This design comes from an exercise in tuning for small area on the open sky130 flow, not from production work.
Function was checked by simulation only, so behaviour that the tests miss may differ from the original.
Not every run is shown, and edits may drop behaviour that the tests do not exercise.

Fig. 1: run 1, the whole layout, all layers
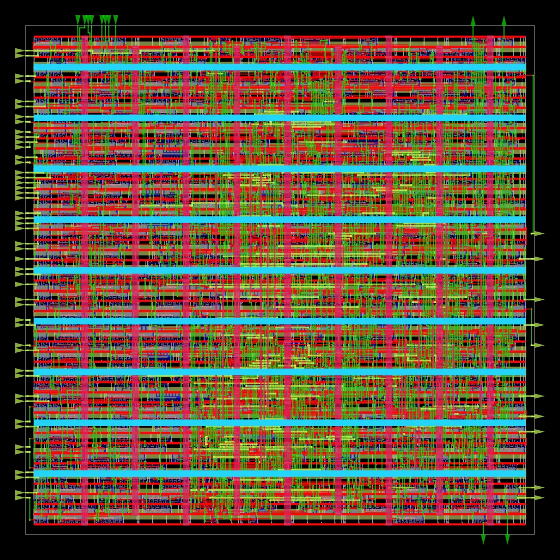
Fig. 2: run 1, placed cells, one color a class
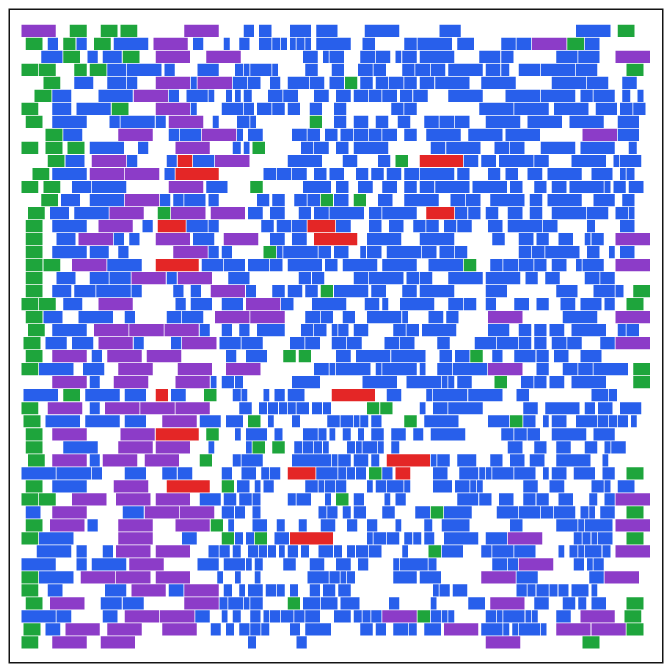
Fig. 3: run 1, a small window of the routed layout
Window x 22 to 47, y 22 to 47 um. Cells in gray, sequential cells in the stronger gray; small squares are vias.
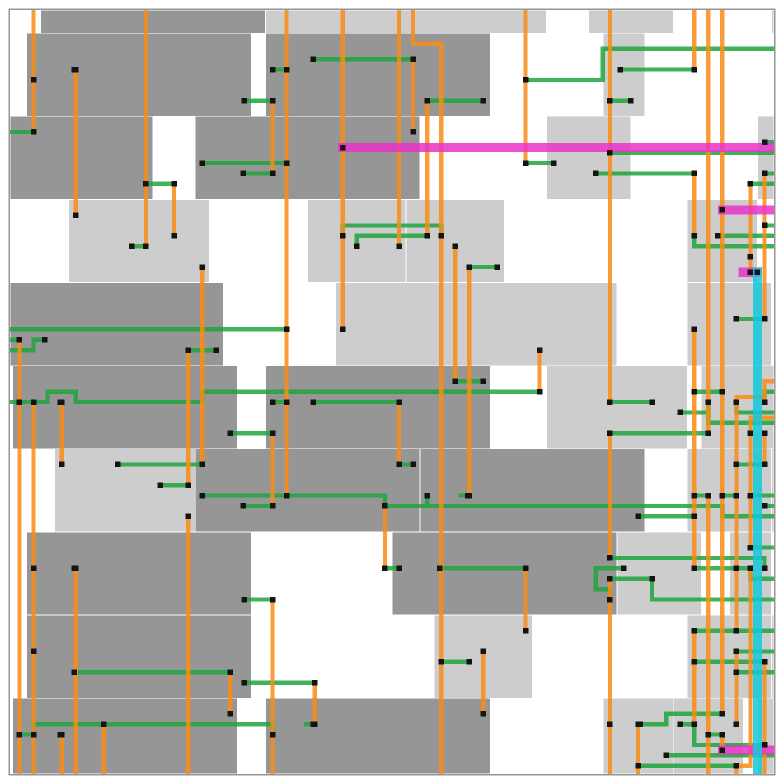
==> flow/design.v <==
`timescale 1ns / 1ps
module top(
    input         clk,
    input         rst,
    input  [26:0] freq_config,
    input  [26:0] phas_config,
    output reg [13:0] S
    );
    reg [26:0] T;
    reg        tc;
    wire [26:0] a = T & {27{~rst}};
    wire        am = tc & ~rst;
    wire s0, c1;
    hadd us0 (.a(a[0]), .b(freq_config[0]), .s(s0), .co(c1));
    wire s2, c3;
    fadd us2 (.a(a[1]), .b(freq_config[1]), .c(c1), .s(s2), .co(c3));
    wire s4, c5;
    fadd us4 (.a(a[2]), .b(freq_config[2]), .c(c3), .s(s4), .co(c5));
    wire s6, c7;
    fadd us6 (.a(a[3]), .b(freq_config[3]), .c(c5), .s(s6), .co(c7));
    wire s8, c9;
    fadd us8 (.a(a[4]), .b(freq_config[4]), .c(c7), .s(s8), .co(c9));
    wire s10, c11;
    fadd us10 (.a(a[5]), .b(freq_config[5]), .c(c9), .s(s10), .co(c11));
    wire s12, c13;
    fadd us12 (.a(a[6]), .b(freq_config[6]), .c(c11), .s(s12), .co(c13));
    wire s14, c15;
    fadd us14 (.a(a[7]), .b(freq_config[7]), .c(c13), .s(s14), .co(c15));
    wire s16, c17;
    fadd us16 (.a(a[8]), .b(freq_config[8]), .c(c15), .s(s16), .co(c17));
    wire s18, c19;
    fadd us18 (.a(a[9]), .b(freq_config[9]), .c(c17), .s(s18), .co(c19));
    wire s20, c21;
    fadd us20 (.a(a[10]), .b(freq_config[10]), .c(c19), .s(s20), .co(c21));
    wire s22, c23;
    fadd us22 (.a(a[11]), .b(freq_config[11]), .c(c21), .s(s22), .co(c23));
    wire s24, c25;
    fadd us24 (.a(a[12]), .b(freq_config[12]), .c(c23), .s(s24), .co(c25));
    wire s26, c27;
    fadd us26 (.a(a[13]), .b(freq_config[13]), .c(c25), .s(s26), .co(c27));
    wire s28, c29;
    fadd us28 (.a(a[14]), .b(freq_config[14]), .c(am), .s(s28), .co(c29));
    wire s30, c31;
    fadd us30 (.a(a[15]), .b(freq_config[15]), .c(c29), .s(s30), .co(c31));
    wire s32, c33;
    fadd us32 (.a(a[16]), .b(freq_config[16]), .c(c31), .s(s32), .co(c33));
    wire s34, c35;
    fadd us34 (.a(a[17]), .b(freq_config[17]), .c(c33), .s(s34), .co(c35));
    wire s36, c37;
    fadd us36 (.a(a[18]), .b(freq_config[18]), .c(c35), .s(s36), .co(c37));
    wire s38, c39;
    fadd us38 (.a(a[19]), .b(freq_config[19]), .c(c37), .s(s38), .co(c39));
    wire s40, c41;
    fadd us40 (.a(a[20]), .b(freq_config[20]), .c(c39), .s(s40), .co(c41));
    wire s42, c43;
    fadd us42 (.a(a[21]), .b(freq_config[21]), .c(c41), .s(s42), .co(c43));
    wire s44, c45;
    fadd us44 (.a(a[22]), .b(freq_config[22]), .c(c43), .s(s44), .co(c45));
    wire s46, c47;
    fadd us46 (.a(a[23]), .b(freq_config[23]), .c(c45), .s(s46), .co(c47));
    wire s48, c49;
    fadd us48 (.a(a[24]), .b(freq_config[24]), .c(c47), .s(s48), .co(c49));
    wire s50, c51;
    fadd us50 (.a(a[25]), .b(freq_config[25]), .c(c49), .s(s50), .co(c51));
    wire s52 = a[26] ^ freq_config[26] ^ c51;
    always @(posedge clk) begin
        T  <= {s52, s50, s48, s46, s44, s42, s40, s38, s36, s34, s32, s30, s28, s26, s24, s22, s20, s18, s16, s14, s12, s10, s8, s6, s4, s2, s0};
        tc <= c27;
    end
    wire s53, c54;
    hadd us53 (.a(a[14]), .b(am), .s(s53), .co(c54));
    wire s55, c56;
    hadd us55 (.a(a[15]), .b(c54), .s(s55), .co(c56));
    wire s57, c58;
    hadd us57 (.a(a[16]), .b(c56), .s(s57), .co(c58));
    wire s59, c60;
    hadd us59 (.a(a[17]), .b(c58), .s(s59), .co(c60));
    wire s61, c62;
    hadd us61 (.a(a[18]), .b(c60), .s(s61), .co(c62));
    wire s63, c64;
    fadd us63 (.a(a[19]), .b(phas_config[19]), .c(c62), .s(s63), .co(c64));
    wire s65, c66;
    fadd us65 (.a(a[20]), .b(phas_config[20]), .c(c64), .s(s65), .co(c66));
    wire s67, c68;
    fadd us67 (.a(a[21]), .b(phas_config[21]), .c(c66), .s(s67), .co(c68));
    wire s69, c70;
    fadd us69 (.a(a[22]), .b(phas_config[22]), .c(c68), .s(s69), .co(c70));
    wire s71, c72;
    fadd us71 (.a(a[23]), .b(phas_config[23]), .c(c70), .s(s71), .co(c72));
    wire s73, c74;
    fadd us73 (.a(a[24]), .b(phas_config[24]), .c(c72), .s(s73), .co(c74));
    wire s75, c76;
    fadd us75 (.a(a[25]), .b(phas_config[25]), .c(c74), .s(s75), .co(c76));
    wire s77 = a[26] ^ phas_config[26] ^ c76;
    reg [7:0] z0;
    always @(posedge clk) z0 <= {s77, s75, s73, s71, s69, s67, s65, s63};
    wire c78 = a[0] & phas_config[0];
    wire c79;
    cmaj uc79 (.a(a[1]), .b(phas_config[1]), .c(c78), .co(c79));
    wire c80;
    cmaj uc80 (.a(a[2]), .b(phas_config[2]), .c(c79), .co(c80));
    wire c81;
    cmaj uc81 (.a(a[3]), .b(phas_config[3]), .c(c80), .co(c81));
    wire c82;
    cmaj uc82 (.a(a[4]), .b(phas_config[4]), .c(c81), .co(c82));
    wire c83;
    cmaj uc83 (.a(a[5]), .b(phas_config[5]), .c(c82), .co(c83));
    wire c84;
    cmaj uc84 (.a(a[6]), .b(phas_config[6]), .c(c83), .co(c84));
    wire c85;
    cmaj uc85 (.a(a[7]), .b(phas_config[7]), .c(c84), .co(c85));
    wire c86;
    cmaj uc86 (.a(a[8]), .b(phas_config[8]), .c(c85), .co(c86));
    wire c87;
    cmaj uc87 (.a(a[9]), .b(phas_config[9]), .c(c86), .co(c87));
    wire c88;
    cmaj uc88 (.a(a[10]), .b(phas_config[10]), .c(c87), .co(c88));
    wire c89;
    cmaj uc89 (.a(a[11]), .b(phas_config[11]), .c(c88), .co(c89));
    wire c90;
    cmaj uc90 (.a(a[12]), .b(phas_config[12]), .c(c89), .co(c90));
    wire c91;
    cmaj uc91 (.a(a[13]), .b(phas_config[13]), .c(c90), .co(c91));
    wire c92;
    cmaj uc92 (.a(s53), .b(phas_config[14]), .c(c91), .co(c92));
    wire c93;
    cmaj uc93 (.a(s55), .b(phas_config[15]), .c(c92), .co(c93));
    wire c94;
    cmaj uc94 (.a(s57), .b(phas_config[16]), .c(c93), .co(c94));
    wire c95;
    cmaj uc95 (.a(s59), .b(phas_config[17]), .c(c94), .co(c95));
    wire c96;
    cmaj uc96 (.a(s61), .b(phas_config[18]), .c(c95), .co(c96));
    reg k0;
    always @(posedge clk) k0 <= c96;
    wire k97 = k0;
    wire s98, c99;
    hadd us98 (.a(z0[0]), .b(k97), .s(s98), .co(c99));
    wire s100, c101;
    hadd us100 (.a(z0[1]), .b(c99), .s(s100), .co(c101));
    wire s102, c103;
    hadd us102 (.a(z0[2]), .b(c101), .s(s102), .co(c103));
    wire s104, c105;
    hadd us104 (.a(z0[3]), .b(c103), .s(s104), .co(c105));
    wire s106, c107;
    hadd us106 (.a(z0[4]), .b(c105), .s(s106), .co(c107));
    wire s108, c109;
    hadd us108 (.a(z0[5]), .b(c107), .s(s108), .co(c109));
    wire s110, c111;
    hadd us110 (.a(z0[6]), .b(c109), .s(s110), .co(c111));
    wire s112 = z0[7] ^ c111;
    reg [7:0] ph1, ph2, ph3;
    reg [5:0] u4;
    reg       ss4, sc4;
    always @(posedge clk) begin
        ph1 <= {s112, s110, s108, s106, s104, s102, s100, s98};
        ph2 <= ph1;
        ph3 <= ph2;
        u4  <= ph3[5:0] ^ {6{ph3[6]}};
        ss4 <= ph3[7];
        sc4 <= ph3[7] ^ ph3[6];
    end
    reg        rd;
    reg [13:0] ci, cq;
    wire s113 = ~ci[0];
    wire s114 = ~(ci[1] ^ ci[0]);
    wire c115 = ci[1] | ci[0];
    wire s116, c117;
    hadd us116 (.a(ci[2]), .b(c115), .s(s116), .co(c117));
    wire s118 = ~(ci[3] ^ c117);
    wire c119 = ci[3] | c117;
    wire s120, c121;
    hadd us120 (.a(ci[4]), .b(c119), .s(s120), .co(c121));
    wire s122, c123;
    hadd us122 (.a(ci[5]), .b(c121), .s(s122), .co(c123));
    wire s124, c125;
    hadd us124 (.a(ci[6]), .b(c123), .s(s124), .co(c125));
    wire s126, c127;
    hadd us126 (.a(ci[7]), .b(c125), .s(s126), .co(c127));
    wire s128, c129;
    hadd us128 (.a(ci[8]), .b(c127), .s(s128), .co(c129));
    wire s130, c131;
    hadd us130 (.a(ci[9]), .b(c129), .s(s130), .co(c131));
    wire s132, c133;
    hadd us132 (.a(ci[10]), .b(c131), .s(s132), .co(c133));
    wire s134, c135;
    hadd us134 (.a(ci[11]), .b(c133), .s(s134), .co(c135));
    wire s136, c137;
    hadd us136 (.a(ci[12]), .b(c135), .s(s136), .co(c137));
    wire s138, c139;
    hadd us138 (.a(ci[13]), .b(c137), .s(s138), .co(c139));
    wire s140 = ~cq[0];
    wire s141, c142;
    hadd us141 (.a(cq[1]), .b(cq[0]), .s(s141), .co(c142));
    wire s143 = ~(cq[2] ^ c142);
    wire c144 = cq[2] | c142;
    wire s145 = ~(cq[3] ^ c144);
    wire c146 = cq[3] | c144;
    wire s147, c148;
    hadd us147 (.a(cq[4]), .b(c146), .s(s147), .co(c148));
    wire s149, c150;
    hadd us149 (.a(cq[5]), .b(c148), .s(s149), .co(c150));
    wire s151, c152;
    hadd us151 (.a(cq[6]), .b(c150), .s(s151), .co(c152));
    wire s153, c154;
    hadd us153 (.a(cq[7]), .b(c152), .s(s153), .co(c154));
    wire s155, c156;
    hadd us155 (.a(cq[8]), .b(c154), .s(s155), .co(c156));
    wire s157, c158;
    hadd us157 (.a(cq[9]), .b(c156), .s(s157), .co(c158));
    wire s159, c160;
    hadd us159 (.a(cq[10]), .b(c158), .s(s159), .co(c160));
    wire s161, c162;
    hadd us161 (.a(cq[11]), .b(c160), .s(s161), .co(c162));
    wire s163, c164;
    hadd us163 (.a(cq[12]), .b(c162), .s(s163), .co(c164));
    wire s165, c166;
    hadd us165 (.a(cq[13]), .b(c164), .s(s165), .co(c166));
    always @(posedge clk) begin
        rd <= rst;
        ci <= {s138, s136, s134, s132, s130, s128, s126, s124, s122, s120, s118, s116, s114, s113} & {14{~rd}};
        cq <= {s165, s163, s161, s159, s157, s155, s153, s151, s149, s147, s145, s143, s141, s140} & {14{~rd}};
    end
    wire [3:0] qs_one;
    assign qs_one[0] = 64'hf32ad8ff8cd2aaaa >> u4;
    assign qs_one[1] = 64'h03f0e33336db4b4b >> u4;
    assign qs_one[2] = 64'h0003ff807f03e0fc >> u4;
    assign qs_one[3] = 64'h00000007fffffc00 >> u4;
    wire [3:0] qs_two;
    assign qs_two[0] = 64'h0c11250052091111 >> u4;
    assign qs_two[1] = 64'h000f00c0c1043084 >> u4;
    assign qs_two[2] = 64'h0000007f80001f00 >> u4;
    assign qs_two[3] = 64'hfffffff800000000 >> u4;
    wire [3:0] qs_neg;
    assign qs_neg[0] = 64'hfc336d555a499999 >> u4;
    assign qs_neg[1] = 64'h03fc0383871c630c >> u4;
    assign qs_neg[2] = 64'h0003fff80003fc00 >> u4;
    assign qs_neg[3] = 1'b0;
    wire [3:0] qc_one;
    assign qc_one[0] = 64'h55554b31ff1b54cf >> u4;
    assign qc_one[1] = 64'hd2d2db6cccc70fc0 >> u4;
    assign qc_one[2] = 64'h3f07c0fe01ffc000 >> u4;
    assign qc_one[3] = 64'h003fffffe0000000 >> u4;
    wire [3:0] qc_two;
    assign qc_two[0] = 64'h8888904a00a48830 >> u4;
    assign qc_two[1] = 64'h210c20830300f000 >> u4;
    assign qc_two[2] = 64'h00f80001fe000000 >> u4;
    assign qc_two[3] = 64'h000000001fffffff >> u4;
    wire [3:0] qc_neg;
    assign qc_neg[0] = 64'h9999925aaab6cc3f >> u4;
    assign qc_neg[1] = 64'h30c638e1c1c03fc0 >> u4;
    assign qc_neg[2] = 64'h003fc0001fffc000 >> u4;
    assign qc_neg[3] = 1'b0;
    wire g167 = qc_neg[0] ^ sc4;
    wire p168 = ((qc_one[0] & ci[0])) ^ g167;
    wire p169 = ((qc_one[0] & ci[1]) | (qc_two[0] & ci[0])) ^ g167;
    wire p170 = ((qc_one[0] & ci[2]) | (qc_two[0] & ci[1])) ^ g167;
    wire p171 = ((qc_one[0] & ci[3]) | (qc_two[0] & ci[2])) ^ g167;
    wire p172 = ((qc_one[0] & ci[4]) | (qc_two[0] & ci[3])) ^ g167;
    wire p173 = ((qc_one[0] & ci[5]) | (qc_two[0] & ci[4])) ^ g167;
    wire p174 = ((qc_one[0] & ci[6]) | (qc_two[0] & ci[5])) ^ g167;
    wire p175 = ((qc_one[0] & ci[7]) | (qc_two[0] & ci[6])) ^ g167;
    wire p176 = ((qc_one[0] & ci[8]) | (qc_two[0] & ci[7])) ^ g167;
    wire p177 = ((qc_one[0] & ci[9]) | (qc_two[0] & ci[8])) ^ g167;
    wire p178 = ((qc_one[0] & ci[10]) | (qc_two[0] & ci[9])) ^ g167;
    wire p179 = ((qc_one[0] & ci[11]) | (qc_two[0] & ci[10])) ^ g167;
    wire p180 = ((qc_one[0] & ci[12]) | (qc_two[0] & ci[11])) ^ g167;
    wire p181 = ((qc_one[0] & ci[13]) | (qc_two[0] & ci[12])) ^ g167;
    wire p182 = ((qc_two[0] & ci[13])) ^ g167;
    wire g183 = ~g167;
    wire g184 = qc_neg[1] ^ sc4;
    wire p185 = ((qc_one[1] & ci[0])) ^ g184;
    wire p186 = ((qc_one[1] & ci[1]) | (qc_two[1] & ci[0])) ^ g184;
    wire p187 = ((qc_one[1] & ci[2]) | (qc_two[1] & ci[1])) ^ g184;
    wire p188 = ((qc_one[1] & ci[3]) | (qc_two[1] & ci[2])) ^ g184;
    wire p189 = ((qc_one[1] & ci[4]) | (qc_two[1] & ci[3])) ^ g184;
    wire p190 = ((qc_one[1] & ci[5]) | (qc_two[1] & ci[4])) ^ g184;
    wire p191 = ((qc_one[1] & ci[6]) | (qc_two[1] & ci[5])) ^ g184;
    wire p192 = ((qc_one[1] & ci[7]) | (qc_two[1] & ci[6])) ^ g184;
    wire p193 = ((qc_one[1] & ci[8]) | (qc_two[1] & ci[7])) ^ g184;
    wire p194 = ((qc_one[1] & ci[9]) | (qc_two[1] & ci[8])) ^ g184;
    wire p195 = ((qc_one[1] & ci[10]) | (qc_two[1] & ci[9])) ^ g184;
    wire p196 = ((qc_one[1] & ci[11]) | (qc_two[1] & ci[10])) ^ g184;
    wire p197 = ((qc_one[1] & ci[12]) | (qc_two[1] & ci[11])) ^ g184;
    wire p198 = ((qc_one[1] & ci[13]) | (qc_two[1] & ci[12])) ^ g184;
    wire p199 = ((qc_two[1] & ci[13])) ^ g184;
    wire g200 = ~g184;
    wire g201 = qc_neg[2] ^ sc4;
    wire p202 = ((qc_one[2] & ci[0])) ^ g201;
    wire p203 = ((qc_one[2] & ci[1]) | (qc_two[2] & ci[0])) ^ g201;
    wire p204 = ((qc_one[2] & ci[2]) | (qc_two[2] & ci[1])) ^ g201;
    wire p205 = ((qc_one[2] & ci[3]) | (qc_two[2] & ci[2])) ^ g201;
    wire p206 = ((qc_one[2] & ci[4]) | (qc_two[2] & ci[3])) ^ g201;
    wire p207 = ((qc_one[2] & ci[5]) | (qc_two[2] & ci[4])) ^ g201;
    wire p208 = ((qc_one[2] & ci[6]) | (qc_two[2] & ci[5])) ^ g201;
    wire p209 = ((qc_one[2] & ci[7]) | (qc_two[2] & ci[6])) ^ g201;
    wire p210 = ((qc_one[2] & ci[8]) | (qc_two[2] & ci[7])) ^ g201;
    wire p211 = ((qc_one[2] & ci[9]) | (qc_two[2] & ci[8])) ^ g201;
    wire p212 = ((qc_one[2] & ci[10]) | (qc_two[2] & ci[9])) ^ g201;
    wire p213 = ((qc_one[2] & ci[11]) | (qc_two[2] & ci[10])) ^ g201;
    wire p214 = ((qc_one[2] & ci[12]) | (qc_two[2] & ci[11])) ^ g201;
    wire p215 = ((qc_one[2] & ci[13]) | (qc_two[2] & ci[12])) ^ g201;
    wire p216 = ((qc_two[2] & ci[13])) ^ g201;
    wire g217 = ~g201;
    wire g218 = qc_neg[3] ^ sc4;
    wire p219 = ((qc_one[3] & ci[0])) ^ g218;
    wire p220 = ((qc_one[3] & ci[1]) | (qc_two[3] & ci[0])) ^ g218;
    wire p221 = ((qc_one[3] & ci[2]) | (qc_two[3] & ci[1])) ^ g218;
    wire p222 = ((qc_one[3] & ci[3]) | (qc_two[3] & ci[2])) ^ g218;
    wire p223 = ((qc_one[3] & ci[4]) | (qc_two[3] & ci[3])) ^ g218;
    wire p224 = ((qc_one[3] & ci[5]) | (qc_two[3] & ci[4])) ^ g218;
    wire p225 = ((qc_one[3] & ci[6]) | (qc_two[3] & ci[5])) ^ g218;
    wire p226 = ((qc_one[3] & ci[7]) | (qc_two[3] & ci[6])) ^ g218;
    wire p227 = ((qc_one[3] & ci[8]) | (qc_two[3] & ci[7])) ^ g218;
    wire p228 = ((qc_one[3] & ci[9]) | (qc_two[3] & ci[8])) ^ g218;
    wire p229 = ((qc_one[3] & ci[10]) | (qc_two[3] & ci[9])) ^ g218;
    wire p230 = ((qc_one[3] & ci[11]) | (qc_two[3] & ci[10])) ^ g218;
    wire p231 = ((qc_one[3] & ci[12]) | (qc_two[3] & ci[11])) ^ g218;
    wire p232 = ((qc_one[3] & ci[13]) | (qc_two[3] & ci[12])) ^ g218;
    wire p233 = ((qc_two[3] & ci[13])) ^ g218;
    wire g234 = ~g218;
    wire g235 = qs_neg[0] ^ ss4;
    wire p236 = ((qs_one[0] & cq[0])) ^ g235;
    wire p237 = ((qs_one[0] & cq[1]) | (qs_two[0] & cq[0])) ^ g235;
    wire p238 = ((qs_one[0] & cq[2]) | (qs_two[0] & cq[1])) ^ g235;
    wire p239 = ((qs_one[0] & cq[3]) | (qs_two[0] & cq[2])) ^ g235;
    wire p240 = ((qs_one[0] & cq[4]) | (qs_two[0] & cq[3])) ^ g235;
    wire p241 = ((qs_one[0] & cq[5]) | (qs_two[0] & cq[4])) ^ g235;
    wire p242 = ((qs_one[0] & cq[6]) | (qs_two[0] & cq[5])) ^ g235;
    wire p243 = ((qs_one[0] & cq[7]) | (qs_two[0] & cq[6])) ^ g235;
    wire p244 = ((qs_one[0] & cq[8]) | (qs_two[0] & cq[7])) ^ g235;
    wire p245 = ((qs_one[0] & cq[9]) | (qs_two[0] & cq[8])) ^ g235;
    wire p246 = ((qs_one[0] & cq[10]) | (qs_two[0] & cq[9])) ^ g235;
    wire p247 = ((qs_one[0] & cq[11]) | (qs_two[0] & cq[10])) ^ g235;
    wire p248 = ((qs_one[0] & cq[12]) | (qs_two[0] & cq[11])) ^ g235;
    wire p249 = ((qs_one[0] & cq[13]) | (qs_two[0] & cq[12])) ^ g235;
    wire p250 = ((qs_two[0] & cq[13])) ^ g235;
    wire g251 = ~g235;
    wire g252 = qs_neg[1] ^ ss4;
    wire p253 = ((qs_one[1] & cq[0])) ^ g252;
    wire p254 = ((qs_one[1] & cq[1]) | (qs_two[1] & cq[0])) ^ g252;
    wire p255 = ((qs_one[1] & cq[2]) | (qs_two[1] & cq[1])) ^ g252;
    wire p256 = ((qs_one[1] & cq[3]) | (qs_two[1] & cq[2])) ^ g252;
    wire p257 = ((qs_one[1] & cq[4]) | (qs_two[1] & cq[3])) ^ g252;
    wire p258 = ((qs_one[1] & cq[5]) | (qs_two[1] & cq[4])) ^ g252;
    wire p259 = ((qs_one[1] & cq[6]) | (qs_two[1] & cq[5])) ^ g252;
    wire p260 = ((qs_one[1] & cq[7]) | (qs_two[1] & cq[6])) ^ g252;
    wire p261 = ((qs_one[1] & cq[8]) | (qs_two[1] & cq[7])) ^ g252;
    wire p262 = ((qs_one[1] & cq[9]) | (qs_two[1] & cq[8])) ^ g252;
    wire p263 = ((qs_one[1] & cq[10]) | (qs_two[1] & cq[9])) ^ g252;
    wire p264 = ((qs_one[1] & cq[11]) | (qs_two[1] & cq[10])) ^ g252;
    wire p265 = ((qs_one[1] & cq[12]) | (qs_two[1] & cq[11])) ^ g252;
    wire p266 = ((qs_one[1] & cq[13]) | (qs_two[1] & cq[12])) ^ g252;
    wire p267 = ((qs_two[1] & cq[13])) ^ g252;
    wire g268 = ~g252;
    wire g269 = qs_neg[2] ^ ss4;
    wire p270 = ((qs_one[2] & cq[0])) ^ g269;
    wire p271 = ((qs_one[2] & cq[1]) | (qs_two[2] & cq[0])) ^ g269;
    wire p272 = ((qs_one[2] & cq[2]) | (qs_two[2] & cq[1])) ^ g269;
    wire p273 = ((qs_one[2] & cq[3]) | (qs_two[2] & cq[2])) ^ g269;
    wire p274 = ((qs_one[2] & cq[4]) | (qs_two[2] & cq[3])) ^ g269;
    wire p275 = ((qs_one[2] & cq[5]) | (qs_two[2] & cq[4])) ^ g269;
    wire p276 = ((qs_one[2] & cq[6]) | (qs_two[2] & cq[5])) ^ g269;
    wire p277 = ((qs_one[2] & cq[7]) | (qs_two[2] & cq[6])) ^ g269;
    wire p278 = ((qs_one[2] & cq[8]) | (qs_two[2] & cq[7])) ^ g269;
    wire p279 = ((qs_one[2] & cq[9]) | (qs_two[2] & cq[8])) ^ g269;
    wire p280 = ((qs_one[2] & cq[10]) | (qs_two[2] & cq[9])) ^ g269;
    wire p281 = ((qs_one[2] & cq[11]) | (qs_two[2] & cq[10])) ^ g269;
    wire p282 = ((qs_one[2] & cq[12]) | (qs_two[2] & cq[11])) ^ g269;
    wire p283 = ((qs_one[2] & cq[13]) | (qs_two[2] & cq[12])) ^ g269;
    wire p284 = ((qs_two[2] & cq[13])) ^ g269;
    wire g285 = ~g269;
    wire g286 = qs_neg[3] ^ ss4;
    wire p287 = ((qs_one[3] & cq[0])) ^ g286;
    wire p288 = ((qs_one[3] & cq[1]) | (qs_two[3] & cq[0])) ^ g286;
    wire p289 = ((qs_one[3] & cq[2]) | (qs_two[3] & cq[1])) ^ g286;
    wire p290 = ((qs_one[3] & cq[3]) | (qs_two[3] & cq[2])) ^ g286;
    wire p291 = ((qs_one[3] & cq[4]) | (qs_two[3] & cq[3])) ^ g286;
    wire p292 = ((qs_one[3] & cq[5]) | (qs_two[3] & cq[4])) ^ g286;
    wire p293 = ((qs_one[3] & cq[6]) | (qs_two[3] & cq[5])) ^ g286;
    wire p294 = ((qs_one[3] & cq[7]) | (qs_two[3] & cq[6])) ^ g286;
    wire p295 = ((qs_one[3] & cq[8]) | (qs_two[3] & cq[7])) ^ g286;
    wire p296 = ((qs_one[3] & cq[9]) | (qs_two[3] & cq[8])) ^ g286;
    wire p297 = ((qs_one[3] & cq[10]) | (qs_two[3] & cq[9])) ^ g286;
    wire p298 = ((qs_one[3] & cq[11]) | (qs_two[3] & cq[10])) ^ g286;
    wire p299 = ((qs_one[3] & cq[12]) | (qs_two[3] & cq[11])) ^ g286;
    wire p300 = ((qs_one[3] & cq[13]) | (qs_two[3] & cq[12])) ^ g286;
    wire p301 = ((qs_two[3] & cq[13])) ^ g286;
    wire g302 = ~g286;
    wire s303, c304;
    hadd us303 (.a(g184), .b(p170), .s(s303), .co(c304));
    wire s305, c306;
    hadd us305 (.a(p171), .b(p186), .s(s305), .co(c306));
    wire s307, c308;
    fadd us307 (.a(g201), .b(p172), .c(p187), .s(s307), .co(c308));
    wire s309, c310;
    hadd us309 (.a(p202), .b(c306), .s(s309), .co(c310));
    wire s311, c312;
    fadd us311 (.a(p173), .b(p188), .c(p203), .s(s311), .co(c312));
    wire s313, c314;
    hadd us313 (.a(c308), .b(s311), .s(s313), .co(c314));
    wire s315, c316;
    fadd us315 (.a(g218), .b(p174), .c(p189), .s(s315), .co(c316));
    wire s317, c318;
    fadd us317 (.a(p204), .b(p219), .c(c312), .s(s317), .co(c318));
    wire s319, c320;
    hadd us319 (.a(s315), .b(c314), .s(s319), .co(c320));
    wire s321, c322;
    fadd us321 (.a(p175), .b(p190), .c(p205), .s(s321), .co(c322));
    wire s323, c324;
    fadd us323 (.a(p220), .b(c316), .c(s321), .s(s323), .co(c324));
    wire s325, c326;
    hadd us325 (.a(c318), .b(s323), .s(s325), .co(c326));
    wire s327, c328;
    fadd us327 (.a(p176), .b(p191), .c(p206), .s(s327), .co(c328));
    wire s329, c330;
    fadd us329 (.a(p221), .b(c322), .c(s327), .s(s329), .co(c330));
    wire s331, c332;
    hadd us331 (.a(c324), .b(s329), .s(s331), .co(c332));
    wire lg333 = g167 & p168;
    wire lg334 = p169 & 1'b0;
    wire lg335 = p185 & s303;
    wire lg336 = c304 & s305;
    wire lg337 = s307 & s309;
    wire lg338 = c310 & s313;
    wire lg339 = s317 & s319;
    wire lg340 = c320 & s325;
    wire lg341 = c326 & s331;
    wire lt342 = g167 | p168;
    wire lt343 = p169 | 1'b0;
    wire lt344 = p185 | s303;
    wire lt345 = c304 | s305;
    wire lt346 = s307 | s309;
    wire lt347 = c310 | s313;
    wire lt348 = s317 | s319;
    wire lt349 = c320 | s325;
    wire lt350 = c326 | s331;
    wire lg351 = lg334 | (lt343 & lg333);
    wire lt352 = lt343 & lt342;
    wire lg353 = lg336 | (lt345 & lg335);
    wire lt354 = lt345 & lt344;
    wire lg355 = lg338 | (lt347 & lg337);
    wire lt356 = lt347 & lt346;
    wire lg357 = lg340 | (lt349 & lg339);
    wire lt358 = lt349 & lt348;
    wire lg359 = lg353 | (lt354 & lg351);
    wire lt360 = lt354 & lt352;
    wire lg361 = lg357 | (lt358 & lg355);
    wire lt362 = lt358 & lt356;
    wire lg363 = lg361 | (lt362 & lg359);
    wire lt364 = lt362 & lt360;
    wire lg365 = lg341 | (lt350 & lg363);
    wire lt366 = lt350 & lt364;
    wire s367, c368;
    hadd us367 (.a(g252), .b(p238), .s(s367), .co(c368));
    wire s369, c370;
    hadd us369 (.a(p239), .b(p254), .s(s369), .co(c370));
    wire s371, c372;
    fadd us371 (.a(g269), .b(p240), .c(p255), .s(s371), .co(c372));
    wire s373, c374;
    hadd us373 (.a(p270), .b(c370), .s(s373), .co(c374));
    wire s375, c376;
    fadd us375 (.a(p241), .b(p256), .c(p271), .s(s375), .co(c376));
    wire s377, c378;
    hadd us377 (.a(c372), .b(s375), .s(s377), .co(c378));
    wire s379, c380;
    fadd us379 (.a(g286), .b(p242), .c(p257), .s(s379), .co(c380));
    wire s381, c382;
    fadd us381 (.a(p272), .b(p287), .c(c376), .s(s381), .co(c382));
    wire s383, c384;
    hadd us383 (.a(s379), .b(c378), .s(s383), .co(c384));
    wire s385, c386;
    fadd us385 (.a(p243), .b(p258), .c(p273), .s(s385), .co(c386));
    wire s387, c388;
    fadd us387 (.a(p288), .b(c380), .c(s385), .s(s387), .co(c388));
    wire s389, c390;
    hadd us389 (.a(c382), .b(s387), .s(s389), .co(c390));
    wire s391, c392;
    fadd us391 (.a(p244), .b(p259), .c(p274), .s(s391), .co(c392));
    wire s393, c394;
    fadd us393 (.a(p289), .b(c386), .c(s391), .s(s393), .co(c394));
    wire s395, c396;
    hadd us395 (.a(c388), .b(s393), .s(s395), .co(c396));
    wire lg397 = g235 & p236;
    wire lg398 = p237 & 1'b0;
    wire lg399 = p253 & s367;
    wire lg400 = c368 & s369;
    wire lg401 = s371 & s373;
    wire lg402 = c374 & s377;
    wire lg403 = s381 & s383;
    wire lg404 = c384 & s389;
    wire lg405 = c390 & s395;
    wire lt406 = g235 | p236;
    wire lt407 = p237 | 1'b0;
    wire lt408 = p253 | s367;
    wire lt409 = c368 | s369;
    wire lt410 = s371 | s373;
    wire lt411 = c374 | s377;
    wire lt412 = s381 | s383;
    wire lt413 = c384 | s389;
    wire lt414 = c390 | s395;
    wire lg415 = lg398 | (lt407 & lg397);
    wire lt416 = lt407 & lt406;
    wire lg417 = lg400 | (lt409 & lg399);
    wire lt418 = lt409 & lt408;
    wire lg419 = lg402 | (lt411 & lg401);
    wire lt420 = lt411 & lt410;
    wire lg421 = lg404 | (lt413 & lg403);
    wire lt422 = lt413 & lt412;
    wire lg423 = lg417 | (lt418 & lg415);
    wire lt424 = lt418 & lt416;
    wire lg425 = lg421 | (lt422 & lg419);
    wire lt426 = lt422 & lt420;
    wire lg427 = lg425 | (lt426 & lg423);
    wire lt428 = lt426 & lt424;
    wire lg429 = lg405 | (lt414 & lg427);
    wire lt430 = lt414 & lt428;
    wire s431, c432;
    fadd us431 (.a(p177), .b(p192), .c(p207), .s(s431), .co(c432));
    wire s433, c434;
    fadd us433 (.a(p222), .b(p245), .c(p260), .s(s433), .co(c434));
    wire s435, c436;
    fadd us435 (.a(p275), .b(p290), .c(c328), .s(s435), .co(c436));
    wire s437, c438;
    fadd us437 (.a(c392), .b(s431), .c(s433), .s(s437), .co(c438));
    wire s439, c440;
    fadd us439 (.a(c330), .b(c394), .c(s435), .s(s439), .co(c440));
    wire s441, c442;
    fadd us441 (.a(s437), .b(c332), .c(c396), .s(s441), .co(c442));
    wire s443, c444;
    hadd us443 (.a(s439), .b(s441), .s(s443), .co(c444));
    wire s445, c446;
    fadd us445 (.a(p178), .b(p193), .c(p208), .s(s445), .co(c446));
    wire s447, c448;
    fadd us447 (.a(p223), .b(p246), .c(p261), .s(s447), .co(c448));
    wire s449, c450;
    fadd us449 (.a(p276), .b(p291), .c(c432), .s(s449), .co(c450));
    wire s451, c452;
    fadd us451 (.a(c434), .b(s445), .c(s447), .s(s451), .co(c452));
    wire s453, c454;
    fadd us453 (.a(c436), .b(c438), .c(s449), .s(s453), .co(c454));
    wire s455, c456;
    fadd us455 (.a(s451), .b(c440), .c(s453), .s(s455), .co(c456));
    wire s457, c458;
    hadd us457 (.a(c442), .b(s455), .s(s457), .co(c458));
    wire s459, c460;
    fadd us459 (.a(p179), .b(p194), .c(p209), .s(s459), .co(c460));
    wire s461, c462;
    fadd us461 (.a(p224), .b(p247), .c(p262), .s(s461), .co(c462));
    wire s463, c464;
    fadd us463 (.a(p277), .b(p292), .c(c446), .s(s463), .co(c464));
    wire s465, c466;
    fadd us465 (.a(c448), .b(s459), .c(s461), .s(s465), .co(c466));
    wire s467, c468;
    fadd us467 (.a(c450), .b(c452), .c(s463), .s(s467), .co(c468));
    wire s469, c470;
    fadd us469 (.a(s465), .b(c454), .c(s467), .s(s469), .co(c470));
    wire s471, c472;
    hadd us471 (.a(c456), .b(s469), .s(s471), .co(c472));
    wire s473, c474;
    fadd us473 (.a(p180), .b(p195), .c(p210), .s(s473), .co(c474));
    wire s475, c476;
    fadd us475 (.a(p225), .b(p248), .c(p263), .s(s475), .co(c476));
    wire s477, c478;
    fadd us477 (.a(p278), .b(p293), .c(c460), .s(s477), .co(c478));
    wire s479, c480;
    fadd us479 (.a(c462), .b(s473), .c(s475), .s(s479), .co(c480));
    wire s481, c482;
    fadd us481 (.a(c464), .b(c466), .c(s477), .s(s481), .co(c482));
    wire s483, c484;
    fadd us483 (.a(s479), .b(c468), .c(s481), .s(s483), .co(c484));
    wire s485, c486;
    hadd us485 (.a(c470), .b(s483), .s(s485), .co(c486));
    wire s487, c488;
    fadd us487 (.a(p181), .b(p196), .c(p211), .s(s487), .co(c488));
    wire s489, c490;
    fadd us489 (.a(p226), .b(p249), .c(p264), .s(s489), .co(c490));
    wire s491, c492;
    fadd us491 (.a(p279), .b(p294), .c(c474), .s(s491), .co(c492));
    wire s493, c494;
    fadd us493 (.a(c476), .b(s487), .c(s489), .s(s493), .co(c494));
    wire s495, c496;
    fadd us495 (.a(c478), .b(c480), .c(s491), .s(s495), .co(c496));
    wire s497, c498;
    fadd us497 (.a(s493), .b(c482), .c(s495), .s(s497), .co(c498));
    wire s499, c500;
    hadd us499 (.a(c484), .b(s497), .s(s499), .co(c500));
    wire s501, c502;
    fadd us501 (.a(p182), .b(p197), .c(p212), .s(s501), .co(c502));
    wire s503, c504;
    fadd us503 (.a(p227), .b(p250), .c(p265), .s(s503), .co(c504));
    wire s505, c506;
    fadd us505 (.a(p280), .b(p295), .c(c488), .s(s505), .co(c506));
    wire s507, c508;
    fadd us507 (.a(c490), .b(s501), .c(s503), .s(s507), .co(c508));
    wire s509, c510;
    fadd us509 (.a(c492), .b(c494), .c(s505), .s(s509), .co(c510));
    wire s511, c512;
    fadd us511 (.a(s507), .b(c496), .c(s509), .s(s511), .co(c512));
    wire s513, c514;
    hadd us513 (.a(c498), .b(s511), .s(s513), .co(c514));
    wire s515, c516;
    fadd us515 (.a(g183), .b(g251), .c(p198), .s(s515), .co(c516));
    wire s517, c518;
    fadd us517 (.a(p213), .b(p228), .c(p266), .s(s517), .co(c518));
    wire s519, c520;
    fadd us519 (.a(p281), .b(p296), .c(c502), .s(s519), .co(c520));
    wire s521, c522;
    fadd us521 (.a(c504), .b(s515), .c(s517), .s(s521), .co(c522));
    wire s523, c524;
    fadd us523 (.a(c506), .b(c508), .c(s519), .s(s523), .co(c524));
    wire s525, c526;
    fadd us525 (.a(s521), .b(c510), .c(s523), .s(s525), .co(c526));
    wire s527, c528;
    hadd us527 (.a(c512), .b(s525), .s(s527), .co(c528));
    wire v529 = ~p199;
    wire s530, c531;
    fadd us530 (.a(p214), .b(p229), .c(p267), .s(s530), .co(c531));
    wire s532, c533;
    fadd us532 (.a(p282), .b(p297), .c(v529), .s(s532), .co(c533));
    wire s534, c535;
    fadd us534 (.a(c516), .b(c518), .c(s530), .s(s534), .co(c535));
    wire s536, c537;
    fadd us536 (.a(s532), .b(c520), .c(c522), .s(s536), .co(c537));
    wire s538, c539;
    fadd us538 (.a(s534), .b(c524), .c(s536), .s(s538), .co(c539));
    wire s540, c541;
    hadd us540 (.a(c526), .b(s538), .s(s540), .co(c541));
    wire v542 = ~g200;
    wire s543, c544;
    fadd us543 (.a(g268), .b(v542), .c(p199), .s(s543), .co(c544));
    wire s545, c546;
    fadd us545 (.a(p215), .b(p230), .c(p283), .s(s545), .co(c546));
    wire s547, c548;
    fadd us547 (.a(p298), .b(c531), .c(c533), .s(s547), .co(c548));
    wire s549, c550;
    fadd us549 (.a(s543), .b(s545), .c(c535), .s(s549), .co(c550));
    wire s551, c552;
    fadd us551 (.a(s547), .b(c537), .c(s549), .s(s551), .co(c552));
    wire s553, c554;
    hadd us553 (.a(c539), .b(s551), .s(s553), .co(c554));
    wire s555, c556;
    fadd us555 (.a(g200), .b(p216), .c(p231), .s(s555), .co(c556));
    wire s557, c558;
    fadd us557 (.a(p284), .b(p299), .c(c544), .s(s557), .co(c558));
    wire s559, c560;
    fadd us559 (.a(c546), .b(s555), .c(c548), .s(s559), .co(c560));
    wire s561, c562;
    fadd us561 (.a(s557), .b(c550), .c(s559), .s(s561), .co(c562));
    wire s563, c564;
    hadd us563 (.a(c552), .b(s561), .s(s563), .co(c564));
    wire v565 = ~g217;
    wire s566, c567;
    fadd us566 (.a(g285), .b(v565), .c(p232), .s(s566), .co(c567));
    wire s568, c569;
    fadd us568 (.a(p300), .b(c556), .c(s566), .s(s568), .co(c569));
    wire s570, c571;
    fadd us570 (.a(c558), .b(s568), .c(c560), .s(s570), .co(c571));
    wire s572, c573;
    hadd us572 (.a(c562), .b(s570), .s(s572), .co(c573));
    wire s574, c575;
    fadd us574 (.a(g217), .b(p233), .c(p301), .s(s574), .co(c575));
    wire s576, c577;
    fadd us576 (.a(c567), .b(s574), .c(c569), .s(s576), .co(c577));
    wire s578, c579;
    hadd us578 (.a(s576), .b(c571), .s(s578), .co(c579));
    wire v580 = ~g234;
    wire s581, c582;
    fadd us581 (.a(g302), .b(v580), .c(c575), .s(s581), .co(c582));
    wire s583, c584;
    hadd us583 (.a(s581), .b(c577), .s(s583), .co(c584));
    wire s585, c586;
    hadd us585 (.a(g234), .b(c582), .s(s585), .co(c586));
    wire [14:0] r1 = {s585, s583, s578, s572, c554, c541, c528, c514, c500, c486, c472, c458, c444, s443, 1'b1};
    wire [14:0] r2 = {c584, c579, c573, c564, s563, s553, s540, s527, s513, s499, s485, s471, s457, lg365, lg429};
    wire [14:0] rs = r1 + r2;
    always @(posedge clk) S <= rs[14:1];
endmodule
module fadd(input a, input b, input c, output s, output co);
    assign s  = a ^ b ^ c;
    assign co = (a & b) | (c & (a ^ b));
endmodule
module hadd(input a, input b, output s, output co);
    assign s  = a ^ b;
    assign co = a & b;
endmodule
module cmaj(input a, input b, input c, output co);
    assign co = (a & b) | (c & (a | b));
endmodule
==> flow/run.sh <==
#!/bin/bash
# synth_recipe.tcl (not shown) runs the flow's synth.tcl, then flattens the netlist and writes it again
# the make line also repeats each setting of config.mk as NAME=value (left out here)
make -C /OpenROAD-flow-scripts/flow DESIGN_CONFIG=/design/flow/config.mk WORK_HOME=/design/flow/orfs CLKGATE_MAP_FILE= SYNTH_SCRIPT=/design/flow/synth_recipe.tcl finish
==> flow/config.mk <==
export PLATFORM = sky130hd
export DESIGN_NAME = top
export DESIGN_NICKNAME = top
export VERILOG_FILES = /design/flow/design.v
export SDC_FILE = /design/flow/constraint.sdc
export NUM_CORES = 4
export LEC_CHECK = 0
export CAP_MARGIN = 20
export CORE_MARGIN = 2
export CORE_UTILIZATION = 60
export SLEW_MARGIN = 20
export SYNTH_HIERARCHICAL = 1
export SYNTH_MINIMUM_KEEP_SIZE = 0
==> flow/constraint.sdc <==
create_clock -name core_clock -period 8.0 [get_ports {clk}]
set_input_delay 1.6000 -clock core_clock [delete_from_list [all_inputs] [get_ports {clk}]]
set_output_delay 1.6000 -clock core_clock [all_outputs]
set_load 0.01 [all_outputs]
==> flow_summary.ini, run 1 <==
[final_layout]
layout.nets = 1328
drive_above_1_share_pct = 8.720
fin_util_pct = 68.12
final_cell_mix = dfxtp_1 (112), fa_1 (111), a22oi_1 (103)
fillCellCount = 1429
n_antenna_cell = 0
final_common_cell = dfxtp_1
area_growth_pct = 11.45

[route]
drc_errors = 0
drt_pre_antenna_iters = 5
drtAntennaViolNets = 0
drt_iter0_drc = 642
drt-wirelength-per-cell_um = 18.81
viasPerCell = 6.001
vias = 7819

[synth]
synthCells = 1041
synth_area_leaders = dfxtp_1 (21%), fa_1 (21%), ha_1 (10%), xnor2_1 (8.6%), a22oi_1 (7.4%)
ys.flop_type = dfxtp_1
ys_seq_area_share_pct = 21.36
ys_types = 82
synth.top_cell.area_share_pct = 21.36
yosysWarnings = 7
post_synth.cell_area_avg_um2 = 10.09
syn-cell-area_um2 = 10500
async_reset_ff_share_pct = 0
synth_seq_cells = 112
synth_edf_count = 0
synth_top_area_cell = dfxtp_1

[worst_setup_path]
crit_path_start_kind = input pin
path_common_cell = maj3_2
reg2regPathDepth = 23
max_stage_delay_ps = 470
worstPathRequired_ps = 8250
r2r_start = u4[1]$_DFF_P_
worstSetupEndpointType = flip-flop
timing.rr.end = S[13]$_DFF_P_
path_buf_inv = 1
crit_type = input pin to flip-flop
critPathTopFamily = adder cells
crit_slowest_cell = clkdlybuf4s50_1
crit_chain = clkdlybuf4s50_1 > nor2b_1 > and2_1 > maj3_2 > maj3_2 > maj3_2 > maj3_2 > maj3_2 > maj3_2 > maj3_2 > maj3_2 > maj3_2 > maj3_2 > maj3_2 > maj3_2 > maj3_2 > maj3_2 > maj3_2 > maj3_2 > maj3_2 > maj3_2
crit_fanout = 2
cp.arrival_ps = 7870
r2r_setup_slack_ps = 780

[global_routing]
gr-total-overflow = 0
grt_pass1_wl_um = 40220
antenna_found_initial = 0
grt_pass1_vias = 7870
grtUsageTotal_pct = 27.94
grt_max_degree = 37
grt.busiest_layer = met2
grt_use_met1_pct = 37.48
met3_usage_pct = 4.176
met2_usage_pct = 46.26

[min_path]
hp-start = ph2[1]$_DFF_P_
timing.hold.worst_path_depth = 0
hold_end = ph3[1]$_DFF_P_
hp-class = flip-flop to flip-flop

[clock_tree]
postCtsSetupRepairBufs = 0
cts_made_buffers = 9
clk_pin_slew_ps = 80
hold_buffers = 0
htreeDepth = 3
cts_buffer_depth = 2
cts_tree = yes
cts_sinks = 112
clock_latency_ps = 370
root_buffer = clkbuf_16
post_cts_resized = 0

[sta]
finalSetupViolCount = 0
fin_tns_setup_ps = 0
timing.final.hold_violations = 0
hold_slack_ps = 327.9
setup_slack_ps = 380.0
max_freq_mhz = 131.2
tightest_slew_ps = 1034
rsz0062_at_grt = no
finalCriticalPeriod_ps = 7620
fin_skew_ps = 14.72
timing.slew.headroom_pct = 30.98
finalCritPeriodShare_pct = 95.25
maxSlewViolCount = 0

[outcome]
outcome = finished clean

[job]
max_cap_viol_count = 0

[placed_design]
dpl_cell_area_um2 = 11390
dp.cells = 1287
pre_cts_ws_ps = -14.80
hpwl_um = 19340
portBuffers = 69
gp_congestion = 0.9427

[die]
die_x_um = 136.3
core_area_um2 = 17180
start_util_pct = 61.12
chipHeight_um = 136.3
io_pins = 70
## Picture notes: Fig. 1
Rows: 48
Routed WL: 24510 um
Die Area: 18570 um2
non-filler instance count after layout: 1303
post-route cell area: 11700 um2

## Picture notes: Fig. 2
| color | class | cells |
|---|---|---|
| purple | registers | 112 |
| blue | remaining logic cells | 844 |
| green | remaining buffers and delay cells | 106 |
| red | clock drivers and dummy loads | 16 |

## Picture notes: Fig. 3
| color | layer |
|---|---|
| magenta | M3 |
| cyan | M4 |
| green | M1 |
| orange | M2 |
netlist names of flops here include: `ph1` (3), `ph2` (3), `ph3` (3)
most frequent: dfxtp_1 (14), buf_4 (4)
sequential cells in the window: 14
cells with their middle in the window: 32

## run 1: synth_stat cells, drive strengths merged (5+ instances only)
cell type  count
ha            88
nand2         37
nand2b        10
o22ai         10
maj3          20
a31oi          9
o21bai         6
fa           111
nor2b         57
a211oi        10
and2           9
a21oi         34
a21o           7
buf           27
inv           30
a22oi        103
xnor2        105
a22o           5
xor2          40
o31ai          6
o211ai         5
clkbuf        58
dfxtp        112
nor3           9
o21ai         27
nor2          34
nand3          6
## run 1: kinds of logic (layout without fill, tap and decap cells)
family                     after synthesis  in the layout  share of synthesized area [%]
AOI/OAI and AO/OA                      260            260                          17.85
adders and majority gates              219            219                          33.77
and+or+nand+nor                        184            184                          9.391
xor gates and xnor gates               145            145                          12.24
buffers and inverters                  116            153                          4.779
DFF                                    112            112                          21.36
muxes                                    5              5                         0.6078
## run 1: final cells by class
class	instances	area [um2]	area share, %
multi-input cells	813	7777	66.47
flip-flops and latches	112	2242	19.16
repair buffers	106	968.4	8.276
well taps	225	281.5	2.406
clock buffers	9	225.2	1.925
inverters	31	116.4	0.9944
clock inverters	7	90.09	0.7699
## run 1: metal layers
layer	vias to the layer above	part of all wire [%]
met1	3748	43
met2	308	48
met3	42	6.1
met4	0	2.7
li1	3721	-
met5	-	0
## run 1: state kept, by name, summed over array words and instances (netlist names)
signal  count
z0          8
cq         14
T          27
ph1         8
tc          1
ss4         1
u4          6
ci         14
sc4         1
rd          1
ph2         8
k0          1
S          14
ph3         8
## run 1: modules after synthesis (local to each module, per instance)
module  cells  flops+latches  times used  area, um2
cmaj        1              0          18      11.26
top       850            112           1       7306
hadd        1              0          63      12.51
fadd        1              0         110      20.02
## run 1: worst max-delay path by stage
| stage | from | end | cells after the start |
|---|---|---|---|
| after floorplan | rst | k0$_DFF_P_ | 20 |
| after global placement | rst | k0$_DFF_P_ | 21 |
| after detailed placement | rst | k0$_DFF_P_ | 21 |
| after CTS | rst | k0$_DFF_P_ | 21 |
| after global routing | rst | k0$_DFF_P_ | 21 |
| final | rst | k0$_DFF_P_ | 21 |
==> inputs of run 2 (changes only) <==
--- a/flow/design.v
+++ b/flow/design.v
@@ -95,42 +95,24 @@
     reg [7:0] z0;
     always @(posedge clk) z0 <= {s77, s75, s73, s71, s69, s67, s65, s63};
     wire c78 = a[0] & phas_config[0];
-    wire c79;
-    cmaj uc79 (.a(a[1]), .b(phas_config[1]), .c(c78), .co(c79));
-    wire c80;
-    cmaj uc80 (.a(a[2]), .b(phas_config[2]), .c(c79), .co(c80));
-    wire c81;
-    cmaj uc81 (.a(a[3]), .b(phas_config[3]), .c(c80), .co(c81));
-    wire c82;
-    cmaj uc82 (.a(a[4]), .b(phas_config[4]), .c(c81), .co(c82));
-    wire c83;
-    cmaj uc83 (.a(a[5]), .b(phas_config[5]), .c(c82), .co(c83));
-    wire c84;
-    cmaj uc84 (.a(a[6]), .b(phas_config[6]), .c(c83), .co(c84));
-    wire c85;
-    cmaj uc85 (.a(a[7]), .b(phas_config[7]), .c(c84), .co(c85));
-    wire c86;
-    cmaj uc86 (.a(a[8]), .b(phas_config[8]), .c(c85), .co(c86));
-    wire c87;
-    cmaj uc87 (.a(a[9]), .b(phas_config[9]), .c(c86), .co(c87));
-    wire c88;
-    cmaj uc88 (.a(a[10]), .b(phas_config[10]), .c(c87), .co(c88));
-    wire c89;
-    cmaj uc89 (.a(a[11]), .b(phas_config[11]), .c(c88), .co(c89));
-    wire c90;
-    cmaj uc90 (.a(a[12]), .b(phas_config[12]), .c(c89), .co(c90));
-    wire c91;
-    cmaj uc91 (.a(a[13]), .b(phas_config[13]), .c(c90), .co(c91));
-    wire c92;
-    cmaj uc92 (.a(s53), .b(phas_config[14]), .c(c91), .co(c92));
-    wire c93;
-    cmaj uc93 (.a(s55), .b(phas_config[15]), .c(c92), .co(c93));
-    wire c94;
-    cmaj uc94 (.a(s57), .b(phas_config[16]), .c(c93), .co(c94));
-    wire c95;
-    cmaj uc95 (.a(s59), .b(phas_config[17]), .c(c94), .co(c95));
-    wire c96;
-    cmaj uc96 (.a(s61), .b(phas_config[18]), .c(c95), .co(c96));
+    wire c79 = (a[1] & phas_config[1]) | (c78 & (a[1] | phas_config[1]));
+    wire c80 = (a[2] & phas_config[2]) | (c79 & (a[2] | phas_config[2]));
+    wire c81 = (a[3] & phas_config[3]) | (c80 & (a[3] | phas_config[3]));
+    wire c82 = (a[4] & phas_config[4]) | (c81 & (a[4] | phas_config[4]));
+    wire c83 = (a[5] & phas_config[5]) | (c82 & (a[5] | phas_config[5]));
+    wire c84 = (a[6] & phas_config[6]) | (c83 & (a[6] | phas_config[6]));
+    wire c85 = (a[7] & phas_config[7]) | (c84 & (a[7] | phas_config[7]));
+    wire c86 = (a[8] & phas_config[8]) | (c85 & (a[8] | phas_config[8]));
+    wire c87 = (a[9] & phas_config[9]) | (c86 & (a[9] | phas_config[9]));
+    wire c88 = (a[10] & phas_config[10]) | (c87 & (a[10] | phas_config[10]));
+    wire c89 = (a[11] & phas_config[11]) | (c88 & (a[11] | phas_config[11]));
+    wire c90 = (a[12] & phas_config[12]) | (c89 & (a[12] | phas_config[12]));
+    wire c91 = (a[13] & phas_config[13]) | (c90 & (a[13] | phas_config[13]));
+    wire c92 = (s53 & phas_config[14]) | (c91 & (s53 | phas_config[14]));
+    wire c93 = (s55 & phas_config[15]) | (c92 & (s55 | phas_config[15]));
+    wire c94 = (s57 & phas_config[16]) | (c93 & (s57 | phas_config[16]));
+    wire c95 = (s59 & phas_config[17]) | (c94 & (s59 | phas_config[17]));
+    wire c96 = (s61 & phas_config[18]) | (c95 & (s61 | phas_config[18]));
     reg k0;
     always @(posedge clk) k0 <= c96;
     wire k97 = k0;
@@ -161,7 +143,9 @@
         sc4 <= ph3[7] ^ ph3[6];
     end
     reg        rd;
-    reg [13:0] ci, cq;
+    reg [13:0] ci;
+    reg [13:1] cqh;
+    wire [13:0] cq = {cqh, ci[0]};
     wire s113 = ~ci[0];
     wire s114 = ~(ci[1] ^ ci[0]);
     wire c115 = ci[1] | ci[0];
@@ -219,38 +203,10 @@
     always @(posedge clk) begin
         rd <= rst;
         ci <= {s138, s136, s134, s132, s130, s128, s126, s124, s122, s120, s118, s116, s114, s113} & {14{~rd}};
-        cq <= {s165, s163, s161, s159, s157, s155, s153, s151, s149, s147, s145, s143, s141, s140} & {14{~rd}};
+        cqh <= {s165, s163, s161, s159, s157, s155, s153, s151, s149, s147, s145, s143, s141} & {13{~rd}};
     end
-    wire [3:0] qs_one;
-    assign qs_one[0] = 64'hf32ad8ff8cd2aaaa >> u4;
-    assign qs_one[1] = 64'h03f0e33336db4b4b >> u4;
-    assign qs_one[2] = 64'h0003ff807f03e0fc >> u4;
-    assign qs_one[3] = 64'h00000007fffffc00 >> u4;
-    wire [3:0] qs_two;
-    assign qs_two[0] = 64'h0c11250052091111 >> u4;
-    assign qs_two[1] = 64'h000f00c0c1043084 >> u4;
-    assign qs_two[2] = 64'h0000007f80001f00 >> u4;
-    assign qs_two[3] = 64'hfffffff800000000 >> u4;
-    wire [3:0] qs_neg;
-    assign qs_neg[0] = 64'hfc336d555a499999 >> u4;
-    assign qs_neg[1] = 64'h03fc0383871c630c >> u4;
-    assign qs_neg[2] = 64'h0003fff80003fc00 >> u4;
-    assign qs_neg[3] = 1'b0;
-    wire [3:0] qc_one;
-    assign qc_one[0] = 64'h55554b31ff1b54cf >> u4;
-    assign qc_one[1] = 64'hd2d2db6cccc70fc0 >> u4;
-    assign qc_one[2] = 64'h3f07c0fe01ffc000 >> u4;
-    assign qc_one[3] = 64'h003fffffe0000000 >> u4;
-    wire [3:0] qc_two;
-    assign qc_two[0] = 64'h8888904a00a48830 >> u4;
-    assign qc_two[1] = 64'h210c20830300f000 >> u4;
-    assign qc_two[2] = 64'h00f80001fe000000 >> u4;
-    assign qc_two[3] = 64'h000000001fffffff >> u4;
-    wire [3:0] qc_neg;
-    assign qc_neg[0] = 64'h9999925aaab6cc3f >> u4;
-    assign qc_neg[1] = 64'h30c638e1c1c03fc0 >> u4;
-    assign qc_neg[2] = 64'h003fc0001fffc000 >> u4;
-    assign qc_neg[3] = 1'b0;
+    wire [3:0] qs_one, qs_two, qs_neg, qc_one, qc_two, qc_neg;
+    tlut ut(.u(u4), .qs_one(qs_one), .qs_two(qs_two), .qs_neg(qs_neg), .qc_one(qc_one), .qc_two(qc_two), .qc_neg(qc_neg));
     wire g167 = qc_neg[0] ^ sc4;
     wire p168 = ((qc_one[0] & ci[0])) ^ g167;
     wire p169 = ((qc_one[0] & ci[1]) | (qc_two[0] & ci[0])) ^ g167;
@@ -687,3 +643,30 @@
 module cmaj(input a, input b, input c, output co);
     assign co = (a & b) | (c & (a | b));
 endmodule
+module tlut(input [5:0] u, output [3:0] qs_one, output [3:0] qs_two, output [3:0] qs_neg,
+            output [3:0] qc_one, output [3:0] qc_two, output [3:0] qc_neg);
+    assign qs_one[0] = 64'hf32ad8ff8cd2aaaa >> u;
+    assign qs_one[1] = 64'h03e0c23364d25a5a >> u;
+    assign qs_one[2] = 64'h000cfe00fc03c1f8 >> u;
+    assign qs_one[3] = 64'h0000017fffffc000 >> u;
+    assign qs_two[0] = 64'h0c11250052091111 >> u;
+    assign qs_two[1] = 64'h001f01c0830c2184 >> u;
+    assign qs_two[2] = 64'h000001ff00003e00 >> u;
+    assign qs_two[3] = 64'hfffffe8000000000 >> u;
+    assign qs_neg[0] = 64'hfc234c5508408888 >> u;
+    assign qs_neg[1] = 64'h03f30203041c4218 >> u;
+    assign qs_neg[2] = 64'h000cfe800003c000 >> u;
+    assign qs_neg[3] = 64'h0000000000000000 >> u;
+    assign qc_one[0] = 64'h55554b31ff1b54cf >> u;
+    assign qc_one[1] = 64'h525a4b26cc4307c0 >> u;
+    assign qc_one[2] = 64'h1f83c03f00ff0000 >> u;
+    assign qc_one[3] = 64'h0003ffffff000000 >> u;
+    assign qc_two[0] = 64'h8888904a00a48830 >> u;
+    assign qc_two[1] = 64'h218430c10380f800 >> u;
+    assign qc_two[2] = 64'h007c0000ff000000 >> u;
+    assign qc_two[3] = 64'h0000000000ffffff >> u;
+    assign qc_neg[0] = 64'h19110210aa32c43f >> u;
+    assign qc_neg[1] = 64'h10423820c0c0ffc0 >> u;
+    assign qc_neg[2] = 64'h0003c00000ff0000 >> u;
+    assign qc_neg[3] = 64'h0000000000000000 >> u;
+endmodule
==> flow/flow/run.sh (new file) <==
#!/bin/bash
# The standard layout (standard.sh), with two changes:
#  - the port buffers are the smallest buffer, sky130_fd_sc_hd__buf_1;
#  - clock tree synthesis inserts no dummy loads.
set -euo pipefail
bash standard.sh \
  'BUFFER_PORTS_ARGS=-buffer_cell sky130_fd_sc_hd__buf_1' \
  'CTS_ARGS=-sink_clustering_enable -repair_clock_nets -dont_use_dummy_load' \
  finish > standard_flow.log 2>&1
==> flow/standard.sh (new file) <==
#!/bin/bash
# synth_recipe.tcl (not shown) runs the flow's synth.tcl, then flattens the netlist and writes it again
# the make line also repeats each setting of config.mk as NAME=value (left out here)
make -C /OpenROAD-flow-scripts/flow DESIGN_CONFIG=/design/flow/config.mk WORK_HOME=/design/flow/orfs CLKGATE_MAP_FILE= SYNTH_SCRIPT=/design/flow/synth_recipe.tcl "${@:-finish}"
--- a/flow/config.mk
+++ b/flow/config.mk
@@ -7,7 +7,7 @@
 export LEC_CHECK = 0
 export CAP_MARGIN = 20
 export CORE_MARGIN = 2
-export CORE_UTILIZATION = 60
+export CORE_UTILIZATION = 75
 export SLEW_MARGIN = 20
 export SYNTH_HIERARCHICAL = 1
 export SYNTH_MINIMUM_KEEP_SIZE = 0
removed: flow/run.sh
Fig. 4: run 2, clock wires, drivers and flops
The bar under the picture is 20 um long.
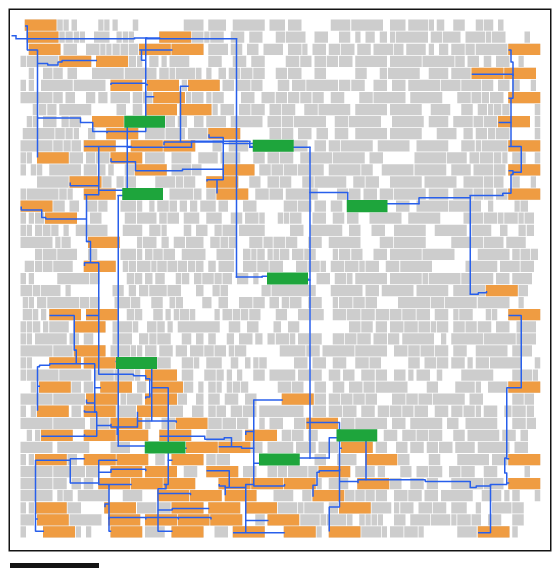
[orange] flip-flops | count: 111
[blue] clock wires | length: 1360 um
[green] clock-net drivers | count: 9
routed clock nets: 10
latest clock arrival within the worst-skew pair: 370 ps
Final Skew: 25.82 ps

==> flow_summary.ini, run 2 <==
[die]
io_pins = 70
core_area_um2 = 13720
die_x_um = 121.7
die_area_um2 = 14820
start_util_pct = 75.78

[synth]
yosysMostFrequentCell = xnor2_1
syn-cell-area_um2 = 10400
synth_area_leaders = dfxtp_1 (21%), fa_1 (21%), xnor2_1 (11%), ha_1 (10%), a22oi_1 (7.6%)
synthCells = 1046
synth_seq_cells = 111
yosysWarnings = 7
ys.flop_type = dfxtp_1
synth_common_cells = xnor2_1 (127), dfxtp_1 (111), fa_1 (111), a22oi_1 (105), ha_1 (86)
synth.top_cell.area_share_pct = 21.37
async_reset_ff_share_pct = 0
synth_edf_count = 0
synth_top_area_cell = dfxtp_1
ys_seq_area_share_pct = 21.37
post_synth.cell_area_avg_um2 = 9.939
ys_types = 75

[worst_setup_path]
worstSetupEndpointType = flip-flop
crit_path_start_kind = flip-flop
path_common_cell = fa_1
crit_slowest_cell = dfxtp_1
critPathTopFamily = adder cells
max_stage_delay_ps = 590
worstPathRequired_ps = 8240
crit_type = flip-flop to flip-flop
crit_fanout = 12
crit_chain = inv_1 > ha_1 > inv_1 > a2111oi_0 > o41a_1 > xor2_4 > xnor2_1 > fa_1 > fa_1 > fa_1 > fa_1 > ha_1 > ha_1 > o21a_1 > o221ai_1 > or3b_2 > o22ai_1 > nor3_4 > o311ai_1 > a21oi_1 > xnor2_1
path_buf_inv = 2
cp.arrival_ps = 7440

[outcome]
outcome = finished clean

[sta]
setup_slack_ps = 803.6
fin_tns_setup_ps = 0
hold_slack_ps = 331.4
maxSlewViolCount = 0
timing.slew.headroom_pct = 37.28
finalSetupViolCount = 0
finalCritPeriodShare_pct = 89.95
timing.final.hold_violations = 0
tightest_slew_ps = 939.6
finalCriticalPeriod_ps = 7196
rsz0062_at_grt = no
max_freq_mhz = 139.0

[final_layout]
layout.nets = 1330
final_common_cell = xnor2_1
largest_reg_flops = 27
fin_util_pct = 80.61
reg.largest.list = T x27, S x14, ci x14
regMostFlops = T
final_cell_mix = xnor2_1 (127), dfxtp_1 (111), fa_1 (111)
n_antenna_cell = 0
drive_above_1_share_pct = 6.047
area_growth_pct = 6.379

[clock_tree]
post_cts_resized = 0
cts_sinks = 111
cts_made_buffers = 9
hold_buffers = 0
postCtsSetupRepairBufs = 0
cts_buffer_depth = 2
clk_pin_slew_ps = 70
root_buffer = clkbuf_16
cts_tree = yes
htreeDepth = 3

[route]
vias = 8011
viasPerCell = 6.383
drt-wirelength-per-cell_um = 18.38
drt_pre_antenna_iters = 5
drt_iter0_drc = 666
drc_errors = 0
finalWirelength_um = 23070
drtAntennaViolNets = 0

[placed_design]
pre_cts_ws_ps = 666.6
portBuffers = 69
dp.cells = 1246
gp_congestion = 0.9296
hpwl_um = 17820

[global_routing]
antenna_found_initial = 0
grtUsageTotal_pct = 32.09
grt_pass1_vias = 7807
grt_max_degree = 48
gr-total-overflow = 0
grt_pass1_wl_um = 37490

[min_path]
hp-class = flip-flop to flip-flop

[job]
max_cap_viol_count = 0
Fig. 5: run 2, the whole layout, all layers
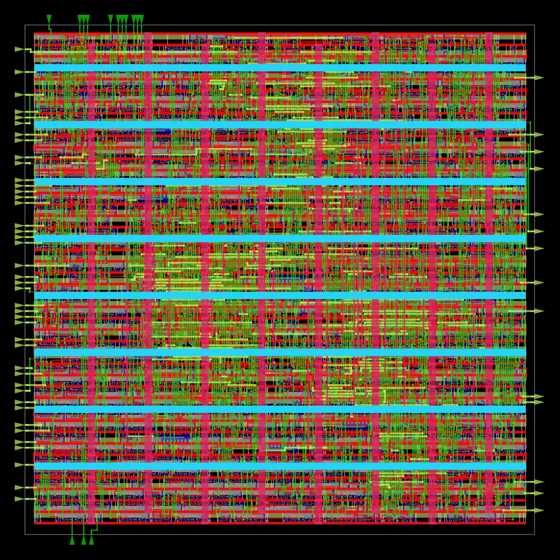
Rows: 43
non-filler instance count after layout: 1255
die height: 121.7 um

run 2: cell types whose count changed after synthesis, sizes merged, moves of 7 or more:
cell,delta
xnor2,+22
maj3,-18
xor2,-18
nor3,+9
nor2,-7
run 2: layout make-up:
type	instances	area [um2]
multi-input combinational	813	7711
sequential	111	2222
inverter	35	131.4
clock buffer	9	225.2
timing repair buffer	107	544.3
tap	180	225.2
fill	905	2660
run 2: worst register-to-register path: stages (launching register included):
cell and delay [ps]:
dfxtp_1 590, inv_1 180, ha_1 350, inv_1 160, a2111oi_0 110, o41a_1 540
xor2_4 510, xnor2_1 230, fa_1 480, fa_1 410, fa_1 540, fa_1 420
ha_1 290, ha_1 390, o21a_1 150, o221ai_1 150, or3b_2 460, o22ai_1 330
nor3_4 90, o311ai_1 420, a21oi_1 150, xnor2_1 140
run 2: path summary, 6_finish.rpt:
path | slack, ps | startpoint | to | cells after the start
setup / recovery | 800 | u4[0]$_DFF_P_ | S[12]$_DFF_P_ | 21
hold / removal | 330 | ph1[0]$_DFF_P_ | ph2[0]$_DFF_P_ | 0
setup reg to reg | 800 | u4[0]$_DFF_P_ | S[12]$_DFF_P_ | 21
hold reg to reg | 330 | ph1[0]$_DFF_P_ | ph2[0]$_DFF_P_ | 0
run 2: cell families (layout without fill, tap and decap cells):
| kind of cell | Yosys count | in the layout | synth area share, % |
|---|---|---|---|
| XOR/XNOR | 149 | 149 | 12.91 |
| multiplexers | 10 | 10 | 1.240 |
| other | 1 | 2 | 0.03607 |
| adder cells (fa/ha/maj) | 199 | 199 | 31.93 |
| buffers and inverters | 123 | 151 | 4.778 |
| flip-flops | 111 | 111 | 21.37 |
| AND/OR/NAND/NOR | 186 | 186 | 9.592 |
| AO/OA/AOI/OAI | 267 | 267 | 18.14 |
run 2: through the flow:
step / instance area (um2)
after floorplan: 10400
after global placement: 10830
after detailed placement: 10830
after CTS: 11060
after global routing: 11060
final: 11060
run 2: per-layer routing:
metal  wire, um  GRT usage [%]  up-vias  share of wire, %
met5          0              0        -                 0
met4        881          14.94        0               3.8
met3       1623          3.933       51               7.0
met2      11250          54.74      390                49
met1       9319          40.94     3830                40
li1           -              -     3740                 -
==> inputs of run 3 (changes only) <==
--- a/flow/config.mk
+++ b/flow/config.mk
@@ -7,7 +7,7 @@
 export LEC_CHECK = 0
 export CAP_MARGIN = 20
 export CORE_MARGIN = 2
-export CORE_UTILIZATION = 75
+export CORE_UTILIZATION = 60
 export SLEW_MARGIN = 20
 export SYNTH_HIERARCHICAL = 1
 export SYNTH_MINIMUM_KEEP_SIZE = 0
Fig. 6: run 3, the metal 3 layer
The bar under the picture is 50 um long. Cells faint in the background.
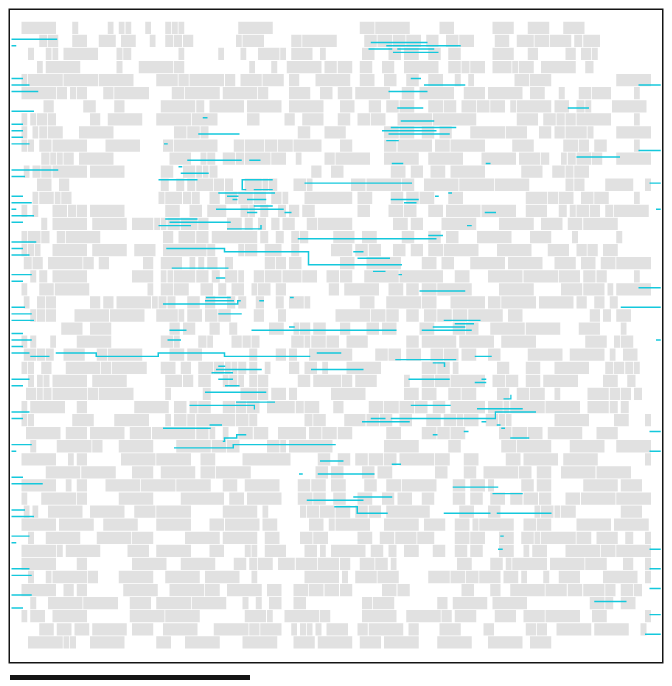
nets with wire on the layer: 130
wire length on this layer: 1060 um

==> flow_summary.ini, run 3 <==
[min_path]
hp-class = flip-flop to flip-flop
timing.hold.worst_path_depth = 0

[sta]
finalSetupViolCount = 0
max_freq_mhz = 136.4
setup_slack_ps = 667.0
fin_tns_setup_ps = 0
timing.slew.headroom_pct = 24.80
finalCritPeriodShare_pct = 91.66
maxSlewViolCount = 0
tightest_slew_ps = 1128
rsz0062_at_grt = no

[global_routing]
gr-total-overflow = 0
grt.busiest_layer = met2
grt_max_degree = 28
grt_pass1_vias = 7829
met2_usage_pct = 46.44
grt_pass1_wl_um = 38800
antenna_found_initial = 0

[clock_tree]
cts_made_buffers = 9
hold_buffers = 0
post_cts_resized = 0
htreeDepth = 3
clock_latency_ps = 370

[worst_setup_path]
worstPathRequired_ps = 8250
crit_path_start_kind = flip-flop
cp.arrival_ps = 7580
r2r_setup_slack_ps = 670
reg2regPathDepth = 20
crit_fanout = 19
crit_type = flip-flop to flip-flop
worstSetupEndpointType = flip-flop

[synth]
post_synth.cell_area_avg_um2 = 9.939
ys.flop_type = dfxtp_1
syn-cell-area_um2 = 10400
synth_top_area_cell = dfxtp_1
yosysMostFrequentCell = xnor2_1
yosysWarnings = 7
synth_edf_count = 0
ys_types = 75
synth_common_cells = xnor2_1 (127), dfxtp_1 (111), fa_1 (111), a22oi_1 (105), ha_1 (86)
synthCells = 1046
synth_area_leaders = dfxtp_1 (21%), fa_1 (21%), xnor2_1 (11%), ha_1 (10%), a22oi_1 (7.6%)
synth_seq_cells = 111
ys_seq_area_share_pct = 21.37

[route]
drt_iter0_drc = 646
drt_pre_antenna_iters = 6
finalWirelength_um = 23570
route.met3.wl_um = 1056
viasPerCell = 6.044
wl_met1_um = 9929
drc_errors = 0
dr.max_layer_used = met4

[final_layout]
final_common_cell = xnor2_1
fillCellCount = 1440
reg.largest.list = T x27, S x14, ci x14
area_growth_pct = 7.353
final_cell_mix = xnor2_1 (127), dfxtp_1 (111), fa_1 (111)
regMostFlops = T

[placed_design]
portBuffers = 69
pre_cts_ws_ps = 557.5

[die]
chipHeight_um = 135.6
rows = 48
core_area_um2 = 17120
die_x_um = 135.6

[job]
max_cap_viol_count = 0

[outcome]
outcome = finished clean
Fig. 7: run 3, clock wires, drivers and flops
The bar under the picture is 50 um long.
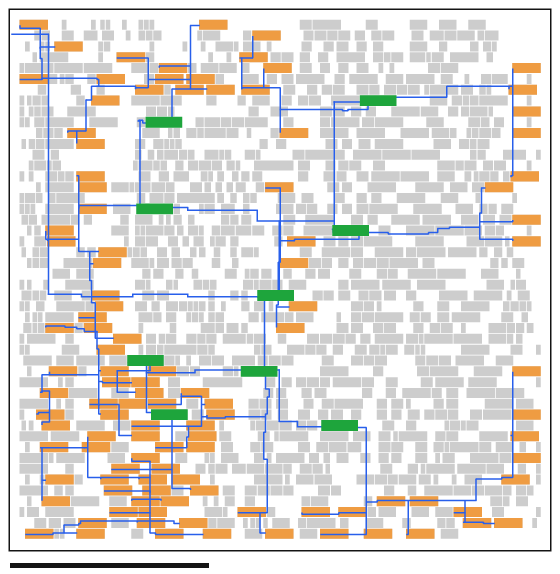
[green] clock-net drivers | count: 9
[orange] flip-flops | count: 111
[blue] clock wires | length: 1470 um
routed clock nets: 10
Final Skew: 29.72 ps

## run 3: cell counts after synthesis
No cell type changed its count.
## run 3: Yosys stat by module, one instance, submodules excluded
module	cell area (um2)	cells inside
tlut	1292	203
top	6113	670
hadd	12.51	1
fadd	20.02	1
## run 3: through the flow
stage / cells / hold WS (ps) / instance area [um2] / utilization [%]
after CTS: 1306 / 313.0 / 11160 / 65.20
after detailed placement: 1297 / 314.3 / 10940 / 63.89
final: 1306 / 313.3 / 11160 / 65.20
after floorplan: 1047 / 309.6 / 10400 / -
after global placement: 1297 / 309.6 / 10940 / 63.89
after global routing: 1306 / 325.5 / 11160 / 65.20
## run 3: area by class of cell
cell class	count	area [um2]	area share, %
multi-input cells	813	7711	69.09
flip-flops and latches	111	2222	19.91
repair buffers	113	589.3	5.280
well taps	225	281.5	2.522
clock buffers	9	225.2	2.018
inverters	35	131.4	1.177
## run 3: cells by family after synthesis
logic type	count (synthesis)	synth area share (%)
buffers and inverters	123	4.778
xor gates and xnor gates	149	12.91
DFF	111	21.37
and+or+nand+nor	186	9.592
other	1	0.03607
adders and majority gates	199	31.93
muxes	10	1.240
AOI/OAI and AO/OA	267	18.14
## run 3: worst max-delay path, cell delays in order, from the launching register on
cell	delay [ps]
dfxtp_1	770
or3b_4	490
o21ai_0	110
a21oi_1	90
a21oi_1	860
a22oi_1	250
xnor2_1	260
fa_1	460
fa_1	470
fa_1	490
fa_1	470
ha_1	290
ha_1	360
o21a_1	170
o221ai_1	150
or3b_2	470
o22ai_1	310
nor3_4	90
o311ai_1	380
a21oi_1	140
xnor2_1	130
## run 3: final timing paths
path,startpoint,endpoint
hold / removal,ph2[4]$_DFF_P_,ph3[4]$_DFF_P_
hold reg to reg,ph2[4]$_DFF_P_,ph3[4]$_DFF_P_
setup reg to reg,u4[3]$_DFF_P_,S[12]$_DFF_P_
setup / recovery,u4[3]$_DFF_P_,S[12]$_DFF_P_
==> inputs of run 4 (changes only) <==
--- a/flow/flow/run.sh
+++ b/flow/flow/run.sh
@@ -6,4 +6,5 @@
 bash standard.sh \
   'BUFFER_PORTS_ARGS=-buffer_cell sky130_fd_sc_hd__buf_1' \
   'CTS_ARGS=-sink_clustering_enable -repair_clock_nets -dont_use_dummy_load' \
+  REMOVE_ABC_BUFFERS=1 \
   finish > standard_flow.log 2>&1
--- a/flow/config.mk
+++ b/flow/config.mk
@@ -8,6 +8,7 @@
 export CAP_MARGIN = 20
 export CORE_MARGIN = 2
 export CORE_UTILIZATION = 60
+export GPL_TIMING_DRIVEN = 0
 export SLEW_MARGIN = 20
 export SYNTH_HIERARCHICAL = 1
 export SYNTH_MINIMUM_KEEP_SIZE = 0
Fig. 8: run 4, a small window of the routed layout
Window x 21 to 46, y 21 to 46 um. Cells in gray, sequential cells in the stronger gray; small squares are vias.
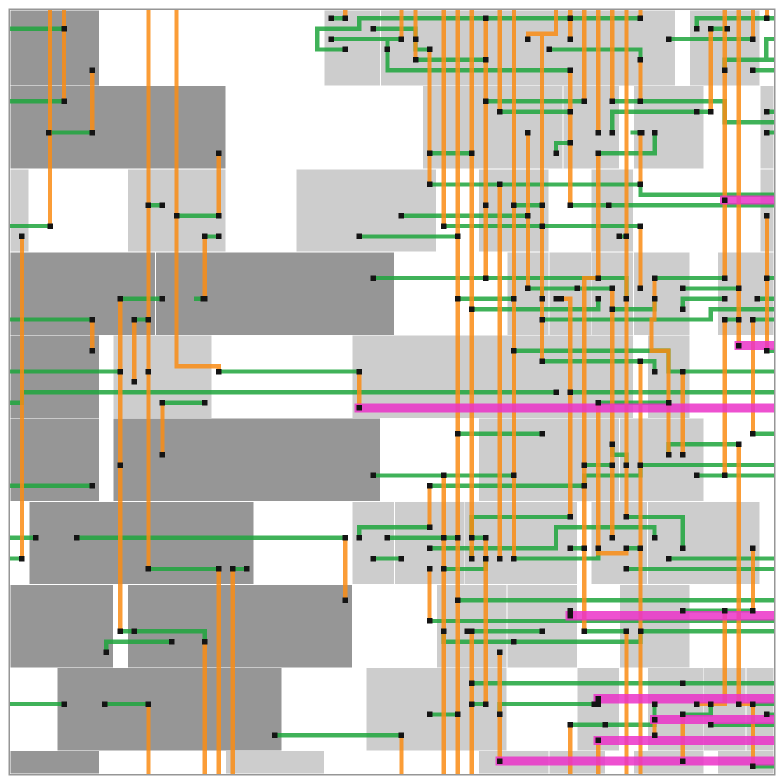
| color | layer |
|---|---|
| green | M1 |
| magenta | M3 |
| orange | M2 |
netlist names of flops here include: `ph3` (3), `ph2` (2), `u4` (2)
sequential cells in the window: 7
most frequent: dfxtp_1 (5), ha_1 (4)
cells with their middle in the window: 39

==> flow_summary.ini, run 4 <==
[final_layout]
final_common_cell = xnor2_1
largest_reg_flops = 27
layout.nets = 1307
final_cell_mix = xnor2_1 (127), fa_1 (111), dfxtp_1 (106)
area_growth_pct = 7.269
regMostFlops = T
drive_above_1_share_pct = 5.703
fillCellCount = 1471
reg.largest.list = T x27, S x14, ci x14
register_area_um2 = 2233
multi_input_area_um2 = 7833
fin_util_pct = 65.15
n_antenna_cell = 0

[sta]
timing.final.hold_violations = 0
setup_slack_ps = 427.3
max_freq_mhz = 132.1
finalSetupViolCount = 0
rsz0062_at_grt = no
fin_tns_setup_ps = 0
fin_skew_ps = 27.92
tightest_slew_ps = 986.7
finalCritPeriodShare_pct = 94.66
maxSlewViolCount = 0
timing.slew.headroom_pct = 34.13
hold_slack_ps = 307.7
finalCriticalPeriod_ps = 7573

[clock_tree]
cts_buffer_depth = 2
root_buffer = clkbuf_16
cts_sinks = 111
clk_pin_slew_ps = 80
cts_made_buffers = 9
htreeDepth = 3
cts_tree = yes
clock_latency_ps = 360
hold_buffers = 0

[worst_setup_path]
max_stage_delay_ps = 600
worstSetupEndpointType = flip-flop
r2r_start = u4[0]$_DFF_P_
crit_slowest_cell = dfxtp_1
r2r_setup_slack_ps = 430
worstPathRequired_ps = 8240
path_buf_inv = 1
timing.rr.end = S[12]$_DFF_P_
reg2regPathDepth = 21
crit_path_start = u4[0]$_DFF_P_
crit_path_start_kind = flip-flop
cp.arrival_ps = 7820
path_common_cell = fa_1
crit_fanout = 11
critPathTopFamily = adder cells
crit_chain = ha_1 > nand2b_1 > mux4_2 > o22ai_1 > xor2_2 > buf_6 > xnor2_1 > fa_1 > fa_1 > fa_1 > fa_1 > ha_1 > ha_1 > o21a_1 > o221ai_1 > or3b_2 > o22ai_1 > nor3_4 > o311ai_1 > a21oi_1 > xnor2_1
crit_type = flip-flop to flip-flop

[synth]
synth_seq_cells = 111
post_synth.cell_area_avg_um2 = 9.939
synth_top_area_cell = dfxtp_1
synth_area_leaders = dfxtp_1 (21%), fa_1 (21%), xnor2_1 (11%), ha_1 (10%), a22oi_1 (7.6%)
yosysMostFrequentCell = xnor2_1
syn-cell-area_um2 = 10400
ys_types = 75
synth_edf_count = 0
synth.top_cell.area_share_pct = 21.37
synth_common_cells = xnor2_1 (127), dfxtp_1 (111), fa_1 (111), a22oi_1 (105), ha_1 (86)
yosysWarnings = 7
synthCells = 1046
ys_seq_area_share_pct = 21.37
async_reset_ff_share_pct = 0
ys.flop_type = dfxtp_1

[die]
chipHeight_um = 135.6
start_util_pct = 60.74
die_x_um = 135.6
io_pins = 70
die_area_um2 = 18400
core_area_um2 = 17120
rows = 48

[min_path]
hp-class = flip-flop to flip-flop
hp-start = ph2[3]$_DFF_P_
timing.hold.worst_path_depth = 0
hold_end = ph3[3]$_DFF_P_

[placed_design]
portBuffers = 69
hpwl_um = 17430
gp_congestion = 0.9107
pre_cts_ws_ps = -19.03

[global_routing]
grt_max_degree = 48
grtUsageTotal_pct = 25.70
gr-total-overflow = 0
grt_pass1_wl_um = 37280
grt_pass1_vias = 7443
antenna_found_initial = 0

[route]
drc_errors = 0
drt-wirelength-per-cell_um = 17.81
drtAntennaViolNets = 0
drt_iter0_drc = 671
viasPerCell = 6.022
drt_pre_antenna_iters = 5

[outcome]
outcome = finished clean

[job]
max_cap_viol_count = 0
Fig. 9: run 4, the metal 3 layer
The bar under the picture is 50 um long. Cells faint in the background.
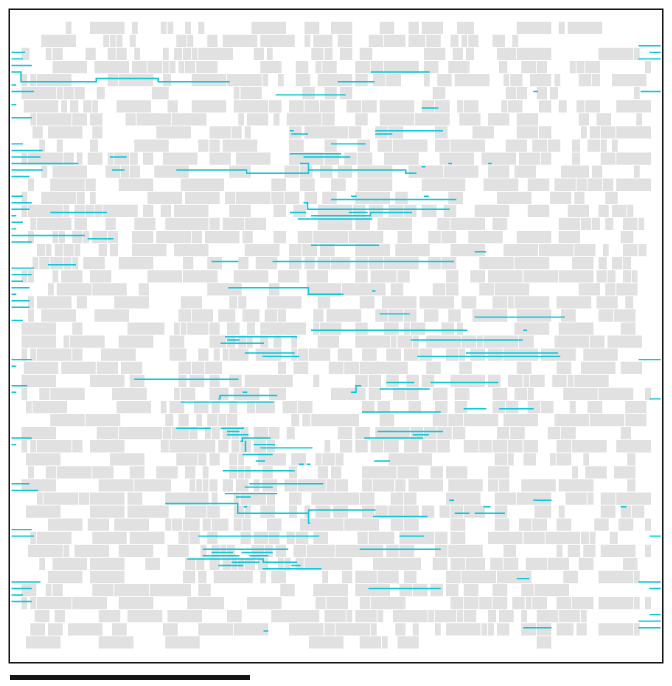
wire length on this layer: 1240 um
longest straight run: 37.5 um
Routed WL: 22750 um
vias: 7690

==> run 4: logic make-up after synthesis <==
| group | after synthesis | share of synthesized area, % |
|---|---|---|
| mux | 10 | 1.240 |
| fa+ha+maj | 199 | 31.93 |
| other cells | 1 | 0.03607 |
| compound gates | 267 | 18.14 |
| flops | 111 | 21.37 |
| xor+xnor | 149 | 12.91 |
| buf+inv | 123 | 4.778 |
| simple gates | 186 | 9.592 |
==> run 4: through the flow <==
stage          instance area (um2)  std cells
2_1_floorplan                10030        959
3_3_place_gp                 10580       1253
3_5_place_dp                 10860       1264
4_1_cts                      11100       1273
5_1_grt                      11150       1277
6_report                     11150       1277
==> run 4: repair_timing <==
action | CTS | global route
setup buffers | 0 | 3
setup endpoints to repair | 1 | 3
resized for setup | 1 | 3
pin swaps | 0 | 1
==> run 4: layout make-up <==
| type | instances | share of cell area [%] |
|---|---|---|
| multi-input combinational | 813 | 70.23 |
| sequential | 111 | 20.03 |
| timing repair buffer | 84 | 4.017 |
| tap | 225 | 2.524 |
| clock buffer | 9 | 2.020 |
| inverter | 35 | 1.178 |
==> run 4: Yosys stat by module (local to each module, per instance) <==
module	cells	times used
fadd	1	110
hadd	1	63
tlut	203	1
top	670	1
==> run 4: routing by layer <==
metal  global-route usage, %  routed length [um]
met2                   41.61               10780
met5                       0                   0
met1                   34.54                9931
met4                   10.65                 789
met3                   3.966                1243
==> run 4: worst max path at each step <==
stage | endpoint | slack [ps] | cells past startpoint
2_1_floorplan | S[12]$_DFF_P_ | 660 | 20
3_3_place_gp | S[12]$_DFF_P_ | -1150 | 20
3_5_place_dp | S[12]$_DFF_P_ | -20 | 22
4_1_cts | S[12]$_DFF_P_ | 70 | 21
5_1_grt | S[12]$_DFF_P_ | 70 | 22
6_report | S[12]$_DFF_P_ | 430 | 21
==> inputs of run 5 (changes only) <==
--- a/flow/design.v
+++ b/flow/design.v
@@ -646,16 +646,16 @@
 module tlut(input [5:0] u, output [3:0] qs_one, output [3:0] qs_two, output [3:0] qs_neg,
             output [3:0] qc_one, output [3:0] qc_two, output [3:0] qc_neg);
     assign qs_one[0] = 64'hf32ad8ff8cd2aaaa >> u;
-    assign qs_one[1] = 64'h03e0c23364d25a5a >> u;
-    assign qs_one[2] = 64'h000cfe00fc03c1f8 >> u;
+    assign qs_one[1] = 64'h03e0e23364d25a5a >> u;
+    assign qs_one[2] = 64'h0004fe00fc03c1f8 >> u;
     assign qs_one[3] = 64'h0000017fffffc000 >> u;
     assign qs_two[0] = 64'h0c11250052091111 >> u;
     assign qs_two[1] = 64'h001f01c0830c2184 >> u;
     assign qs_two[2] = 64'h000001ff00003e00 >> u;
     assign qs_two[3] = 64'hfffffe8000000000 >> u;
-    assign qs_neg[0] = 64'hfc234c5508408888 >> u;
-    assign qs_neg[1] = 64'h03f30203041c4218 >> u;
-    assign qs_neg[2] = 64'h000cfe800003c000 >> u;
+    assign qs_neg[0] = 64'hfc236c5508408888 >> u;
+    assign qs_neg[1] = 64'h03fb0203041c4218 >> u;
+    assign qs_neg[2] = 64'h0004fe800003c000 >> u;
     assign qs_neg[3] = 64'h0000000000000000 >> u;
     assign qc_one[0] = 64'h55554b31ff1b54cf >> u;
     assign qc_one[1] = 64'h525a4b26cc4307c0 >> u;
--- a/flow/flow/run.sh
+++ b/flow/flow/run.sh
@@ -6,5 +6,4 @@
 bash standard.sh \
   'BUFFER_PORTS_ARGS=-buffer_cell sky130_fd_sc_hd__buf_1' \
   'CTS_ARGS=-sink_clustering_enable -repair_clock_nets -dont_use_dummy_load' \
-  REMOVE_ABC_BUFFERS=1 \
   finish > standard_flow.log 2>&1
--- a/flow/config.mk
+++ b/flow/config.mk
@@ -5,10 +5,10 @@
 export SDC_FILE = /design/flow/constraint.sdc
 export NUM_CORES = 4
 export LEC_CHECK = 0
+export ABC_AREA = 1
 export CAP_MARGIN = 20
 export CORE_MARGIN = 2
 export CORE_UTILIZATION = 60
-export GPL_TIMING_DRIVEN = 0
 export SLEW_MARGIN = 20
 export SYNTH_HIERARCHICAL = 1
 export SYNTH_MINIMUM_KEEP_SIZE = 0
Fig. 10: run 5, clock wires, drivers and flops
The bar under the picture is 50 um long.
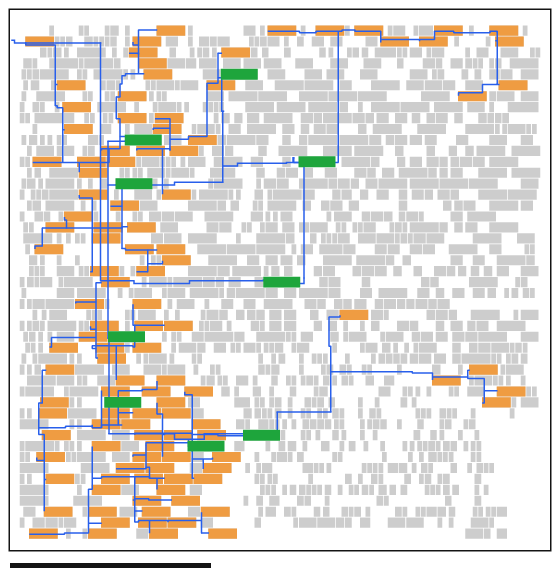
[blue] clock wires | length: 1290 um
[orange] flip-flops | count: 111
[green] clock-net drivers | count: 9
routed clock nets: 10

==> flow_summary.ini, run 5 <==
[route]
viasPerCell = 5.593
drt_pre_antenna_iters = 5
drc_errors = 0
drt_iter0_drc = 629
drtAntennaViolNets = 0
vias = 8121
drt-wirelength-per-cell_um = 15.93

[worst_setup_path]
worstSetupEndpointType = flip-flop
reg2regPathDepth = 28
max_stage_delay_ps = 420
crit_slowest_cell = fa_1
timing.rr.end = S[13]$_DFF_P_
crit_type = input pin to flip-flop
worstPathRequired_ps = 8220
crit_path_start_kind = input pin
crit_fanout = 4
path_common_cell = fa_1
endpoint = T[13]$_DFF_P_
r2r_setup_slack_ps = 1150
crit_chain = buf_1 > nor2_1 > ha_1 > fa_1 > fa_1 > fa_1 > fa_1 > fa_1 > fa_1 > fa_1 > fa_1 > fa_1 > fa_1 > fa_1 > fa_1 > fa_1
cp.arrival_ps = 7200
r2r_start = u4[4]$_DFF_P_
crit_path_start = rst

[final_layout]
n_antenna_cell = 0
final_cell_mix = nand2_1 (178), inv_1 (136), xor2_1 (134)
fillCellCount = 1488
reg.largest.list = T x27, S x14, ci x14
largest_reg_flops = 27
regMostFlops = T
design_area_um2 = 10830
area_growth_pct = 6.310
drive_above_1_share_pct = 4.789
final_common_cell = nand2_1
layout.nets = 1487

[global_routing]
gr-total-overflow = 0
antenna_found_initial = 0
grtUsageTotal_pct = 27.15
grt_max_degree = 28
grt_pass1_wl_um = 38530
grt_pass1_vias = 7754

[die]
core_area_um2 = 16580
chipHeight_um = 134.3
start_util_pct = 61.45
io_pins = 70
die_x_um = 134.3
rows = 47
die_area_um2 = 18040

[synth]
synthAdderAreaFrac_pct = 32.36
yosysWarnings = 7
synth.top_cell.area_share_pct = 21.80
synthMuxAreaShare_pct = 0
synth_common_cells = nand2_1 (178), inv_1 (136), xor2_1 (134), dfxtp_1 (111), fa_1 (111)
synth_top_area_cell = dfxtp_1
yosysMostFrequentCell = nand2_1
synth_simple_gate_area_share_pct = 14.22
syn-cell-area_um2 = 10190
synthCells = 1187
synth_xor_area_share_pct = 12.36
synth_area_leaders = dfxtp_1 (22%), fa_1 (22%), xor2_1 (12%), ha_1 (11%), nand2_1 (6.6%)
async_reset_ff_share_pct = 0
ys_types = 46
synth_seq_cells = 111
synth_compound_area_share_pct = 11.38
synth_top_family_by_area = adder cells
ys.flop_type = dfxtp_1
post_synth.cell_area_avg_um2 = 8.586
ys_seq_area_share_pct = 21.80
synth_edf_count = 0

[placed_design]
hpwl_um = 18430
dpl_cell_area_um2 = 10610
portBuffers = 69
gp_congestion = 0.9748

[clock_tree]
cts_tree = yes
cts_buffer_depth = 2
hold_buffers = 0
post_cts_resized = 0
cts_made_buffers = 9
htreeDepth = 3
postCtsSetupRepairBufs = 0
root_buffer = clkbuf_16
cts_sinks = 111
clock_latency_ps = 360
clk_pin_slew_ps = 80

[sta]
finalCritPeriodShare_pct = 87.19
finalCriticalPeriod_ps = 6975
maxSlewViolCount = 0
timing.final.hold_violations = 0
max_freq_mhz = 143.4
finalSetupViolCount = 0
rsz0062_at_grt = no
fin_tns_setup_ps = 0
fin_skew_ps = 30.15
tightest_slew_ps = 1022
timing.slew.headroom_pct = 31.76

[min_path]
timing.hold.worst_path_depth = 0
hp-start = ph2[1]$_DFF_P_
hold_end = ph3[1]$_DFF_P_
hp-class = flip-flop to flip-flop

[job]
max_cap_viol_count = 0

[outcome]
outcome = finished clean
Fig. 11: run 5, a small window of the routed layout
Window x 21 to 46, y 21 to 46 um. Cells in gray, sequential cells in the stronger gray; small squares are vias.
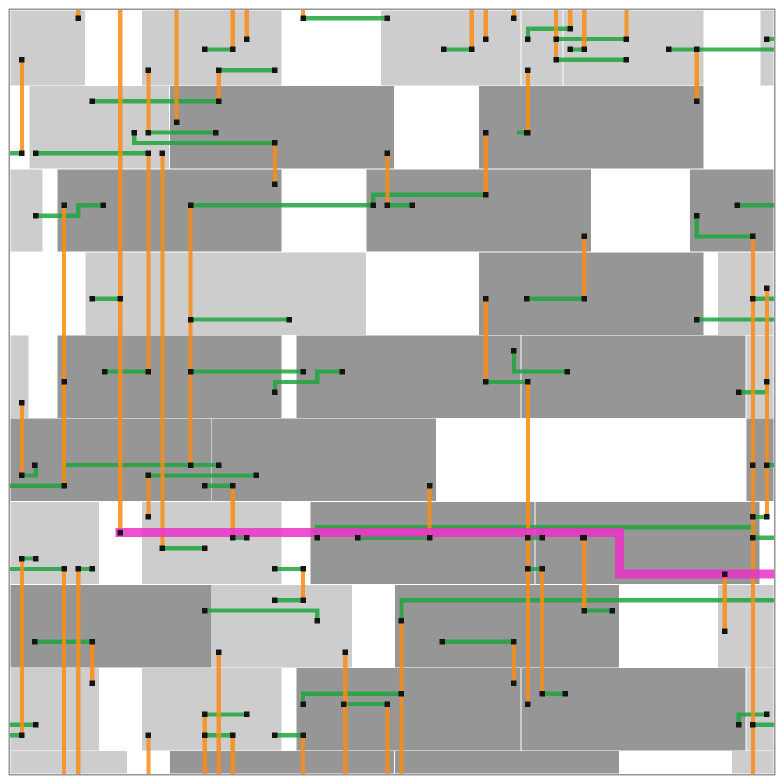
| color | layer |
|---|---|
| orange | M2 |
| magenta | M3 |
| green | M1 |
cells with their middle in the window: 26
sequential cells in the window: 16
most frequent: dfxtp_1 (16), ha_1 (7)
netlist names of flops here include: `ph1` (4), `ph2` (4), `ph3` (4)

[run 5: changes by cell type in the layout (fill, tap and decap cells not counted), moves of 10 or more]
| cell | change |
|---|---|
| a22oi_1 | -105 |
| a31oi_1 | -10 |
| inv_1 | +101 |
| inv_2 | +11 |
| nand2_1 | +139 |
| nand2b_1 | -10 |
| nand3_1 | +43 |
| nor2_1 | +55 |
| nor2b_1 | -58 |
| nor3_1 | -10 |
| o22ai_1 | +94 |
| xnor2_1 | -119 |
| xor2_1 | +120 |
[run 5: critical path, delay by kind of cell]
kind / cells / cell delay [ps]
adders and majority gates: 14 / 5380
buffers and inverters: 1 / 150
and+or+nand+nor: 1 / 70
[run 5: modules after synthesis, one instance, submodules excluded]
| module | flip-flops and latches | cells inside | cell area, um2 | times used |
|---|---|---|---|---|
| fadd | 0 | 1 | 20.02 | 110 |
| tlut | 0 | 251 | 1159 | 1 |
| hadd | 0 | 1 | 12.51 | 63 |
| top | 111 | 763 | 6042 | 1 |
[run 5: layout make-up]
cell class	count	area [um2]	share of cell area [%]
clock buffer	9	225.2	2.079
tap	220	275.3	2.541
sequential	111	2222	20.51
timing repair buffer	82	356.6	3.291
multi-input combinational	876	7174	66.22
inverter	154	580.6	5.359
[run 5: through the flow]
| step | hold slack, ps | worst slack [ps] | util, % | cells |
|---|---|---|---|---|
| 4_1_cts | 310.8 | 1044 | 65.33 | 1452 |
| 3_3_place_gp | 309.7 | 701.6 | 63.97 | 1443 |
| 6_report | 309.2 | 1025 | 65.33 | 1452 |
| 5_1_grt | 318.2 | 649.2 | 65.33 | 1452 |
| 3_5_place_dp | 312.1 | 669.3 | 63.97 | 1443 |
| 2_1_floorplan | 309.6 | 574.3 | - | 1188 |
[run 5: kinds of logic after synthesis]
kind of cell	after synthesis
AND/OR/NAND/NOR	345
buffers and inverters	201
adder cells (fa/ha/maj)	197
AO/OA/AOI/OAI	189
XOR/XNOR	143
flip-flops	111
other	1
[run 5: metal layers]
metal	wire length [um]	vias up	GRT usage [%]
met1	10460	3823	39.28
met3	1667	42	5.253
li1	-	3937	-
met4	694	0	10.47
met2	10310	319	40.33
met5	0	-	0
==> inputs of run 6 (changes only) <==
--- a/flow/design.v
+++ b/flow/design.v
@@ -629,7 +629,21 @@
     hadd us585 (.a(g234), .b(c582), .s(s585), .co(c586));
     wire [14:0] r1 = {s585, s583, s578, s572, c554, c541, c528, c514, c500, c486, c472, c458, c444, s443, 1'b1};
     wire [14:0] r2 = {c584, c579, c573, c564, s563, s553, s540, s527, s513, s499, s485, s471, s457, lg365, lg429};
-    wire [14:0] rs = r1 + r2;
+    wire [14:0] rs;
+    assign rs[0] = 1'b0;
+    wire s587, c588;
+    fadd us587 (.a(r1[1]), .b(r2[1]), .c(r2[0]), .s(s587), .co(c588));
+    assign rs[1] = s587;
+    wire s589, c590;
+    fadd us589 (.a(r1[2]), .b(r2[2]), .c(c588), .s(s589), .co(c590));
+    assign rs[2] = s589;
+    wire [11:0] sg591 = {1'b0, r1[12:3], 1'b1} + {1'b0, r2[12:3], c590};
+    assign rs[12:3] = sg591[10:1];
+    wire s592, c593;
+    fadd us592 (.a(r1[13]), .b(r2[13]), .c(sg591[11]), .s(s592), .co(c593));
+    assign rs[13] = s592;
+    wire s594 = r1[14] ^ r2[14] ^ c593;
+    assign rs[14] = s594;
     always @(posedge clk) S <= rs[14:1];
 endmodule
 module fadd(input a, input b, input c, output s, output co);
--- a/flow/config.mk
+++ b/flow/config.mk
@@ -8,7 +8,7 @@
 export ABC_AREA = 1
 export CAP_MARGIN = 20
 export CORE_MARGIN = 2
-export CORE_UTILIZATION = 60
+export CORE_UTILIZATION = 75
 export SLEW_MARGIN = 20
 export SYNTH_HIERARCHICAL = 1
 export SYNTH_MINIMUM_KEEP_SIZE = 0
Fig. 12: run 6, a small window of the routed layout
Window x 17 to 42, y 17 to 42 um. Cells in gray, sequential cells in the stronger gray; small squares are vias.
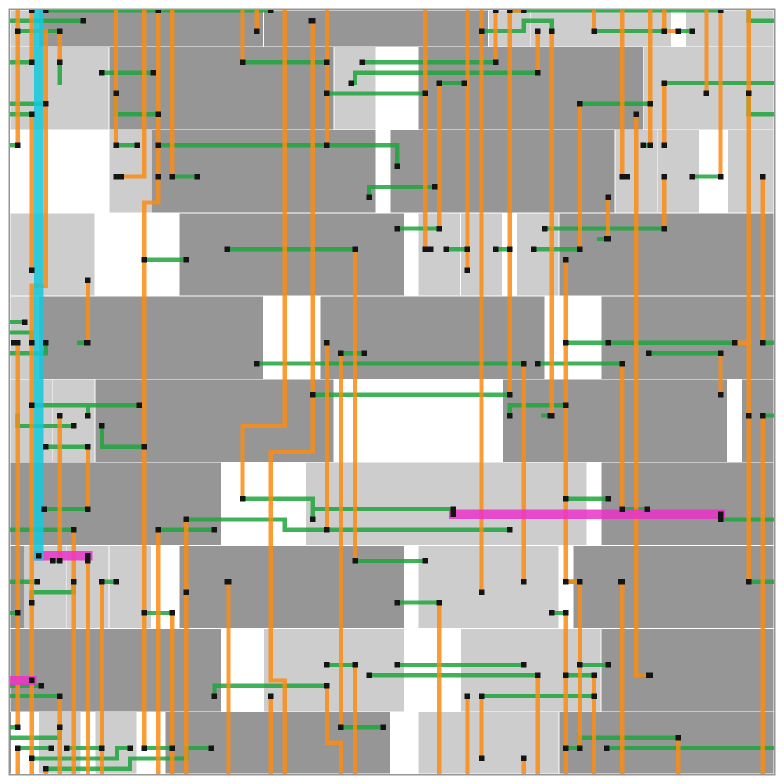
| color | layer |
|---|---|
| cyan | M4 |
| green | M1 |
| magenta | M3 |
| orange | M2 |
netlist names of flops here include: `ph3` (6), `ph1` (4), `ph2` (4)
cells with their middle in the window: 39
most frequent: dfxtp_1 (18), inv_1 (8), ha_1 (5)
sequential cells in the window: 19

==> flow_summary.ini, run 6 <==
[worst_setup_path]
r2r_start = u4[1]$_DFF_P_
worstSetupEndpointType = flip-flop
path_common_cell = fa_1
max_stage_delay_ps = 580
reg2regPathDepth = 31
crit_path_start_kind = flip-flop
crit_fanout = 12
worstPathRequired_ps = 8230
cp.arrival_ps = 7740
r2r_setup_slack_ps = 490
timing.rr.end = S[13]$_DFF_P_
crit_slowest_cell = fa_1
crit_type = flip-flop to flip-flop

[sta]
rsz0062_at_grt = no
maxSlewViolCount = 0
fin_skew_ps = 21.24
finalCriticalPeriod_ps = 7506
max_freq_mhz = 133.2
fin_tns_setup_ps = 0
hold_slack_ps = 330.2
timing.final.hold_violations = 0
tightest_slew_ps = 625.7
timing.slew.headroom_pct = 58.29
finalCritPeriodShare_pct = 93.82
finalSetupViolCount = 0

[global_routing]
grt_pass1_vias = 8453
grtUsageTotal_pct = 36.28
grt_pass1_wl_um = 40630
antenna_found_initial = 0
grt_max_degree = 28
gr-total-overflow = 0

[clock_tree]
root_buffer = clkbuf_16
hold_buffers = 0
clk_pin_slew_ps = 60
post_cts_resized = 0
cts_tree = yes
cts_sinks = 111
htreeDepth = 3
clock_latency_ps = 360
cts_buffer_depth = 2
postCtsSetupRepairBufs = 0
cts_made_buffers = 9

[route]
drc_errors = 0
drt_pre_antenna_iters = 6
drtAntennaViolNets = 0
drt-wirelength-per-cell_um = 17.69
drt_iter0_drc = 855
viasPerCell = 5.976
finalWirelength_um = 24790

[synth]
post_synth.cell_area_avg_um2 = 8.587
ys_seq_area_share_pct = 22.06
synth_seq_cells = 111
synth.top_cell.area_share_pct = 22.66
synth_edf_count = 0
yosysWarnings = 7
synth_area_leaders = fa_1 (23%), dfxtp_1 (22%), xor2_1 (11%), ha_1 (10%), nand2_1 (6.7%)
synthCells = 1173
ys.flop_type = dfxtp_1
async_reset_ff_share_pct = 0
ys_types = 34
synth_top_area_cell = fa_1
synth_common_cells = nand2_1 (180), inv_1 (145), xor2_1 (129), fa_1 (114), dfxtp_1 (111)
yosysMostFrequentCell = nand2_1
syn-cell-area_um2 = 10070

[final_layout]
fillCellCount = 843
area_growth_pct = 6.199
final_common_cell = nand2_1
reg.largest.list = T x27, S x14, ci x14
fin_util_pct = 81.09
register_area_um2 = 2223
final_cell_mix = nand2_1 (180), inv_1 (145), xor2_1 (129)
regMostFlops = T
largest_reg_flops = 27
multi_input_area_um2 = 7008
design_area_um2 = 10700
drive_above_1_share_pct = 4.490
n_antenna_cell = 0
layout.nets = 1480

[die]
die_area_um2 = 14370
core_area_um2 = 13190
rows = 42
die_x_um = 119.9
start_util_pct = 76.36
io_pins = 70
chipHeight_um = 119.9

[min_path]
hp-start = ph2[7]$_DFF_P_
timing.hold.worst_path_depth = 0
hold_end = ph3[7]$_DFF_P_
hp-class = flip-flop to flip-flop

[outcome]
outcome = finished clean

[job]
max_cap_viol_count = 0

[placed_design]
hpwl_um = 18740
portBuffers = 69
dpl_cell_area_um2 = 10470
gp_congestion = 1.017
Fig. 13: run 6, the metal 3 layer
The bar under the picture is 20 um long. Cells faint in the background.
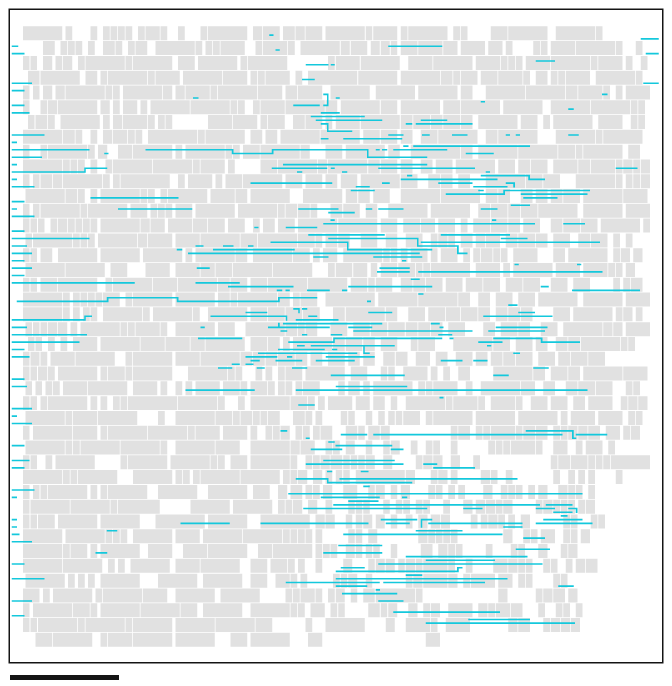
wire length on this layer: 2120 um
main direction: horizontal
met3 GRT Util: 7.890%
vias: 8373

[run 6: Yosys stat by module (local to each module, per instance)]
module  times used  area (um2)  flip-flops and latches
fadd           113       20.02                       0
hadd            63       12.51                       0
tlut             1        1159                       0
top              1        5863                     111
[run 6: logic make-up after synthesis]
family / Yosys count / share of synthesized area, %
simple gates: 333 / 13.63
buf+inv: 209 / 8.398
fa+ha+maj: 197 / 32.97
compound gates: 183 / 10.82
xor+xnor: 139 / 12.09
flops: 111 / 22.06
other cells: 1 / 0.03723
[run 6: layer usage]
metal  global-route usage, %  share of wire [%]  vias up
met5                       0                  0        -
met3                   7.890                8.6       95
li1                        -                  -     3872
met2                   58.96                 47      455
met4                   17.43                4.8        0
met1                   46.35                 40     3951
[run 6: worst max-delay path by stage]
stage	start	endpoint	slack (ps)	cells past startpoint
finish	u4[1]$_DFF_P_	S[13]$_DFF_P_	490	31
global route	u4[0]$_DFF_P_	S[13]$_DFF_P_	120	31
CTS	u4[1]$_DFF_P_	S[13]$_DFF_P_	600	31
detailed placement	rst	T[26]$_DFF_P_	610	17
global placement	rst	T[26]$_DFF_P_	700	17
floorplan	rst	T[13]$_DFF_P_	770	17
[run 6: critical path, delay by kind of cell, from the launching register on]
kind | cells | cell delay, ps
fa+ha+maj | 9 | 3420
compound gates | 7 | 1370
simple gates | 8 | 960
buf+inv | 5 | 700
flops | 1 | 530
xor+xnor | 2 | 400
[run 6: final cells by class]
| class | count | share of cell area, % |
|---|---|---|
| Tap cell | 176 | 2.059 |
| Multi-Input combinational cell | 854 | 65.52 |
| Clock buffer | 9 | 2.106 |
| Timing Repair Buffer | 89 | 3.825 |
| Inverter | 162 | 5.708 |
| Sequential cell | 111 | 20.79 |
[run 6: per-stage QoR]
step           std cells  setup slack, ps
2_1_floorplan       1174            766.4
3_3_place_gp        1392            703.9
3_5_place_dp        1392            609.7
4_1_cts             1401            603.3
5_1_grt             1401            120.1
6_report            1401            494.3
==> inputs of run 7 (changes only) <==
--- a/flow/config.mk
+++ b/flow/config.mk
@@ -8,7 +8,7 @@
 export ABC_AREA = 1
 export CAP_MARGIN = 20
 export CORE_MARGIN = 2
-export CORE_UTILIZATION = 75
+export CORE_UTILIZATION = 60
 export SLEW_MARGIN = 20
 export SYNTH_HIERARCHICAL = 1
 export SYNTH_MINIMUM_KEEP_SIZE = 0
Fig. 14: run 7, clock wires, drivers and flops
The bar under the picture is 50 um long.
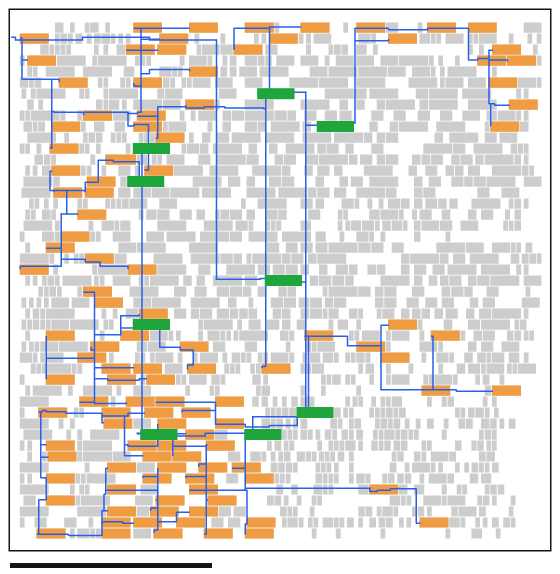
[orange] flip-flops | count: 111
[green] clock-net drivers | count: 9
[blue] clock wires | length: 1500 um
flops lie: all over the die
routed clock nets: 10

==> flow_summary.ini, run 7 <==
[synth]
post_synth.cell_area_avg_um2 = 8.587
synth_seq_cells = 111
async_reset_ff_share_pct = 0
yosysMostFrequentCell = nand2_1
ys.flop_type = dfxtp_1
synth_area_leaders = fa_1 (23%), dfxtp_1 (22%), xor2_1 (11%), ha_1 (10%), nand2_1 (6.7%)
synthCells = 1173
yosysWarnings = 7

[sta]
maxSlewViolCount = 0
fin_skew_ps = 29.80
tightest_slew_ps = 708.8
setup_slack_ps = 641.8
rsz0062_at_grt = no
hold_slack_ps = 328.4
fin_tns_setup_ps = 0
finalCritPeriodShare_pct = 91.98
max_freq_mhz = 135.9
finalCriticalPeriod_ps = 7358
finalSetupViolCount = 0
timing.slew.headroom_pct = 52.69

[final_layout]
design_area_um2 = 10760
regMostFlops = T
largest_reg_flops = 27
multi_input_area_um2 = 7008
final_cell_mix = nand2_1 (180), inv_1 (145), xor2_1 (129)
instances_no_fill = 1446

[placed_design]
dp.cells = 1437
dpl_cell_area_um2 = 10530
gp_congestion = 0.9634
pre_cts_ws_ps = 687.9
hpwl_um = 17870
portBuffers = 69

[worst_setup_path]
path_common_cell = fa_1
crit_type = flip-flop to flip-flop
cp.arrival_ps = 7590
crit_fanout = 22
worstSetupEndpointType = flip-flop
max_stage_delay_ps = 580
crit_slowest_cell = fa_1
critPathTopFamily = adder cells
path_buf_inv = 4
crit_path_start_kind = flip-flop

[route]
drt_iter0_drc = 734
drt-wirelength-per-cell_um = 15.61
finalWirelength_um = 22570
vias = 7973
viasPerCell = 5.514
drc_errors = 0
drtAntennaViolNets = 0

[clock_tree]
root_buffer = clkbuf_16
htreeDepth = 3
cts_sinks = 111
cts_made_buffers = 9
postCtsSetupRepairBufs = 0
cts_buffer_depth = 2
cts_tree = yes

[die]
core_area_um2 = 16520
die_area_um2 = 17840
chipHeight_um = 133.6
rows = 47
die_x_um = 133.6

[global_routing]
grt_pass1_wl_um = 37390

[job]
max_cap_viol_count = 0

[outcome]
outcome = finished clean

[min_path]
hp-class = flip-flop to flip-flop
Fig. 15: run 7, a small window of the routed layout
Window x 21 to 46, y 21 to 46 um. Cells in gray, sequential cells in the stronger gray; small squares are vias.
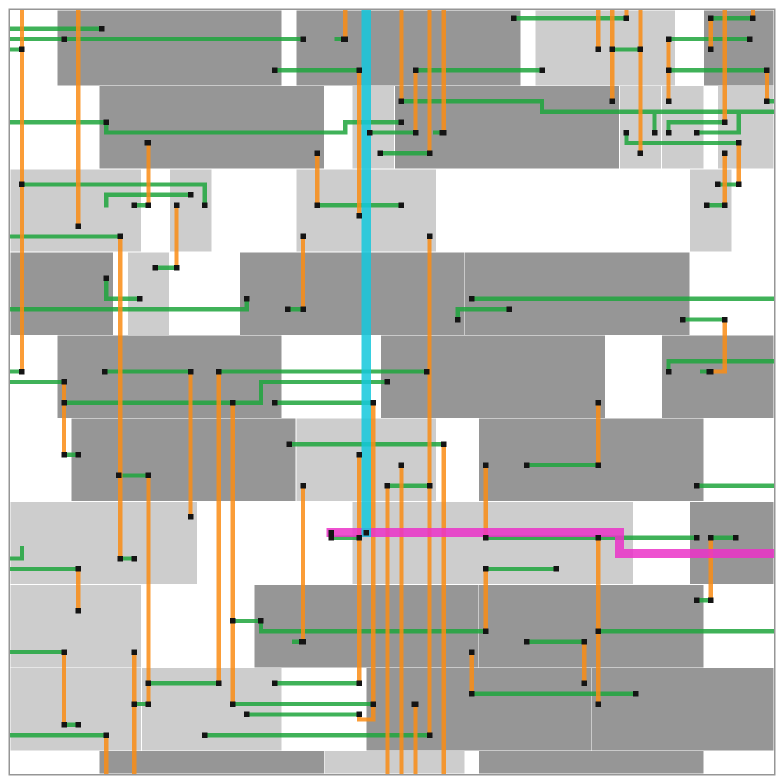
| color | layer |
|---|---|
| magenta | M3 |
| orange | M2 |
| cyan | M4 |
| green | M1 |
sequential cells in the window: 14
netlist names of flops here include: `ph1` (4), `ph2` (4), `z0` (3)
most frequent: dfxtp_1 (14), ha_1 (4), fa_1 (4)
cells with their middle in the window: 29

-- run 7: cells by family after synthesis --
logic type                 synth area share, %
DFF                                      22.06
and+or+nand+nor                          13.63
adders and majority gates                32.97
xor gates and xnor gates                 12.09
AOI/OAI and AO/OA                        10.82
other                                  0.03723
buffers and inverters                    8.398
-- run 7: worst paths after layout --
kind	from	to	slack (ps)	cells past startpoint
setup / recovery	u4[3]$_DFF_P_	S[13]$_DFF_P_	640	29
hold / removal	ph2[3]$_DFF_P_	ph3[3]$_DFF_P_	330	0
setup reg to reg	u4[3]$_DFF_P_	S[13]$_DFF_P_	640	29
hold reg to reg	ph2[3]$_DFF_P_	ph3[3]$_DFF_P_	330	0
-- run 7: layout make-up --
class | instances | share of cell area, %
repair buffers | 90 | 3.873
inverters | 162 | 5.675
clock buffers | 9 | 2.093
multi-input cells | 854 | 65.14
well taps | 220 | 2.558
flip-flops and latches | 111 | 20.67
-- run 7: worst reg2reg max path, delay by kind of cell (launching register included) --
family | cells | cell delay (ps)
AO/OA/AOI/OAI | 8 | 1460
buffers and inverters | 4 | 980
AND/OR/NAND/NOR | 7 | 920
XOR/XNOR | 2 | 420
adder cells (fa/ha/maj) | 8 | 3140
flip-flops | 1 | 310
-- run 7: metal layers --
layer,GRT usage [%],up-vias,part of all wire [%]
li1,-,3876,-
met1,38.32,3752,46
met2,41.24,316,45
met3,3.767,29,7.4
met4,8.215,0,2.0
met5,0,-,0
-- run 7: modules after synthesis (local to each module, per instance) --
module	cell area (um2)	cells inside
hadd	12.51	1
tlut	1159	251
fadd	20.02	1
top	5863	746
==> inputs of run 8 (changes only) <==
--- a/flow/flow/run.sh
+++ b/flow/flow/run.sh
@@ -6,4 +6,5 @@
 bash standard.sh \
   'BUFFER_PORTS_ARGS=-buffer_cell sky130_fd_sc_hd__buf_1' \
   'CTS_ARGS=-sink_clustering_enable -repair_clock_nets -dont_use_dummy_load' \
+  REMOVE_ABC_BUFFERS=1 \
   finish > standard_flow.log 2>&1
--- a/flow/config.mk
+++ b/flow/config.mk
@@ -9,6 +9,7 @@
 export CAP_MARGIN = 20
 export CORE_MARGIN = 2
 export CORE_UTILIZATION = 60
+export GPL_TIMING_DRIVEN = 0
 export SLEW_MARGIN = 20
 export SYNTH_HIERARCHICAL = 1
 export SYNTH_MINIMUM_KEEP_SIZE = 0
Fig. 16: run 8, the metal 3 layer
The bar under the picture is 50 um long. Cells faint in the background.
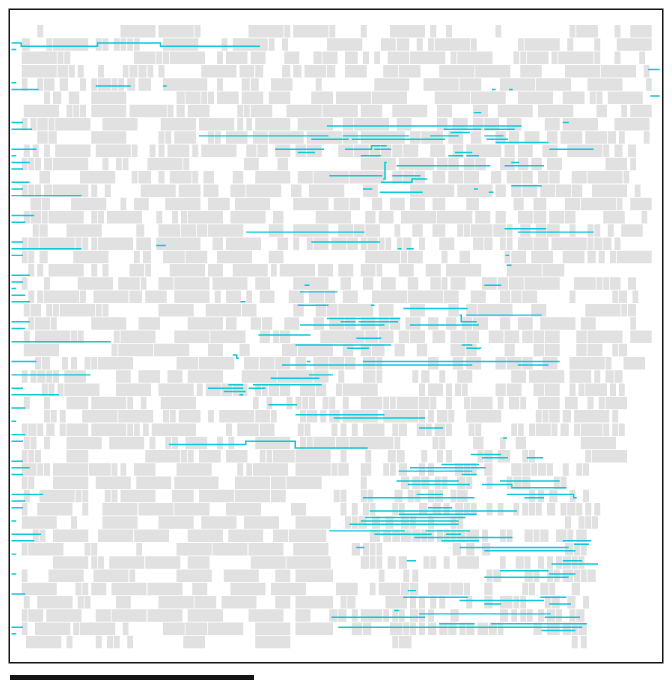
longest straight run: 49.7 um
nets with wire on the layer: 148
share of all routed wire: 6.9%
wire length on this layer: 1560 um
main direction: horizontal

==> flow_summary.ini, run 8 <==
[synth]
synth_edf_count = 0
synth_top_area_cell = fa_1
yosysMostFrequentCell = nand2_1
synthCells = 1173
yosysWarnings = 7
post_synth.cell_area_avg_um2 = 8.587
synth_seq_cells = 111
syn-cell-area_um2 = 10070
ys.flop_type = dfxtp_1
async_reset_ff_share_pct = 0
synth_area_leaders = fa_1 (23%), dfxtp_1 (22%), xor2_1 (11%), ha_1 (10%), nand2_1 (6.7%)

[route]
drtAntennaViolNets = 0
drc_errors = 0
drt_pre_antenna_iters = 5
vias = 7927
drt-wirelength-per-cell_um = 15.67
drt_iter0_drc = 562
viasPerCell = 5.505
finalWirelength_um = 22560

[clock_tree]
clock_latency_ps = 370
cts_tree = yes
cts_made_buffers = 9
root_buffer = clkbuf_16
cts_buffer_depth = 2
htreeDepth = 3
cts_sinks = 111

[worst_setup_path]
timing.rr.end = S[13]$_DFF_P_
crit_fanout = 21
reg2regPathDepth = 32
worstSetupPathDepth = 32
worstSetupEndpointType = flip-flop
path_buf_inv = 6
r2r_start = u4[3]$_DFF_P_
crit_path_start_kind = flip-flop
endpoint = S[13]$_DFF_P_
max_stage_delay_ps = 630
crit_type = flip-flop to flip-flop
cp.arrival_ps = 7850
crit_path_start = u4[3]$_DFF_P_
r2r_setup_slack_ps = 400
path_common_cell = fa_1
crit_slowest_cell = dfxtp_2
worstPathRequired_ps = 8250
critPathTopFamily = adder cells

[sta]
finalCriticalPeriod_ps = 7600
finalSetupViolCount = 0
maxSlewViolCount = 0
fin_skew_ps = 23.72
fin_tns_setup_ps = 0
timing.slew.headroom_pct = 49.63
setup_slack_ps = 399.8
hold_slack_ps = 317.1
finalCritPeriodShare_pct = 95.00
max_freq_mhz = 131.6
tightest_slew_ps = 750.9

[final_layout]
final_cell_mix = nand2_1 (180), inv_1 (141), xor2_1 (129)
drive_above_1_share_pct = 5.246
largest_reg_flops = 27
instances_no_fill = 1440
regMostFlops = T
layout.nets = 1475
design_area_um2 = 10740

[min_path]
hp-class = flip-flop to flip-flop

[placed_design]
dpl_cell_area_um2 = 10380
portBuffers = 69
pre_cts_ws_ps = -387.8
dp.cells = 1416
hpwl_um = 17350
gp_congestion = 0.9080

[global_routing]
grt_pass1_wl_um = 38180
antenna_found_initial = 0
grtUsageTotal_pct = 26.95

[die]
chipHeight_um = 133.6
rows = 47
die_x_um = 133.6
core_area_um2 = 16520
die_area_um2 = 17840

[outcome]
outcome = finished clean

[job]
max_cap_viol_count = 0
Fig. 17: run 8, clock wires, drivers and flops
The bar under the picture is 50 um long.
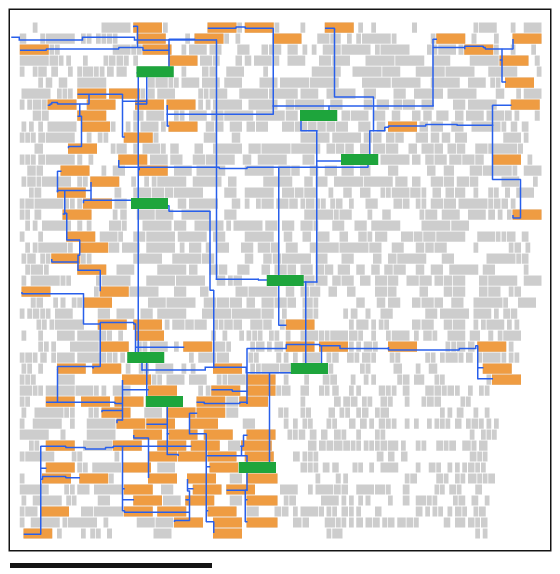
[green] clock-net drivers | count: 9
[blue] clock wires | length: 1520 um
[orange] flip-flops | count: 111
flops lie: all over the die
routed clock nets: 10

-- run 8: cell counts after synthesis --
No cell type changed its count.
-- run 8: layout make-up --
| type | instances | area (um2) | area share (%) |
|---|---|---|---|
| clock buffers | 9 | 225.2 | 2.097 |
| inverters | 162 | 634.4 | 5.906 |
| multi-input cells | 854 | 7010 | 65.26 |
| flip-flops and latches | 111 | 2228 | 20.75 |
| well taps | 220 | 275.3 | 2.563 |
| repair buffers | 82 | 357.8 | 3.331 |
| repair inverters | 2 | 10.01 | 0.09319 |
-- run 8: logic make-up (layout without fill, tap and decap cells) --
group,count (synthesis),in the layout,share of synthesized area [%]
and+or+nand+nor,333,333,13.63
xor gates and xnor gates,139,139,12.09
buffers and inverters,209,255,8.398
other,1,2,0.03723
adders and majority gates,197,197,32.97
DFF,111,111,22.06
AOI/OAI and AO/OA,183,183,10.82
-- run 8: metal layers --
metal | vias to the layer above | track usage [%] | share of wire, %
li1 | 3872 | - | -
met3 | 32 | 3.463 | 6.9
met4 | 0 | 10.05 | 2.5
met2 | 331 | 41.95 | 46
met1 | 3692 | 38.73 | 45
met5 | - | 0 | 0
-- run 8: how the worst min path moves through the flow --
stage	to	from	cells after the start	slack (ps)
final	ph2[0]$_DFF_P_	ph1[0]$_DFF_P_	0	320
after global routing	ph2[0]$_DFF_P_	ph1[0]$_DFF_P_	0	330
after CTS	ph2[0]$_DFF_P_	ph1[0]$_DFF_P_	0	320
after detailed placement	ph2[2]$_DFF_P_	ph1[2]$_DFF_P_	0	310
after global placement	ph3[4]$_DFF_P_	ph2[4]$_DFF_P_	0	310
after floorplan	ph2[0]$_DFF_P_	ph1[0]$_DFF_P_	0	310
-- run 8: Yosys stat by module, one instance, submodules excluded --
module / times used / cells inside / cell area [um2]
fadd: 113 / 1 / 20.02
top: 1 / 746 / 5863
tlut: 1 / 251 / 1159
hadd: 63 / 1 / 12.51
-- run 8: timing repair --
item	in CTS	in global routing
gates resized for setup	6	10
pin swaps	0	0
cloned	1	1
setup endpoints to repair	3	3
buffers inserted	0	13
==> inputs of run 9 (changes only) <==
--- a/flow/flow/run.sh
+++ b/flow/flow/run.sh
@@ -5,6 +5,5 @@
 set -euo pipefail
 bash standard.sh \
   'BUFFER_PORTS_ARGS=-buffer_cell sky130_fd_sc_hd__buf_1' \
-  'CTS_ARGS=-sink_clustering_enable -repair_clock_nets -dont_use_dummy_load' \
-  REMOVE_ABC_BUFFERS=1 \
+  'CTS_ARGS=-sink_clustering_enable -repair_clock_nets -dont_use_dummy_load -sink_clustering_size 25 -sink_clustering_max_diameter 100' \
   finish > standard_flow.log 2>&1
--- a/flow/config.mk
+++ b/flow/config.mk
@@ -9,7 +9,6 @@
 export CAP_MARGIN = 20
 export CORE_MARGIN = 2
 export CORE_UTILIZATION = 60
-export GPL_TIMING_DRIVEN = 0
 export SLEW_MARGIN = 20
 export SYNTH_HIERARCHICAL = 1
 export SYNTH_MINIMUM_KEEP_SIZE = 0
Fig. 18: run 9, the whole layout, all layers
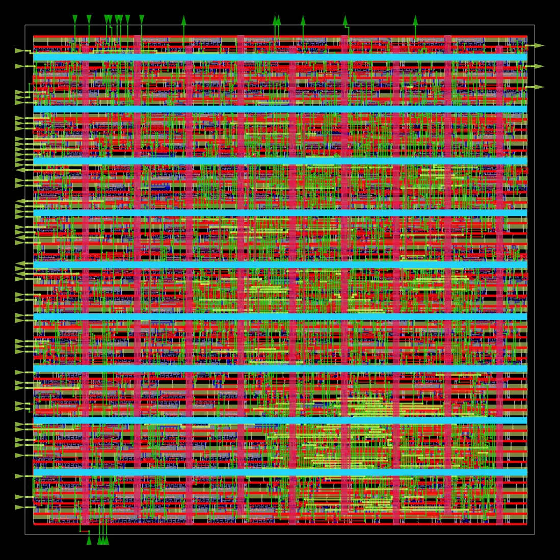
Routed WL: 22570 um
Die Width: 133.6 um
die height: 133.6 um
Die Area: 17840 um2
final core occ: 65.11%

==> flow_summary.ini, run 9 <==
[outcome]
outcome = finished clean

[synth]
yosysWarnings = 7
ys_seq_area_share_pct = 22.06
yosysMostFrequentCell = nand2_1
syn-cell-area_um2 = 10070
synthCells = 1173
synth_top_area_cell = fa_1
post_synth.cell_area_avg_um2 = 8.587
synth_seq_cells = 111
synth_common_cells = nand2_1 (180), inv_1 (145), xor2_1 (129), fa_1 (114), dfxtp_1 (111)
ys.flop_type = dfxtp_1
synth.top_cell.area_share_pct = 22.66
synth_area_leaders = fa_1 (23%), dfxtp_1 (22%), xor2_1 (11%), ha_1 (10%), nand2_1 (6.7%)
async_reset_ff_share_pct = 0
ys_types = 34
synth_edf_count = 0

[sta]
max_freq_mhz = 135.9
tightest_slew_ps = 708.8
timing.final.hold_violations = 0
fin_skew_ps = 29.80
fin_tns_setup_ps = 0
finalSetupViolCount = 0
finalCritPeriodShare_pct = 91.98
rsz0062_at_grt = no
maxSlewViolCount = 0
finalCriticalPeriod_ps = 7358
timing.slew.headroom_pct = 52.69

[route]
drt_pre_antenna_iters = 6
viasPerCell = 5.514
drtAntennaViolNets = 0
drt-wirelength-per-cell_um = 15.61
drc_errors = 0
vias = 7973
drt_iter0_drc = 734

[worst_setup_path]
worstSetupEndpointType = flip-flop
cp.arrival_ps = 7590
crit_type = flip-flop to flip-flop
worstPathRequired_ps = 8230
crit_path_start_kind = flip-flop
crit_fanout = 22
path_common_cell = fa_1
crit_slowest_cell = fa_1
max_stage_delay_ps = 580

[global_routing]
grt_pass1_wl_um = 37390
grtUsageTotal_pct = 26.42
grt_max_degree = 28
gr-total-overflow = 0
antenna_found_initial = 0
grt_pass1_vias = 7572

[placed_design]
gp_congestion = 0.9634
portBuffers = 69
hpwl_um = 17870

[die]
rows = 47
io_pins = 70
core_area_um2 = 16520
start_util_pct = 60.95

[clock_tree]
htreeDepth = 3
postCtsSetupRepairBufs = 0
root_buffer = clkbuf_16
cts_buffer_depth = 2
clock_latency_ps = 370
cts_made_buffers = 9
hold_buffers = 0
clk_pin_slew_ps = 70
post_cts_resized = 0
cts_sinks = 111
cts_tree = yes

[job]
max_cap_viol_count = 0

[final_layout]
area_growth_pct = 6.820
fillCellCount = 1454
final_cell_mix = nand2_1 (180), inv_1 (145), xor2_1 (129)
n_antenna_cell = 0
regMostFlops = T
largest_reg_flops = 27
reg.largest.list = T x27, S x14, ci x14
final_common_cell = nand2_1
layout.nets = 1481
drive_above_1_share_pct = 4.568

[min_path]
hp-class = flip-flop to flip-flop
Fig. 19: run 9, placed cells, one color a class
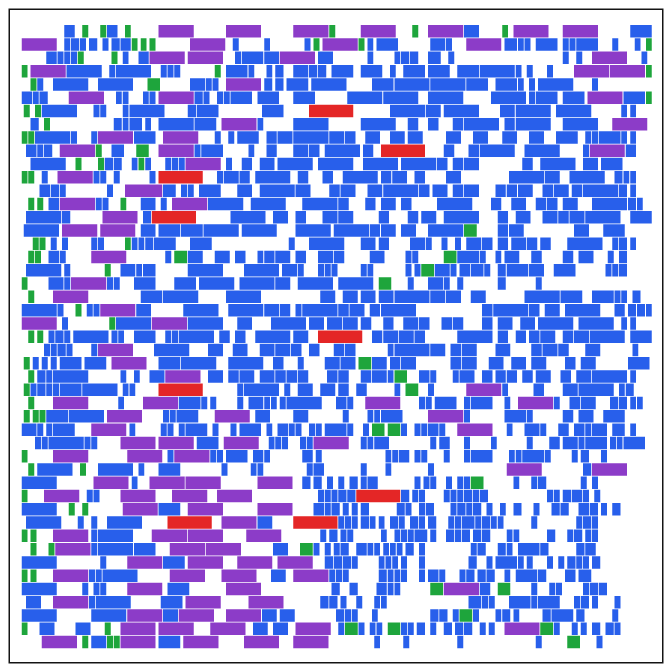
| color | class | cells |
|---|---|---|
| red | clock-net drivers | 9 |
| green | remaining buffers and delay cells | 90 |
| blue | remaining logic cells | 1016 |
| purple | registers | 111 |

[run 9: cell counts after synthesis]
Identical to the previous run, type by type.
[run 9: Yosys stat by module, one instance, submodules excluded]
module | area, um2 | flops+latches | times used | cells
fadd | 20.02 | 0 | 113 | 1
tlut | 1159 | 0 | 1 | 251
top | 5863 | 111 | 1 | 746
hadd | 12.51 | 0 | 63 | 1
[run 9: kinds of logic after synthesis]
family / synth area share [%]
and+or+nand+nor: 13.63
AOI/OAI and AO/OA: 10.82
buffers and inverters: 8.398
DFF: 22.06
adders and majority gates: 32.97
xor gates and xnor gates: 12.09
other: 0.03723
[run 9: per-layer routing]
layer	track usage [%]	wire, um	up-vias
li1	-	-	3876
met3	3.767	1660	29
met2	41.24	10170	316
met5	0	0	-
met4	8.215	443	0
met1	38.32	10290	3752
[run 9: through the flow]
step	std cells	instance area (um2)	setup WS (ps)	hold slack, ps
after floorplan	1174	10080	766.4	309.6
after global placement	1437	10530	720.9	310.6
after detailed placement	1437	10530	687.9	312.1
after CTS	1446	10760	665.6	329.9
after global routing	1446	10760	116.6	339.9
final	1446	10760	641.8	328.4
[run 9: final cells by class]
class | instances | area, um2 | share of cell area, %
Timing Repair Buffer | 90 | 416.7 | 3.873
Tap cell | 220 | 275.3 | 2.558
Sequential cell | 111 | 2223 | 20.67
Clock buffer | 9 | 225.2 | 2.093
Multi-Input combinational cell | 854 | 7008 | 65.14
Inverter | 162 | 610.6 | 5.675
[run 9: critical path: cells and delay by family (launching register included)]
family | cells | cell delay (ps)
AOI/OAI and AO/OA | 8 | 1450
xor gates and xnor gates | 2 | 420
adders and majority gates | 8 | 3140
buffers and inverters | 4 | 980
DFF | 1 | 310
and+or+nand+nor | 7 | 910
[run 9: path summary, 6_finish.rpt]
check | start | end | slack, ps | depth (start not counted)
setup / recovery | u4[3]$_DFF_P_ | S[13]$_DFF_P_ | 640 | 29
hold / removal | ph2[3]$_DFF_P_ | ph3[3]$_DFF_P_ | 330 | 0
setup reg to reg | u4[3]$_DFF_P_ | S[13]$_DFF_P_ | 640 | 29
hold reg to reg | ph2[3]$_DFF_P_ | ph3[3]$_DFF_P_ | 330 | 0
--- run 10 (changed files replaced; the others as in run 9) ---
==> flow/design.v <==
`timescale 1ns / 1ps
module top(
    input         clk,
    input         rst,
    input  [26:0] freq_config,
    input  [26:0] phas_config,
    output reg [13:0] S
    );
    reg [26:0] T;
    reg        tc;
    wire [26:0] a = T & {27{~rst}};
    wire        am = tc & ~rst;
    wire s0, c1;
    hadd us0 (.a(a[0]), .b(freq_config[0]), .s(s0), .co(c1));
    wire s2, c3;
    fadd us2 (.a(a[1]), .b(freq_config[1]), .c(c1), .s(s2), .co(c3));
    wire s4, c5;
    fadd us4 (.a(a[2]), .b(freq_config[2]), .c(c3), .s(s4), .co(c5));
    wire s6, c7;
    fadd us6 (.a(a[3]), .b(freq_config[3]), .c(c5), .s(s6), .co(c7));
    wire s8, c9;
    fadd us8 (.a(a[4]), .b(freq_config[4]), .c(c7), .s(s8), .co(c9));
    wire s10, c11;
    fadd us10 (.a(a[5]), .b(freq_config[5]), .c(c9), .s(s10), .co(c11));
    wire s12, c13;
    fadd us12 (.a(a[6]), .b(freq_config[6]), .c(c11), .s(s12), .co(c13));
    wire s14, c15;
    fadd us14 (.a(a[7]), .b(freq_config[7]), .c(c13), .s(s14), .co(c15));
    wire s16, c17;
    fadd us16 (.a(a[8]), .b(freq_config[8]), .c(c15), .s(s16), .co(c17));
    wire s18, c19;
    fadd us18 (.a(a[9]), .b(freq_config[9]), .c(c17), .s(s18), .co(c19));
    wire s20, c21;
    fadd us20 (.a(a[10]), .b(freq_config[10]), .c(c19), .s(s20), .co(c21));
    wire s22, c23;
    fadd us22 (.a(a[11]), .b(freq_config[11]), .c(c21), .s(s22), .co(c23));
    wire s24, c25;
    fadd us24 (.a(a[12]), .b(freq_config[12]), .c(c23), .s(s24), .co(c25));
    wire s26, c27;
    fadd us26 (.a(a[13]), .b(freq_config[13]), .c(c25), .s(s26), .co(c27));
    wire s28, c29;
    fadd us28 (.a(a[14]), .b(freq_config[14]), .c(am), .s(s28), .co(c29));
    wire s30, c31;
    fadd us30 (.a(a[15]), .b(freq_config[15]), .c(c29), .s(s30), .co(c31));
    wire s32, c33;
    fadd us32 (.a(a[16]), .b(freq_config[16]), .c(c31), .s(s32), .co(c33));
    wire s34, c35;
    fadd us34 (.a(a[17]), .b(freq_config[17]), .c(c33), .s(s34), .co(c35));
    wire s36, c37;
    fadd us36 (.a(a[18]), .b(freq_config[18]), .c(c35), .s(s36), .co(c37));
    wire s38, c39;
    fadd us38 (.a(a[19]), .b(freq_config[19]), .c(c37), .s(s38), .co(c39));
    wire s40, c41;
    fadd us40 (.a(a[20]), .b(freq_config[20]), .c(c39), .s(s40), .co(c41));
    wire s42, c43;
    fadd us42 (.a(a[21]), .b(freq_config[21]), .c(c41), .s(s42), .co(c43));
    wire s44, c45;
    fadd us44 (.a(a[22]), .b(freq_config[22]), .c(c43), .s(s44), .co(c45));
    wire s46, c47;
    fadd us46 (.a(a[23]), .b(freq_config[23]), .c(c45), .s(s46), .co(c47));
    wire s48, c49;
    fadd us48 (.a(a[24]), .b(freq_config[24]), .c(c47), .s(s48), .co(c49));
    wire s50, c51;
    fadd us50 (.a(a[25]), .b(freq_config[25]), .c(c49), .s(s50), .co(c51));
    wire s52 = a[26] ^ freq_config[26] ^ c51;
    always @(posedge clk) begin
        T  <= {s52, s50, s48, s46, s44, s42, s40, s38, s36, s34, s32, s30, s28, s26, s24, s22, s20, s18, s16, s14, s12, s10, s8, s6, s4, s2, s0};
        tc <= c27;
    end
    wire s53, c54;
    hadd us53 (.a(a[14]), .b(am), .s(s53), .co(c54));
    wire s55, c56;
    hadd us55 (.a(a[15]), .b(c54), .s(s55), .co(c56));
    wire s57, c58;
    hadd us57 (.a(a[16]), .b(c56), .s(s57), .co(c58));
    wire s59, c60;
    hadd us59 (.a(a[17]), .b(c58), .s(s59), .co(c60));
    wire s61, c62;
    hadd us61 (.a(a[18]), .b(c60), .s(s61), .co(c62));
    wire s63, c64;
    fadd us63 (.a(a[19]), .b(phas_config[19]), .c(c62), .s(s63), .co(c64));
    wire s65, c66;
    fadd us65 (.a(a[20]), .b(phas_config[20]), .c(c64), .s(s65), .co(c66));
    wire s67, c68;
    fadd us67 (.a(a[21]), .b(phas_config[21]), .c(c66), .s(s67), .co(c68));
    wire s69, c70;
    fadd us69 (.a(a[22]), .b(phas_config[22]), .c(c68), .s(s69), .co(c70));
    wire s71, c72;
    fadd us71 (.a(a[23]), .b(phas_config[23]), .c(c70), .s(s71), .co(c72));
    wire s73, c74;
    fadd us73 (.a(a[24]), .b(phas_config[24]), .c(c72), .s(s73), .co(c74));
    wire s75, c76;
    fadd us75 (.a(a[25]), .b(phas_config[25]), .c(c74), .s(s75), .co(c76));
    wire s77 = a[26] ^ phas_config[26] ^ c76;
    reg [7:0] z0;
    always @(posedge clk) z0 <= {s77, s75, s73, s71, s69, s67, s65, s63};
    wire c78 = a[0] & phas_config[0];
    wire c79 = (a[1] & phas_config[1]) | (c78 & (a[1] | phas_config[1]));
    wire c80 = (a[2] & phas_config[2]) | (c79 & (a[2] | phas_config[2]));
    wire c81 = (a[3] & phas_config[3]) | (c80 & (a[3] | phas_config[3]));
    wire c82 = (a[4] & phas_config[4]) | (c81 & (a[4] | phas_config[4]));
    wire c83 = (a[5] & phas_config[5]) | (c82 & (a[5] | phas_config[5]));
    wire c84 = (a[6] & phas_config[6]) | (c83 & (a[6] | phas_config[6]));
    wire c85 = (a[7] & phas_config[7]) | (c84 & (a[7] | phas_config[7]));
    wire c86 = (a[8] & phas_config[8]) | (c85 & (a[8] | phas_config[8]));
    wire c87 = (a[9] & phas_config[9]) | (c86 & (a[9] | phas_config[9]));
    wire c88 = (a[10] & phas_config[10]) | (c87 & (a[10] | phas_config[10]));
    wire c89 = (a[11] & phas_config[11]) | (c88 & (a[11] | phas_config[11]));
    wire c90 = (a[12] & phas_config[12]) | (c89 & (a[12] | phas_config[12]));
    wire c91 = (a[13] & phas_config[13]) | (c90 & (a[13] | phas_config[13]));
    wire c92 = (s53 & phas_config[14]) | (c91 & (s53 | phas_config[14]));
    wire c93 = (s55 & phas_config[15]) | (c92 & (s55 | phas_config[15]));
    wire c94 = (s57 & phas_config[16]) | (c93 & (s57 | phas_config[16]));
    wire c95 = (s59 & phas_config[17]) | (c94 & (s59 | phas_config[17]));
    wire c96 = (s61 & phas_config[18]) | (c95 & (s61 | phas_config[18]));
    reg k0;
    always @(posedge clk) k0 <= c96;
    wire k97 = k0;
    wire s98, c99;
    hadd us98 (.a(z0[0]), .b(k97), .s(s98), .co(c99));
    wire s100, c101;
    hadd us100 (.a(z0[1]), .b(c99), .s(s100), .co(c101));
    wire s102, c103;
    hadd us102 (.a(z0[2]), .b(c101), .s(s102), .co(c103));
    wire s104, c105;
    hadd us104 (.a(z0[3]), .b(c103), .s(s104), .co(c105));
    wire s106, c107;
    hadd us106 (.a(z0[4]), .b(c105), .s(s106), .co(c107));
    wire s108, c109;
    hadd us108 (.a(z0[5]), .b(c107), .s(s108), .co(c109));
    wire s110, c111;
    hadd us110 (.a(z0[6]), .b(c109), .s(s110), .co(c111));
    wire s112 = z0[7] ^ c111;
    reg [7:0] ph1, ph2, ph3;
    reg [4:0] v4;       
    reg       f4;       
    reg       sa4, sb4;  
    always @(posedge clk) begin
        ph1 <= {s112, s110, s108, s106, s104, s102, s100, s98};
        ph2 <= ph1;
        ph3 <= ph2;
        f4  <= ph3[5] ^ ph3[6];
        v4  <= ph3[4:0] ^ {5{ph3[5] ^ ph3[6]}} ^ {5{ph3[6]}};
        sa4 <= (ph3[5] ^ ph3[6]) ? (ph3[7] ^ ph3[6]) : ph3[7];
        sb4 <= (ph3[5] ^ ph3[6]) ? ph3[7] : (ph3[7] ^ ph3[6]);
    end
    reg        rd;
    reg [13:0] ci;
    reg [13:1] cqh;
    wire [13:0] cq = {cqh, ci[0]};
    wire s113 = ~ci[0];
    wire s114 = ~(ci[1] ^ ci[0]);
    wire c115 = ci[1] | ci[0];
    wire s116, c117;
    hadd us116 (.a(ci[2]), .b(c115), .s(s116), .co(c117));
    wire s118 = ~(ci[3] ^ c117);
    wire c119 = ci[3] | c117;
    wire s120, c121;
    hadd us120 (.a(ci[4]), .b(c119), .s(s120), .co(c121));
    wire s122, c123;
    hadd us122 (.a(ci[5]), .b(c121), .s(s122), .co(c123));
    wire s124, c125;
    hadd us124 (.a(ci[6]), .b(c123), .s(s124), .co(c125));
    wire s126, c127;
    hadd us126 (.a(ci[7]), .b(c125), .s(s126), .co(c127));
    wire s128, c129;
    hadd us128 (.a(ci[8]), .b(c127), .s(s128), .co(c129));
    wire s130, c131;
    hadd us130 (.a(ci[9]), .b(c129), .s(s130), .co(c131));
    wire s132, c133;
    hadd us132 (.a(ci[10]), .b(c131), .s(s132), .co(c133));
    wire s134, c135;
    hadd us134 (.a(ci[11]), .b(c133), .s(s134), .co(c135));
    wire s136, c137;
    hadd us136 (.a(ci[12]), .b(c135), .s(s136), .co(c137));
    wire s138, c139;
    hadd us138 (.a(ci[13]), .b(c137), .s(s138), .co(c139));
    wire s140 = ~cq[0];
    wire s141, c142;
    hadd us141 (.a(cq[1]), .b(cq[0]), .s(s141), .co(c142));
    wire s143 = ~(cq[2] ^ c142);
    wire c144 = cq[2] | c142;
    wire s145 = ~(cq[3] ^ c144);
    wire c146 = cq[3] | c144;
    wire s147, c148;
    hadd us147 (.a(cq[4]), .b(c146), .s(s147), .co(c148));
    wire s149, c150;
    hadd us149 (.a(cq[5]), .b(c148), .s(s149), .co(c150));
    wire s151, c152;
    hadd us151 (.a(cq[6]), .b(c150), .s(s151), .co(c152));
    wire s153, c154;
    hadd us153 (.a(cq[7]), .b(c152), .s(s153), .co(c154));
    wire s155, c156;
    hadd us155 (.a(cq[8]), .b(c154), .s(s155), .co(c156));
    wire s157, c158;
    hadd us157 (.a(cq[9]), .b(c156), .s(s157), .co(c158));
    wire s159, c160;
    hadd us159 (.a(cq[10]), .b(c158), .s(s159), .co(c160));
    wire s161, c162;
    hadd us161 (.a(cq[11]), .b(c160), .s(s161), .co(c162));
    wire s163, c164;
    hadd us163 (.a(cq[12]), .b(c162), .s(s163), .co(c164));
    wire s165, c166;
    hadd us165 (.a(cq[13]), .b(c164), .s(s165), .co(c166));
    always @(posedge clk) begin
        rd <= rst;
        ci <= {s138, s136, s134, s132, s130, s128, s126, s124, s122, s120, s118, s116, s114, s113} & {14{~rd}};
        cqh <= {s165, s163, s161, s159, s157, s155, s153, s151, s149, s147, s145, s143, s141} & {13{~rd}};
    end
    wire [3:0] ta_one, ta_two, ta_neg, tb_one, tb_two, tb_neg;
    hlut ut(.v(v4), .ta_one(ta_one), .ta_two(ta_two), .ta_neg(ta_neg), .tb_one(tb_one), .tb_two(tb_two), .tb_neg(tb_neg));
    wire [13:0] ca = f4 ? ci : cq;
    wire [13:0] cb = f4 ? cq : ci;
    wire g167 = ta_neg[0] ^ sa4;
    wire p168 = ((ta_one[0] & ca[0])) ^ g167;
    wire p169 = ((ta_one[0] & ca[1]) | (ta_two[0] & ca[0])) ^ g167;
    wire p170 = ((ta_one[0] & ca[2]) | (ta_two[0] & ca[1])) ^ g167;
    wire p171 = ((ta_one[0] & ca[3]) | (ta_two[0] & ca[2])) ^ g167;
    wire p172 = ((ta_one[0] & ca[4]) | (ta_two[0] & ca[3])) ^ g167;
    wire p173 = ((ta_one[0] & ca[5]) | (ta_two[0] & ca[4])) ^ g167;
    wire p174 = ((ta_one[0] & ca[6]) | (ta_two[0] & ca[5])) ^ g167;
    wire p175 = ((ta_one[0] & ca[7]) | (ta_two[0] & ca[6])) ^ g167;
    wire p176 = ((ta_one[0] & ca[8]) | (ta_two[0] & ca[7])) ^ g167;
    wire p177 = ((ta_one[0] & ca[9]) | (ta_two[0] & ca[8])) ^ g167;
    wire p178 = ((ta_one[0] & ca[10]) | (ta_two[0] & ca[9])) ^ g167;
    wire p179 = ((ta_one[0] & ca[11]) | (ta_two[0] & ca[10])) ^ g167;
    wire p180 = ((ta_one[0] & ca[12]) | (ta_two[0] & ca[11])) ^ g167;
    wire p181 = ((ta_one[0] & ca[13]) | (ta_two[0] & ca[12])) ^ g167;
    wire p182 = ((ta_two[0] & ca[13])) ^ g167;
    wire g183 = ~g167;
    wire g184 = ta_neg[1] ^ sa4;
    wire p185 = ((ta_one[1] & ca[0])) ^ g184;
    wire p186 = ((ta_one[1] & ca[1]) | (ta_two[1] & ca[0])) ^ g184;
    wire p187 = ((ta_one[1] & ca[2]) | (ta_two[1] & ca[1])) ^ g184;
    wire p188 = ((ta_one[1] & ca[3]) | (ta_two[1] & ca[2])) ^ g184;
    wire p189 = ((ta_one[1] & ca[4]) | (ta_two[1] & ca[3])) ^ g184;
    wire p190 = ((ta_one[1] & ca[5]) | (ta_two[1] & ca[4])) ^ g184;
    wire p191 = ((ta_one[1] & ca[6]) | (ta_two[1] & ca[5])) ^ g184;
    wire p192 = ((ta_one[1] & ca[7]) | (ta_two[1] & ca[6])) ^ g184;
    wire p193 = ((ta_one[1] & ca[8]) | (ta_two[1] & ca[7])) ^ g184;
    wire p194 = ((ta_one[1] & ca[9]) | (ta_two[1] & ca[8])) ^ g184;
    wire p195 = ((ta_one[1] & ca[10]) | (ta_two[1] & ca[9])) ^ g184;
    wire p196 = ((ta_one[1] & ca[11]) | (ta_two[1] & ca[10])) ^ g184;
    wire p197 = ((ta_one[1] & ca[12]) | (ta_two[1] & ca[11])) ^ g184;
    wire p198 = ((ta_one[1] & ca[13]) | (ta_two[1] & ca[12])) ^ g184;
    wire p199 = ((ta_two[1] & ca[13])) ^ g184;
    wire g200 = ~g184;
    wire g201 = ta_neg[2] ^ sa4;
    wire p202 = ((ta_one[2] & ca[0])) ^ g201;
    wire p203 = ((ta_one[2] & ca[1]) | (ta_two[2] & ca[0])) ^ g201;
    wire p204 = ((ta_one[2] & ca[2]) | (ta_two[2] & ca[1])) ^ g201;
    wire p205 = ((ta_one[2] & ca[3]) | (ta_two[2] & ca[2])) ^ g201;
    wire p206 = ((ta_one[2] & ca[4]) | (ta_two[2] & ca[3])) ^ g201;
    wire p207 = ((ta_one[2] & ca[5]) | (ta_two[2] & ca[4])) ^ g201;
    wire p208 = ((ta_one[2] & ca[6]) | (ta_two[2] & ca[5])) ^ g201;
    wire p209 = ((ta_one[2] & ca[7]) | (ta_two[2] & ca[6])) ^ g201;
    wire p210 = ((ta_one[2] & ca[8]) | (ta_two[2] & ca[7])) ^ g201;
    wire p211 = ((ta_one[2] & ca[9]) | (ta_two[2] & ca[8])) ^ g201;
    wire p212 = ((ta_one[2] & ca[10]) | (ta_two[2] & ca[9])) ^ g201;
    wire p213 = ((ta_one[2] & ca[11]) | (ta_two[2] & ca[10])) ^ g201;
    wire p214 = ((ta_one[2] & ca[12]) | (ta_two[2] & ca[11])) ^ g201;
    wire p215 = ((ta_one[2] & ca[13]) | (ta_two[2] & ca[12])) ^ g201;
    wire p216 = ((ta_two[2] & ca[13])) ^ g201;
    wire g217 = ~g201;
    wire g218 = ta_neg[3] ^ sa4;
    wire p219 = ((ta_one[3] & ca[0])) ^ g218;
    wire p220 = ((ta_one[3] & ca[1]) | (ta_two[3] & ca[0])) ^ g218;
    wire p221 = ((ta_one[3] & ca[2]) | (ta_two[3] & ca[1])) ^ g218;
    wire p222 = ((ta_one[3] & ca[3]) | (ta_two[3] & ca[2])) ^ g218;
    wire p223 = ((ta_one[3] & ca[4]) | (ta_two[3] & ca[3])) ^ g218;
    wire p224 = ((ta_one[3] & ca[5]) | (ta_two[3] & ca[4])) ^ g218;
    wire p225 = ((ta_one[3] & ca[6]) | (ta_two[3] & ca[5])) ^ g218;
    wire p226 = ((ta_one[3] & ca[7]) | (ta_two[3] & ca[6])) ^ g218;
    wire p227 = ((ta_one[3] & ca[8]) | (ta_two[3] & ca[7])) ^ g218;
    wire p228 = ((ta_one[3] & ca[9]) | (ta_two[3] & ca[8])) ^ g218;
    wire p229 = ((ta_one[3] & ca[10]) | (ta_two[3] & ca[9])) ^ g218;
    wire p230 = ((ta_one[3] & ca[11]) | (ta_two[3] & ca[10])) ^ g218;
    wire p231 = ((ta_one[3] & ca[12]) | (ta_two[3] & ca[11])) ^ g218;
    wire p232 = ((ta_one[3] & ca[13]) | (ta_two[3] & ca[12])) ^ g218;
    wire p233 = ((ta_two[3] & ca[13])) ^ g218;
    wire g234 = ~g218;
    wire g235 = tb_neg[0] ^ sb4;
    wire p236 = ((tb_one[0] & cb[0])) ^ g235;
    wire p237 = ((tb_one[0] & cb[1]) | (tb_two[0] & cb[0])) ^ g235;
    wire p238 = ((tb_one[0] & cb[2]) | (tb_two[0] & cb[1])) ^ g235;
    wire p239 = ((tb_one[0] & cb[3]) | (tb_two[0] & cb[2])) ^ g235;
    wire p240 = ((tb_one[0] & cb[4]) | (tb_two[0] & cb[3])) ^ g235;
    wire p241 = ((tb_one[0] & cb[5]) | (tb_two[0] & cb[4])) ^ g235;
    wire p242 = ((tb_one[0] & cb[6]) | (tb_two[0] & cb[5])) ^ g235;
    wire p243 = ((tb_one[0] & cb[7]) | (tb_two[0] & cb[6])) ^ g235;
    wire p244 = ((tb_one[0] & cb[8]) | (tb_two[0] & cb[7])) ^ g235;
    wire p245 = ((tb_one[0] & cb[9]) | (tb_two[0] & cb[8])) ^ g235;
    wire p246 = ((tb_one[0] & cb[10]) | (tb_two[0] & cb[9])) ^ g235;
    wire p247 = ((tb_one[0] & cb[11]) | (tb_two[0] & cb[10])) ^ g235;
    wire p248 = ((tb_one[0] & cb[12]) | (tb_two[0] & cb[11])) ^ g235;
    wire p249 = ((tb_one[0] & cb[13]) | (tb_two[0] & cb[12])) ^ g235;
    wire p250 = ((tb_two[0] & cb[13])) ^ g235;
    wire g251 = ~g235;
    wire g252 = tb_neg[1] ^ sb4;
    wire p253 = ((tb_one[1] & cb[0])) ^ g252;
    wire p254 = ((tb_one[1] & cb[1]) | (tb_two[1] & cb[0])) ^ g252;
    wire p255 = ((tb_one[1] & cb[2]) | (tb_two[1] & cb[1])) ^ g252;
    wire p256 = ((tb_one[1] & cb[3]) | (tb_two[1] & cb[2])) ^ g252;
    wire p257 = ((tb_one[1] & cb[4]) | (tb_two[1] & cb[3])) ^ g252;
    wire p258 = ((tb_one[1] & cb[5]) | (tb_two[1] & cb[4])) ^ g252;
    wire p259 = ((tb_one[1] & cb[6]) | (tb_two[1] & cb[5])) ^ g252;
    wire p260 = ((tb_one[1] & cb[7]) | (tb_two[1] & cb[6])) ^ g252;
    wire p261 = ((tb_one[1] & cb[8]) | (tb_two[1] & cb[7])) ^ g252;
    wire p262 = ((tb_one[1] & cb[9]) | (tb_two[1] & cb[8])) ^ g252;
    wire p263 = ((tb_one[1] & cb[10]) | (tb_two[1] & cb[9])) ^ g252;
    wire p264 = ((tb_one[1] & cb[11]) | (tb_two[1] & cb[10])) ^ g252;
    wire p265 = ((tb_one[1] & cb[12]) | (tb_two[1] & cb[11])) ^ g252;
    wire p266 = ((tb_one[1] & cb[13]) | (tb_two[1] & cb[12])) ^ g252;
    wire p267 = ((tb_two[1] & cb[13])) ^ g252;
    wire g268 = ~g252;
    wire g269 = tb_neg[2] ^ sb4;
    wire p270 = ((tb_one[2] & cb[0])) ^ g269;
    wire p271 = ((tb_one[2] & cb[1]) | (tb_two[2] & cb[0])) ^ g269;
    wire p272 = ((tb_one[2] & cb[2]) | (tb_two[2] & cb[1])) ^ g269;
    wire p273 = ((tb_one[2] & cb[3]) | (tb_two[2] & cb[2])) ^ g269;
    wire p274 = ((tb_one[2] & cb[4]) | (tb_two[2] & cb[3])) ^ g269;
    wire p275 = ((tb_one[2] & cb[5]) | (tb_two[2] & cb[4])) ^ g269;
    wire p276 = ((tb_one[2] & cb[6]) | (tb_two[2] & cb[5])) ^ g269;
    wire p277 = ((tb_one[2] & cb[7]) | (tb_two[2] & cb[6])) ^ g269;
    wire p278 = ((tb_one[2] & cb[8]) | (tb_two[2] & cb[7])) ^ g269;
    wire p279 = ((tb_one[2] & cb[9]) | (tb_two[2] & cb[8])) ^ g269;
    wire p280 = ((tb_one[2] & cb[10]) | (tb_two[2] & cb[9])) ^ g269;
    wire p281 = ((tb_one[2] & cb[11]) | (tb_two[2] & cb[10])) ^ g269;
    wire p282 = ((tb_one[2] & cb[12]) | (tb_two[2] & cb[11])) ^ g269;
    wire p283 = ((tb_one[2] & cb[13]) | (tb_two[2] & cb[12])) ^ g269;
    wire p284 = ((tb_two[2] & cb[13])) ^ g269;
    wire g285 = ~g269;
    wire g286 = tb_neg[3] ^ sb4;
    wire p287 = ((tb_one[3] & cb[0])) ^ g286;
    wire p288 = ((tb_one[3] & cb[1]) | (tb_two[3] & cb[0])) ^ g286;
    wire p289 = ((tb_one[3] & cb[2]) | (tb_two[3] & cb[1])) ^ g286;
    wire p290 = ((tb_one[3] & cb[3]) | (tb_two[3] & cb[2])) ^ g286;
    wire p291 = ((tb_one[3] & cb[4]) | (tb_two[3] & cb[3])) ^ g286;
    wire p292 = ((tb_one[3] & cb[5]) | (tb_two[3] & cb[4])) ^ g286;
    wire p293 = ((tb_one[3] & cb[6]) | (tb_two[3] & cb[5])) ^ g286;
    wire p294 = ((tb_one[3] & cb[7]) | (tb_two[3] & cb[6])) ^ g286;
    wire p295 = ((tb_one[3] & cb[8]) | (tb_two[3] & cb[7])) ^ g286;
    wire p296 = ((tb_one[3] & cb[9]) | (tb_two[3] & cb[8])) ^ g286;
    wire p297 = ((tb_one[3] & cb[10]) | (tb_two[3] & cb[9])) ^ g286;
    wire p298 = ((tb_one[3] & cb[11]) | (tb_two[3] & cb[10])) ^ g286;
    wire p299 = ((tb_one[3] & cb[12]) | (tb_two[3] & cb[11])) ^ g286;
    wire p300 = ((tb_one[3] & cb[13]) | (tb_two[3] & cb[12])) ^ g286;
    wire p301 = ((tb_two[3] & cb[13])) ^ g286;
    wire g302 = ~g286;
    wire s303, c304;
    hadd us303 (.a(g184), .b(p170), .s(s303), .co(c304));
    wire s305, c306;
    hadd us305 (.a(p171), .b(p186), .s(s305), .co(c306));
    wire s307, c308;
    fadd us307 (.a(g201), .b(p172), .c(p187), .s(s307), .co(c308));
    wire s309, c310;
    hadd us309 (.a(p202), .b(c306), .s(s309), .co(c310));
    wire s311, c312;
    fadd us311 (.a(p173), .b(p188), .c(p203), .s(s311), .co(c312));
    wire s313, c314;
    hadd us313 (.a(c308), .b(s311), .s(s313), .co(c314));
    wire s315, c316;
    fadd us315 (.a(g218), .b(p174), .c(p189), .s(s315), .co(c316));
    wire s317, c318;
    fadd us317 (.a(p204), .b(p219), .c(c312), .s(s317), .co(c318));
    wire s319, c320;
    hadd us319 (.a(s315), .b(c314), .s(s319), .co(c320));
    wire s321, c322;
    fadd us321 (.a(p175), .b(p190), .c(p205), .s(s321), .co(c322));
    wire s323, c324;
    fadd us323 (.a(p220), .b(c316), .c(s321), .s(s323), .co(c324));
    wire s325, c326;
    hadd us325 (.a(c318), .b(s323), .s(s325), .co(c326));
    wire s327, c328;
    fadd us327 (.a(p176), .b(p191), .c(p206), .s(s327), .co(c328));
    wire s329, c330;
    fadd us329 (.a(p221), .b(c322), .c(s327), .s(s329), .co(c330));
    wire s331, c332;
    hadd us331 (.a(c324), .b(s329), .s(s331), .co(c332));
    wire lg333 = g167 & p168;
    wire lg334 = p169 & 1'b0;
    wire lg335 = p185 & s303;
    wire lg336 = c304 & s305;
    wire lg337 = s307 & s309;
    wire lg338 = c310 & s313;
    wire lg339 = s317 & s319;
    wire lg340 = c320 & s325;
    wire lg341 = c326 & s331;
    wire lt342 = g167 | p168;
    wire lt343 = p169 | 1'b0;
    wire lt344 = p185 | s303;
    wire lt345 = c304 | s305;
    wire lt346 = s307 | s309;
    wire lt347 = c310 | s313;
    wire lt348 = s317 | s319;
    wire lt349 = c320 | s325;
    wire lt350 = c326 | s331;
    wire lg351 = lg334 | (lt343 & lg333);
    wire lt352 = lt343 & lt342;
    wire lg353 = lg336 | (lt345 & lg335);
    wire lt354 = lt345 & lt344;
    wire lg355 = lg338 | (lt347 & lg337);
    wire lt356 = lt347 & lt346;
    wire lg357 = lg340 | (lt349 & lg339);
    wire lt358 = lt349 & lt348;
    wire lg359 = lg353 | (lt354 & lg351);
    wire lt360 = lt354 & lt352;
    wire lg361 = lg357 | (lt358 & lg355);
    wire lt362 = lt358 & lt356;
    wire lg363 = lg361 | (lt362 & lg359);
    wire lt364 = lt362 & lt360;
    wire lg365 = lg341 | (lt350 & lg363);
    wire lt366 = lt350 & lt364;
    wire s367, c368;
    hadd us367 (.a(g252), .b(p238), .s(s367), .co(c368));
    wire s369, c370;
    hadd us369 (.a(p239), .b(p254), .s(s369), .co(c370));
    wire s371, c372;
    fadd us371 (.a(g269), .b(p240), .c(p255), .s(s371), .co(c372));
    wire s373, c374;
    hadd us373 (.a(p270), .b(c370), .s(s373), .co(c374));
    wire s375, c376;
    fadd us375 (.a(p241), .b(p256), .c(p271), .s(s375), .co(c376));
    wire s377, c378;
    hadd us377 (.a(c372), .b(s375), .s(s377), .co(c378));
    wire s379, c380;
    fadd us379 (.a(g286), .b(p242), .c(p257), .s(s379), .co(c380));
    wire s381, c382;
    fadd us381 (.a(p272), .b(p287), .c(c376), .s(s381), .co(c382));
    wire s383, c384;
    hadd us383 (.a(s379), .b(c378), .s(s383), .co(c384));
    wire s385, c386;
    fadd us385 (.a(p243), .b(p258), .c(p273), .s(s385), .co(c386));
    wire s387, c388;
    fadd us387 (.a(p288), .b(c380), .c(s385), .s(s387), .co(c388));
    wire s389, c390;
    hadd us389 (.a(c382), .b(s387), .s(s389), .co(c390));
    wire s391, c392;
    fadd us391 (.a(p244), .b(p259), .c(p274), .s(s391), .co(c392));
    wire s393, c394;
    fadd us393 (.a(p289), .b(c386), .c(s391), .s(s393), .co(c394));
    wire s395, c396;
    hadd us395 (.a(c388), .b(s393), .s(s395), .co(c396));
    wire lg397 = g235 & p236;
    wire lg398 = p237 & 1'b0;
    wire lg399 = p253 & s367;
    wire lg400 = c368 & s369;
    wire lg401 = s371 & s373;
    wire lg402 = c374 & s377;
    wire lg403 = s381 & s383;
    wire lg404 = c384 & s389;
    wire lg405 = c390 & s395;
    wire lt406 = g235 | p236;
    wire lt407 = p237 | 1'b0;
    wire lt408 = p253 | s367;
    wire lt409 = c368 | s369;
    wire lt410 = s371 | s373;
    wire lt411 = c374 | s377;
    wire lt412 = s381 | s383;
    wire lt413 = c384 | s389;
    wire lt414 = c390 | s395;
    wire lg415 = lg398 | (lt407 & lg397);
    wire lt416 = lt407 & lt406;
    wire lg417 = lg400 | (lt409 & lg399);
    wire lt418 = lt409 & lt408;
    wire lg419 = lg402 | (lt411 & lg401);
    wire lt420 = lt411 & lt410;
    wire lg421 = lg404 | (lt413 & lg403);
    wire lt422 = lt413 & lt412;
    wire lg423 = lg417 | (lt418 & lg415);
    wire lt424 = lt418 & lt416;
    wire lg425 = lg421 | (lt422 & lg419);
    wire lt426 = lt422 & lt420;
    wire lg427 = lg425 | (lt426 & lg423);
    wire lt428 = lt426 & lt424;
    wire lg429 = lg405 | (lt414 & lg427);
    wire lt430 = lt414 & lt428;
    wire s431, c432;
    fadd us431 (.a(p177), .b(p192), .c(p207), .s(s431), .co(c432));
    wire s433, c434;
    fadd us433 (.a(p222), .b(p245), .c(p260), .s(s433), .co(c434));
    wire s435, c436;
    fadd us435 (.a(p275), .b(p290), .c(c328), .s(s435), .co(c436));
    wire s437, c438;
    fadd us437 (.a(c392), .b(s431), .c(s433), .s(s437), .co(c438));
    wire s439, c440;
    fadd us439 (.a(c330), .b(c394), .c(s435), .s(s439), .co(c440));
    wire s441, c442;
    fadd us441 (.a(s437), .b(c332), .c(c396), .s(s441), .co(c442));
    wire s443, c444;
    hadd us443 (.a(s439), .b(s441), .s(s443), .co(c444));
    wire s445, c446;
    fadd us445 (.a(p178), .b(p193), .c(p208), .s(s445), .co(c446));
    wire s447, c448;
    fadd us447 (.a(p223), .b(p246), .c(p261), .s(s447), .co(c448));
    wire s449, c450;
    fadd us449 (.a(p276), .b(p291), .c(c432), .s(s449), .co(c450));
    wire s451, c452;
    fadd us451 (.a(c434), .b(s445), .c(s447), .s(s451), .co(c452));
    wire s453, c454;
    fadd us453 (.a(c436), .b(c438), .c(s449), .s(s453), .co(c454));
    wire s455, c456;
    fadd us455 (.a(s451), .b(c440), .c(s453), .s(s455), .co(c456));
    wire s457, c458;
    hadd us457 (.a(c442), .b(s455), .s(s457), .co(c458));
    wire s459, c460;
    fadd us459 (.a(p179), .b(p194), .c(p209), .s(s459), .co(c460));
    wire s461, c462;
    fadd us461 (.a(p224), .b(p247), .c(p262), .s(s461), .co(c462));
    wire s463, c464;
    fadd us463 (.a(p277), .b(p292), .c(c446), .s(s463), .co(c464));
    wire s465, c466;
    fadd us465 (.a(c448), .b(s459), .c(s461), .s(s465), .co(c466));
    wire s467, c468;
    fadd us467 (.a(c450), .b(c452), .c(s463), .s(s467), .co(c468));
    wire s469, c470;
    fadd us469 (.a(s465), .b(c454), .c(s467), .s(s469), .co(c470));
    wire s471, c472;
    hadd us471 (.a(c456), .b(s469), .s(s471), .co(c472));
    wire s473, c474;
    fadd us473 (.a(p180), .b(p195), .c(p210), .s(s473), .co(c474));
    wire s475, c476;
    fadd us475 (.a(p225), .b(p248), .c(p263), .s(s475), .co(c476));
    wire s477, c478;
    fadd us477 (.a(p278), .b(p293), .c(c460), .s(s477), .co(c478));
    wire s479, c480;
    fadd us479 (.a(c462), .b(s473), .c(s475), .s(s479), .co(c480));
    wire s481, c482;
    fadd us481 (.a(c464), .b(c466), .c(s477), .s(s481), .co(c482));
    wire s483, c484;
    fadd us483 (.a(s479), .b(c468), .c(s481), .s(s483), .co(c484));
    wire s485, c486;
    hadd us485 (.a(c470), .b(s483), .s(s485), .co(c486));
    wire s487, c488;
    fadd us487 (.a(p181), .b(p196), .c(p211), .s(s487), .co(c488));
    wire s489, c490;
    fadd us489 (.a(p226), .b(p249), .c(p264), .s(s489), .co(c490));
    wire s491, c492;
    fadd us491 (.a(p279), .b(p294), .c(c474), .s(s491), .co(c492));
    wire s493, c494;
    fadd us493 (.a(c476), .b(s487), .c(s489), .s(s493), .co(c494));
    wire s495, c496;
    fadd us495 (.a(c478), .b(c480), .c(s491), .s(s495), .co(c496));
    wire s497, c498;
    fadd us497 (.a(s493), .b(c482), .c(s495), .s(s497), .co(c498));
    wire s499, c500;
    hadd us499 (.a(c484), .b(s497), .s(s499), .co(c500));
    wire s501, c502;
    fadd us501 (.a(p182), .b(p197), .c(p212), .s(s501), .co(c502));
    wire s503, c504;
    fadd us503 (.a(p227), .b(p250), .c(p265), .s(s503), .co(c504));
    wire s505, c506;
    fadd us505 (.a(p280), .b(p295), .c(c488), .s(s505), .co(c506));
    wire s507, c508;
    fadd us507 (.a(c490), .b(s501), .c(s503), .s(s507), .co(c508));
    wire s509, c510;
    fadd us509 (.a(c492), .b(c494), .c(s505), .s(s509), .co(c510));
    wire s511, c512;
    fadd us511 (.a(s507), .b(c496), .c(s509), .s(s511), .co(c512));
    wire s513, c514;
    hadd us513 (.a(c498), .b(s511), .s(s513), .co(c514));
    wire s515, c516;
    fadd us515 (.a(g183), .b(g251), .c(p198), .s(s515), .co(c516));
    wire s517, c518;
    fadd us517 (.a(p213), .b(p228), .c(p266), .s(s517), .co(c518));
    wire s519, c520;
    fadd us519 (.a(p281), .b(p296), .c(c502), .s(s519), .co(c520));
    wire s521, c522;
    fadd us521 (.a(c504), .b(s515), .c(s517), .s(s521), .co(c522));
    wire s523, c524;
    fadd us523 (.a(c506), .b(c508), .c(s519), .s(s523), .co(c524));
    wire s525, c526;
    fadd us525 (.a(s521), .b(c510), .c(s523), .s(s525), .co(c526));
    wire s527, c528;
    hadd us527 (.a(c512), .b(s525), .s(s527), .co(c528));
    wire v529 = ~p199;
    wire s530, c531;
    fadd us530 (.a(p214), .b(p229), .c(p267), .s(s530), .co(c531));
    wire s532, c533;
    fadd us532 (.a(p282), .b(p297), .c(v529), .s(s532), .co(c533));
    wire s534, c535;
    fadd us534 (.a(c516), .b(c518), .c(s530), .s(s534), .co(c535));
    wire s536, c537;
    fadd us536 (.a(s532), .b(c520), .c(c522), .s(s536), .co(c537));
    wire s538, c539;
    fadd us538 (.a(s534), .b(c524), .c(s536), .s(s538), .co(c539));
    wire s540, c541;
    hadd us540 (.a(c526), .b(s538), .s(s540), .co(c541));
    wire v542 = ~g200;
    wire s543, c544;
    fadd us543 (.a(g268), .b(v542), .c(p199), .s(s543), .co(c544));
    wire s545, c546;
    fadd us545 (.a(p215), .b(p230), .c(p283), .s(s545), .co(c546));
    wire s547, c548;
    fadd us547 (.a(p298), .b(c531), .c(c533), .s(s547), .co(c548));
    wire s549, c550;
    fadd us549 (.a(s543), .b(s545), .c(c535), .s(s549), .co(c550));
    wire s551, c552;
    fadd us551 (.a(s547), .b(c537), .c(s549), .s(s551), .co(c552));
    wire s553, c554;
    hadd us553 (.a(c539), .b(s551), .s(s553), .co(c554));
    wire s555, c556;
    fadd us555 (.a(g200), .b(p216), .c(p231), .s(s555), .co(c556));
    wire s557, c558;
    fadd us557 (.a(p284), .b(p299), .c(c544), .s(s557), .co(c558));
    wire s559, c560;
    fadd us559 (.a(c546), .b(s555), .c(c548), .s(s559), .co(c560));
    wire s561, c562;
    fadd us561 (.a(s557), .b(c550), .c(s559), .s(s561), .co(c562));
    wire s563, c564;
    hadd us563 (.a(c552), .b(s561), .s(s563), .co(c564));
    wire v565 = ~g217;
    wire s566, c567;
    fadd us566 (.a(g285), .b(v565), .c(p232), .s(s566), .co(c567));
    wire s568, c569;
    fadd us568 (.a(p300), .b(c556), .c(s566), .s(s568), .co(c569));
    wire s570, c571;
    fadd us570 (.a(c558), .b(s568), .c(c560), .s(s570), .co(c571));
    wire s572, c573;
    hadd us572 (.a(c562), .b(s570), .s(s572), .co(c573));
    wire s574, c575;
    fadd us574 (.a(g217), .b(p233), .c(p301), .s(s574), .co(c575));
    wire s576, c577;
    fadd us576 (.a(c567), .b(s574), .c(c569), .s(s576), .co(c577));
    wire s578, c579;
    hadd us578 (.a(s576), .b(c571), .s(s578), .co(c579));
    wire v580 = ~g234;
    wire s581, c582;
    fadd us581 (.a(g302), .b(v580), .c(c575), .s(s581), .co(c582));
    wire s583, c584;
    hadd us583 (.a(s581), .b(c577), .s(s583), .co(c584));
    wire s585, c586;
    hadd us585 (.a(g234), .b(c582), .s(s585), .co(c586));
    wire [14:0] r1 = {s585, s583, s578, s572, c554, c541, c528, c514, c500, c486, c472, c458, c444, s443, 1'b1};
    wire [14:0] r2 = {c584, c579, c573, c564, s563, s553, s540, s527, s513, s499, s485, s471, s457, lg365, lg429};
    wire [14:0] rs;
    assign rs[0] = 1'b0;
    wire s587, c588;
    fadd us587 (.a(r1[1]), .b(r2[1]), .c(r2[0]), .s(s587), .co(c588));
    assign rs[1] = s587;
    wire s589, c590;
    fadd us589 (.a(r1[2]), .b(r2[2]), .c(c588), .s(s589), .co(c590));
    assign rs[2] = s589;
    wire [11:0] sg591 = {1'b0, r1[12:3], 1'b1} + {1'b0, r2[12:3], c590};
    assign rs[12:3] = sg591[10:1];
    wire s592, c593;
    fadd us592 (.a(r1[13]), .b(r2[13]), .c(sg591[11]), .s(s592), .co(c593));
    assign rs[13] = s592;
    wire s594 = r1[14] ^ r2[14] ^ c593;
    assign rs[14] = s594;
    always @(posedge clk) S <= rs[14:1];
endmodule
module fadd(input a, input b, input c, output s, output co);
    assign s  = a ^ b ^ c;
    assign co = (a & b) | (c & (a ^ b));
endmodule
module hadd(input a, input b, output s, output co);
    assign s  = a ^ b;
    assign co = a & b;
endmodule
module cmaj(input a, input b, input c, output co);
    assign co = (a & b) | (c & (a | b));
endmodule
module hlut(input [4:0] v, output [3:0] ta_one, output [3:0] ta_two, output [3:0] ta_neg,
            output [3:0] tb_one, output [3:0] tb_two, output [3:0] tb_neg);
    assign ta_one[0] = 32'h8cd2aaaa >> v;
    assign ta_one[1] = 32'h64da5a5a >> v;
    assign ta_one[2] = 32'hfc03c1f8 >> v;
    assign ta_one[3] = 32'hffffc400 >> v;
    assign ta_two[0] = 32'h52091111 >> v;
    assign ta_two[1] = 32'h83042184 >> v;
    assign ta_two[2] = 32'h00003e00 >> v;
    assign ta_two[3] = 32'h00000000 >> v;
    assign ta_neg[0] = 32'h08488888 >> v;
    assign ta_neg[1] = 32'h041c4218 >> v;
    assign ta_neg[2] = 32'h0003c400 >> v;
    assign ta_neg[3] = 32'h00000000 >> v;
    assign tb_one[0] = 32'hff1b54cf >> v;
    assign tb_one[1] = 32'hcc4307c0 >> v;
    assign tb_one[2] = 32'h00ff1000 >> v;
    assign tb_one[3] = 32'hff000000 >> v;
    assign tb_two[0] = 32'h00a48830 >> v;
    assign tb_two[1] = 32'h0380f800 >> v;
    assign tb_two[2] = 32'hff000000 >> v;
    assign tb_two[3] = 32'h00ffffff >> v;
    assign tb_neg[0] = 32'haa32c43f >> v;
    assign tb_neg[1] = 32'hc0c0efc0 >> v;
    assign tb_neg[2] = 32'h00ff1000 >> v;
    assign tb_neg[3] = 32'h00000000 >> v;
endmodule
==> flow/flow/run.sh <==
#!/bin/bash
# The standard layout (standard.sh), with two changes:
#  - the port buffers are the smallest buffer, sky130_fd_sc_hd__buf_1;
#  - clock tree synthesis inserts no dummy loads.
set -euo pipefail
bash standard.sh \
  'BUFFER_PORTS_ARGS=-buffer_cell sky130_fd_sc_hd__buf_1' \
  'CTS_ARGS=-sink_clustering_enable -repair_clock_nets -dont_use_dummy_load' \
  finish > standard_flow.log 2>&1
Fig. 20: run 10, the metal 3 layer
The bar under the picture is 50 um long. Cells faint in the background.
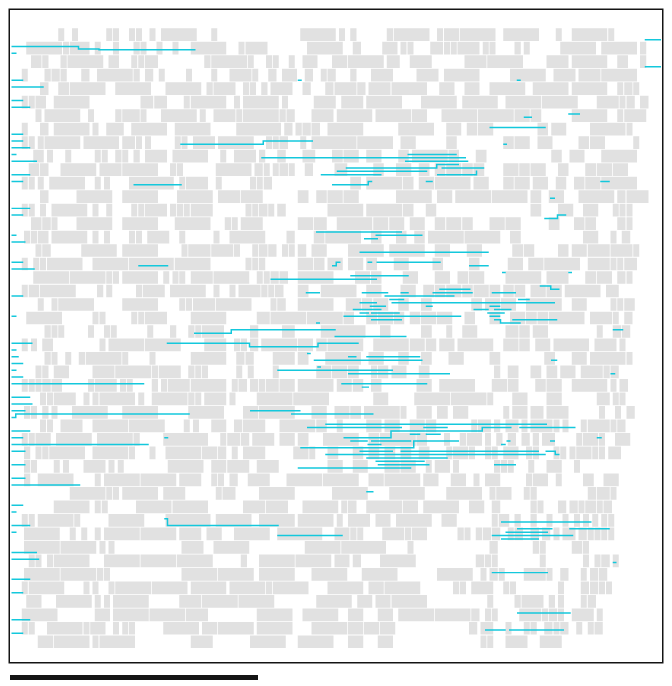
nets with wire on the layer: 122
main direction: horizontal
share of all routed wire: 6.7%
wire length on this layer: 1390 um
longest straight run: 44.4 um
met3 GRT Util: 5.440%
Routed WL: 20750 um
vias: 7301

==> flow_summary.ini, run 10 <==
[placed_design]
dpl_cell_area_um2 = 10160
portBuffers = 69
hpwl_um = 16160
gp_congestion = 0.9065
pre_cts_ws_ps = 663.8
dp.cells = 1333

[min_path]
hp-start = ph2[6]$_DFF_P_
hold_end = ph3[6]$_DFF_P_
timing.hold.worst_path_depth = 0
hp-class = flip-flop to flip-flop

[synth]
synth_common_cells = xor2_1 (129), inv_1 (120), fa_1 (114), nand2_1 (114), dfxtp_1 (111)
synth_area_leaders = fa_1 (23%), dfxtp_1 (23%), xor2_1 (12%), ha_1 (11%), o22ai_1 (6.7%)
synth_top_area_cell = fa_1
synth.top_cell.area_share_pct = 23.41
ys_types = 35
syn-cell-area_um2 = 9747
synthCells = 1080
post_synth.cell_area_avg_um2 = 9.025
ys.flop_type = dfxtp_1
async_reset_ff_share_pct = 0
ys_seq_area_share_pct = 22.80
synth_seq_cells = 111
yosysMostFrequentCell = xor2_1
yosysWarnings = 7
synth_edf_count = 0

[final_layout]
fillCellCount = 1416
reg.largest.list = T x27, S x14, ci x14
drive_above_1_share_pct = 4.352
multi_input_area_um2 = 6803
regMostFlops = T
final_common_cell = xor2_1
area_growth_pct = 6.573
largest_reg_flops = 27
instances_no_fill = 1342
layout.nets = 1382
n_antenna_cell = 0
design_area_um2 = 10390
register_area_um2 = 2222
final_cell_mix = xor2_1 (129), inv_1 (120), nand2_1 (114), fa_1 (114), dfxtp_1 (111)
fin_util_pct = 65.39

[clock_tree]
clock_latency_ps = 350
htreeDepth = 3
cts_sinks = 111
postCtsSetupRepairBufs = 0
hold_buffers = 0
cts_tree = yes
clk_pin_slew_ps = 80
root_buffer = clkbuf_16
post_cts_resized = 0
cts_buffer_depth = 2
cts_made_buffers = 9

[worst_setup_path]
reg2regPathDepth = 27
worstSetupEndpointType = flip-flop
worstPathRequired_ps = 8250
crit_slowest_cell = dfxtp_1
path_common_cell = fa_1
path_buf_inv = 3
crit_type = flip-flop to flip-flop
crit_fanout = 18
critPathTopFamily = adder cells
r2r_start = v4[2]$_DFF_P_
crit_path_start_kind = flip-flop
timing.rr.end = S[13]$_DFF_P_
max_stage_delay_ps = 680
cp.arrival_ps = 7360
r2r_setup_slack_ps = 890

[sta]
maxSlewViolCount = 0
hold_slack_ps = 327.4
tightest_slew_ps = 948.7
fin_tns_setup_ps = 0
finalCritPeriodShare_pct = 88.91
fin_skew_ps = 24.01
max_freq_mhz = 140.6
timing.slew.headroom_pct = 36.67
finalSetupViolCount = 0
setup_slack_ps = 887.4
finalCriticalPeriod_ps = 7113
timing.final.hold_violations = 0
rsz0062_at_grt = no

[global_routing]
grt_pass1_vias = 7363
grtUsageTotal_pct = 25.40
antenna_found_initial = 0
grt_pass1_wl_um = 35380
grt_max_degree = 33
gr-total-overflow = 0

[die]
rows = 46
start_util_pct = 61.36
core_area_um2 = 15890
io_pins = 70

[route]
viasPerCell = 5.440
drt_iter0_drc = 496
drc_errors = 0
drt_pre_antenna_iters = 6
drtAntennaViolNets = 0
drt-wirelength-per-cell_um = 15.46

[job]
max_cap_viol_count = 0

[outcome]
outcome = finished clean
Fig. 21: run 10, the whole layout, all layers
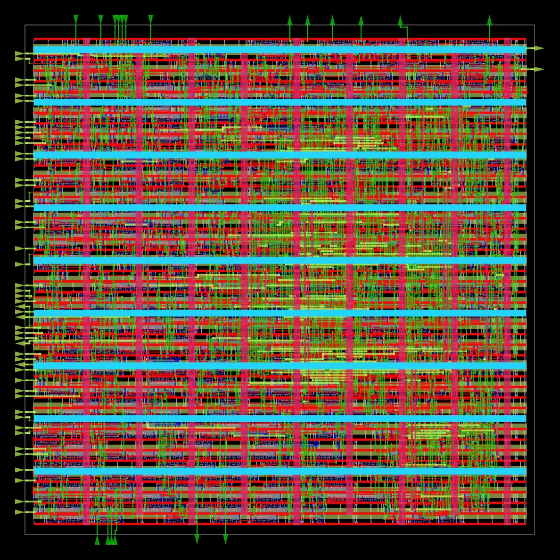
Die Area: 17280 um2
Die Width: 131.5 um

## run 10: changes by cell type after synthesis, sizes merged, moves of 9 or more
| cell | change |
|---|---|
| clkinv | -9 |
| xnor2 | +13 |
| inv | -17 |
| nand3 | -25 |
| nor2 | +10 |
| nand2 | -64 |
| o21ai | +10 |
## run 10: Yosys stat by module, one instance, submodules excluded
module  flip-flops and latches  cells inside  copies in the design
hadd                         0             1                    63
fadd                         0             1                   113
top                        111           789                     1
hlut                         0           115                     1
## run 10: final cells by class
cell class,instances,area share [%]
multi-input combinational,788,65.49
tap,216,2.602
inverter,136,4.914
sequential,111,21.39
clock buffer,9,2.168
timing repair buffer,82,3.433
## run 10: routing by layer
layer | part of all wire, % | up-vias | wire (um) | GRT usage (%)
met3 | 6.7 | 46 | 1392 | 5.440
met5 | 0 | - | 0 | 0
met2 | 46 | 259 | 9645 | 41.42
met4 | 3.2 | 0 | 670 | 9.662
met1 | 44 | 3416 | 9045 | 33.30
li1 | - | 3580 | - | -
## run 10: logic make-up after synthesis
logic type	count (synthesis)	share of synthesized area (%)
compound gates	188	11.42
simple gates	247	10.40
xor+xnor	152	13.66
buf+inv	183	7.484
other cells	1	0.03847
flops	111	22.80
fa+ha+maj	198	34.20
## run 10: worst max-delay path by stage
stage / start / end / slack (ps) / cells past startpoint
4_1_cts: v4[2]$_DFF_P_ / S[13]$_DFF_P_ / 900 / 27
6_report: v4[2]$_DFF_P_ / S[13]$_DFF_P_ / 890 / 27
3_5_place_dp: rst / T[26]$_DFF_P_ / 660 / 17
2_1_floorplan: rst / T[13]$_DFF_P_ / 760 / 17
5_1_grt: v4[2]$_DFF_P_ / S[13]$_DFF_P_ / 360 / 27
3_3_place_gp: rst / T[26]$_DFF_P_ / 720 / 17
## run 10: worst reg2reg max path: cells and delay by family, from the launching register on
kind,cells,cell delay [ps]
simple gates,6,650
fa+ha+maj,8,3130
compound gates,7,1150
xor+xnor,3,840
buf+inv,3,590
flops,1,680
==> inputs of run 11 (changes only) <==
--- a/flow/design.v
+++ b/flow/design.v
@@ -208,7 +208,12 @@
         cqh <= {s165, s163, s161, s159, s157, s155, s153, s151, s149, s147, s145, s143, s141} & {13{~rd}};
     end
     wire [3:0] ta_one, ta_two, ta_neg, tb_one, tb_two, tb_neg;
-    hlut ut(.v(v4), .ta_one(ta_one), .ta_two(ta_two), .ta_neg(ta_neg), .tb_one(tb_one), .tb_two(tb_two), .tb_neg(tb_neg));
+    assign ta_two[3] = 1'b0;
+    assign ta_neg[3] = 1'b0;
+    assign tb_one[3] = 1'b0;
+    assign tb_two[3] = 1'b1;
+    assign tb_neg[3] = 1'b0;
+    hlut ut(.v(v4), .ta_one0(ta_one[0]), .ta_one1(ta_one[1]), .ta_one2(ta_one[2]), .ta_one3(ta_one[3]), .ta_two0(ta_two[0]), .ta_two1(ta_two[1]), .ta_two2(ta_two[2]), .ta_neg0(ta_neg[0]), .ta_neg1(ta_neg[1]), .ta_neg2(ta_neg[2]), .tb_one0(tb_one[0]), .tb_one1(tb_one[1]), .tb_one2(tb_one[2]), .tb_two0(tb_two[0]), .tb_two1(tb_two[1]), .tb_two2(tb_two[2]), .tb_neg0(tb_neg[0]), .tb_neg1(tb_neg[1]), .tb_neg2(tb_neg[2]));
     wire [13:0] ca = f4 ? ci : cq;
     wire [13:0] cb = f4 ? cq : ci;
     wire g167 = ta_neg[0] ^ sa4;
@@ -661,30 +666,24 @@
 module cmaj(input a, input b, input c, output co);
     assign co = (a & b) | (c & (a | b));
 endmodule
-module hlut(input [4:0] v, output [3:0] ta_one, output [3:0] ta_two, output [3:0] ta_neg,
-            output [3:0] tb_one, output [3:0] tb_two, output [3:0] tb_neg);
-    assign ta_one[0] = 32'h8cd2aaaa >> v;
-    assign ta_one[1] = 32'h64da5a5a >> v;
-    assign ta_one[2] = 32'hfc03c1f8 >> v;
-    assign ta_one[3] = 32'hffffc400 >> v;
-    assign ta_two[0] = 32'h52091111 >> v;
-    assign ta_two[1] = 32'h83042184 >> v;
-    assign ta_two[2] = 32'h00003e00 >> v;
-    assign ta_two[3] = 32'h00000000 >> v;
-    assign ta_neg[0] = 32'h08488888 >> v;
-    assign ta_neg[1] = 32'h041c4218 >> v;
-    assign ta_neg[2] = 32'h0003c400 >> v;
-    assign ta_neg[3] = 32'h00000000 >> v;
-    assign tb_one[0] = 32'hff1b54cf >> v;
-    assign tb_one[1] = 32'hcc4307c0 >> v;
-    assign tb_one[2] = 32'h00ff1000 >> v;
-    assign tb_one[3] = 32'hff000000 >> v;
-    assign tb_two[0] = 32'h00a48830 >> v;
-    assign tb_two[1] = 32'h0380f800 >> v;
-    assign tb_two[2] = 32'hff000000 >> v;
-    assign tb_two[3] = 32'h00ffffff >> v;
-    assign tb_neg[0] = 32'haa32c43f >> v;
-    assign tb_neg[1] = 32'hc0c0efc0 >> v;
-    assign tb_neg[2] = 32'h00ff1000 >> v;
-    assign tb_neg[3] = 32'h00000000 >> v;
+module hlut(input [4:0] v, output ta_one0, output ta_one1, output ta_one2, output ta_one3, output ta_two0, output ta_two1, output ta_two2, output ta_neg0, output ta_neg1, output ta_neg2, output tb_one0, output tb_one1, output tb_one2, output tb_two0, output tb_two1, output tb_two2, output tb_neg0, output tb_neg1, output tb_neg2);
+    assign ta_one0 = 32'h8cd2aaaa >> v;
+    assign ta_one1 = 32'h64da5a5a >> v;
+    assign ta_one2 = 32'hfc03c0f8 >> v;
+    assign ta_one3 = 32'hffffc400 >> v;
+    assign ta_two0 = 32'h52091111 >> v;
+    assign ta_two1 = 32'h83042184 >> v;
+    assign ta_two2 = 32'h00003f00 >> v;
+    assign ta_neg0 = 32'h08488888 >> v;
+    assign ta_neg1 = 32'h041c4318 >> v;
+    assign ta_neg2 = 32'h0003c400 >> v;
+    assign tb_one0 = 32'hff1b54cf >> v;
+    assign tb_one1 = 32'hcc470fc0 >> v;
+    assign tb_one2 = 32'h00ff7000 >> v;
+    assign tb_two0 = 32'h00a48830 >> v;
+    assign tb_two1 = 32'h0380f000 >> v;
+    assign tb_two2 = 32'hff000000 >> v;
+    assign tb_neg0 = 32'haa36cc3f >> v;
+    assign tb_neg1 = 32'hc0c08fc0 >> v;
+    assign tb_neg2 = 32'hffff7000 >> v;
 endmodule
--- a/flow/flow/run.sh
+++ b/flow/flow/run.sh
@@ -5,5 +5,5 @@
 set -euo pipefail
 bash standard.sh \
   'BUFFER_PORTS_ARGS=-buffer_cell sky130_fd_sc_hd__buf_1' \
-  'CTS_ARGS=-sink_clustering_enable -repair_clock_nets -dont_use_dummy_load' \
+  'CTS_ARGS=-sink_clustering_enable -repair_clock_nets -dont_use_dummy_load -root_buf sky130_fd_sc_hd__clkbuf_16 -buf_list sky130_fd_sc_hd__clkbuf_8' \
   finish > standard_flow.log 2>&1
Fig. 22: run 11, the whole layout, all layers
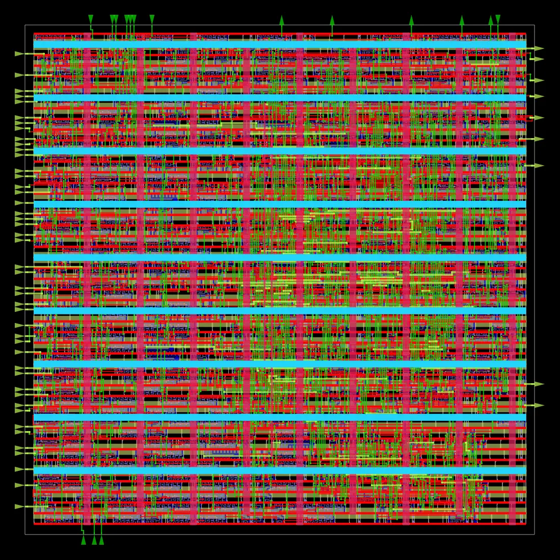
Routed WL: 18660 um
final core occ: 65.18%

==> flow_summary.ini, run 11 <==
[synth]
synth_seq_cells = 111
ys_types = 32
syn-cell-area_um2 = 9539
synthMuxAreaShare_pct = 0
post_synth.cell_area_avg_um2 = 9.025
synthAdderAreaFrac_pct = 34.81
synth_top_family_by_area = adder cells
synth_xor_area_share_pct = 13.50
async_reset_ff_share_pct = 0
yosysWarnings = 7
synth_compound_area_share_pct = 9.824
yosysMostFrequentCell = xor2_1
synthCells = 1057
synth_simple_gate_area_share_pct = 11.33
synth.top_cell.area_share_pct = 23.92
ys.flop_type = dfxtp_1
synth_common_cells = xor2_1 (127), inv_1 (122), nand2_1 (116), fa_1 (114), dfxtp_1 (111)
synth_edf_count = 0
synth_top_area_cell = fa_1
synth_area_leaders = fa_1 (24%), dfxtp_1 (23%), xor2_1 (12%), ha_1 (11%), o22ai_1 (5.0%)
ys_seq_area_share_pct = 23.29

[job]
max_cap_viol_count = 0

[placed_design]
dpl_cell_area_um2 = 10020
dp.cells = 1319
pre_cts_ws_ps = 665.6
gp_congestion = 0.9051
hpwl_um = 14920
portBuffers = 69

[final_layout]
reg.largest.list = T x27, S x14, ci x14
drive_above_1_share_pct = 4.047
register_area_um2 = 2222
final_cell_mix = xor2_1 (127), inv_1 (122), nand2_1 (116)
n_antenna_cell = 0
largest_reg_flops = 27
multi_input_area_um2 = 6626
final_common_cell = xor2_1
layout.nets = 1367
instances_no_fill = 1328
design_area_um2 = 10240
fillCellCount = 1380
area_growth_pct = 7.359
regMostFlops = T

[route]
drtAntennaViolNets = 0
vias = 6930
drt-wirelength-per-cell_um = 14.05
drt_pre_antenna_iters = 5
drt_iter0_drc = 454
viasPerCell = 5.218
drc_errors = 0

[outcome]
outcome = finished clean

[global_routing]
grt_pass1_wl_um = 31460
grt_max_degree = 53
gr-total-overflow = 0
grt_pass1_vias = 6773
antenna_found_initial = 0
grtUsageTotal_pct = 23.63

[sta]
rsz0062_at_grt = no
finalSetupViolCount = 0
timing.slew.headroom_pct = 40.36
hold_slack_ps = 317.0
fin_tns_setup_ps = 0
maxSlewViolCount = 0
tightest_slew_ps = 893.3
finalCritPeriodShare_pct = 90.08
max_freq_mhz = 138.8
finalCriticalPeriod_ps = 7207
timing.final.hold_violations = 0
setup_slack_ps = 793.4

[worst_setup_path]
r2r_setup_slack_ps = 790
max_stage_delay_ps = 570
worstSetupEndpointType = flip-flop
crit_slowest_cell = fa_1
critPathTopFamily = adder cells
endpoint = S[13]$_DFF_P_
path_common_cell = fa_1
worstPathRequired_ps = 8220
crit_type = flip-flop to flip-flop
cp.arrival_ps = 7430
path_buf_inv = 4
r2r_start = v4[0]$_DFF_P_
crit_path_start_kind = flip-flop
reg2regPathDepth = 28
crit_fanout = 10
timing.rr.end = S[13]$_DFF_P_
worstSetupPathDepth = 28
crit_path_start = v4[0]$_DFF_P_

[clock_tree]
cts_sinks = 111
cts_made_buffers = 9
postCtsSetupRepairBufs = 0
hold_buffers = 0
root_buffer = clkbuf_16
cts_tree = yes
post_cts_resized = 0
htreeDepth = 3
cts_buffer_depth = 2
clk_pin_slew_ps = 80

[min_path]
hp-class = flip-flop to flip-flop

[die]
core_area_um2 = 15710
start_util_pct = 60.71
die_area_um2 = 16920
io_pins = 70
rows = 46
die_x_um = 130.1
chipHeight_um = 130.1
Fig. 23: run 11, clock wires, drivers and flops
The bar under the picture is 50 um long.
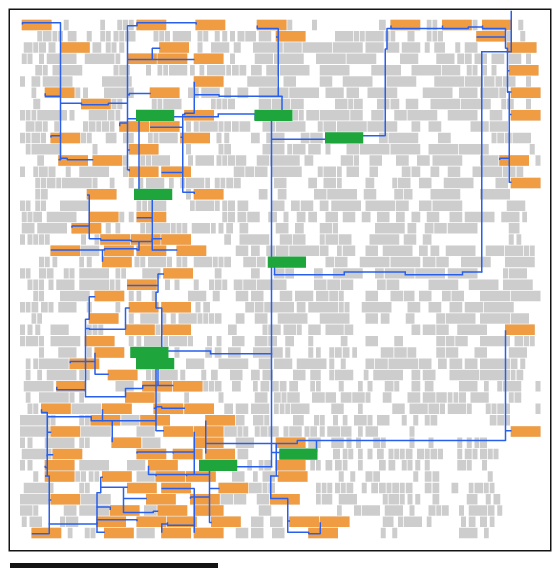
[green] clock-net drivers | count: 9
[orange] flip-flops | count: 111
[blue] clock wires | length: 1350 um
flops lie: all over the die
Final Skew: 26.10 ps
latest clock arrival within the worst-skew pair: 360 ps

[run 11: cell count changes in the layout (fill, tap and decap cells not counted), moves of 2 or more]
cell / previous run / this run
inv_1: 120 / 122
nand3_1: 20 / 30
xnor2_1: 23 / 20
buf_4: 13 / 19
nor2_1: 91 / 104
nand2_2: 2 / 0
conb_1: 3 / 0
xor2_1: 129 / 127
nor2_2: 0 / 2
nand2_1: 114 / 116
inv_2: 14 / 7
nand3_2: 2 / 0
o22ai_1: 104 / 77
[run 11: per-module statistics from Yosys, one instance, submodules excluded]
module,times used,area (um2),flops+latches,cells
fadd,113,20.02,0,1
hadd,63,12.51,0,1
hlut,1,549.3,0,114
top,1,5939,111,767
[run 11: cells by family after synthesis]
group / count (synthesis)
buffers and inverters: 174
xor gates and xnor gates: 147
AOI/OAI and AO/OA: 160
DFF: 111
adders and majority gates: 197
and+or+nand+nor: 268
[run 11: layout make-up]
| type | count | share of cell area [%] |
|---|---|---|
| multi-input combinational | 772 | 64.70 |
| sequential | 111 | 21.70 |
| inverter | 132 | 4.838 |
| timing repair buffer | 88 | 3.922 |
| tap | 216 | 2.639 |
| clock buffer | 9 | 2.199 |
[run 11: worst min-delay path by stage]
stage          depth (start not counted)  slack (ps)           start              to
4_1_cts                                0         320  ph1[0]$_DFF_P_  ph2[0]$_DFF_P_
3_5_place_dp                           0         310  ph2[4]$_DFF_P_  ph3[4]$_DFF_P_
6_report                               0         320  ph1[0]$_DFF_P_  ph2[0]$_DFF_P_
2_1_floorplan                          0         310  ph1[0]$_DFF_P_  ph2[0]$_DFF_P_
5_1_grt                                0         330  ph2[6]$_DFF_P_  ph3[6]$_DFF_P_
3_3_place_gp                           0         310  ph1[6]$_DFF_P_  ph2[6]$_DFF_P_
[run 11: per-layer routing]
layer  global-route usage, %  part of all wire (%)  routed length (um)  vias to the layer above
li1                        -                     -                   -                     3500
met1                   32.52                    47                8755                     3234
met2                   38.74                    47                8693                      182
met3                   4.100                   5.3                 989                       14
met4                   6.705                   1.2                 221                        0
met5                       0                     0                   0                        -
==> inputs of run 12 (changes only) <==
==> flow/flow/run.sh (replaced) <==
#!/bin/bash
# The standard layout (standard.sh), with two changes:
#  - the port buffers are the smallest buffer, sky130_fd_sc_hd__buf_1;
#  - clock tree synthesis inserts no dummy loads.
set -euo pipefail
bash standard.sh \
  'BUFFER_PORTS_ARGS=-buffer_cell sky130_fd_sc_hd__buf_1' \
  'CTS_ARGS=-sink_clustering_enable -repair_clock_nets -dont_use_dummy_load' \
  finish > standard_flow.log 2>&1
Fig. 24: run 12, a small window of the routed layout
Window x 20 to 45, y 20 to 45 um. Cells in gray, sequential cells in the stronger gray; small squares are vias.
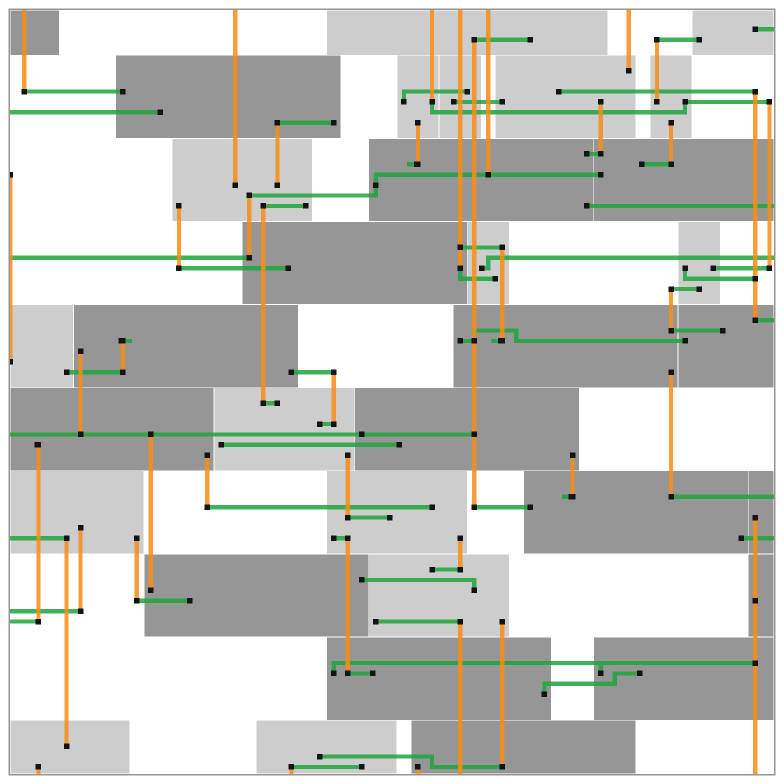
| color | layer |
|---|---|
| green | M1 |
| orange | M2 |
sequential cells in the window: 13
netlist names of flops here include: `ph1` (4), `z0` (4), `ph2` (3)
most frequent: dfxtp_1 (13), ha_1 (7), nor2_1 (3)
cells with their middle in the window: 28

==> flow_summary.ini, run 12 <==
[synth]
synth_top_area_cell = fa_1
ys_seq_area_share_pct = 23.29
synth_common_cells = xor2_1 (127), inv_1 (122), nand2_1 (116), fa_1 (114), dfxtp_1 (111)
post_synth.cell_area_avg_um2 = 9.025
ys.flop_type = dfxtp_1
syn-cell-area_um2 = 9539
synth_seq_cells = 111
synth.top_cell.area_share_pct = 23.92
ys_types = 32
synth_edf_count = 0
synth_area_leaders = fa_1 (24%), dfxtp_1 (23%), xor2_1 (12%), ha_1 (11%), o22ai_1 (5.0%)
synthCells = 1057
yosysWarnings = 7
yosysMostFrequentCell = xor2_1
async_reset_ff_share_pct = 0

[route]
drt_iter0_drc = 454
drc_errors = 0
finalWirelength_um = 18660
vias = 6930
viasPerCell = 5.218
drtAntennaViolNets = 0
drt_pre_antenna_iters = 5
drt-wirelength-per-cell_um = 14.05

[global_routing]
antenna_found_initial = 0
grtUsageTotal_pct = 23.63
grt_pass1_vias = 6773
gr-total-overflow = 0
grt_pass1_wl_um = 31460
grt_max_degree = 53

[sta]
finalCriticalPeriod_ps = 7207
fin_tns_setup_ps = 0
finalSetupViolCount = 0
fin_skew_ps = 26.10
rsz0062_at_grt = no
maxSlewViolCount = 0
tightest_slew_ps = 893.3
max_freq_mhz = 138.8
finalCritPeriodShare_pct = 90.08
timing.final.hold_violations = 0
timing.slew.headroom_pct = 40.36

[clock_tree]
cts_made_buffers = 9
clock_latency_ps = 360
htreeDepth = 3
clk_pin_slew_ps = 80
post_cts_resized = 0
cts_sinks = 111
cts_buffer_depth = 2
cts_tree = yes
root_buffer = clkbuf_16
postCtsSetupRepairBufs = 0
hold_buffers = 0

[job]
max_cap_viol_count = 0

[final_layout]
final_common_cell = xor2_1
final_cell_mix = xor2_1 (127), inv_1 (122), nand2_1 (116)
n_antenna_cell = 0
register_area_um2 = 2222
regMostFlops = T
area_growth_pct = 7.359
largest_reg_flops = 27
drive_above_1_share_pct = 4.047
multi_input_area_um2 = 6626
fillCellCount = 1380
layout.nets = 1367
reg.largest.list = T x27, S x14, ci x14
instances_no_fill = 1328

[placed_design]
dp.cells = 1319
hpwl_um = 14920
portBuffers = 69
gp_congestion = 0.9051

[die]
die_x_um = 130.1
chipHeight_um = 130.1
start_util_pct = 60.71
io_pins = 70
die_area_um2 = 16920
rows = 46
core_area_um2 = 15710

[min_path]
hp-class = flip-flop to flip-flop

[worst_setup_path]
worstSetupEndpointType = flip-flop
path_common_cell = fa_1
cp.arrival_ps = 7430
crit_fanout = 10
crit_slowest_cell = fa_1
crit_path_start_kind = flip-flop
crit_type = flip-flop to flip-flop
max_stage_delay_ps = 570
worstPathRequired_ps = 8220

[outcome]
outcome = finished clean
Fig. 25: run 12, the metal 3 layer
The bar under the picture is 50 um long. Cells faint in the background.
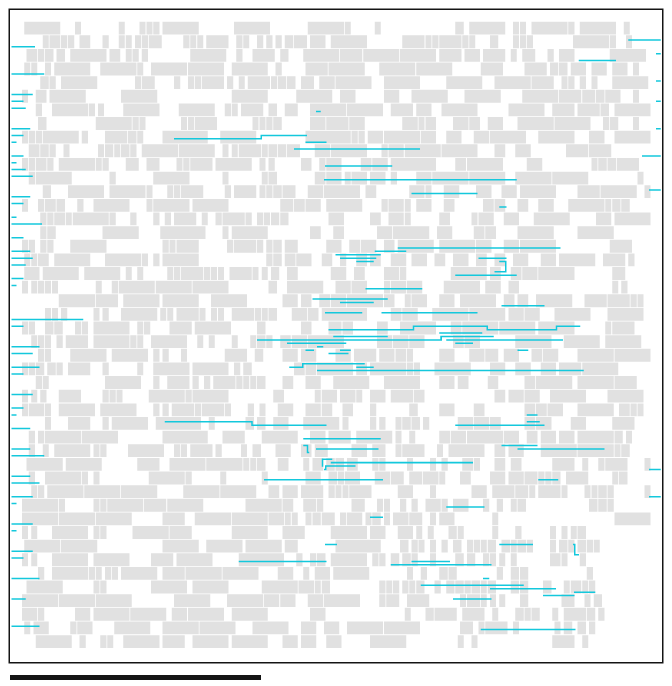
wire length on this layer: 990 um
nets with wire on the layer: 104
main direction: horizontal
longest straight run: 52.9 um
share of all routed wire: 5.3%

## run 12: cell counts in the layout (fill, tap and decap cells not counted)
Identical to the previous run, type by type.
## run 12: per-layer routing
| metal | vias up | global-route usage, % | routed length, um |
|---|---|---|---|
| met4 | 0 | 6.705 | 221 |
| met1 | 3234 | 32.52 | 8755 |
| li1 | 3500 | - | - |
| met5 | - | 0 | 0 |
| met3 | 14 | 4.100 | 989 |
| met2 | 182 | 38.74 | 8693 |
## run 12: critical path, delay by kind of cell, from the launching register on
family / cells / cell delay (ps)
adders and majority gates: 9 / 3500
AOI/OAI and AO/OA: 7 / 1110
buffers and inverters: 4 / 810
xor gates and xnor gates: 3 / 770
DFF: 1 / 510
and+or+nand+nor: 5 / 400
## run 12: per-stage QoR
stage	worst slack, ps	hold WS, ps	cell area (um2)	util [%]
final	793.4	317.0	10240	65.18
after global routing	229.0	328.9	10240	65.18
after CTS	738.8	315.3	10240	65.18
after detailed placement	665.6	312.1	10020	63.74
after global placement	711.4	310.6	10020	63.74
after floorplan	766.4	309.6	9539	-
## run 12: layout make-up
type	count	area share, %
Inverter	132	4.838
Tap cell	216	2.639
Multi-Input combinational cell	772	64.70
Clock buffer	9	2.199
Sequential cell	111	21.70
Timing Repair Buffer	88	3.922
## run 12: worst paths after layout
| kind | start | end | slack [ps] | cells past startpoint |
|---|---|---|---|---|
| max | v4[0]$_DFF_P_ | S[13]$_DFF_P_ | 790 | 28 |
| min reg2reg | ph1[0]$_DFF_P_ | ph2[0]$_DFF_P_ | 320 | 0 |
| min | ph1[0]$_DFF_P_ | ph2[0]$_DFF_P_ | 320 | 0 |
| max reg2reg | v4[0]$_DFF_P_ | S[13]$_DFF_P_ | 790 | 28 |
## run 12: kinds of logic after synthesis
group	count (synthesis)	synth area share [%]
DFF	111	23.29
buffers and inverters	174	7.240
AOI/OAI and AO/OA	160	9.824
and+or+nand+nor	268	11.33
xor gates and xnor gates	147	13.50
adders and majority gates	197	34.81
## run 12: Yosys stat by module, one instance, submodules excluded
module | area (um2) | times used | flip-flops and latches
top | 5939 | 1 | 111
hlut | 549.3 | 1 | 0
hadd | 12.51 | 63 | 0
fadd | 20.02 | 113 | 0
==> inputs of run 13 (changes only) <==
--- a/flow/design.v
+++ b/flow/design.v
@@ -208,12 +208,38 @@
         cqh <= {s165, s163, s161, s159, s157, s155, s153, s151, s149, s147, s145, s143, s141} & {13{~rd}};
     end
     wire [3:0] ta_one, ta_two, ta_neg, tb_one, tb_two, tb_neg;
+    wire ta_none0;
+    assign ta_one[0] = ~ta_none0;
+    wire ta_none1;
+    assign ta_one[1] = ~ta_none1;
+    wire ta_none2;
+    assign ta_one[2] = ~ta_none2;
+    wire ta_none3;
+    assign ta_one[3] = ~ta_none3;
+    wire ta_ntwo0;
+    assign ta_two[0] = ~ta_ntwo0;
+    wire ta_ntwo1;
+    assign ta_two[1] = ~ta_ntwo1;
+    wire ta_ntwo2;
+    assign ta_two[2] = ~ta_ntwo2;
     assign ta_two[3] = 1'b0;
     assign ta_neg[3] = 1'b0;
+    wire tb_none0;
+    assign tb_one[0] = ~tb_none0;
+    wire tb_none1;
+    assign tb_one[1] = ~tb_none1;
+    wire tb_none2;
+    assign tb_one[2] = ~tb_none2;
     assign tb_one[3] = 1'b0;
+    wire tb_ntwo0;
+    assign tb_two[0] = ~tb_ntwo0;
+    wire tb_ntwo1;
+    assign tb_two[1] = ~tb_ntwo1;
+    wire tb_ntwo2;
+    assign tb_two[2] = ~tb_ntwo2;
     assign tb_two[3] = 1'b1;
     assign tb_neg[3] = 1'b0;
-    hlut ut(.v(v4), .ta_one0(ta_one[0]), .ta_one1(ta_one[1]), .ta_one2(ta_one[2]), .ta_one3(ta_one[3]), .ta_two0(ta_two[0]), .ta_two1(ta_two[1]), .ta_two2(ta_two[2]), .ta_neg0(ta_neg[0]), .ta_neg1(ta_neg[1]), .ta_neg2(ta_neg[2]), .tb_one0(tb_one[0]), .tb_one1(tb_one[1]), .tb_one2(tb_one[2]), .tb_two0(tb_two[0]), .tb_two1(tb_two[1]), .tb_two2(tb_two[2]), .tb_neg0(tb_neg[0]), .tb_neg1(tb_neg[1]), .tb_neg2(tb_neg[2]));
+    hlut ut(.v(v4), .ta_none0(ta_none0), .ta_none1(ta_none1), .ta_none2(ta_none2), .ta_none3(ta_none3), .ta_ntwo0(ta_ntwo0), .ta_ntwo1(ta_ntwo1), .ta_ntwo2(ta_ntwo2), .ta_neg0(ta_neg[0]), .ta_neg1(ta_neg[1]), .ta_neg2(ta_neg[2]), .tb_none0(tb_none0), .tb_none1(tb_none1), .tb_none2(tb_none2), .tb_ntwo0(tb_ntwo0), .tb_ntwo1(tb_ntwo1), .tb_ntwo2(tb_ntwo2), .tb_neg0(tb_neg[0]), .tb_neg1(tb_neg[1]), .tb_neg2(tb_neg[2]));
     wire [13:0] ca = f4 ? ci : cq;
     wire [13:0] cb = f4 ? cq : ci;
     wire g167 = ta_neg[0] ^ sa4;
@@ -666,23 +692,23 @@
 module cmaj(input a, input b, input c, output co);
     assign co = (a & b) | (c & (a | b));
 endmodule
-module hlut(input [4:0] v, output ta_one0, output ta_one1, output ta_one2, output ta_one3, output ta_two0, output ta_two1, output ta_two2, output ta_neg0, output ta_neg1, output ta_neg2, output tb_one0, output tb_one1, output tb_one2, output tb_two0, output tb_two1, output tb_two2, output tb_neg0, output tb_neg1, output tb_neg2);
-    assign ta_one0 = 32'h8cd2aaaa >> v;
-    assign ta_one1 = 32'h64da5a5a >> v;
-    assign ta_one2 = 32'hfc03c0f8 >> v;
-    assign ta_one3 = 32'hffffc400 >> v;
-    assign ta_two0 = 32'h52091111 >> v;
-    assign ta_two1 = 32'h83042184 >> v;
-    assign ta_two2 = 32'h00003f00 >> v;
+module hlut(input [4:0] v, output ta_none0, output ta_none1, output ta_none2, output ta_none3, output ta_ntwo0, output ta_ntwo1, output ta_ntwo2, output ta_neg0, output ta_neg1, output ta_neg2, output tb_none0, output tb_none1, output tb_none2, output tb_ntwo0, output tb_ntwo1, output tb_ntwo2, output tb_neg0, output tb_neg1, output tb_neg2);
+    assign ta_none0 = 32'h732d5555 >> v;
+    assign ta_none1 = 32'h9b25a5a5 >> v;
+    assign ta_none2 = 32'h03fc3f07 >> v;
+    assign ta_none3 = 32'h00003bff >> v;
+    assign ta_ntwo0 = 32'hadf6eeee >> v;
+    assign ta_ntwo1 = 32'h7cfbde7b >> v;
+    assign ta_ntwo2 = 32'hffffc0ff >> v;
     assign ta_neg0 = 32'h08488888 >> v;
     assign ta_neg1 = 32'h041c4318 >> v;
     assign ta_neg2 = 32'h0003c400 >> v;
-    assign tb_one0 = 32'hff1b54cf >> v;
-    assign tb_one1 = 32'hcc470fc0 >> v;
-    assign tb_one2 = 32'h00ff7000 >> v;
-    assign tb_two0 = 32'h00a48830 >> v;
-    assign tb_two1 = 32'h0380f000 >> v;
-    assign tb_two2 = 32'hff000000 >> v;
+    assign tb_none0 = 32'h00e4ab30 >> v;
+    assign tb_none1 = 32'h33b8f03f >> v;
+    assign tb_none2 = 32'hff008fff >> v;
+    assign tb_ntwo0 = 32'hff5b77cf >> v;
+    assign tb_ntwo1 = 32'hfc7f0fff >> v;
+    assign tb_ntwo2 = 32'h00ffffff >> v;
     assign tb_neg0 = 32'haa36cc3f >> v;
     assign tb_neg1 = 32'hc0c08fc0 >> v;
     assign tb_neg2 = 32'hffff7000 >> v;
--- a/flow/config.mk
+++ b/flow/config.mk
@@ -8,7 +8,7 @@
 export ABC_AREA = 1
 export CAP_MARGIN = 20
 export CORE_MARGIN = 2
-export CORE_UTILIZATION = 60
+export CORE_UTILIZATION = 70
 export SLEW_MARGIN = 20
 export SYNTH_HIERARCHICAL = 1
 export SYNTH_MINIMUM_KEEP_SIZE = 0
Fig. 26: run 13, placed cells, one color a class
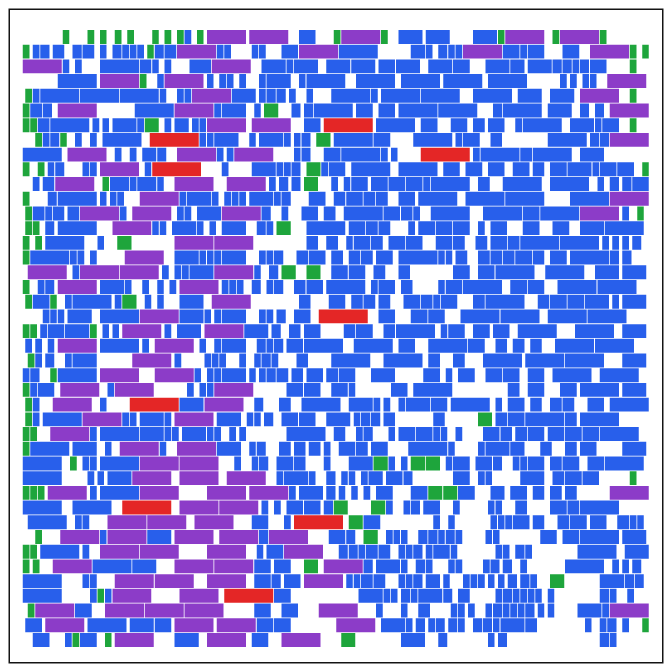
| color | class | cells |
|---|---|---|
| blue | remaining logic cells | 885 |
| purple | registers | 111 |
| green | remaining buffers and delay cells | 92 |
| red | clock-net drivers | 9 |

==> flow_summary.ini, run 13 <==
[synth]
synth_seq_cells = 111
syn-cell-area_um2 = 9514
ys.flop_type = dfxtp_1
synth_edf_count = 0
ys_seq_area_share_pct = 23.36
yosysWarnings = 7
synth_common_cells = xor2_1 (128), fa_1 (114), nand2_1 (113), dfxtp_1 (111), inv_1 (103)
synthMuxAreaShare_pct = 0
synth_area_leaders = fa_1 (24%), dfxtp_1 (23%), xor2_1 (12%), ha_1 (11%), o22ai_1 (5.0%)
synth_top_family_by_area = adder cells
synth.top_cell.area_share_pct = 23.99
synth_xor_area_share_pct = 13.62
synth_simple_gate_area_share_pct = 11.93
synth_top_area_cell = fa_1
synth_compound_area_share_pct = 9.548
post_synth.cell_area_avg_um2 = 9.166
synthAdderAreaFrac_pct = 34.77
synthCells = 1038
ys_types = 36
yosysMostFrequentCell = xor2_1
async_reset_ff_share_pct = 0

[final_layout]
fillCellCount = 1002
final_cell_mix = xor2_1 (128), fa_1 (114), nand2_1 (113)
layout.nets = 1351
instances_no_fill = 1273
n_antenna_cell = 0
largest_reg_flops = 27
multi_input_area_um2 = 6648
register_area_um2 = 2222
drive_above_1_share_pct = 5.469
reg.largest.list = T x27, S x14, ci x14
final_common_cell = xor2_1
area_growth_pct = 7.049
regMostFlops = T
fin_util_pct = 76.91

[clock_tree]
clock_latency_ps = 350
postCtsSetupRepairBufs = 0
root_buffer = clkbuf_16
hold_buffers = 0
cts_tree = yes
htreeDepth = 3
clk_pin_slew_ps = 80
post_cts_resized = 0
cts_buffer_depth = 2
cts_sinks = 111
cts_made_buffers = 9

[worst_setup_path]
critPathTopFamily = adder cells
r2r_setup_slack_ps = 1050
crit_path_start_kind = input pin
crit_type = input pin to flip-flop
reg2regPathDepth = 27
endpoint = T[13]$_DFF_P_
crit_slowest_cell = fa_1
max_stage_delay_ps = 440
path_buf_inv = 2
crit_path_start = rst
path_common_cell = fa_1
worstSetupEndpointType = flip-flop
crit_fanout = 7
cp.arrival_ps = 7350
worstSetupPathDepth = 16
worstPathRequired_ps = 8230
crit_chain = buf_1 > buf_4 > nor2_1 > fa_1 > fa_1 > fa_1 > fa_1 > fa_1 > fa_1 > fa_1 > fa_1 > fa_1 > fa_1 > fa_1 > fa_1 > fa_1
timing.rr.end = S[13]$_DFF_P_
r2r_start = v4[0]$_DFF_P_

[route]
drt_pre_antenna_iters = 5
finalWirelength_um = 18910
drc_errors = 0
viasPerCell = 5.590
vias = 7116
drtAntennaViolNets = 0
drt_iter0_drc = 571
drt-wirelength-per-cell_um = 14.85

[sta]
timing.final.hold_violations = 0
rsz0062_at_grt = no
timing.slew.headroom_pct = 34.71
finalCritPeriodShare_pct = 89.00
max_freq_mhz = 140.4
fin_tns_setup_ps = 0
fin_skew_ps = 26.02
finalCriticalPeriod_ps = 7120
finalSetupViolCount = 0
setup_slack_ps = 879.8
hold_slack_ps = 325.6
tightest_slew_ps = 975.0
maxSlewViolCount = 0

[min_path]
hp-class = flip-flop to flip-flop

[placed_design]
portBuffers = 69
dp.cells = 1264
pre_cts_ws_ps = 522.7
hpwl_um = 14870
gp_congestion = 0.9551

[die]
die_area_um2 = 14540
die_x_um = 120.6
chipHeight_um = 120.6
start_util_pct = 71.84
core_area_um2 = 13240
io_pins = 70
rows = 42

[global_routing]
antenna_found_initial = 0
grt_max_degree = 29
grt_pass1_vias = 6947
grtUsageTotal_pct = 27.82
gr-total-overflow = 0
grt_pass1_wl_um = 32150

[job]
max_cap_viol_count = 0

[outcome]
outcome = finished clean
Fig. 27: run 13, the metal 3 layer
The bar under the picture is 20 um long. Cells faint in the background.
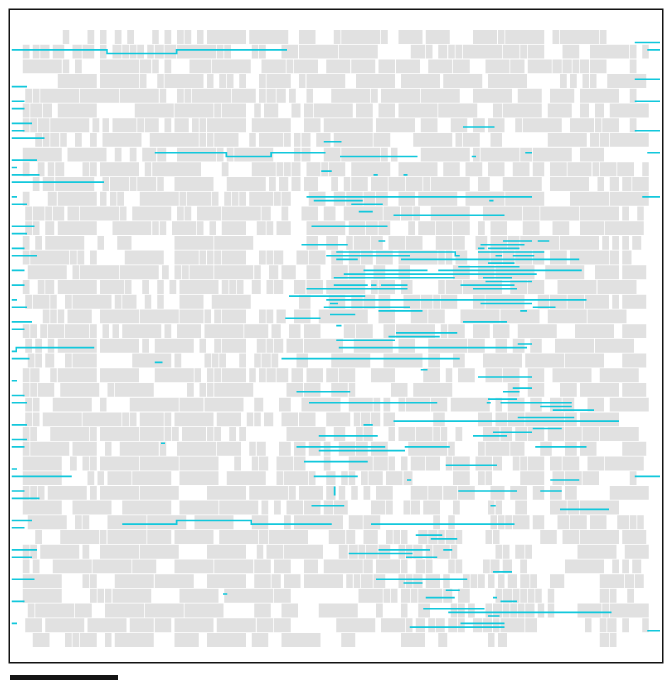
nets with wire on the layer: 128
share of all routed wire: 7.2%
main direction: horizontal
wire length on this layer: 1370 um
longest straight run: 47.8 um

==> run 13: area by class of cell <==
class | count | area share (%)
clock buffers | 9 | 2.211
inverters | 116 | 4.300
multi-input cells | 769 | 65.27
flip-flops and latches | 111 | 21.82
well taps | 176 | 2.162
repair buffers | 92 | 4.238
==> run 13: worst register-to-register path, stage by stage, from the launching register on <==
cell	delay, ps
dfxtp_1	440
inv_1	140
ha_1	270
nor2_1	240
nand2_1	90
nand3_1	70
nand3_1	490
o22ai_1	330
xor2_1	220
fa_1	460
fa_1	440
ha_1	240
fa_1	460
ha_1	310
fa_1	440
fa_1	420
nand3_1	90
nand2_1	90
a21oi_1	140
inv_1	50
a21oi_1	210
o21ai_0	160
a21oi_1	160
o21bai_1	110
a21oi_1	140
o21bai_1	90
fa_1	390
xnor2_1	130
==> run 13: worst min path at each step <==
stage,from,endpoint,slack [ps],depth (start not counted)
after global placement,ph2[6]$_DFF_P_,ph3[6]$_DFF_P_,310,0
after CTS,ph2[7]$_DFF_P_,ph3[7]$_DFF_P_,330,0
after detailed placement,ph2[4]$_DFF_P_,ph3[4]$_DFF_P_,310,0
after floorplan,ph1[0]$_DFF_P_,ph2[0]$_DFF_P_,310,0
final,ph2[2]$_DFF_P_,ph3[2]$_DFF_P_,330,0
after global routing,ph2[2]$_DFF_P_,ph3[2]$_DFF_P_,330,0
==> run 13: per-module statistics from Yosys (local to each module, per instance) <==
module | flops+latches | cell area [um2] | cells | times used
hlut | 0 | 570.5 | 114 | 1
hadd | 0 | 12.51 | 1 | 63
fadd | 0 | 20.02 | 1 | 113
top | 111 | 5893 | 748 | 1
==> run 13: routing by layer <==
| metal | part of all wire [%] | GRT usage (%) | vias up |
|---|---|---|---|
| li1 | - | - | 3456 |
| met1 | 42 | 36.88 | 3349 |
| met2 | 48 | 46.29 | 282 |
| met3 | 7.2 | 5.189 | 29 |
| met4 | 2.3 | 9.157 | 0 |
| met5 | 0 | 0 | - |
==> run 13: stage by stage <==
step	cell area (um2)
CTS	10180
detailed placement	9960
global route	10180
floorplan	9514
finish	10180
global placement	9960
==> inputs of run 14 (changes only) <==
--- a/flow/config.mk
+++ b/flow/config.mk
@@ -8,7 +8,7 @@
 export ABC_AREA = 1
 export CAP_MARGIN = 20
 export CORE_MARGIN = 2
-export CORE_UTILIZATION = 70
+export CORE_UTILIZATION = 60
 export SLEW_MARGIN = 20
 export SYNTH_HIERARCHICAL = 1
 export SYNTH_MINIMUM_KEEP_SIZE = 0
Fig. 28: run 14, a small window of the routed layout
Window x 20 to 45, y 20 to 45 um. Cells in gray, sequential cells in the stronger gray; small squares are vias.
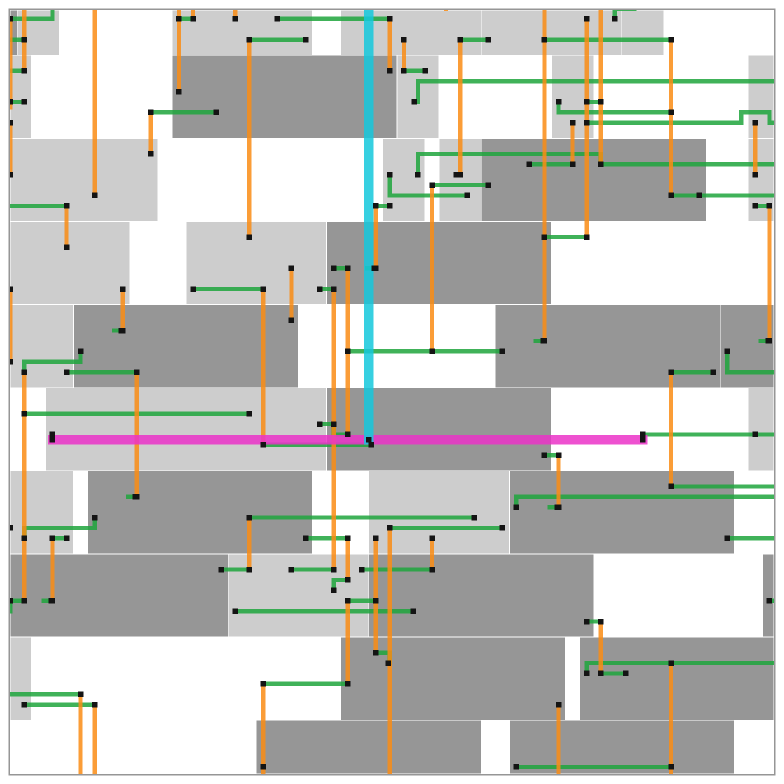
| color | layer |
|---|---|
| magenta | M3 |
| green | M1 |
| cyan | M4 |
| orange | M2 |
sequential cells in the window: 14
most frequent: dfxtp_1 (14), ha_1 (6), nor2_1 (5)
cells with their middle in the window: 31
netlist names of flops here include: `ph1` (4), `ph2` (4), `z0` (4)

==> flow_summary.ini, run 14 <==
[outcome]
outcome = finished clean

[die]
die_x_um = 129.9
start_util_pct = 60.55
io_pins = 70
die_area_um2 = 16880
chipHeight_um = 129.9
rows = 46
core_area_um2 = 15710

[sta]
max_freq_mhz = 141.7
finalSetupViolCount = 0
fin_tns_setup_ps = 0
tightest_slew_ps = 885.4
timing.final.hold_violations = 0
rsz0062_at_grt = no
maxSlewViolCount = 0
fin_skew_ps = 26.49
hold_slack_ps = 320.6
finalCritPeriodShare_pct = 88.19
finalCriticalPeriod_ps = 7055

[synth]
ys.flop_type = dfxtp_1
synth_seq_cells = 111
post_synth.cell_area_avg_um2 = 9.166
synthCells = 1038
synth_area_leaders = fa_1 (24%), dfxtp_1 (23%), xor2_1 (12%), ha_1 (11%), o22ai_1 (5.0%)
yosysMostFrequentCell = xor2_1
yosysWarnings = 7
syn-cell-area_um2 = 9514
async_reset_ff_share_pct = 0
synth.top_cell.area_share_pct = 23.99
ys_types = 36
synth_common_cells = xor2_1 (128), fa_1 (114), nand2_1 (113), dfxtp_1 (111), inv_1 (103)

[final_layout]
fillCellCount = 1364
final_common_cell = xor2_1
n_antenna_cell = 0
largest_reg_flops = 27
regMostFlops = T
fin_util_pct = 64.99
layout.nets = 1348
instances_no_fill = 1310
design_area_um2 = 10210
final_cell_mix = xor2_1 (128), fa_1 (114), nand2_1 (113)
reg.largest.list = T x27, S x14, ci x14
drive_above_1_share_pct = 5.210

[clock_tree]
clock_latency_ps = 360
root_buffer = clkbuf_16
cts_buffer_depth = 2
cts_tree = yes
hold_buffers = 0
cts_made_buffers = 9
cts_sinks = 111
postCtsSetupRepairBufs = 0

[global_routing]
grt_pass1_vias = 6541
grt_max_degree = 53
grt_pass1_wl_um = 31420
gr-total-overflow = 0
grtUsageTotal_pct = 23.74
antenna_found_initial = 0

[route]
drc_errors = 0
finalWirelength_um = 18570
viasPerCell = 5.271
drt_pre_antenna_iters = 5
route.met3.wl_um = 1167
wl_met1_um = 8528
met2WireLength_um = 8546
drt_iter0_drc = 487
vias = 6905
drt-wirelength-per-cell_um = 14.17
dr.max_layer_used = met4

[job]
max_cap_viol_count = 0

[worst_setup_path]
crit_path_start_kind = flip-flop
worstSetupEndpointType = flip-flop
r2r_setup_slack_ps = 940
crit_fanout = 14
crit_type = flip-flop to flip-flop
worstPathRequired_ps = 8220
cp.arrival_ps = 7280

[placed_design]
portBuffers = 69
hpwl_um = 14930
dpl_cell_area_um2 = 9987
pre_cts_ws_ps = 661.7

[min_path]
hp-class = flip-flop to flip-flop
Fig. 29: run 14, clock wires, drivers and flops
The bar under the picture is 50 um long.
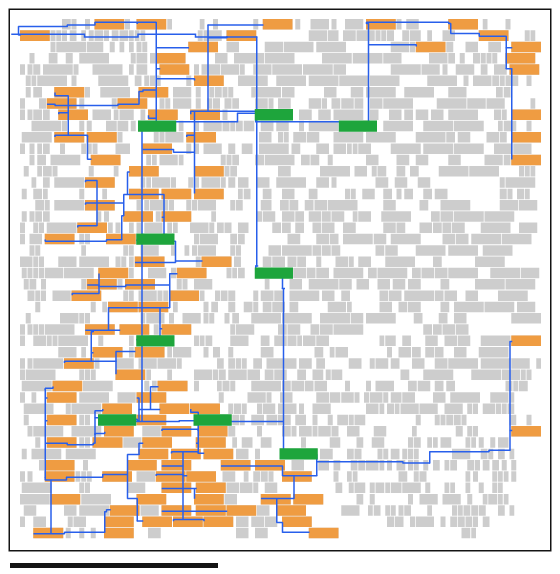
[blue] clock wires | length: 1300 um
[green] clock-net drivers | count: 9
[orange] flip-flops | count: 111
routed clock nets: 10

[run 14: changes by cell type in the layout (fill, tap and decap cells not counted)]
cell | before | now
buf_4 | 23 | 20
[run 14: modules after synthesis (local to each module, per instance)]
module	flip-flops and latches	cells
top	111	748
hadd	0	1
fadd	0	1
hlut	0	114
[run 14: final timing paths]
check	startpoint	endpoint	cells after the start
worst max-delay path	v4[4]$_DFF_P_	S[13]$_DFF_P_	26
worst min-delay path	ph1[0]$_DFF_P_	ph2[0]$_DFF_P_	0
worst min register to register	ph1[0]$_DFF_P_	ph2[0]$_DFF_P_	0
worst max register to register	v4[4]$_DFF_P_	S[13]$_DFF_P_	26
[run 14: area by class of cell]
type | count | area (um2) | share of cell area (%)
Clock buffer | 9 | 225.2 | 2.205
Inverter | 116 | 437.9 | 4.288
Sequential cell | 111 | 2222 | 21.76
Multi-Input combinational cell | 769 | 6648 | 65.09
Timing Repair Buffer | 89 | 409.1 | 4.006
Tap cell | 216 | 270.3 | 2.646
[run 14: cells by family after synthesis]
group	after synthesis	synth area share (%)
fa+ha+maj	196	34.77
buf+inv	158	6.773
flops	111	23.36
compound gates	152	9.548
simple gates	273	11.93
xor+xnor	148	13.62
[run 14: layer usage]
layer | track usage [%] | vias to the layer above
met3 | 4.920 | 19
met4 | 6.452 | 0
met5 | 0 | -
met1 | 32.89 | 3228
li1 | - | 3448
met2 | 38.19 | 210
[run 14: critical path: stages (launching register included)]
cell and delay (ps):
dfxtp_1 610, inv_1 350, nand2_1 170, o211ai_1 150, xnor2_1 470, clkinv_1 120
buf_4 230, xor2_1 200, fa_1 560, fa_1 420, ha_1 240, fa_1 460
ha_1 310, fa_1 440, fa_1 400, nand3_1 80, nand2_1 90, a21oi_1 130
inv_1 50, a21oi_1 200, o21ai_0 160, a21oi_1 170, o21bai_1 110, a21oi_1 170
o21bai_1 120, fa_1 390, xnor2_1 130
==> inputs of run 15 (changes only) <==
--- a/flow/flow/run.sh
+++ b/flow/flow/run.sh
@@ -6,4 +6,5 @@
 bash standard.sh \
   'BUFFER_PORTS_ARGS=-buffer_cell sky130_fd_sc_hd__buf_1' \
   'CTS_ARGS=-sink_clustering_enable -repair_clock_nets -dont_use_dummy_load' \
+  REMOVE_ABC_BUFFERS=1 \
   finish > standard_flow.log 2>&1
--- a/flow/config.mk
+++ b/flow/config.mk
@@ -9,6 +9,7 @@
 export CAP_MARGIN = 20
 export CORE_MARGIN = 2
 export CORE_UTILIZATION = 60
+export GPL_TIMING_DRIVEN = 0
 export SLEW_MARGIN = 20
 export SYNTH_HIERARCHICAL = 1
 export SYNTH_MINIMUM_KEEP_SIZE = 0
Fig. 30: run 15, the whole layout, all layers
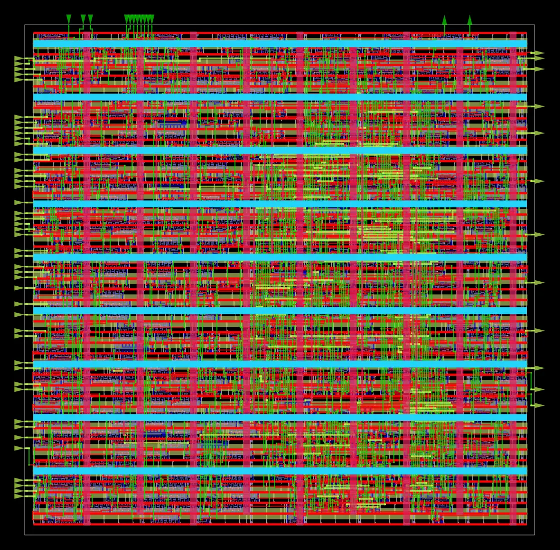
Die Area: 16880 um2
die height: 129.9 um
Ports: 70

==> flow_summary.ini, run 15 <==
[global_routing]
grt_max_degree = 53
grtUsageTotal_pct = 22.97
grt_pass1_vias = 6459
grt_pass1_wl_um = 30490
antenna_found_initial = 0
gr-total-overflow = 0

[synth]
synth_simple_gate_area_share_pct = 11.93
ys_types = 36
synthAdderAreaFrac_pct = 34.77
synth_edf_count = 0
syn-cell-area_um2 = 9514
ys.flop_type = dfxtp_1
synth_compound_area_share_pct = 9.548
post_synth.cell_area_avg_um2 = 9.166
yosysMostFrequentCell = xor2_1
synthMuxAreaShare_pct = 0
synth.top_cell.area_share_pct = 23.99
synth_common_cells = xor2_1 (128), fa_1 (114), nand2_1 (113), dfxtp_1 (111), inv_1 (103)
yosysWarnings = 7
synth_seq_cells = 111
synth_xor_area_share_pct = 13.62
synth_top_family_by_area = adder cells
async_reset_ff_share_pct = 0
ys_seq_area_share_pct = 23.36
synth_top_area_cell = fa_1
synthCells = 1038
synth_area_leaders = fa_1 (24%), dfxtp_1 (23%), xor2_1 (12%), ha_1 (11%), o22ai_1 (5.0%)

[sta]
timing.slew.headroom_pct = 38.08
rsz0062_at_grt = no
finalCriticalPeriod_ps = 7577
finalCritPeriodShare_pct = 94.71
timing.final.hold_violations = 0
max_freq_mhz = 132.0
maxSlewViolCount = 0
hold_slack_ps = 327.4
tightest_slew_ps = 927.5
fin_tns_setup_ps = 0
finalSetupViolCount = 0

[clock_tree]
hold_buffers = 0
cts_buffer_depth = 2
htreeDepth = 3
cts_tree = yes
root_buffer = clkbuf_16
cts_made_buffers = 9
clk_pin_slew_ps = 70
clock_latency_ps = 360
cts_sinks = 111

[route]
drtAntennaViolNets = 0
drc_errors = 0
drt-wirelength-per-cell_um = 14.10
dr.max_layer_used = met4
drt_iter0_drc = 433
viasPerCell = 5.289
finalWirelength_um = 18280
met2WireLength_um = 8347
drt_pre_antenna_iters = 5
vias = 6855
route.met3.wl_um = 1193
wl_met1_um = 8295

[final_layout]
drive_above_1_share_pct = 4.537
layout.nets = 1334
instances_no_fill = 1296
area_growth_pct = 6.391
reg.largest.list = T x27, S x14, ci x14
regMostFlops = T
register_area_um2 = 2225
fillCellCount = 1362
n_antenna_cell = 0
largest_reg_flops = 27
multi_input_area_um2 = 6651
final_cell_mix = xor2_1 (128), fa_1 (114), nand2_1 (113)
final_common_cell = xor2_1

[worst_setup_path]
crit_path_start_kind = flip-flop
reg2regPathDepth = 24
worstSetupPathDepth = 24
worstSetupEndpointType = flip-flop
crit_path_start = v4[4]$_DFF_P_
crit_type = flip-flop to flip-flop
crit_fanout = 15
max_stage_delay_ps = 710
r2r_start = v4[4]$_DFF_P_
path_buf_inv = 2
crit_chain = inv_1 > nand3_1 > nand3_1 > o22ai_1 > xor2_1 > fa_1 > fa_1 > ha_1 > fa_1 > ha_1 > fa_1 > fa_1 > nand3_1 > nand2_1 > a21oi_1 > inv_1 > a21oi_1 > o21ai_0 > a21oi_1 > o21bai_1 > a21oi_1 > o21bai_1 > fa_1 > xnor2_1
critPathTopFamily = adder cells
cp.arrival_ps = 7810
worstPathRequired_ps = 8230
crit_slowest_cell = nand3_1
path_common_cell = fa_1

[die]
die_x_um = 129.9
rows = 46
start_util_pct = 60.55
core_area_um2 = 15710

[placed_design]
hpwl_um = 14530
dp.cells = 1281
portBuffers = 69
gp_congestion = 0.8898

[min_path]
hp-class = flip-flop to flip-flop
hp-start = ph2[0]$_DFF_P_
timing.hold.worst_path_depth = 0

[job]
max_cap_viol_count = 0

[outcome]
outcome = finished clean
Fig. 31: run 15, clock wires, drivers and flops
The bar under the picture is 50 um long.
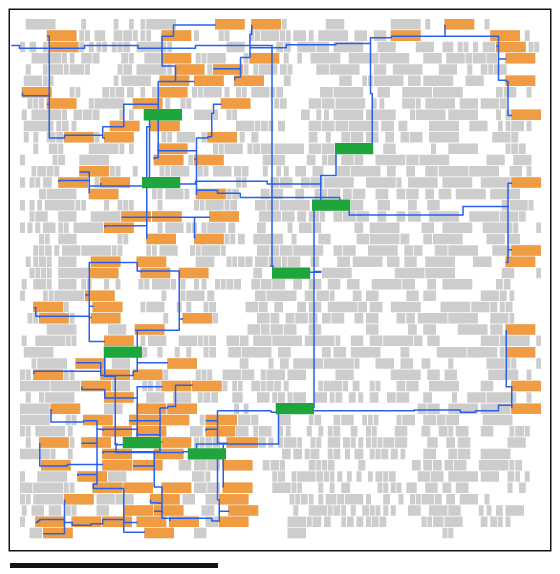
[green] clock-net drivers | count: 9
[orange] flip-flops | count: 111
[blue] clock wires | length: 1400 um
routed clock nets: 10
Final Skew: 26.51 ps

[run 15: cell families after synthesis]
group,after synthesis
AND/OR/NAND/NOR,273
adder cells (fa/ha/maj),196
XOR/XNOR,148
flip-flops,111
buffers and inverters,158
AO/OA/AOI/OAI,152
[run 15: repair_timing]
action                     CTS  global route
setup endpoints to repair    0             3
buffers inserted             0             5
resized for setup            0             2
hold endpoints to repair     0             0
[run 15: through the flow]
step | utilization (%) | area, um2 | setup WS [ps]
after detailed placement | 62.65 | 9844 | 225.4
final | 64.42 | 10120 | 423.4
after global routing | 64.42 | 10120 | 20.80
after global placement | 62.61 | 9837 | -329.6
after floorplan | - | 9308 | 1089
after CTS | 64.09 | 10070 | 282.1
[run 15: per-layer routing]
layer	global-route usage, %	vias up
met2	36.31	250
met5	0	-
met1	31.82	3149
met3	4.633	30
met4	7.780	0
li1	-	3426
[run 15: path summary, 6_finish.rpt]
check / endpoint / slack, ps
max: S[13]$_DFF_P_ / 420
min: ph3[0]$_DFF_P_ / 330
max reg2reg: S[13]$_DFF_P_ / 420
min reg2reg: ph3[0]$_DFF_P_ / 330
[run 15: worst register-to-register path, stage by stage, from the launching register on]
cell and delay, ps:
dfxtp_1 630, inv_1 370, nand3_1 650, nand3_1 710, o22ai_1 390, xor2_1 210
fa_1 460, fa_1 450, ha_1 220, fa_1 460, ha_1 310, fa_1 450
fa_1 410, nand3_1 80, nand2_1 80, a21oi_1 150, inv_1 60, a21oi_1 200
o21ai_0 170, a21oi_1 160, o21bai_1 100, a21oi_1 140, o21bai_1 90, fa_1 380
xnor2_1 130
[run 15: layout make-up]
type,instances,share of cell area (%)
Clock buffer,9,2.225
Multi-Input combinational cell,769,65.71
Tap cell,216,2.670
Timing Repair Buffer,75,3.016
Inverter,116,4.400
Sequential cell,111,21.98
[run 15: per-module statistics from Yosys (local to each module, per instance)]
module  times used  cell area, um2  flip-flops and latches  cells
fadd           113           20.02                       0      1
hlut             1           570.5                       0    114
hadd            63           12.51                       0      1
top              1            5893                     111    748
==> inputs of run 16 (changes only) <==
--- a/flow/design.v
+++ b/flow/design.v
@@ -146,8 +146,8 @@
     end
     reg        rd;
     reg [13:0] ci;
-    reg [13:1] cqh;
-    wire [13:0] cq = {cqh, ci[0]};
+    reg [13:2] cqh;
+    wire [13:0] cq = {cqh, ci[1] ^ ci[0], ci[0]};
     wire s113 = ~ci[0];
     wire s114 = ~(ci[1] ^ ci[0]);
     wire c115 = ci[1] | ci[0];
@@ -205,7 +205,7 @@
     always @(posedge clk) begin
         rd <= rst;
         ci <= {s138, s136, s134, s132, s130, s128, s126, s124, s122, s120, s118, s116, s114, s113} & {14{~rd}};
-        cqh <= {s165, s163, s161, s159, s157, s155, s153, s151, s149, s147, s145, s143, s141} & {13{~rd}};
+        cqh <= {s165, s163, s161, s159, s157, s155, s153, s151, s149, s147, s145, s143} & {12{~rd}};
     end
     wire [3:0] ta_one, ta_two, ta_neg, tb_one, tb_two, tb_neg;
     wire ta_none0;
@@ -710,6 +710,6 @@
     assign tb_ntwo1 = 32'hfc7f0fff >> v;
     assign tb_ntwo2 = 32'h00ffffff >> v;
     assign tb_neg0 = 32'haa36cc3f >> v;
-    assign tb_neg1 = 32'hc0c08fc0 >> v;
+    assign tb_neg1 = 32'hc0c88fc0 >> v;
     assign tb_neg2 = 32'hffff7000 >> v;
 endmodule
==> flow/flow/run.sh (replaced) <==
#!/bin/bash
# The standard layout (standard.sh), with three changes:
#  - the port buffers are the smallest buffer, sky130_fd_sc_hd__buf_1;
#  - clock tree synthesis inserts no dummy loads;
#  - the buffers that synthesis inserted are removed at floorplan
#    (REMOVE_ABC_BUFFERS), since placement is not timing driven
#    (GPL_TIMING_DRIVEN 0 in config.mk) and so does not remove them itself.
# The make output goes to standard_flow.log; each ORFS step keeps its own log
# under orfs/logs.
set -euo pipefail
bash standard.sh \
  'BUFFER_PORTS_ARGS=-buffer_cell sky130_fd_sc_hd__buf_1' \
  'CTS_ARGS=-sink_clustering_enable -repair_clock_nets -dont_use_dummy_load' \
  REMOVE_ABC_BUFFERS=1 \
  finish > standard_flow.log 2>&1
Fig. 32: run 16, placed cells, one color a class
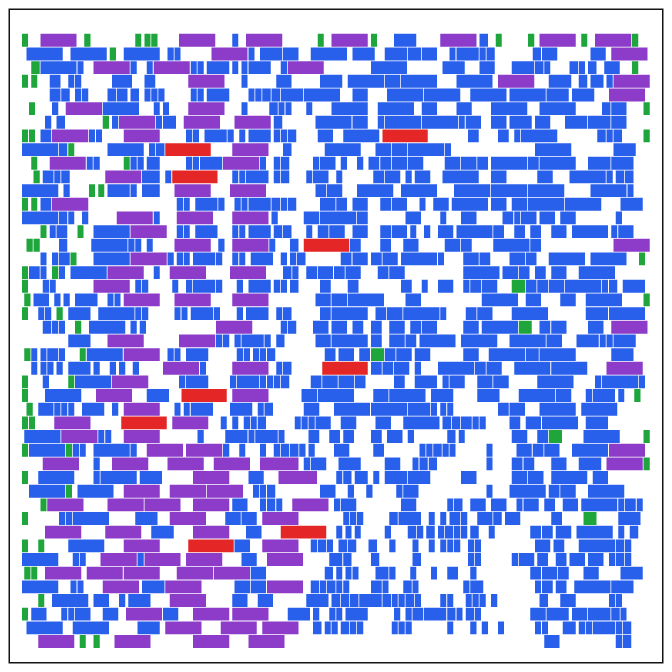
| color | class | cells |
|---|---|---|
| purple | registers | 110 |
| red | clock-net drivers | 9 |
| blue | remaining logic cells | 890 |
| green | remaining buffers and delay cells | 74 |
Rows: 45
post-route cell area: 10100 um2
final core occ: 65.92%
core area: 15310 um2

==> flow_summary.ini, run 16 <==
[outcome]
outcome = finished clean

[worst_setup_path]
worstPathRequired_ps = 8230
cp.arrival_ps = 7810
reg2regPathDepth = 29
timing.rr.end = S[13]$_DFF_P_
crit_fanout = 7
crit_slowest_cell = xnor2_1
max_stage_delay_ps = 660
r2r_start = v4[1]$_DFF_P_
critPathTopFamily = adder cells
path_common_cell = fa_1
path_buf_inv = 5
worstSetupEndpointType = flip-flop
crit_path_start_kind = flip-flop

[final_layout]
largest_reg_flops = 27
area_growth_pct = 6.339
final_common_cell = xor2_1
instances_no_fill = 1294
layout.nets = 1337
final_cell_mix = xor2_1 (128), nand2_1 (124), fa_1 (114)

[route]
vias = 6778
dr.max_layer_used = met4
drt_iter0_drc = 286
drt-wirelength-per-cell_um = 14.34
drt_pre_antenna_iters = 5
drtAntennaViolNets = 0
drc_errors = 0
wl_met1_um = 8277
met2WireLength_um = 8684

[sta]
maxSlewViolCount = 0
finalCriticalPeriod_ps = 7582
tightest_slew_ps = 1138
finalCritPeriodShare_pct = 94.78
timing.final.hold_violations = 0
max_freq_mhz = 131.9
fin_tns_setup_ps = 0
rsz0062_at_grt = no
finalSetupViolCount = 0

[synth]
synth_seq_cells = 110
ys.flop_type = dfxtp_1
synthCells = 1042
synth_area_leaders = fa_1 (24%), dfxtp_1 (23%), xor2_1 (12%), ha_1 (11%), o22ai_1 (5.1%)
ys_seq_area_share_pct = 23.19
yosysMostFrequentCell = xor2_1
synth_top_area_cell = fa_1
async_reset_ff_share_pct = 0
post_synth.cell_area_avg_um2 = 9.111
ys_types = 37
synth.top_cell.area_share_pct = 24.04
synth_common_cells = xor2_1 (128), nand2_1 (124), fa_1 (114), dfxtp_1 (110), inv_1 (109)
yosysWarnings = 7

[global_routing]
grt_max_degree = 53
grt.busiest_layer = met2
grtUsageTotal_pct = 23.63
met2_usage_pct = 38.59
antenna_found_initial = 0
grt_pass1_wl_um = 31250
gr-total-overflow = 0
met3_usage_pct = 4.674
grt_pass1_vias = 6660

[die]
die_x_um = 129.8
chipHeight_um = 129.8
io_pins = 70
start_util_pct = 61.99

[clock_tree]
cts_tree = yes
root_buffer = clkbuf_16
cts_sinks = 110
cts_buffer_depth = 2
clk_pin_slew_ps = 80
cts_made_buffers = 9
htreeDepth = 3

[placed_design]
hpwl_um = 14800
dp.cells = 1281
dpl_cell_area_um2 = 9836
portBuffers = 69

[min_path]
hp-class = flip-flop to flip-flop
hp-start = ph1[2]$_DFF_P_
hold_end = ph2[2]$_DFF_P_
timing.hold.worst_path_depth = 0

[job]
max_cap_viol_count = 0
Fig. 33: run 16, the whole layout, all layers
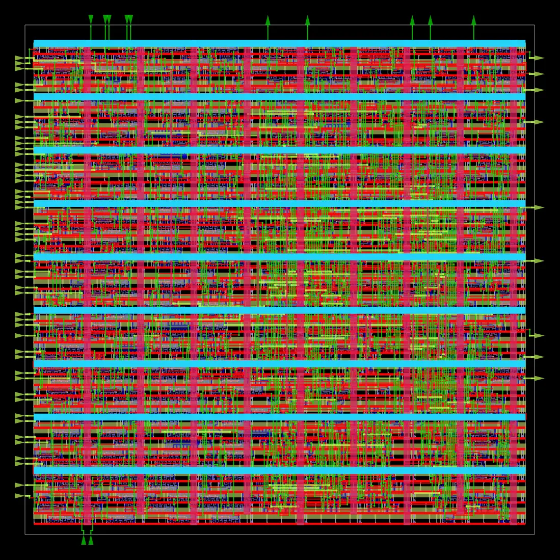
Die Area: 16850 um2
Routed WL: 18560 um

[run 16: cell types whose count changed after synthesis, moves of 5 or more]
cell,delta
a21oi_1,-5
o21ai_0,+5
inv_1,+6
nor2_1,-5
nand2_1,+11
[run 16: modules after synthesis, one instance, submodules excluded]
module / copies in the design / flip-flops and latches
fadd: 113 / 0
hadd: 63 / 0
hlut: 1 / 0
top: 1 / 110
[run 16: cell families after synthesis]
family / synth area share (%)
flip-flops: 23.19
AO/OA/AOI/OAI: 9.700
AND/OR/NAND/NOR: 11.78
buffers and inverters: 6.827
XOR/XNOR: 13.65
adder cells (fa/ha/maj): 34.84
[run 16: how the worst max path moves through the flow]
stage,from,to,slack (ps),depth (start not counted)
2_1_floorplan,rst,T[13]$_DFF_P_,1090,15
3_3_place_gp,rst,T[13]$_DFF_P_,-310,16
3_5_place_dp,v4[1]$_DFF_P_,S[13]$_DFF_P_,70,28
4_1_cts,v4[1]$_DFF_P_,S[13]$_DFF_P_,60,28
5_1_grt,v4[3]$_DFF_P_,S[13]$_DFF_P_,6,26
6_report,v4[1]$_DFF_P_,S[13]$_DFF_P_,420,29
[run 16: cell type report]
type | instances | area (um2)
multi-input combinational | 770 | 6650
fill | 1323 | 5219
sequential | 110 | 2205
inverter | 120 | 454.2
timing repair buffer | 74 | 297.8
tap | 211 | 264.0
clock buffer | 9 | 225.2
[run 16: worst reg2reg max path: cells and delay by family, from the launching register on]
kind / cells / cell delay (ps)
xor+xnor: 3 / 970
compound gates: 8 / 1270
fa+ha+maj: 9 / 3470
buf+inv: 5 / 730
simple gates: 4 / 530
flops: 1 / 480
[run 16: stage by stage]
stage               hold WS, ps  worst slack [ps]
CTS                       312.9             58.44
finish                    311.2             418.0
global route              316.0             6.071
floorplan                 309.6              1089
detailed placement        312.8             73.27
global placement          309.7            -314.2
[run 16: timing repair]
action,4_1_cts,5_1_grt
hold buffers,0,0
resized for setup,0,1
setup buffers,0,4
endpoints found under the setup margin,0,2
==> inputs of run 17 (changes only) <==
--- a/flow/design.v
+++ b/flow/design.v
@@ -695,21 +695,21 @@
 module hlut(input [4:0] v, output ta_none0, output ta_none1, output ta_none2, output ta_none3, output ta_ntwo0, output ta_ntwo1, output ta_ntwo2, output ta_neg0, output ta_neg1, output ta_neg2, output tb_none0, output tb_none1, output tb_none2, output tb_ntwo0, output tb_ntwo1, output tb_ntwo2, output tb_neg0, output tb_neg1, output tb_neg2);
     assign ta_none0 = 32'h732d5555 >> v;
     assign ta_none1 = 32'h9b25a5a5 >> v;
-    assign ta_none2 = 32'h03fc3f07 >> v;
-    assign ta_none3 = 32'h00003bff >> v;
+    assign ta_none2 = 32'h03fc3f03 >> v;
+    assign ta_none3 = 32'h00003fff >> v;
     assign ta_ntwo0 = 32'hadf6eeee >> v;
     assign ta_ntwo1 = 32'h7cfbde7b >> v;
     assign ta_ntwo2 = 32'hffffc0ff >> v;
     assign ta_neg0 = 32'h08488888 >> v;
-    assign ta_neg1 = 32'h041c4318 >> v;
-    assign ta_neg2 = 32'h0003c400 >> v;
+    assign ta_neg1 = 32'h041c431c >> v;
+    assign ta_neg2 = 32'h0003c000 >> v;
     assign tb_none0 = 32'h00e4ab30 >> v;
     assign tb_none1 = 32'h33b8f03f >> v;
-    assign tb_none2 = 32'hff008fff >> v;
+    assign tb_none2 = 32'hff00afff >> v;
     assign tb_ntwo0 = 32'hff5b77cf >> v;
     assign tb_ntwo1 = 32'hfc7f0fff >> v;
     assign tb_ntwo2 = 32'h00ffffff >> v;
-    assign tb_neg0 = 32'haa36cc3f >> v;
-    assign tb_neg1 = 32'hc0c88fc0 >> v;
-    assign tb_neg2 = 32'hffff7000 >> v;
+    assign tb_neg0 = 32'haa76cc3f >> v;
+    assign tb_neg1 = 32'hc0c8afc0 >> v;
+    assign tb_neg2 = 32'hffff7011 >> v;
 endmodule
Fig. 34: run 17, the metal 3 layer
The bar under the picture is 50 um long. Cells faint in the background.
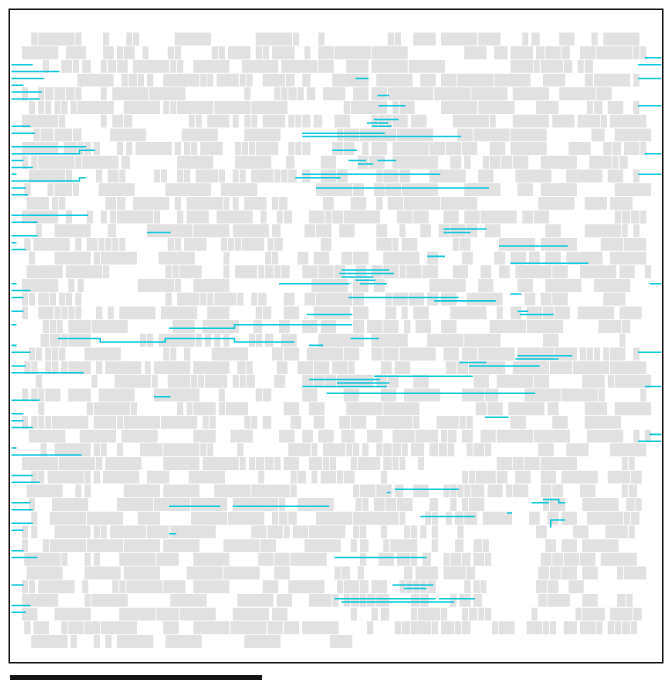
share of all routed wire: 5.1%
main direction: horizontal
longest straight run: 41.2 um
wire length on this layer: 948 um
nets with wire on the layer: 98
Routed WL: 18470 um
vias: 6752

==> flow_summary.ini, run 17 <==
[sta]
maxSlewViolCount = 0
setup_slack_ps = 494.9
timing.final.hold_violations = 0
tightest_slew_ps = 1082
finalCritPeriodShare_pct = 93.81
finalSetupViolCount = 0
rsz0062_at_grt = no
finalCriticalPeriod_ps = 7505
max_freq_mhz = 133.2
timing.slew.headroom_pct = 27.76

[clock_tree]
cts_made_buffers = 9
root_buffer = clkbuf_16
cts_sinks = 110
hold_buffers = 0
clk_pin_slew_ps = 60
clock_latency_ps = 360
htreeDepth = 3
post_cts_resized = 0
cts_buffer_depth = 2
cts_tree = yes
postCtsSetupRepairBufs = 0

[synth]
ys.flop_type = dfxtp_1
post_synth.cell_area_avg_um2 = 9.179
synth_common_cells = xor2_1 (128), fa_1 (114), inv_1 (114), dfxtp_1 (110), nand2_1 (104)
ys_seq_area_share_pct = 23.29
synthMuxAreaShare_pct = 0
synth_area_leaders = fa_1 (24%), dfxtp_1 (23%), xor2_1 (12%), ha_1 (11%), o22ai_1 (5.3%)
ys_types = 38
async_reset_ff_share_pct = 0
syn-cell-area_um2 = 9454
synth.top_cell.area_share_pct = 24.14
synthCells = 1030
yosysMostFrequentCell = xor2_1
synth_compound_area_share_pct = 10.55
synthAdderAreaFrac_pct = 34.99
synth_simple_gate_area_share_pct = 10.61
synth_top_area_cell = fa_1
synth_edf_count = 0
synth_seq_cells = 110
yosysWarnings = 7
synth_top_family_by_area = adder cells
synth_xor_area_share_pct = 13.71

[final_layout]
drive_above_1_share_pct = 4.019
reg.largest.list = T x27, S x14, ci x14
n_antenna_cell = 0
layout.nets = 1324
largest_reg_flops = 27
area_growth_pct = 6.604
regMostFlops = T
final_common_cell = xor2_1
final_cell_mix = xor2_1 (128), inv_1 (114), fa_1 (114)
fillCellCount = 1314

[placed_design]
gp_congestion = 0.9087
pre_cts_ws_ps = 90.06
hpwl_um = 14710
portBuffers = 69

[route]
drc_errors = 0
drt-wirelength-per-cell_um = 14.42
drtAntennaViolNets = 0
viasPerCell = 5.271
drt_iter0_drc = 377
drt_pre_antenna_iters = 4

[global_routing]
gr-total-overflow = 0
grt_pass1_vias = 6518
antenna_found_initial = 0
grt_max_degree = 53
grt_pass1_wl_um = 30870
grtUsageTotal_pct = 23.42

[worst_setup_path]
crit_path_start_kind = flip-flop
crit_type = flip-flop to flip-flop
critPathTopFamily = adder cells
crit_slowest_cell = fa_1
reg2regPathDepth = 28
worstSetupPathDepth = 28
path_buf_inv = 4
crit_fanout = 13
cp.arrival_ps = 7730
max_stage_delay_ps = 570
worstSetupEndpointType = flip-flop
worstPathRequired_ps = 8230
path_common_cell = fa_1

[die]
chipHeight_um = 129.5
die_x_um = 129.5
die_area_um2 = 16780
start_util_pct = 61.73
core_area_um2 = 15310
io_pins = 70
rows = 45

[job]
max_cap_viol_count = 0

[outcome]
outcome = finished clean

[min_path]
hp-class = flip-flop to flip-flop
timing.hold.worst_path_depth = 0
Fig. 35: run 17, clock wires, drivers and flops
The bar under the picture is 50 um long.
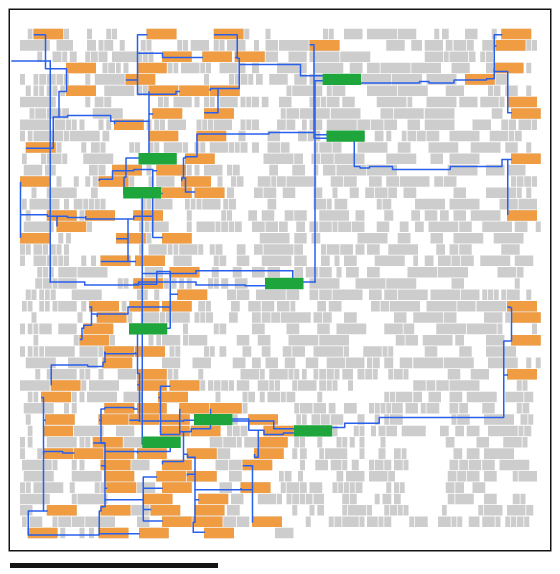
[green] clock-net drivers | count: 9
[blue] clock wires | length: 1370 um
[orange] flip-flops | count: 110
flops lie: all over the die
Final Skew: 22.36 ps

[run 17: cells by family (layout without fill, tap and decap cells)]
family / count (synthesis) / after routing
buf+inv: 164 / 204
xor+xnor: 148 / 148
flops: 110 / 110
compound gates: 168 / 168
simple gates: 244 / 244
fa+ha+maj: 196 / 196
[run 17: per-layer routing]
metal  part of all wire [%]  GRT usage (%)  vias up
met4                    1.4          5.819        0
met1                     46          31.95     3153
met2                     47          39.69      177
met5                      0              0        -
li1                       -              -     3406
met3                    5.1          3.386       16
[run 17: layout make-up]
type | count | area [um2] | share of cell area [%]
Clock buffer | 9 | 225.2 | 2.235
Inverter | 124 | 473.0 | 4.693
Multi-Input combinational cell | 756 | 6634 | 65.82
Sequential cell | 110 | 2203 | 21.86
Tap cell | 211 | 264.0 | 2.619
Timing Repair Buffer | 71 | 279.0 | 2.768
[run 17: worst register-to-register path, delay by kind of cell, from the launching register on]
kind | cells | cell delay, ps
compound gates | 9 | 1340
xor+xnor | 3 | 910
fa+ha+maj | 9 | 3460
buf+inv | 4 | 790
flops | 1 | 480
simple gates | 3 | 430
[run 17: final timing paths]
path | start | end | slack (ps)
worst min-delay path | ph2[0]$_DFF_P_ | ph3[0]$_DFF_P_ | 330
worst max-delay path | v4[0]$_DFF_P_ | S[13]$_DFF_P_ | 490
worst max register to register | v4[0]$_DFF_P_ | S[13]$_DFF_P_ | 490
worst min register to register | ph2[0]$_DFF_P_ | ph3[0]$_DFF_P_ | 330
[run 17: modules after synthesis (local to each module, per instance)]
module | times used | cells inside | area, um2 | flops+latches
hlut | 1 | 103 | 519.2 | 0
hadd | 63 | 1 | 12.51 | 0
fadd | 113 | 1 | 20.02 | 0
top | 1 | 751 | 5884 | 110
[run 17: metrics by stage]
step	instance area (um2)	TNS [ps]	hold WS [ps]	cells	util (%)
after CTS	10040	0	329.7	1280	65.59
final	10080	0	328.8	1281	65.81
after global placement	9796	-527.3	310.4	1270	63.96
after global routing	10080	0	334.3	1281	65.81
after floorplan	9273	0	309.6	990	-
after detailed placement	9819	0	312.1	1271	64.12

==> layout pictures side by side <==
Clock wires, drivers and flops.
(a)
The bar under the picture is 50 um long.
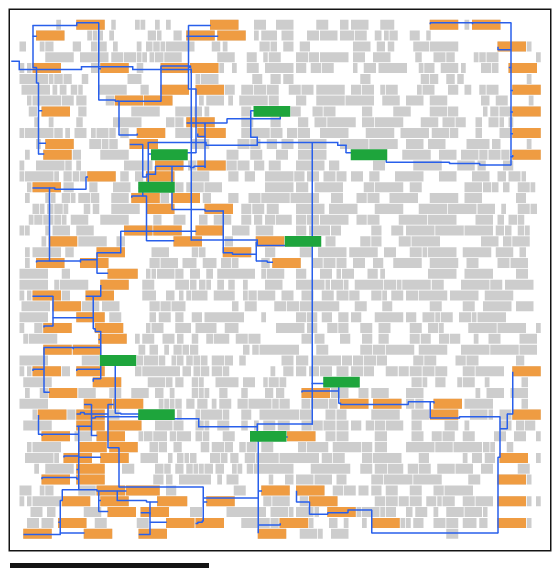
(b)
The bar under the picture is 50 um long.
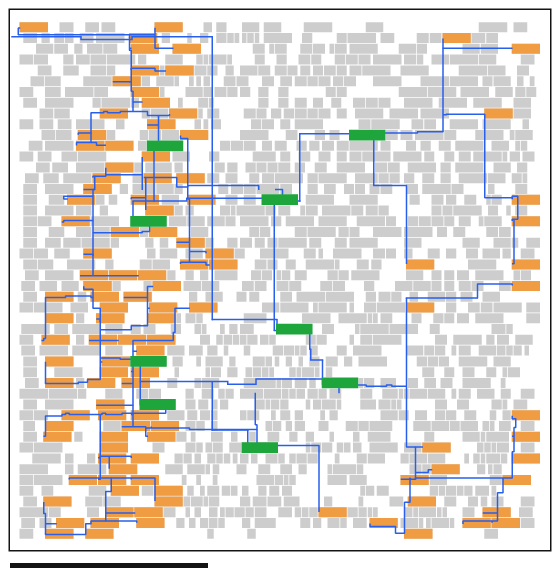
(c)
The bar under the picture is 20 um long.
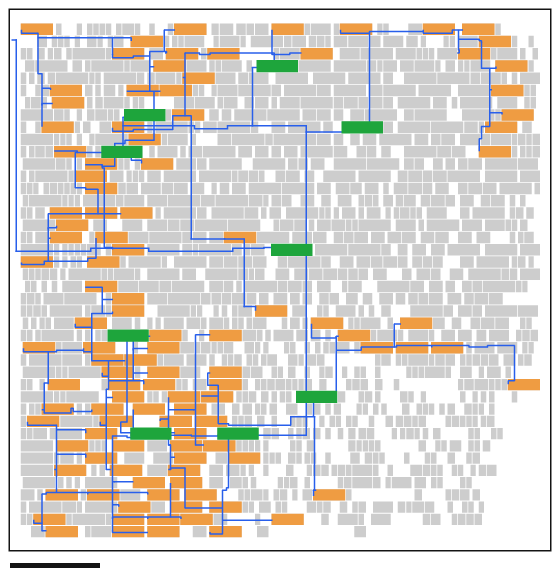
(d)
The bar under the picture is 50 um long.
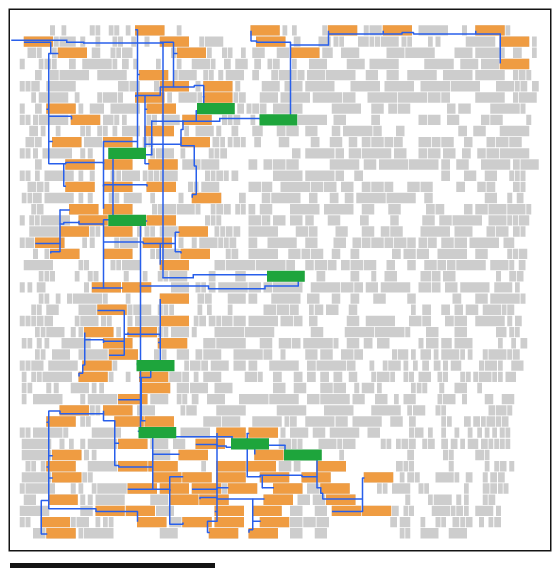
run 1 -> (b)
run 6 -> (c)
run 10 -> (d)
run 4 -> (a)
- smallest die: (c)


==> gallery <==
A small window of the routed layout.
shot_01.png
Window x 21 to 46, y 21 to 46 um. Cells in gray, sequential cells in the stronger gray; small squares are vias.
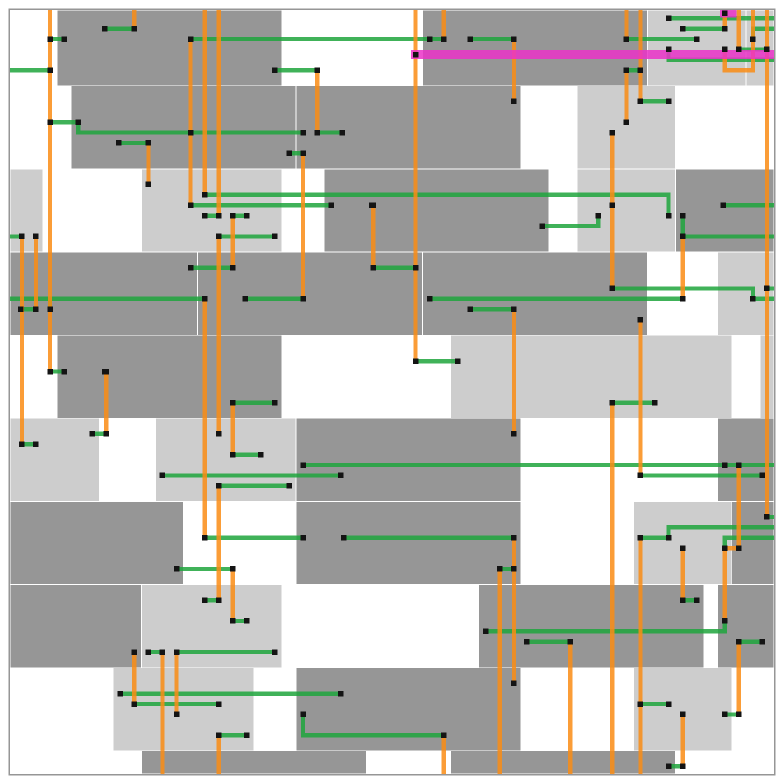
shot_02.png
Window x 20 to 45, y 20 to 45 um. Cells in gray, sequential cells in the stronger gray; small squares are vias.
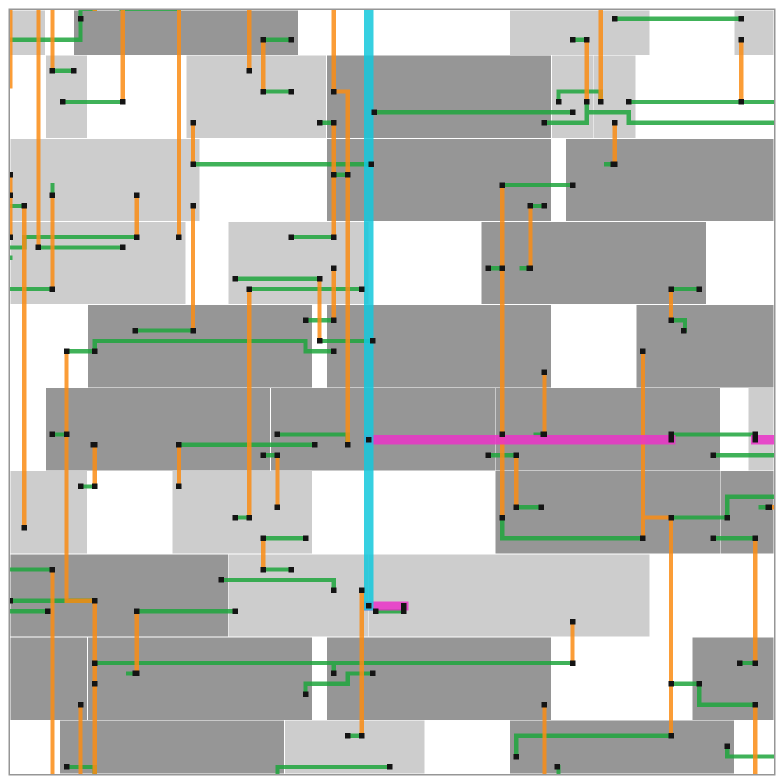
shot_03.png
Window x 21 to 46, y 21 to 46 um. Cells in gray, sequential cells in the stronger gray; small squares are vias.
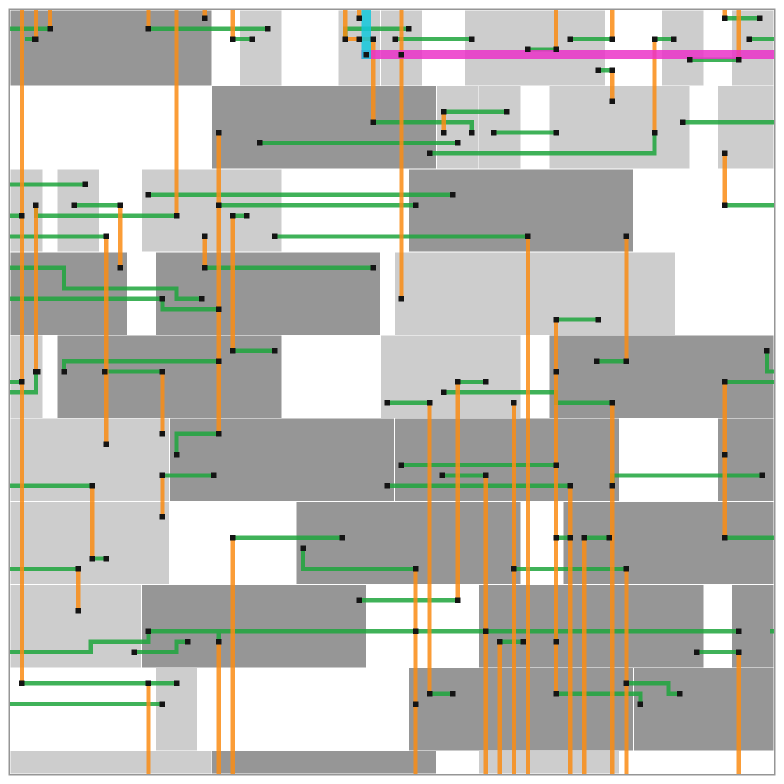
shot_04.png
Window x 20 to 45, y 20 to 45 um. Cells in gray, sequential cells in the stronger gray; small squares are vias.
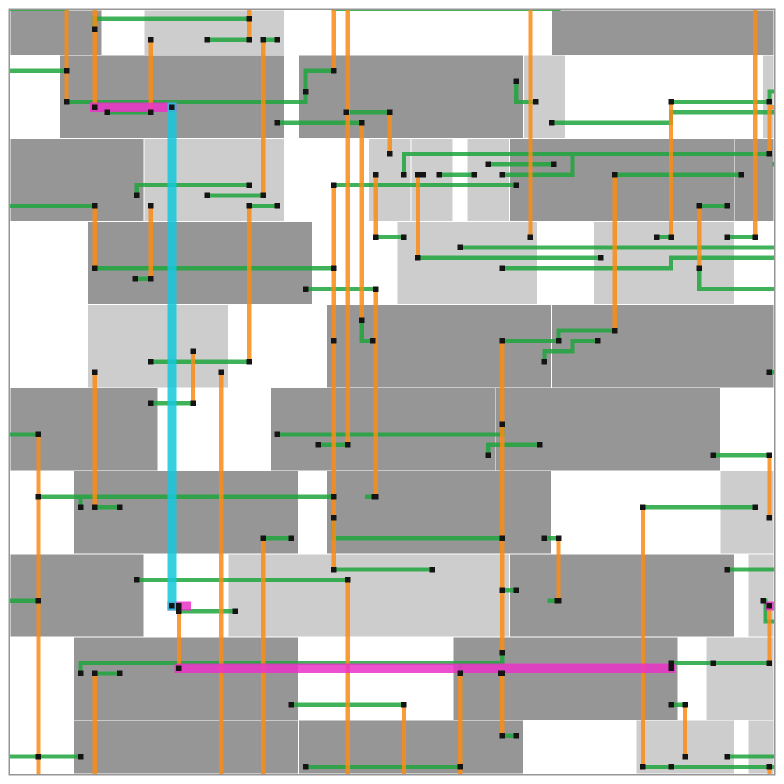
shot_05.png
Window x 18 to 43, y 18 to 43 um. Cells in gray, sequential cells in the stronger gray; small squares are vias.
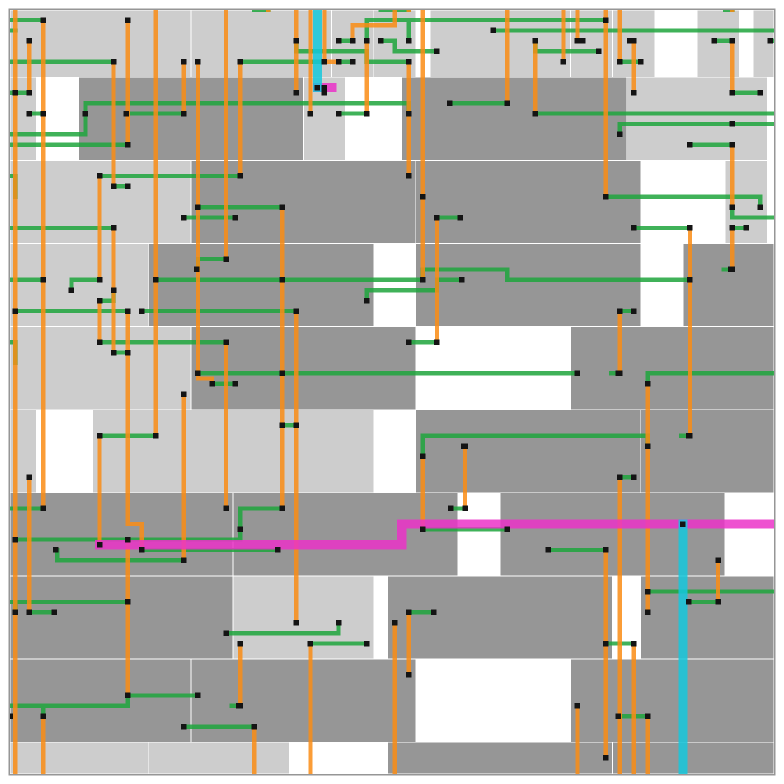
run 13 -> shot_05.png
run 8 -> shot_03.png
run 3 -> shot_01.png
run 17 -> shot_02.png
run 15 -> shot_04.png

Key to shot_02.png:
| color | layer |
|---|---|
| orange | M2 |
| green | M1 |
| magenta | M3 |
| cyan | M4 |
most frequent: dfxtp_1 (17), ha_1 (6)
netlist names of flops here include: `z0` (5), `ph1` (4), `ph2` (4)
sequential cells in the window: 17
cells with their middle in the window: 29

## what the ideal ports hide
The flow's constraints put no driver on any port. The routed layouts listed below were extracted and timed again, unchanged, in two steps.
Step 1: set_driving_cell puts a clkbuf_16 on clk and a buf_2 on each other input, an assumption about the parent block.
Step 2 adds t to the input delays and takes it off the output delays; t is the mean of the earliest and latest rising clock arrival at the registers after step 1. Input paths then give back, and output paths get back, about the clock's delay inside the block.
a / b / c = ideal ports / drivers / drivers and shift; a / b = the first two.
run	t (ns)	setup slack, ns	slew at the worst register clock pin (ns)	pins driven straight from the clock port
run 1	0.411	0.380 / 0.406 / -0.005	0.09 / 0.09	1
run 2	0.394	0.804 / 0.804 / 0.639	0.09 / 0.09	1
run 3	0.399	0.667 / 0.667 / 0.571	0.09 / 0.09	1
run 4	0.390	0.427 / 0.427 / 0.275	0.08 / 0.08	1
run 5	0.387	1.025 / 1.041 / 0.654	0.08 / 0.08	1
run 6	0.388	0.494 / 0.494 / 0.494	0.08 / 0.08	1
run 7	0.399	0.642 / 0.642 / 0.642	0.09 / 0.09	1
run 8	0.399	0.400 / 0.400 / 0.323	0.09 / 0.09	1
run 9	0.399	0.642 / 0.642 / 0.642	0.09 / 0.09	1
run 10	0.384	0.887 / 0.887 / 0.692	0.08 / 0.08	1
run 11	0.391	0.793 / 0.793 / 0.686	0.08 / 0.08	1
run 12	0.391	0.793 / 0.793 / 0.686	0.08 / 0.08	1
run 13	0.379	0.880 / 0.898 / 0.519	0.08 / 0.08	1
run 14	0.388	0.945 / 0.945 / 0.689	0.08 / 0.08	1
run 15	0.390	0.423 / 0.423 / 0.232	0.08 / 0.08	1
run 16	0.386	0.418 / 0.418 / 0.259	0.08 / 0.08	1
run 17	0.389	0.495 / 0.495 / 0.226	0.09 / 0.09	1
Met with ideal ports but missed after step 2: setup timing in run 1. The setup slack of run 1, which loses most, moves by +0.026 ns with the drivers and by -0.385 ns with both steps.
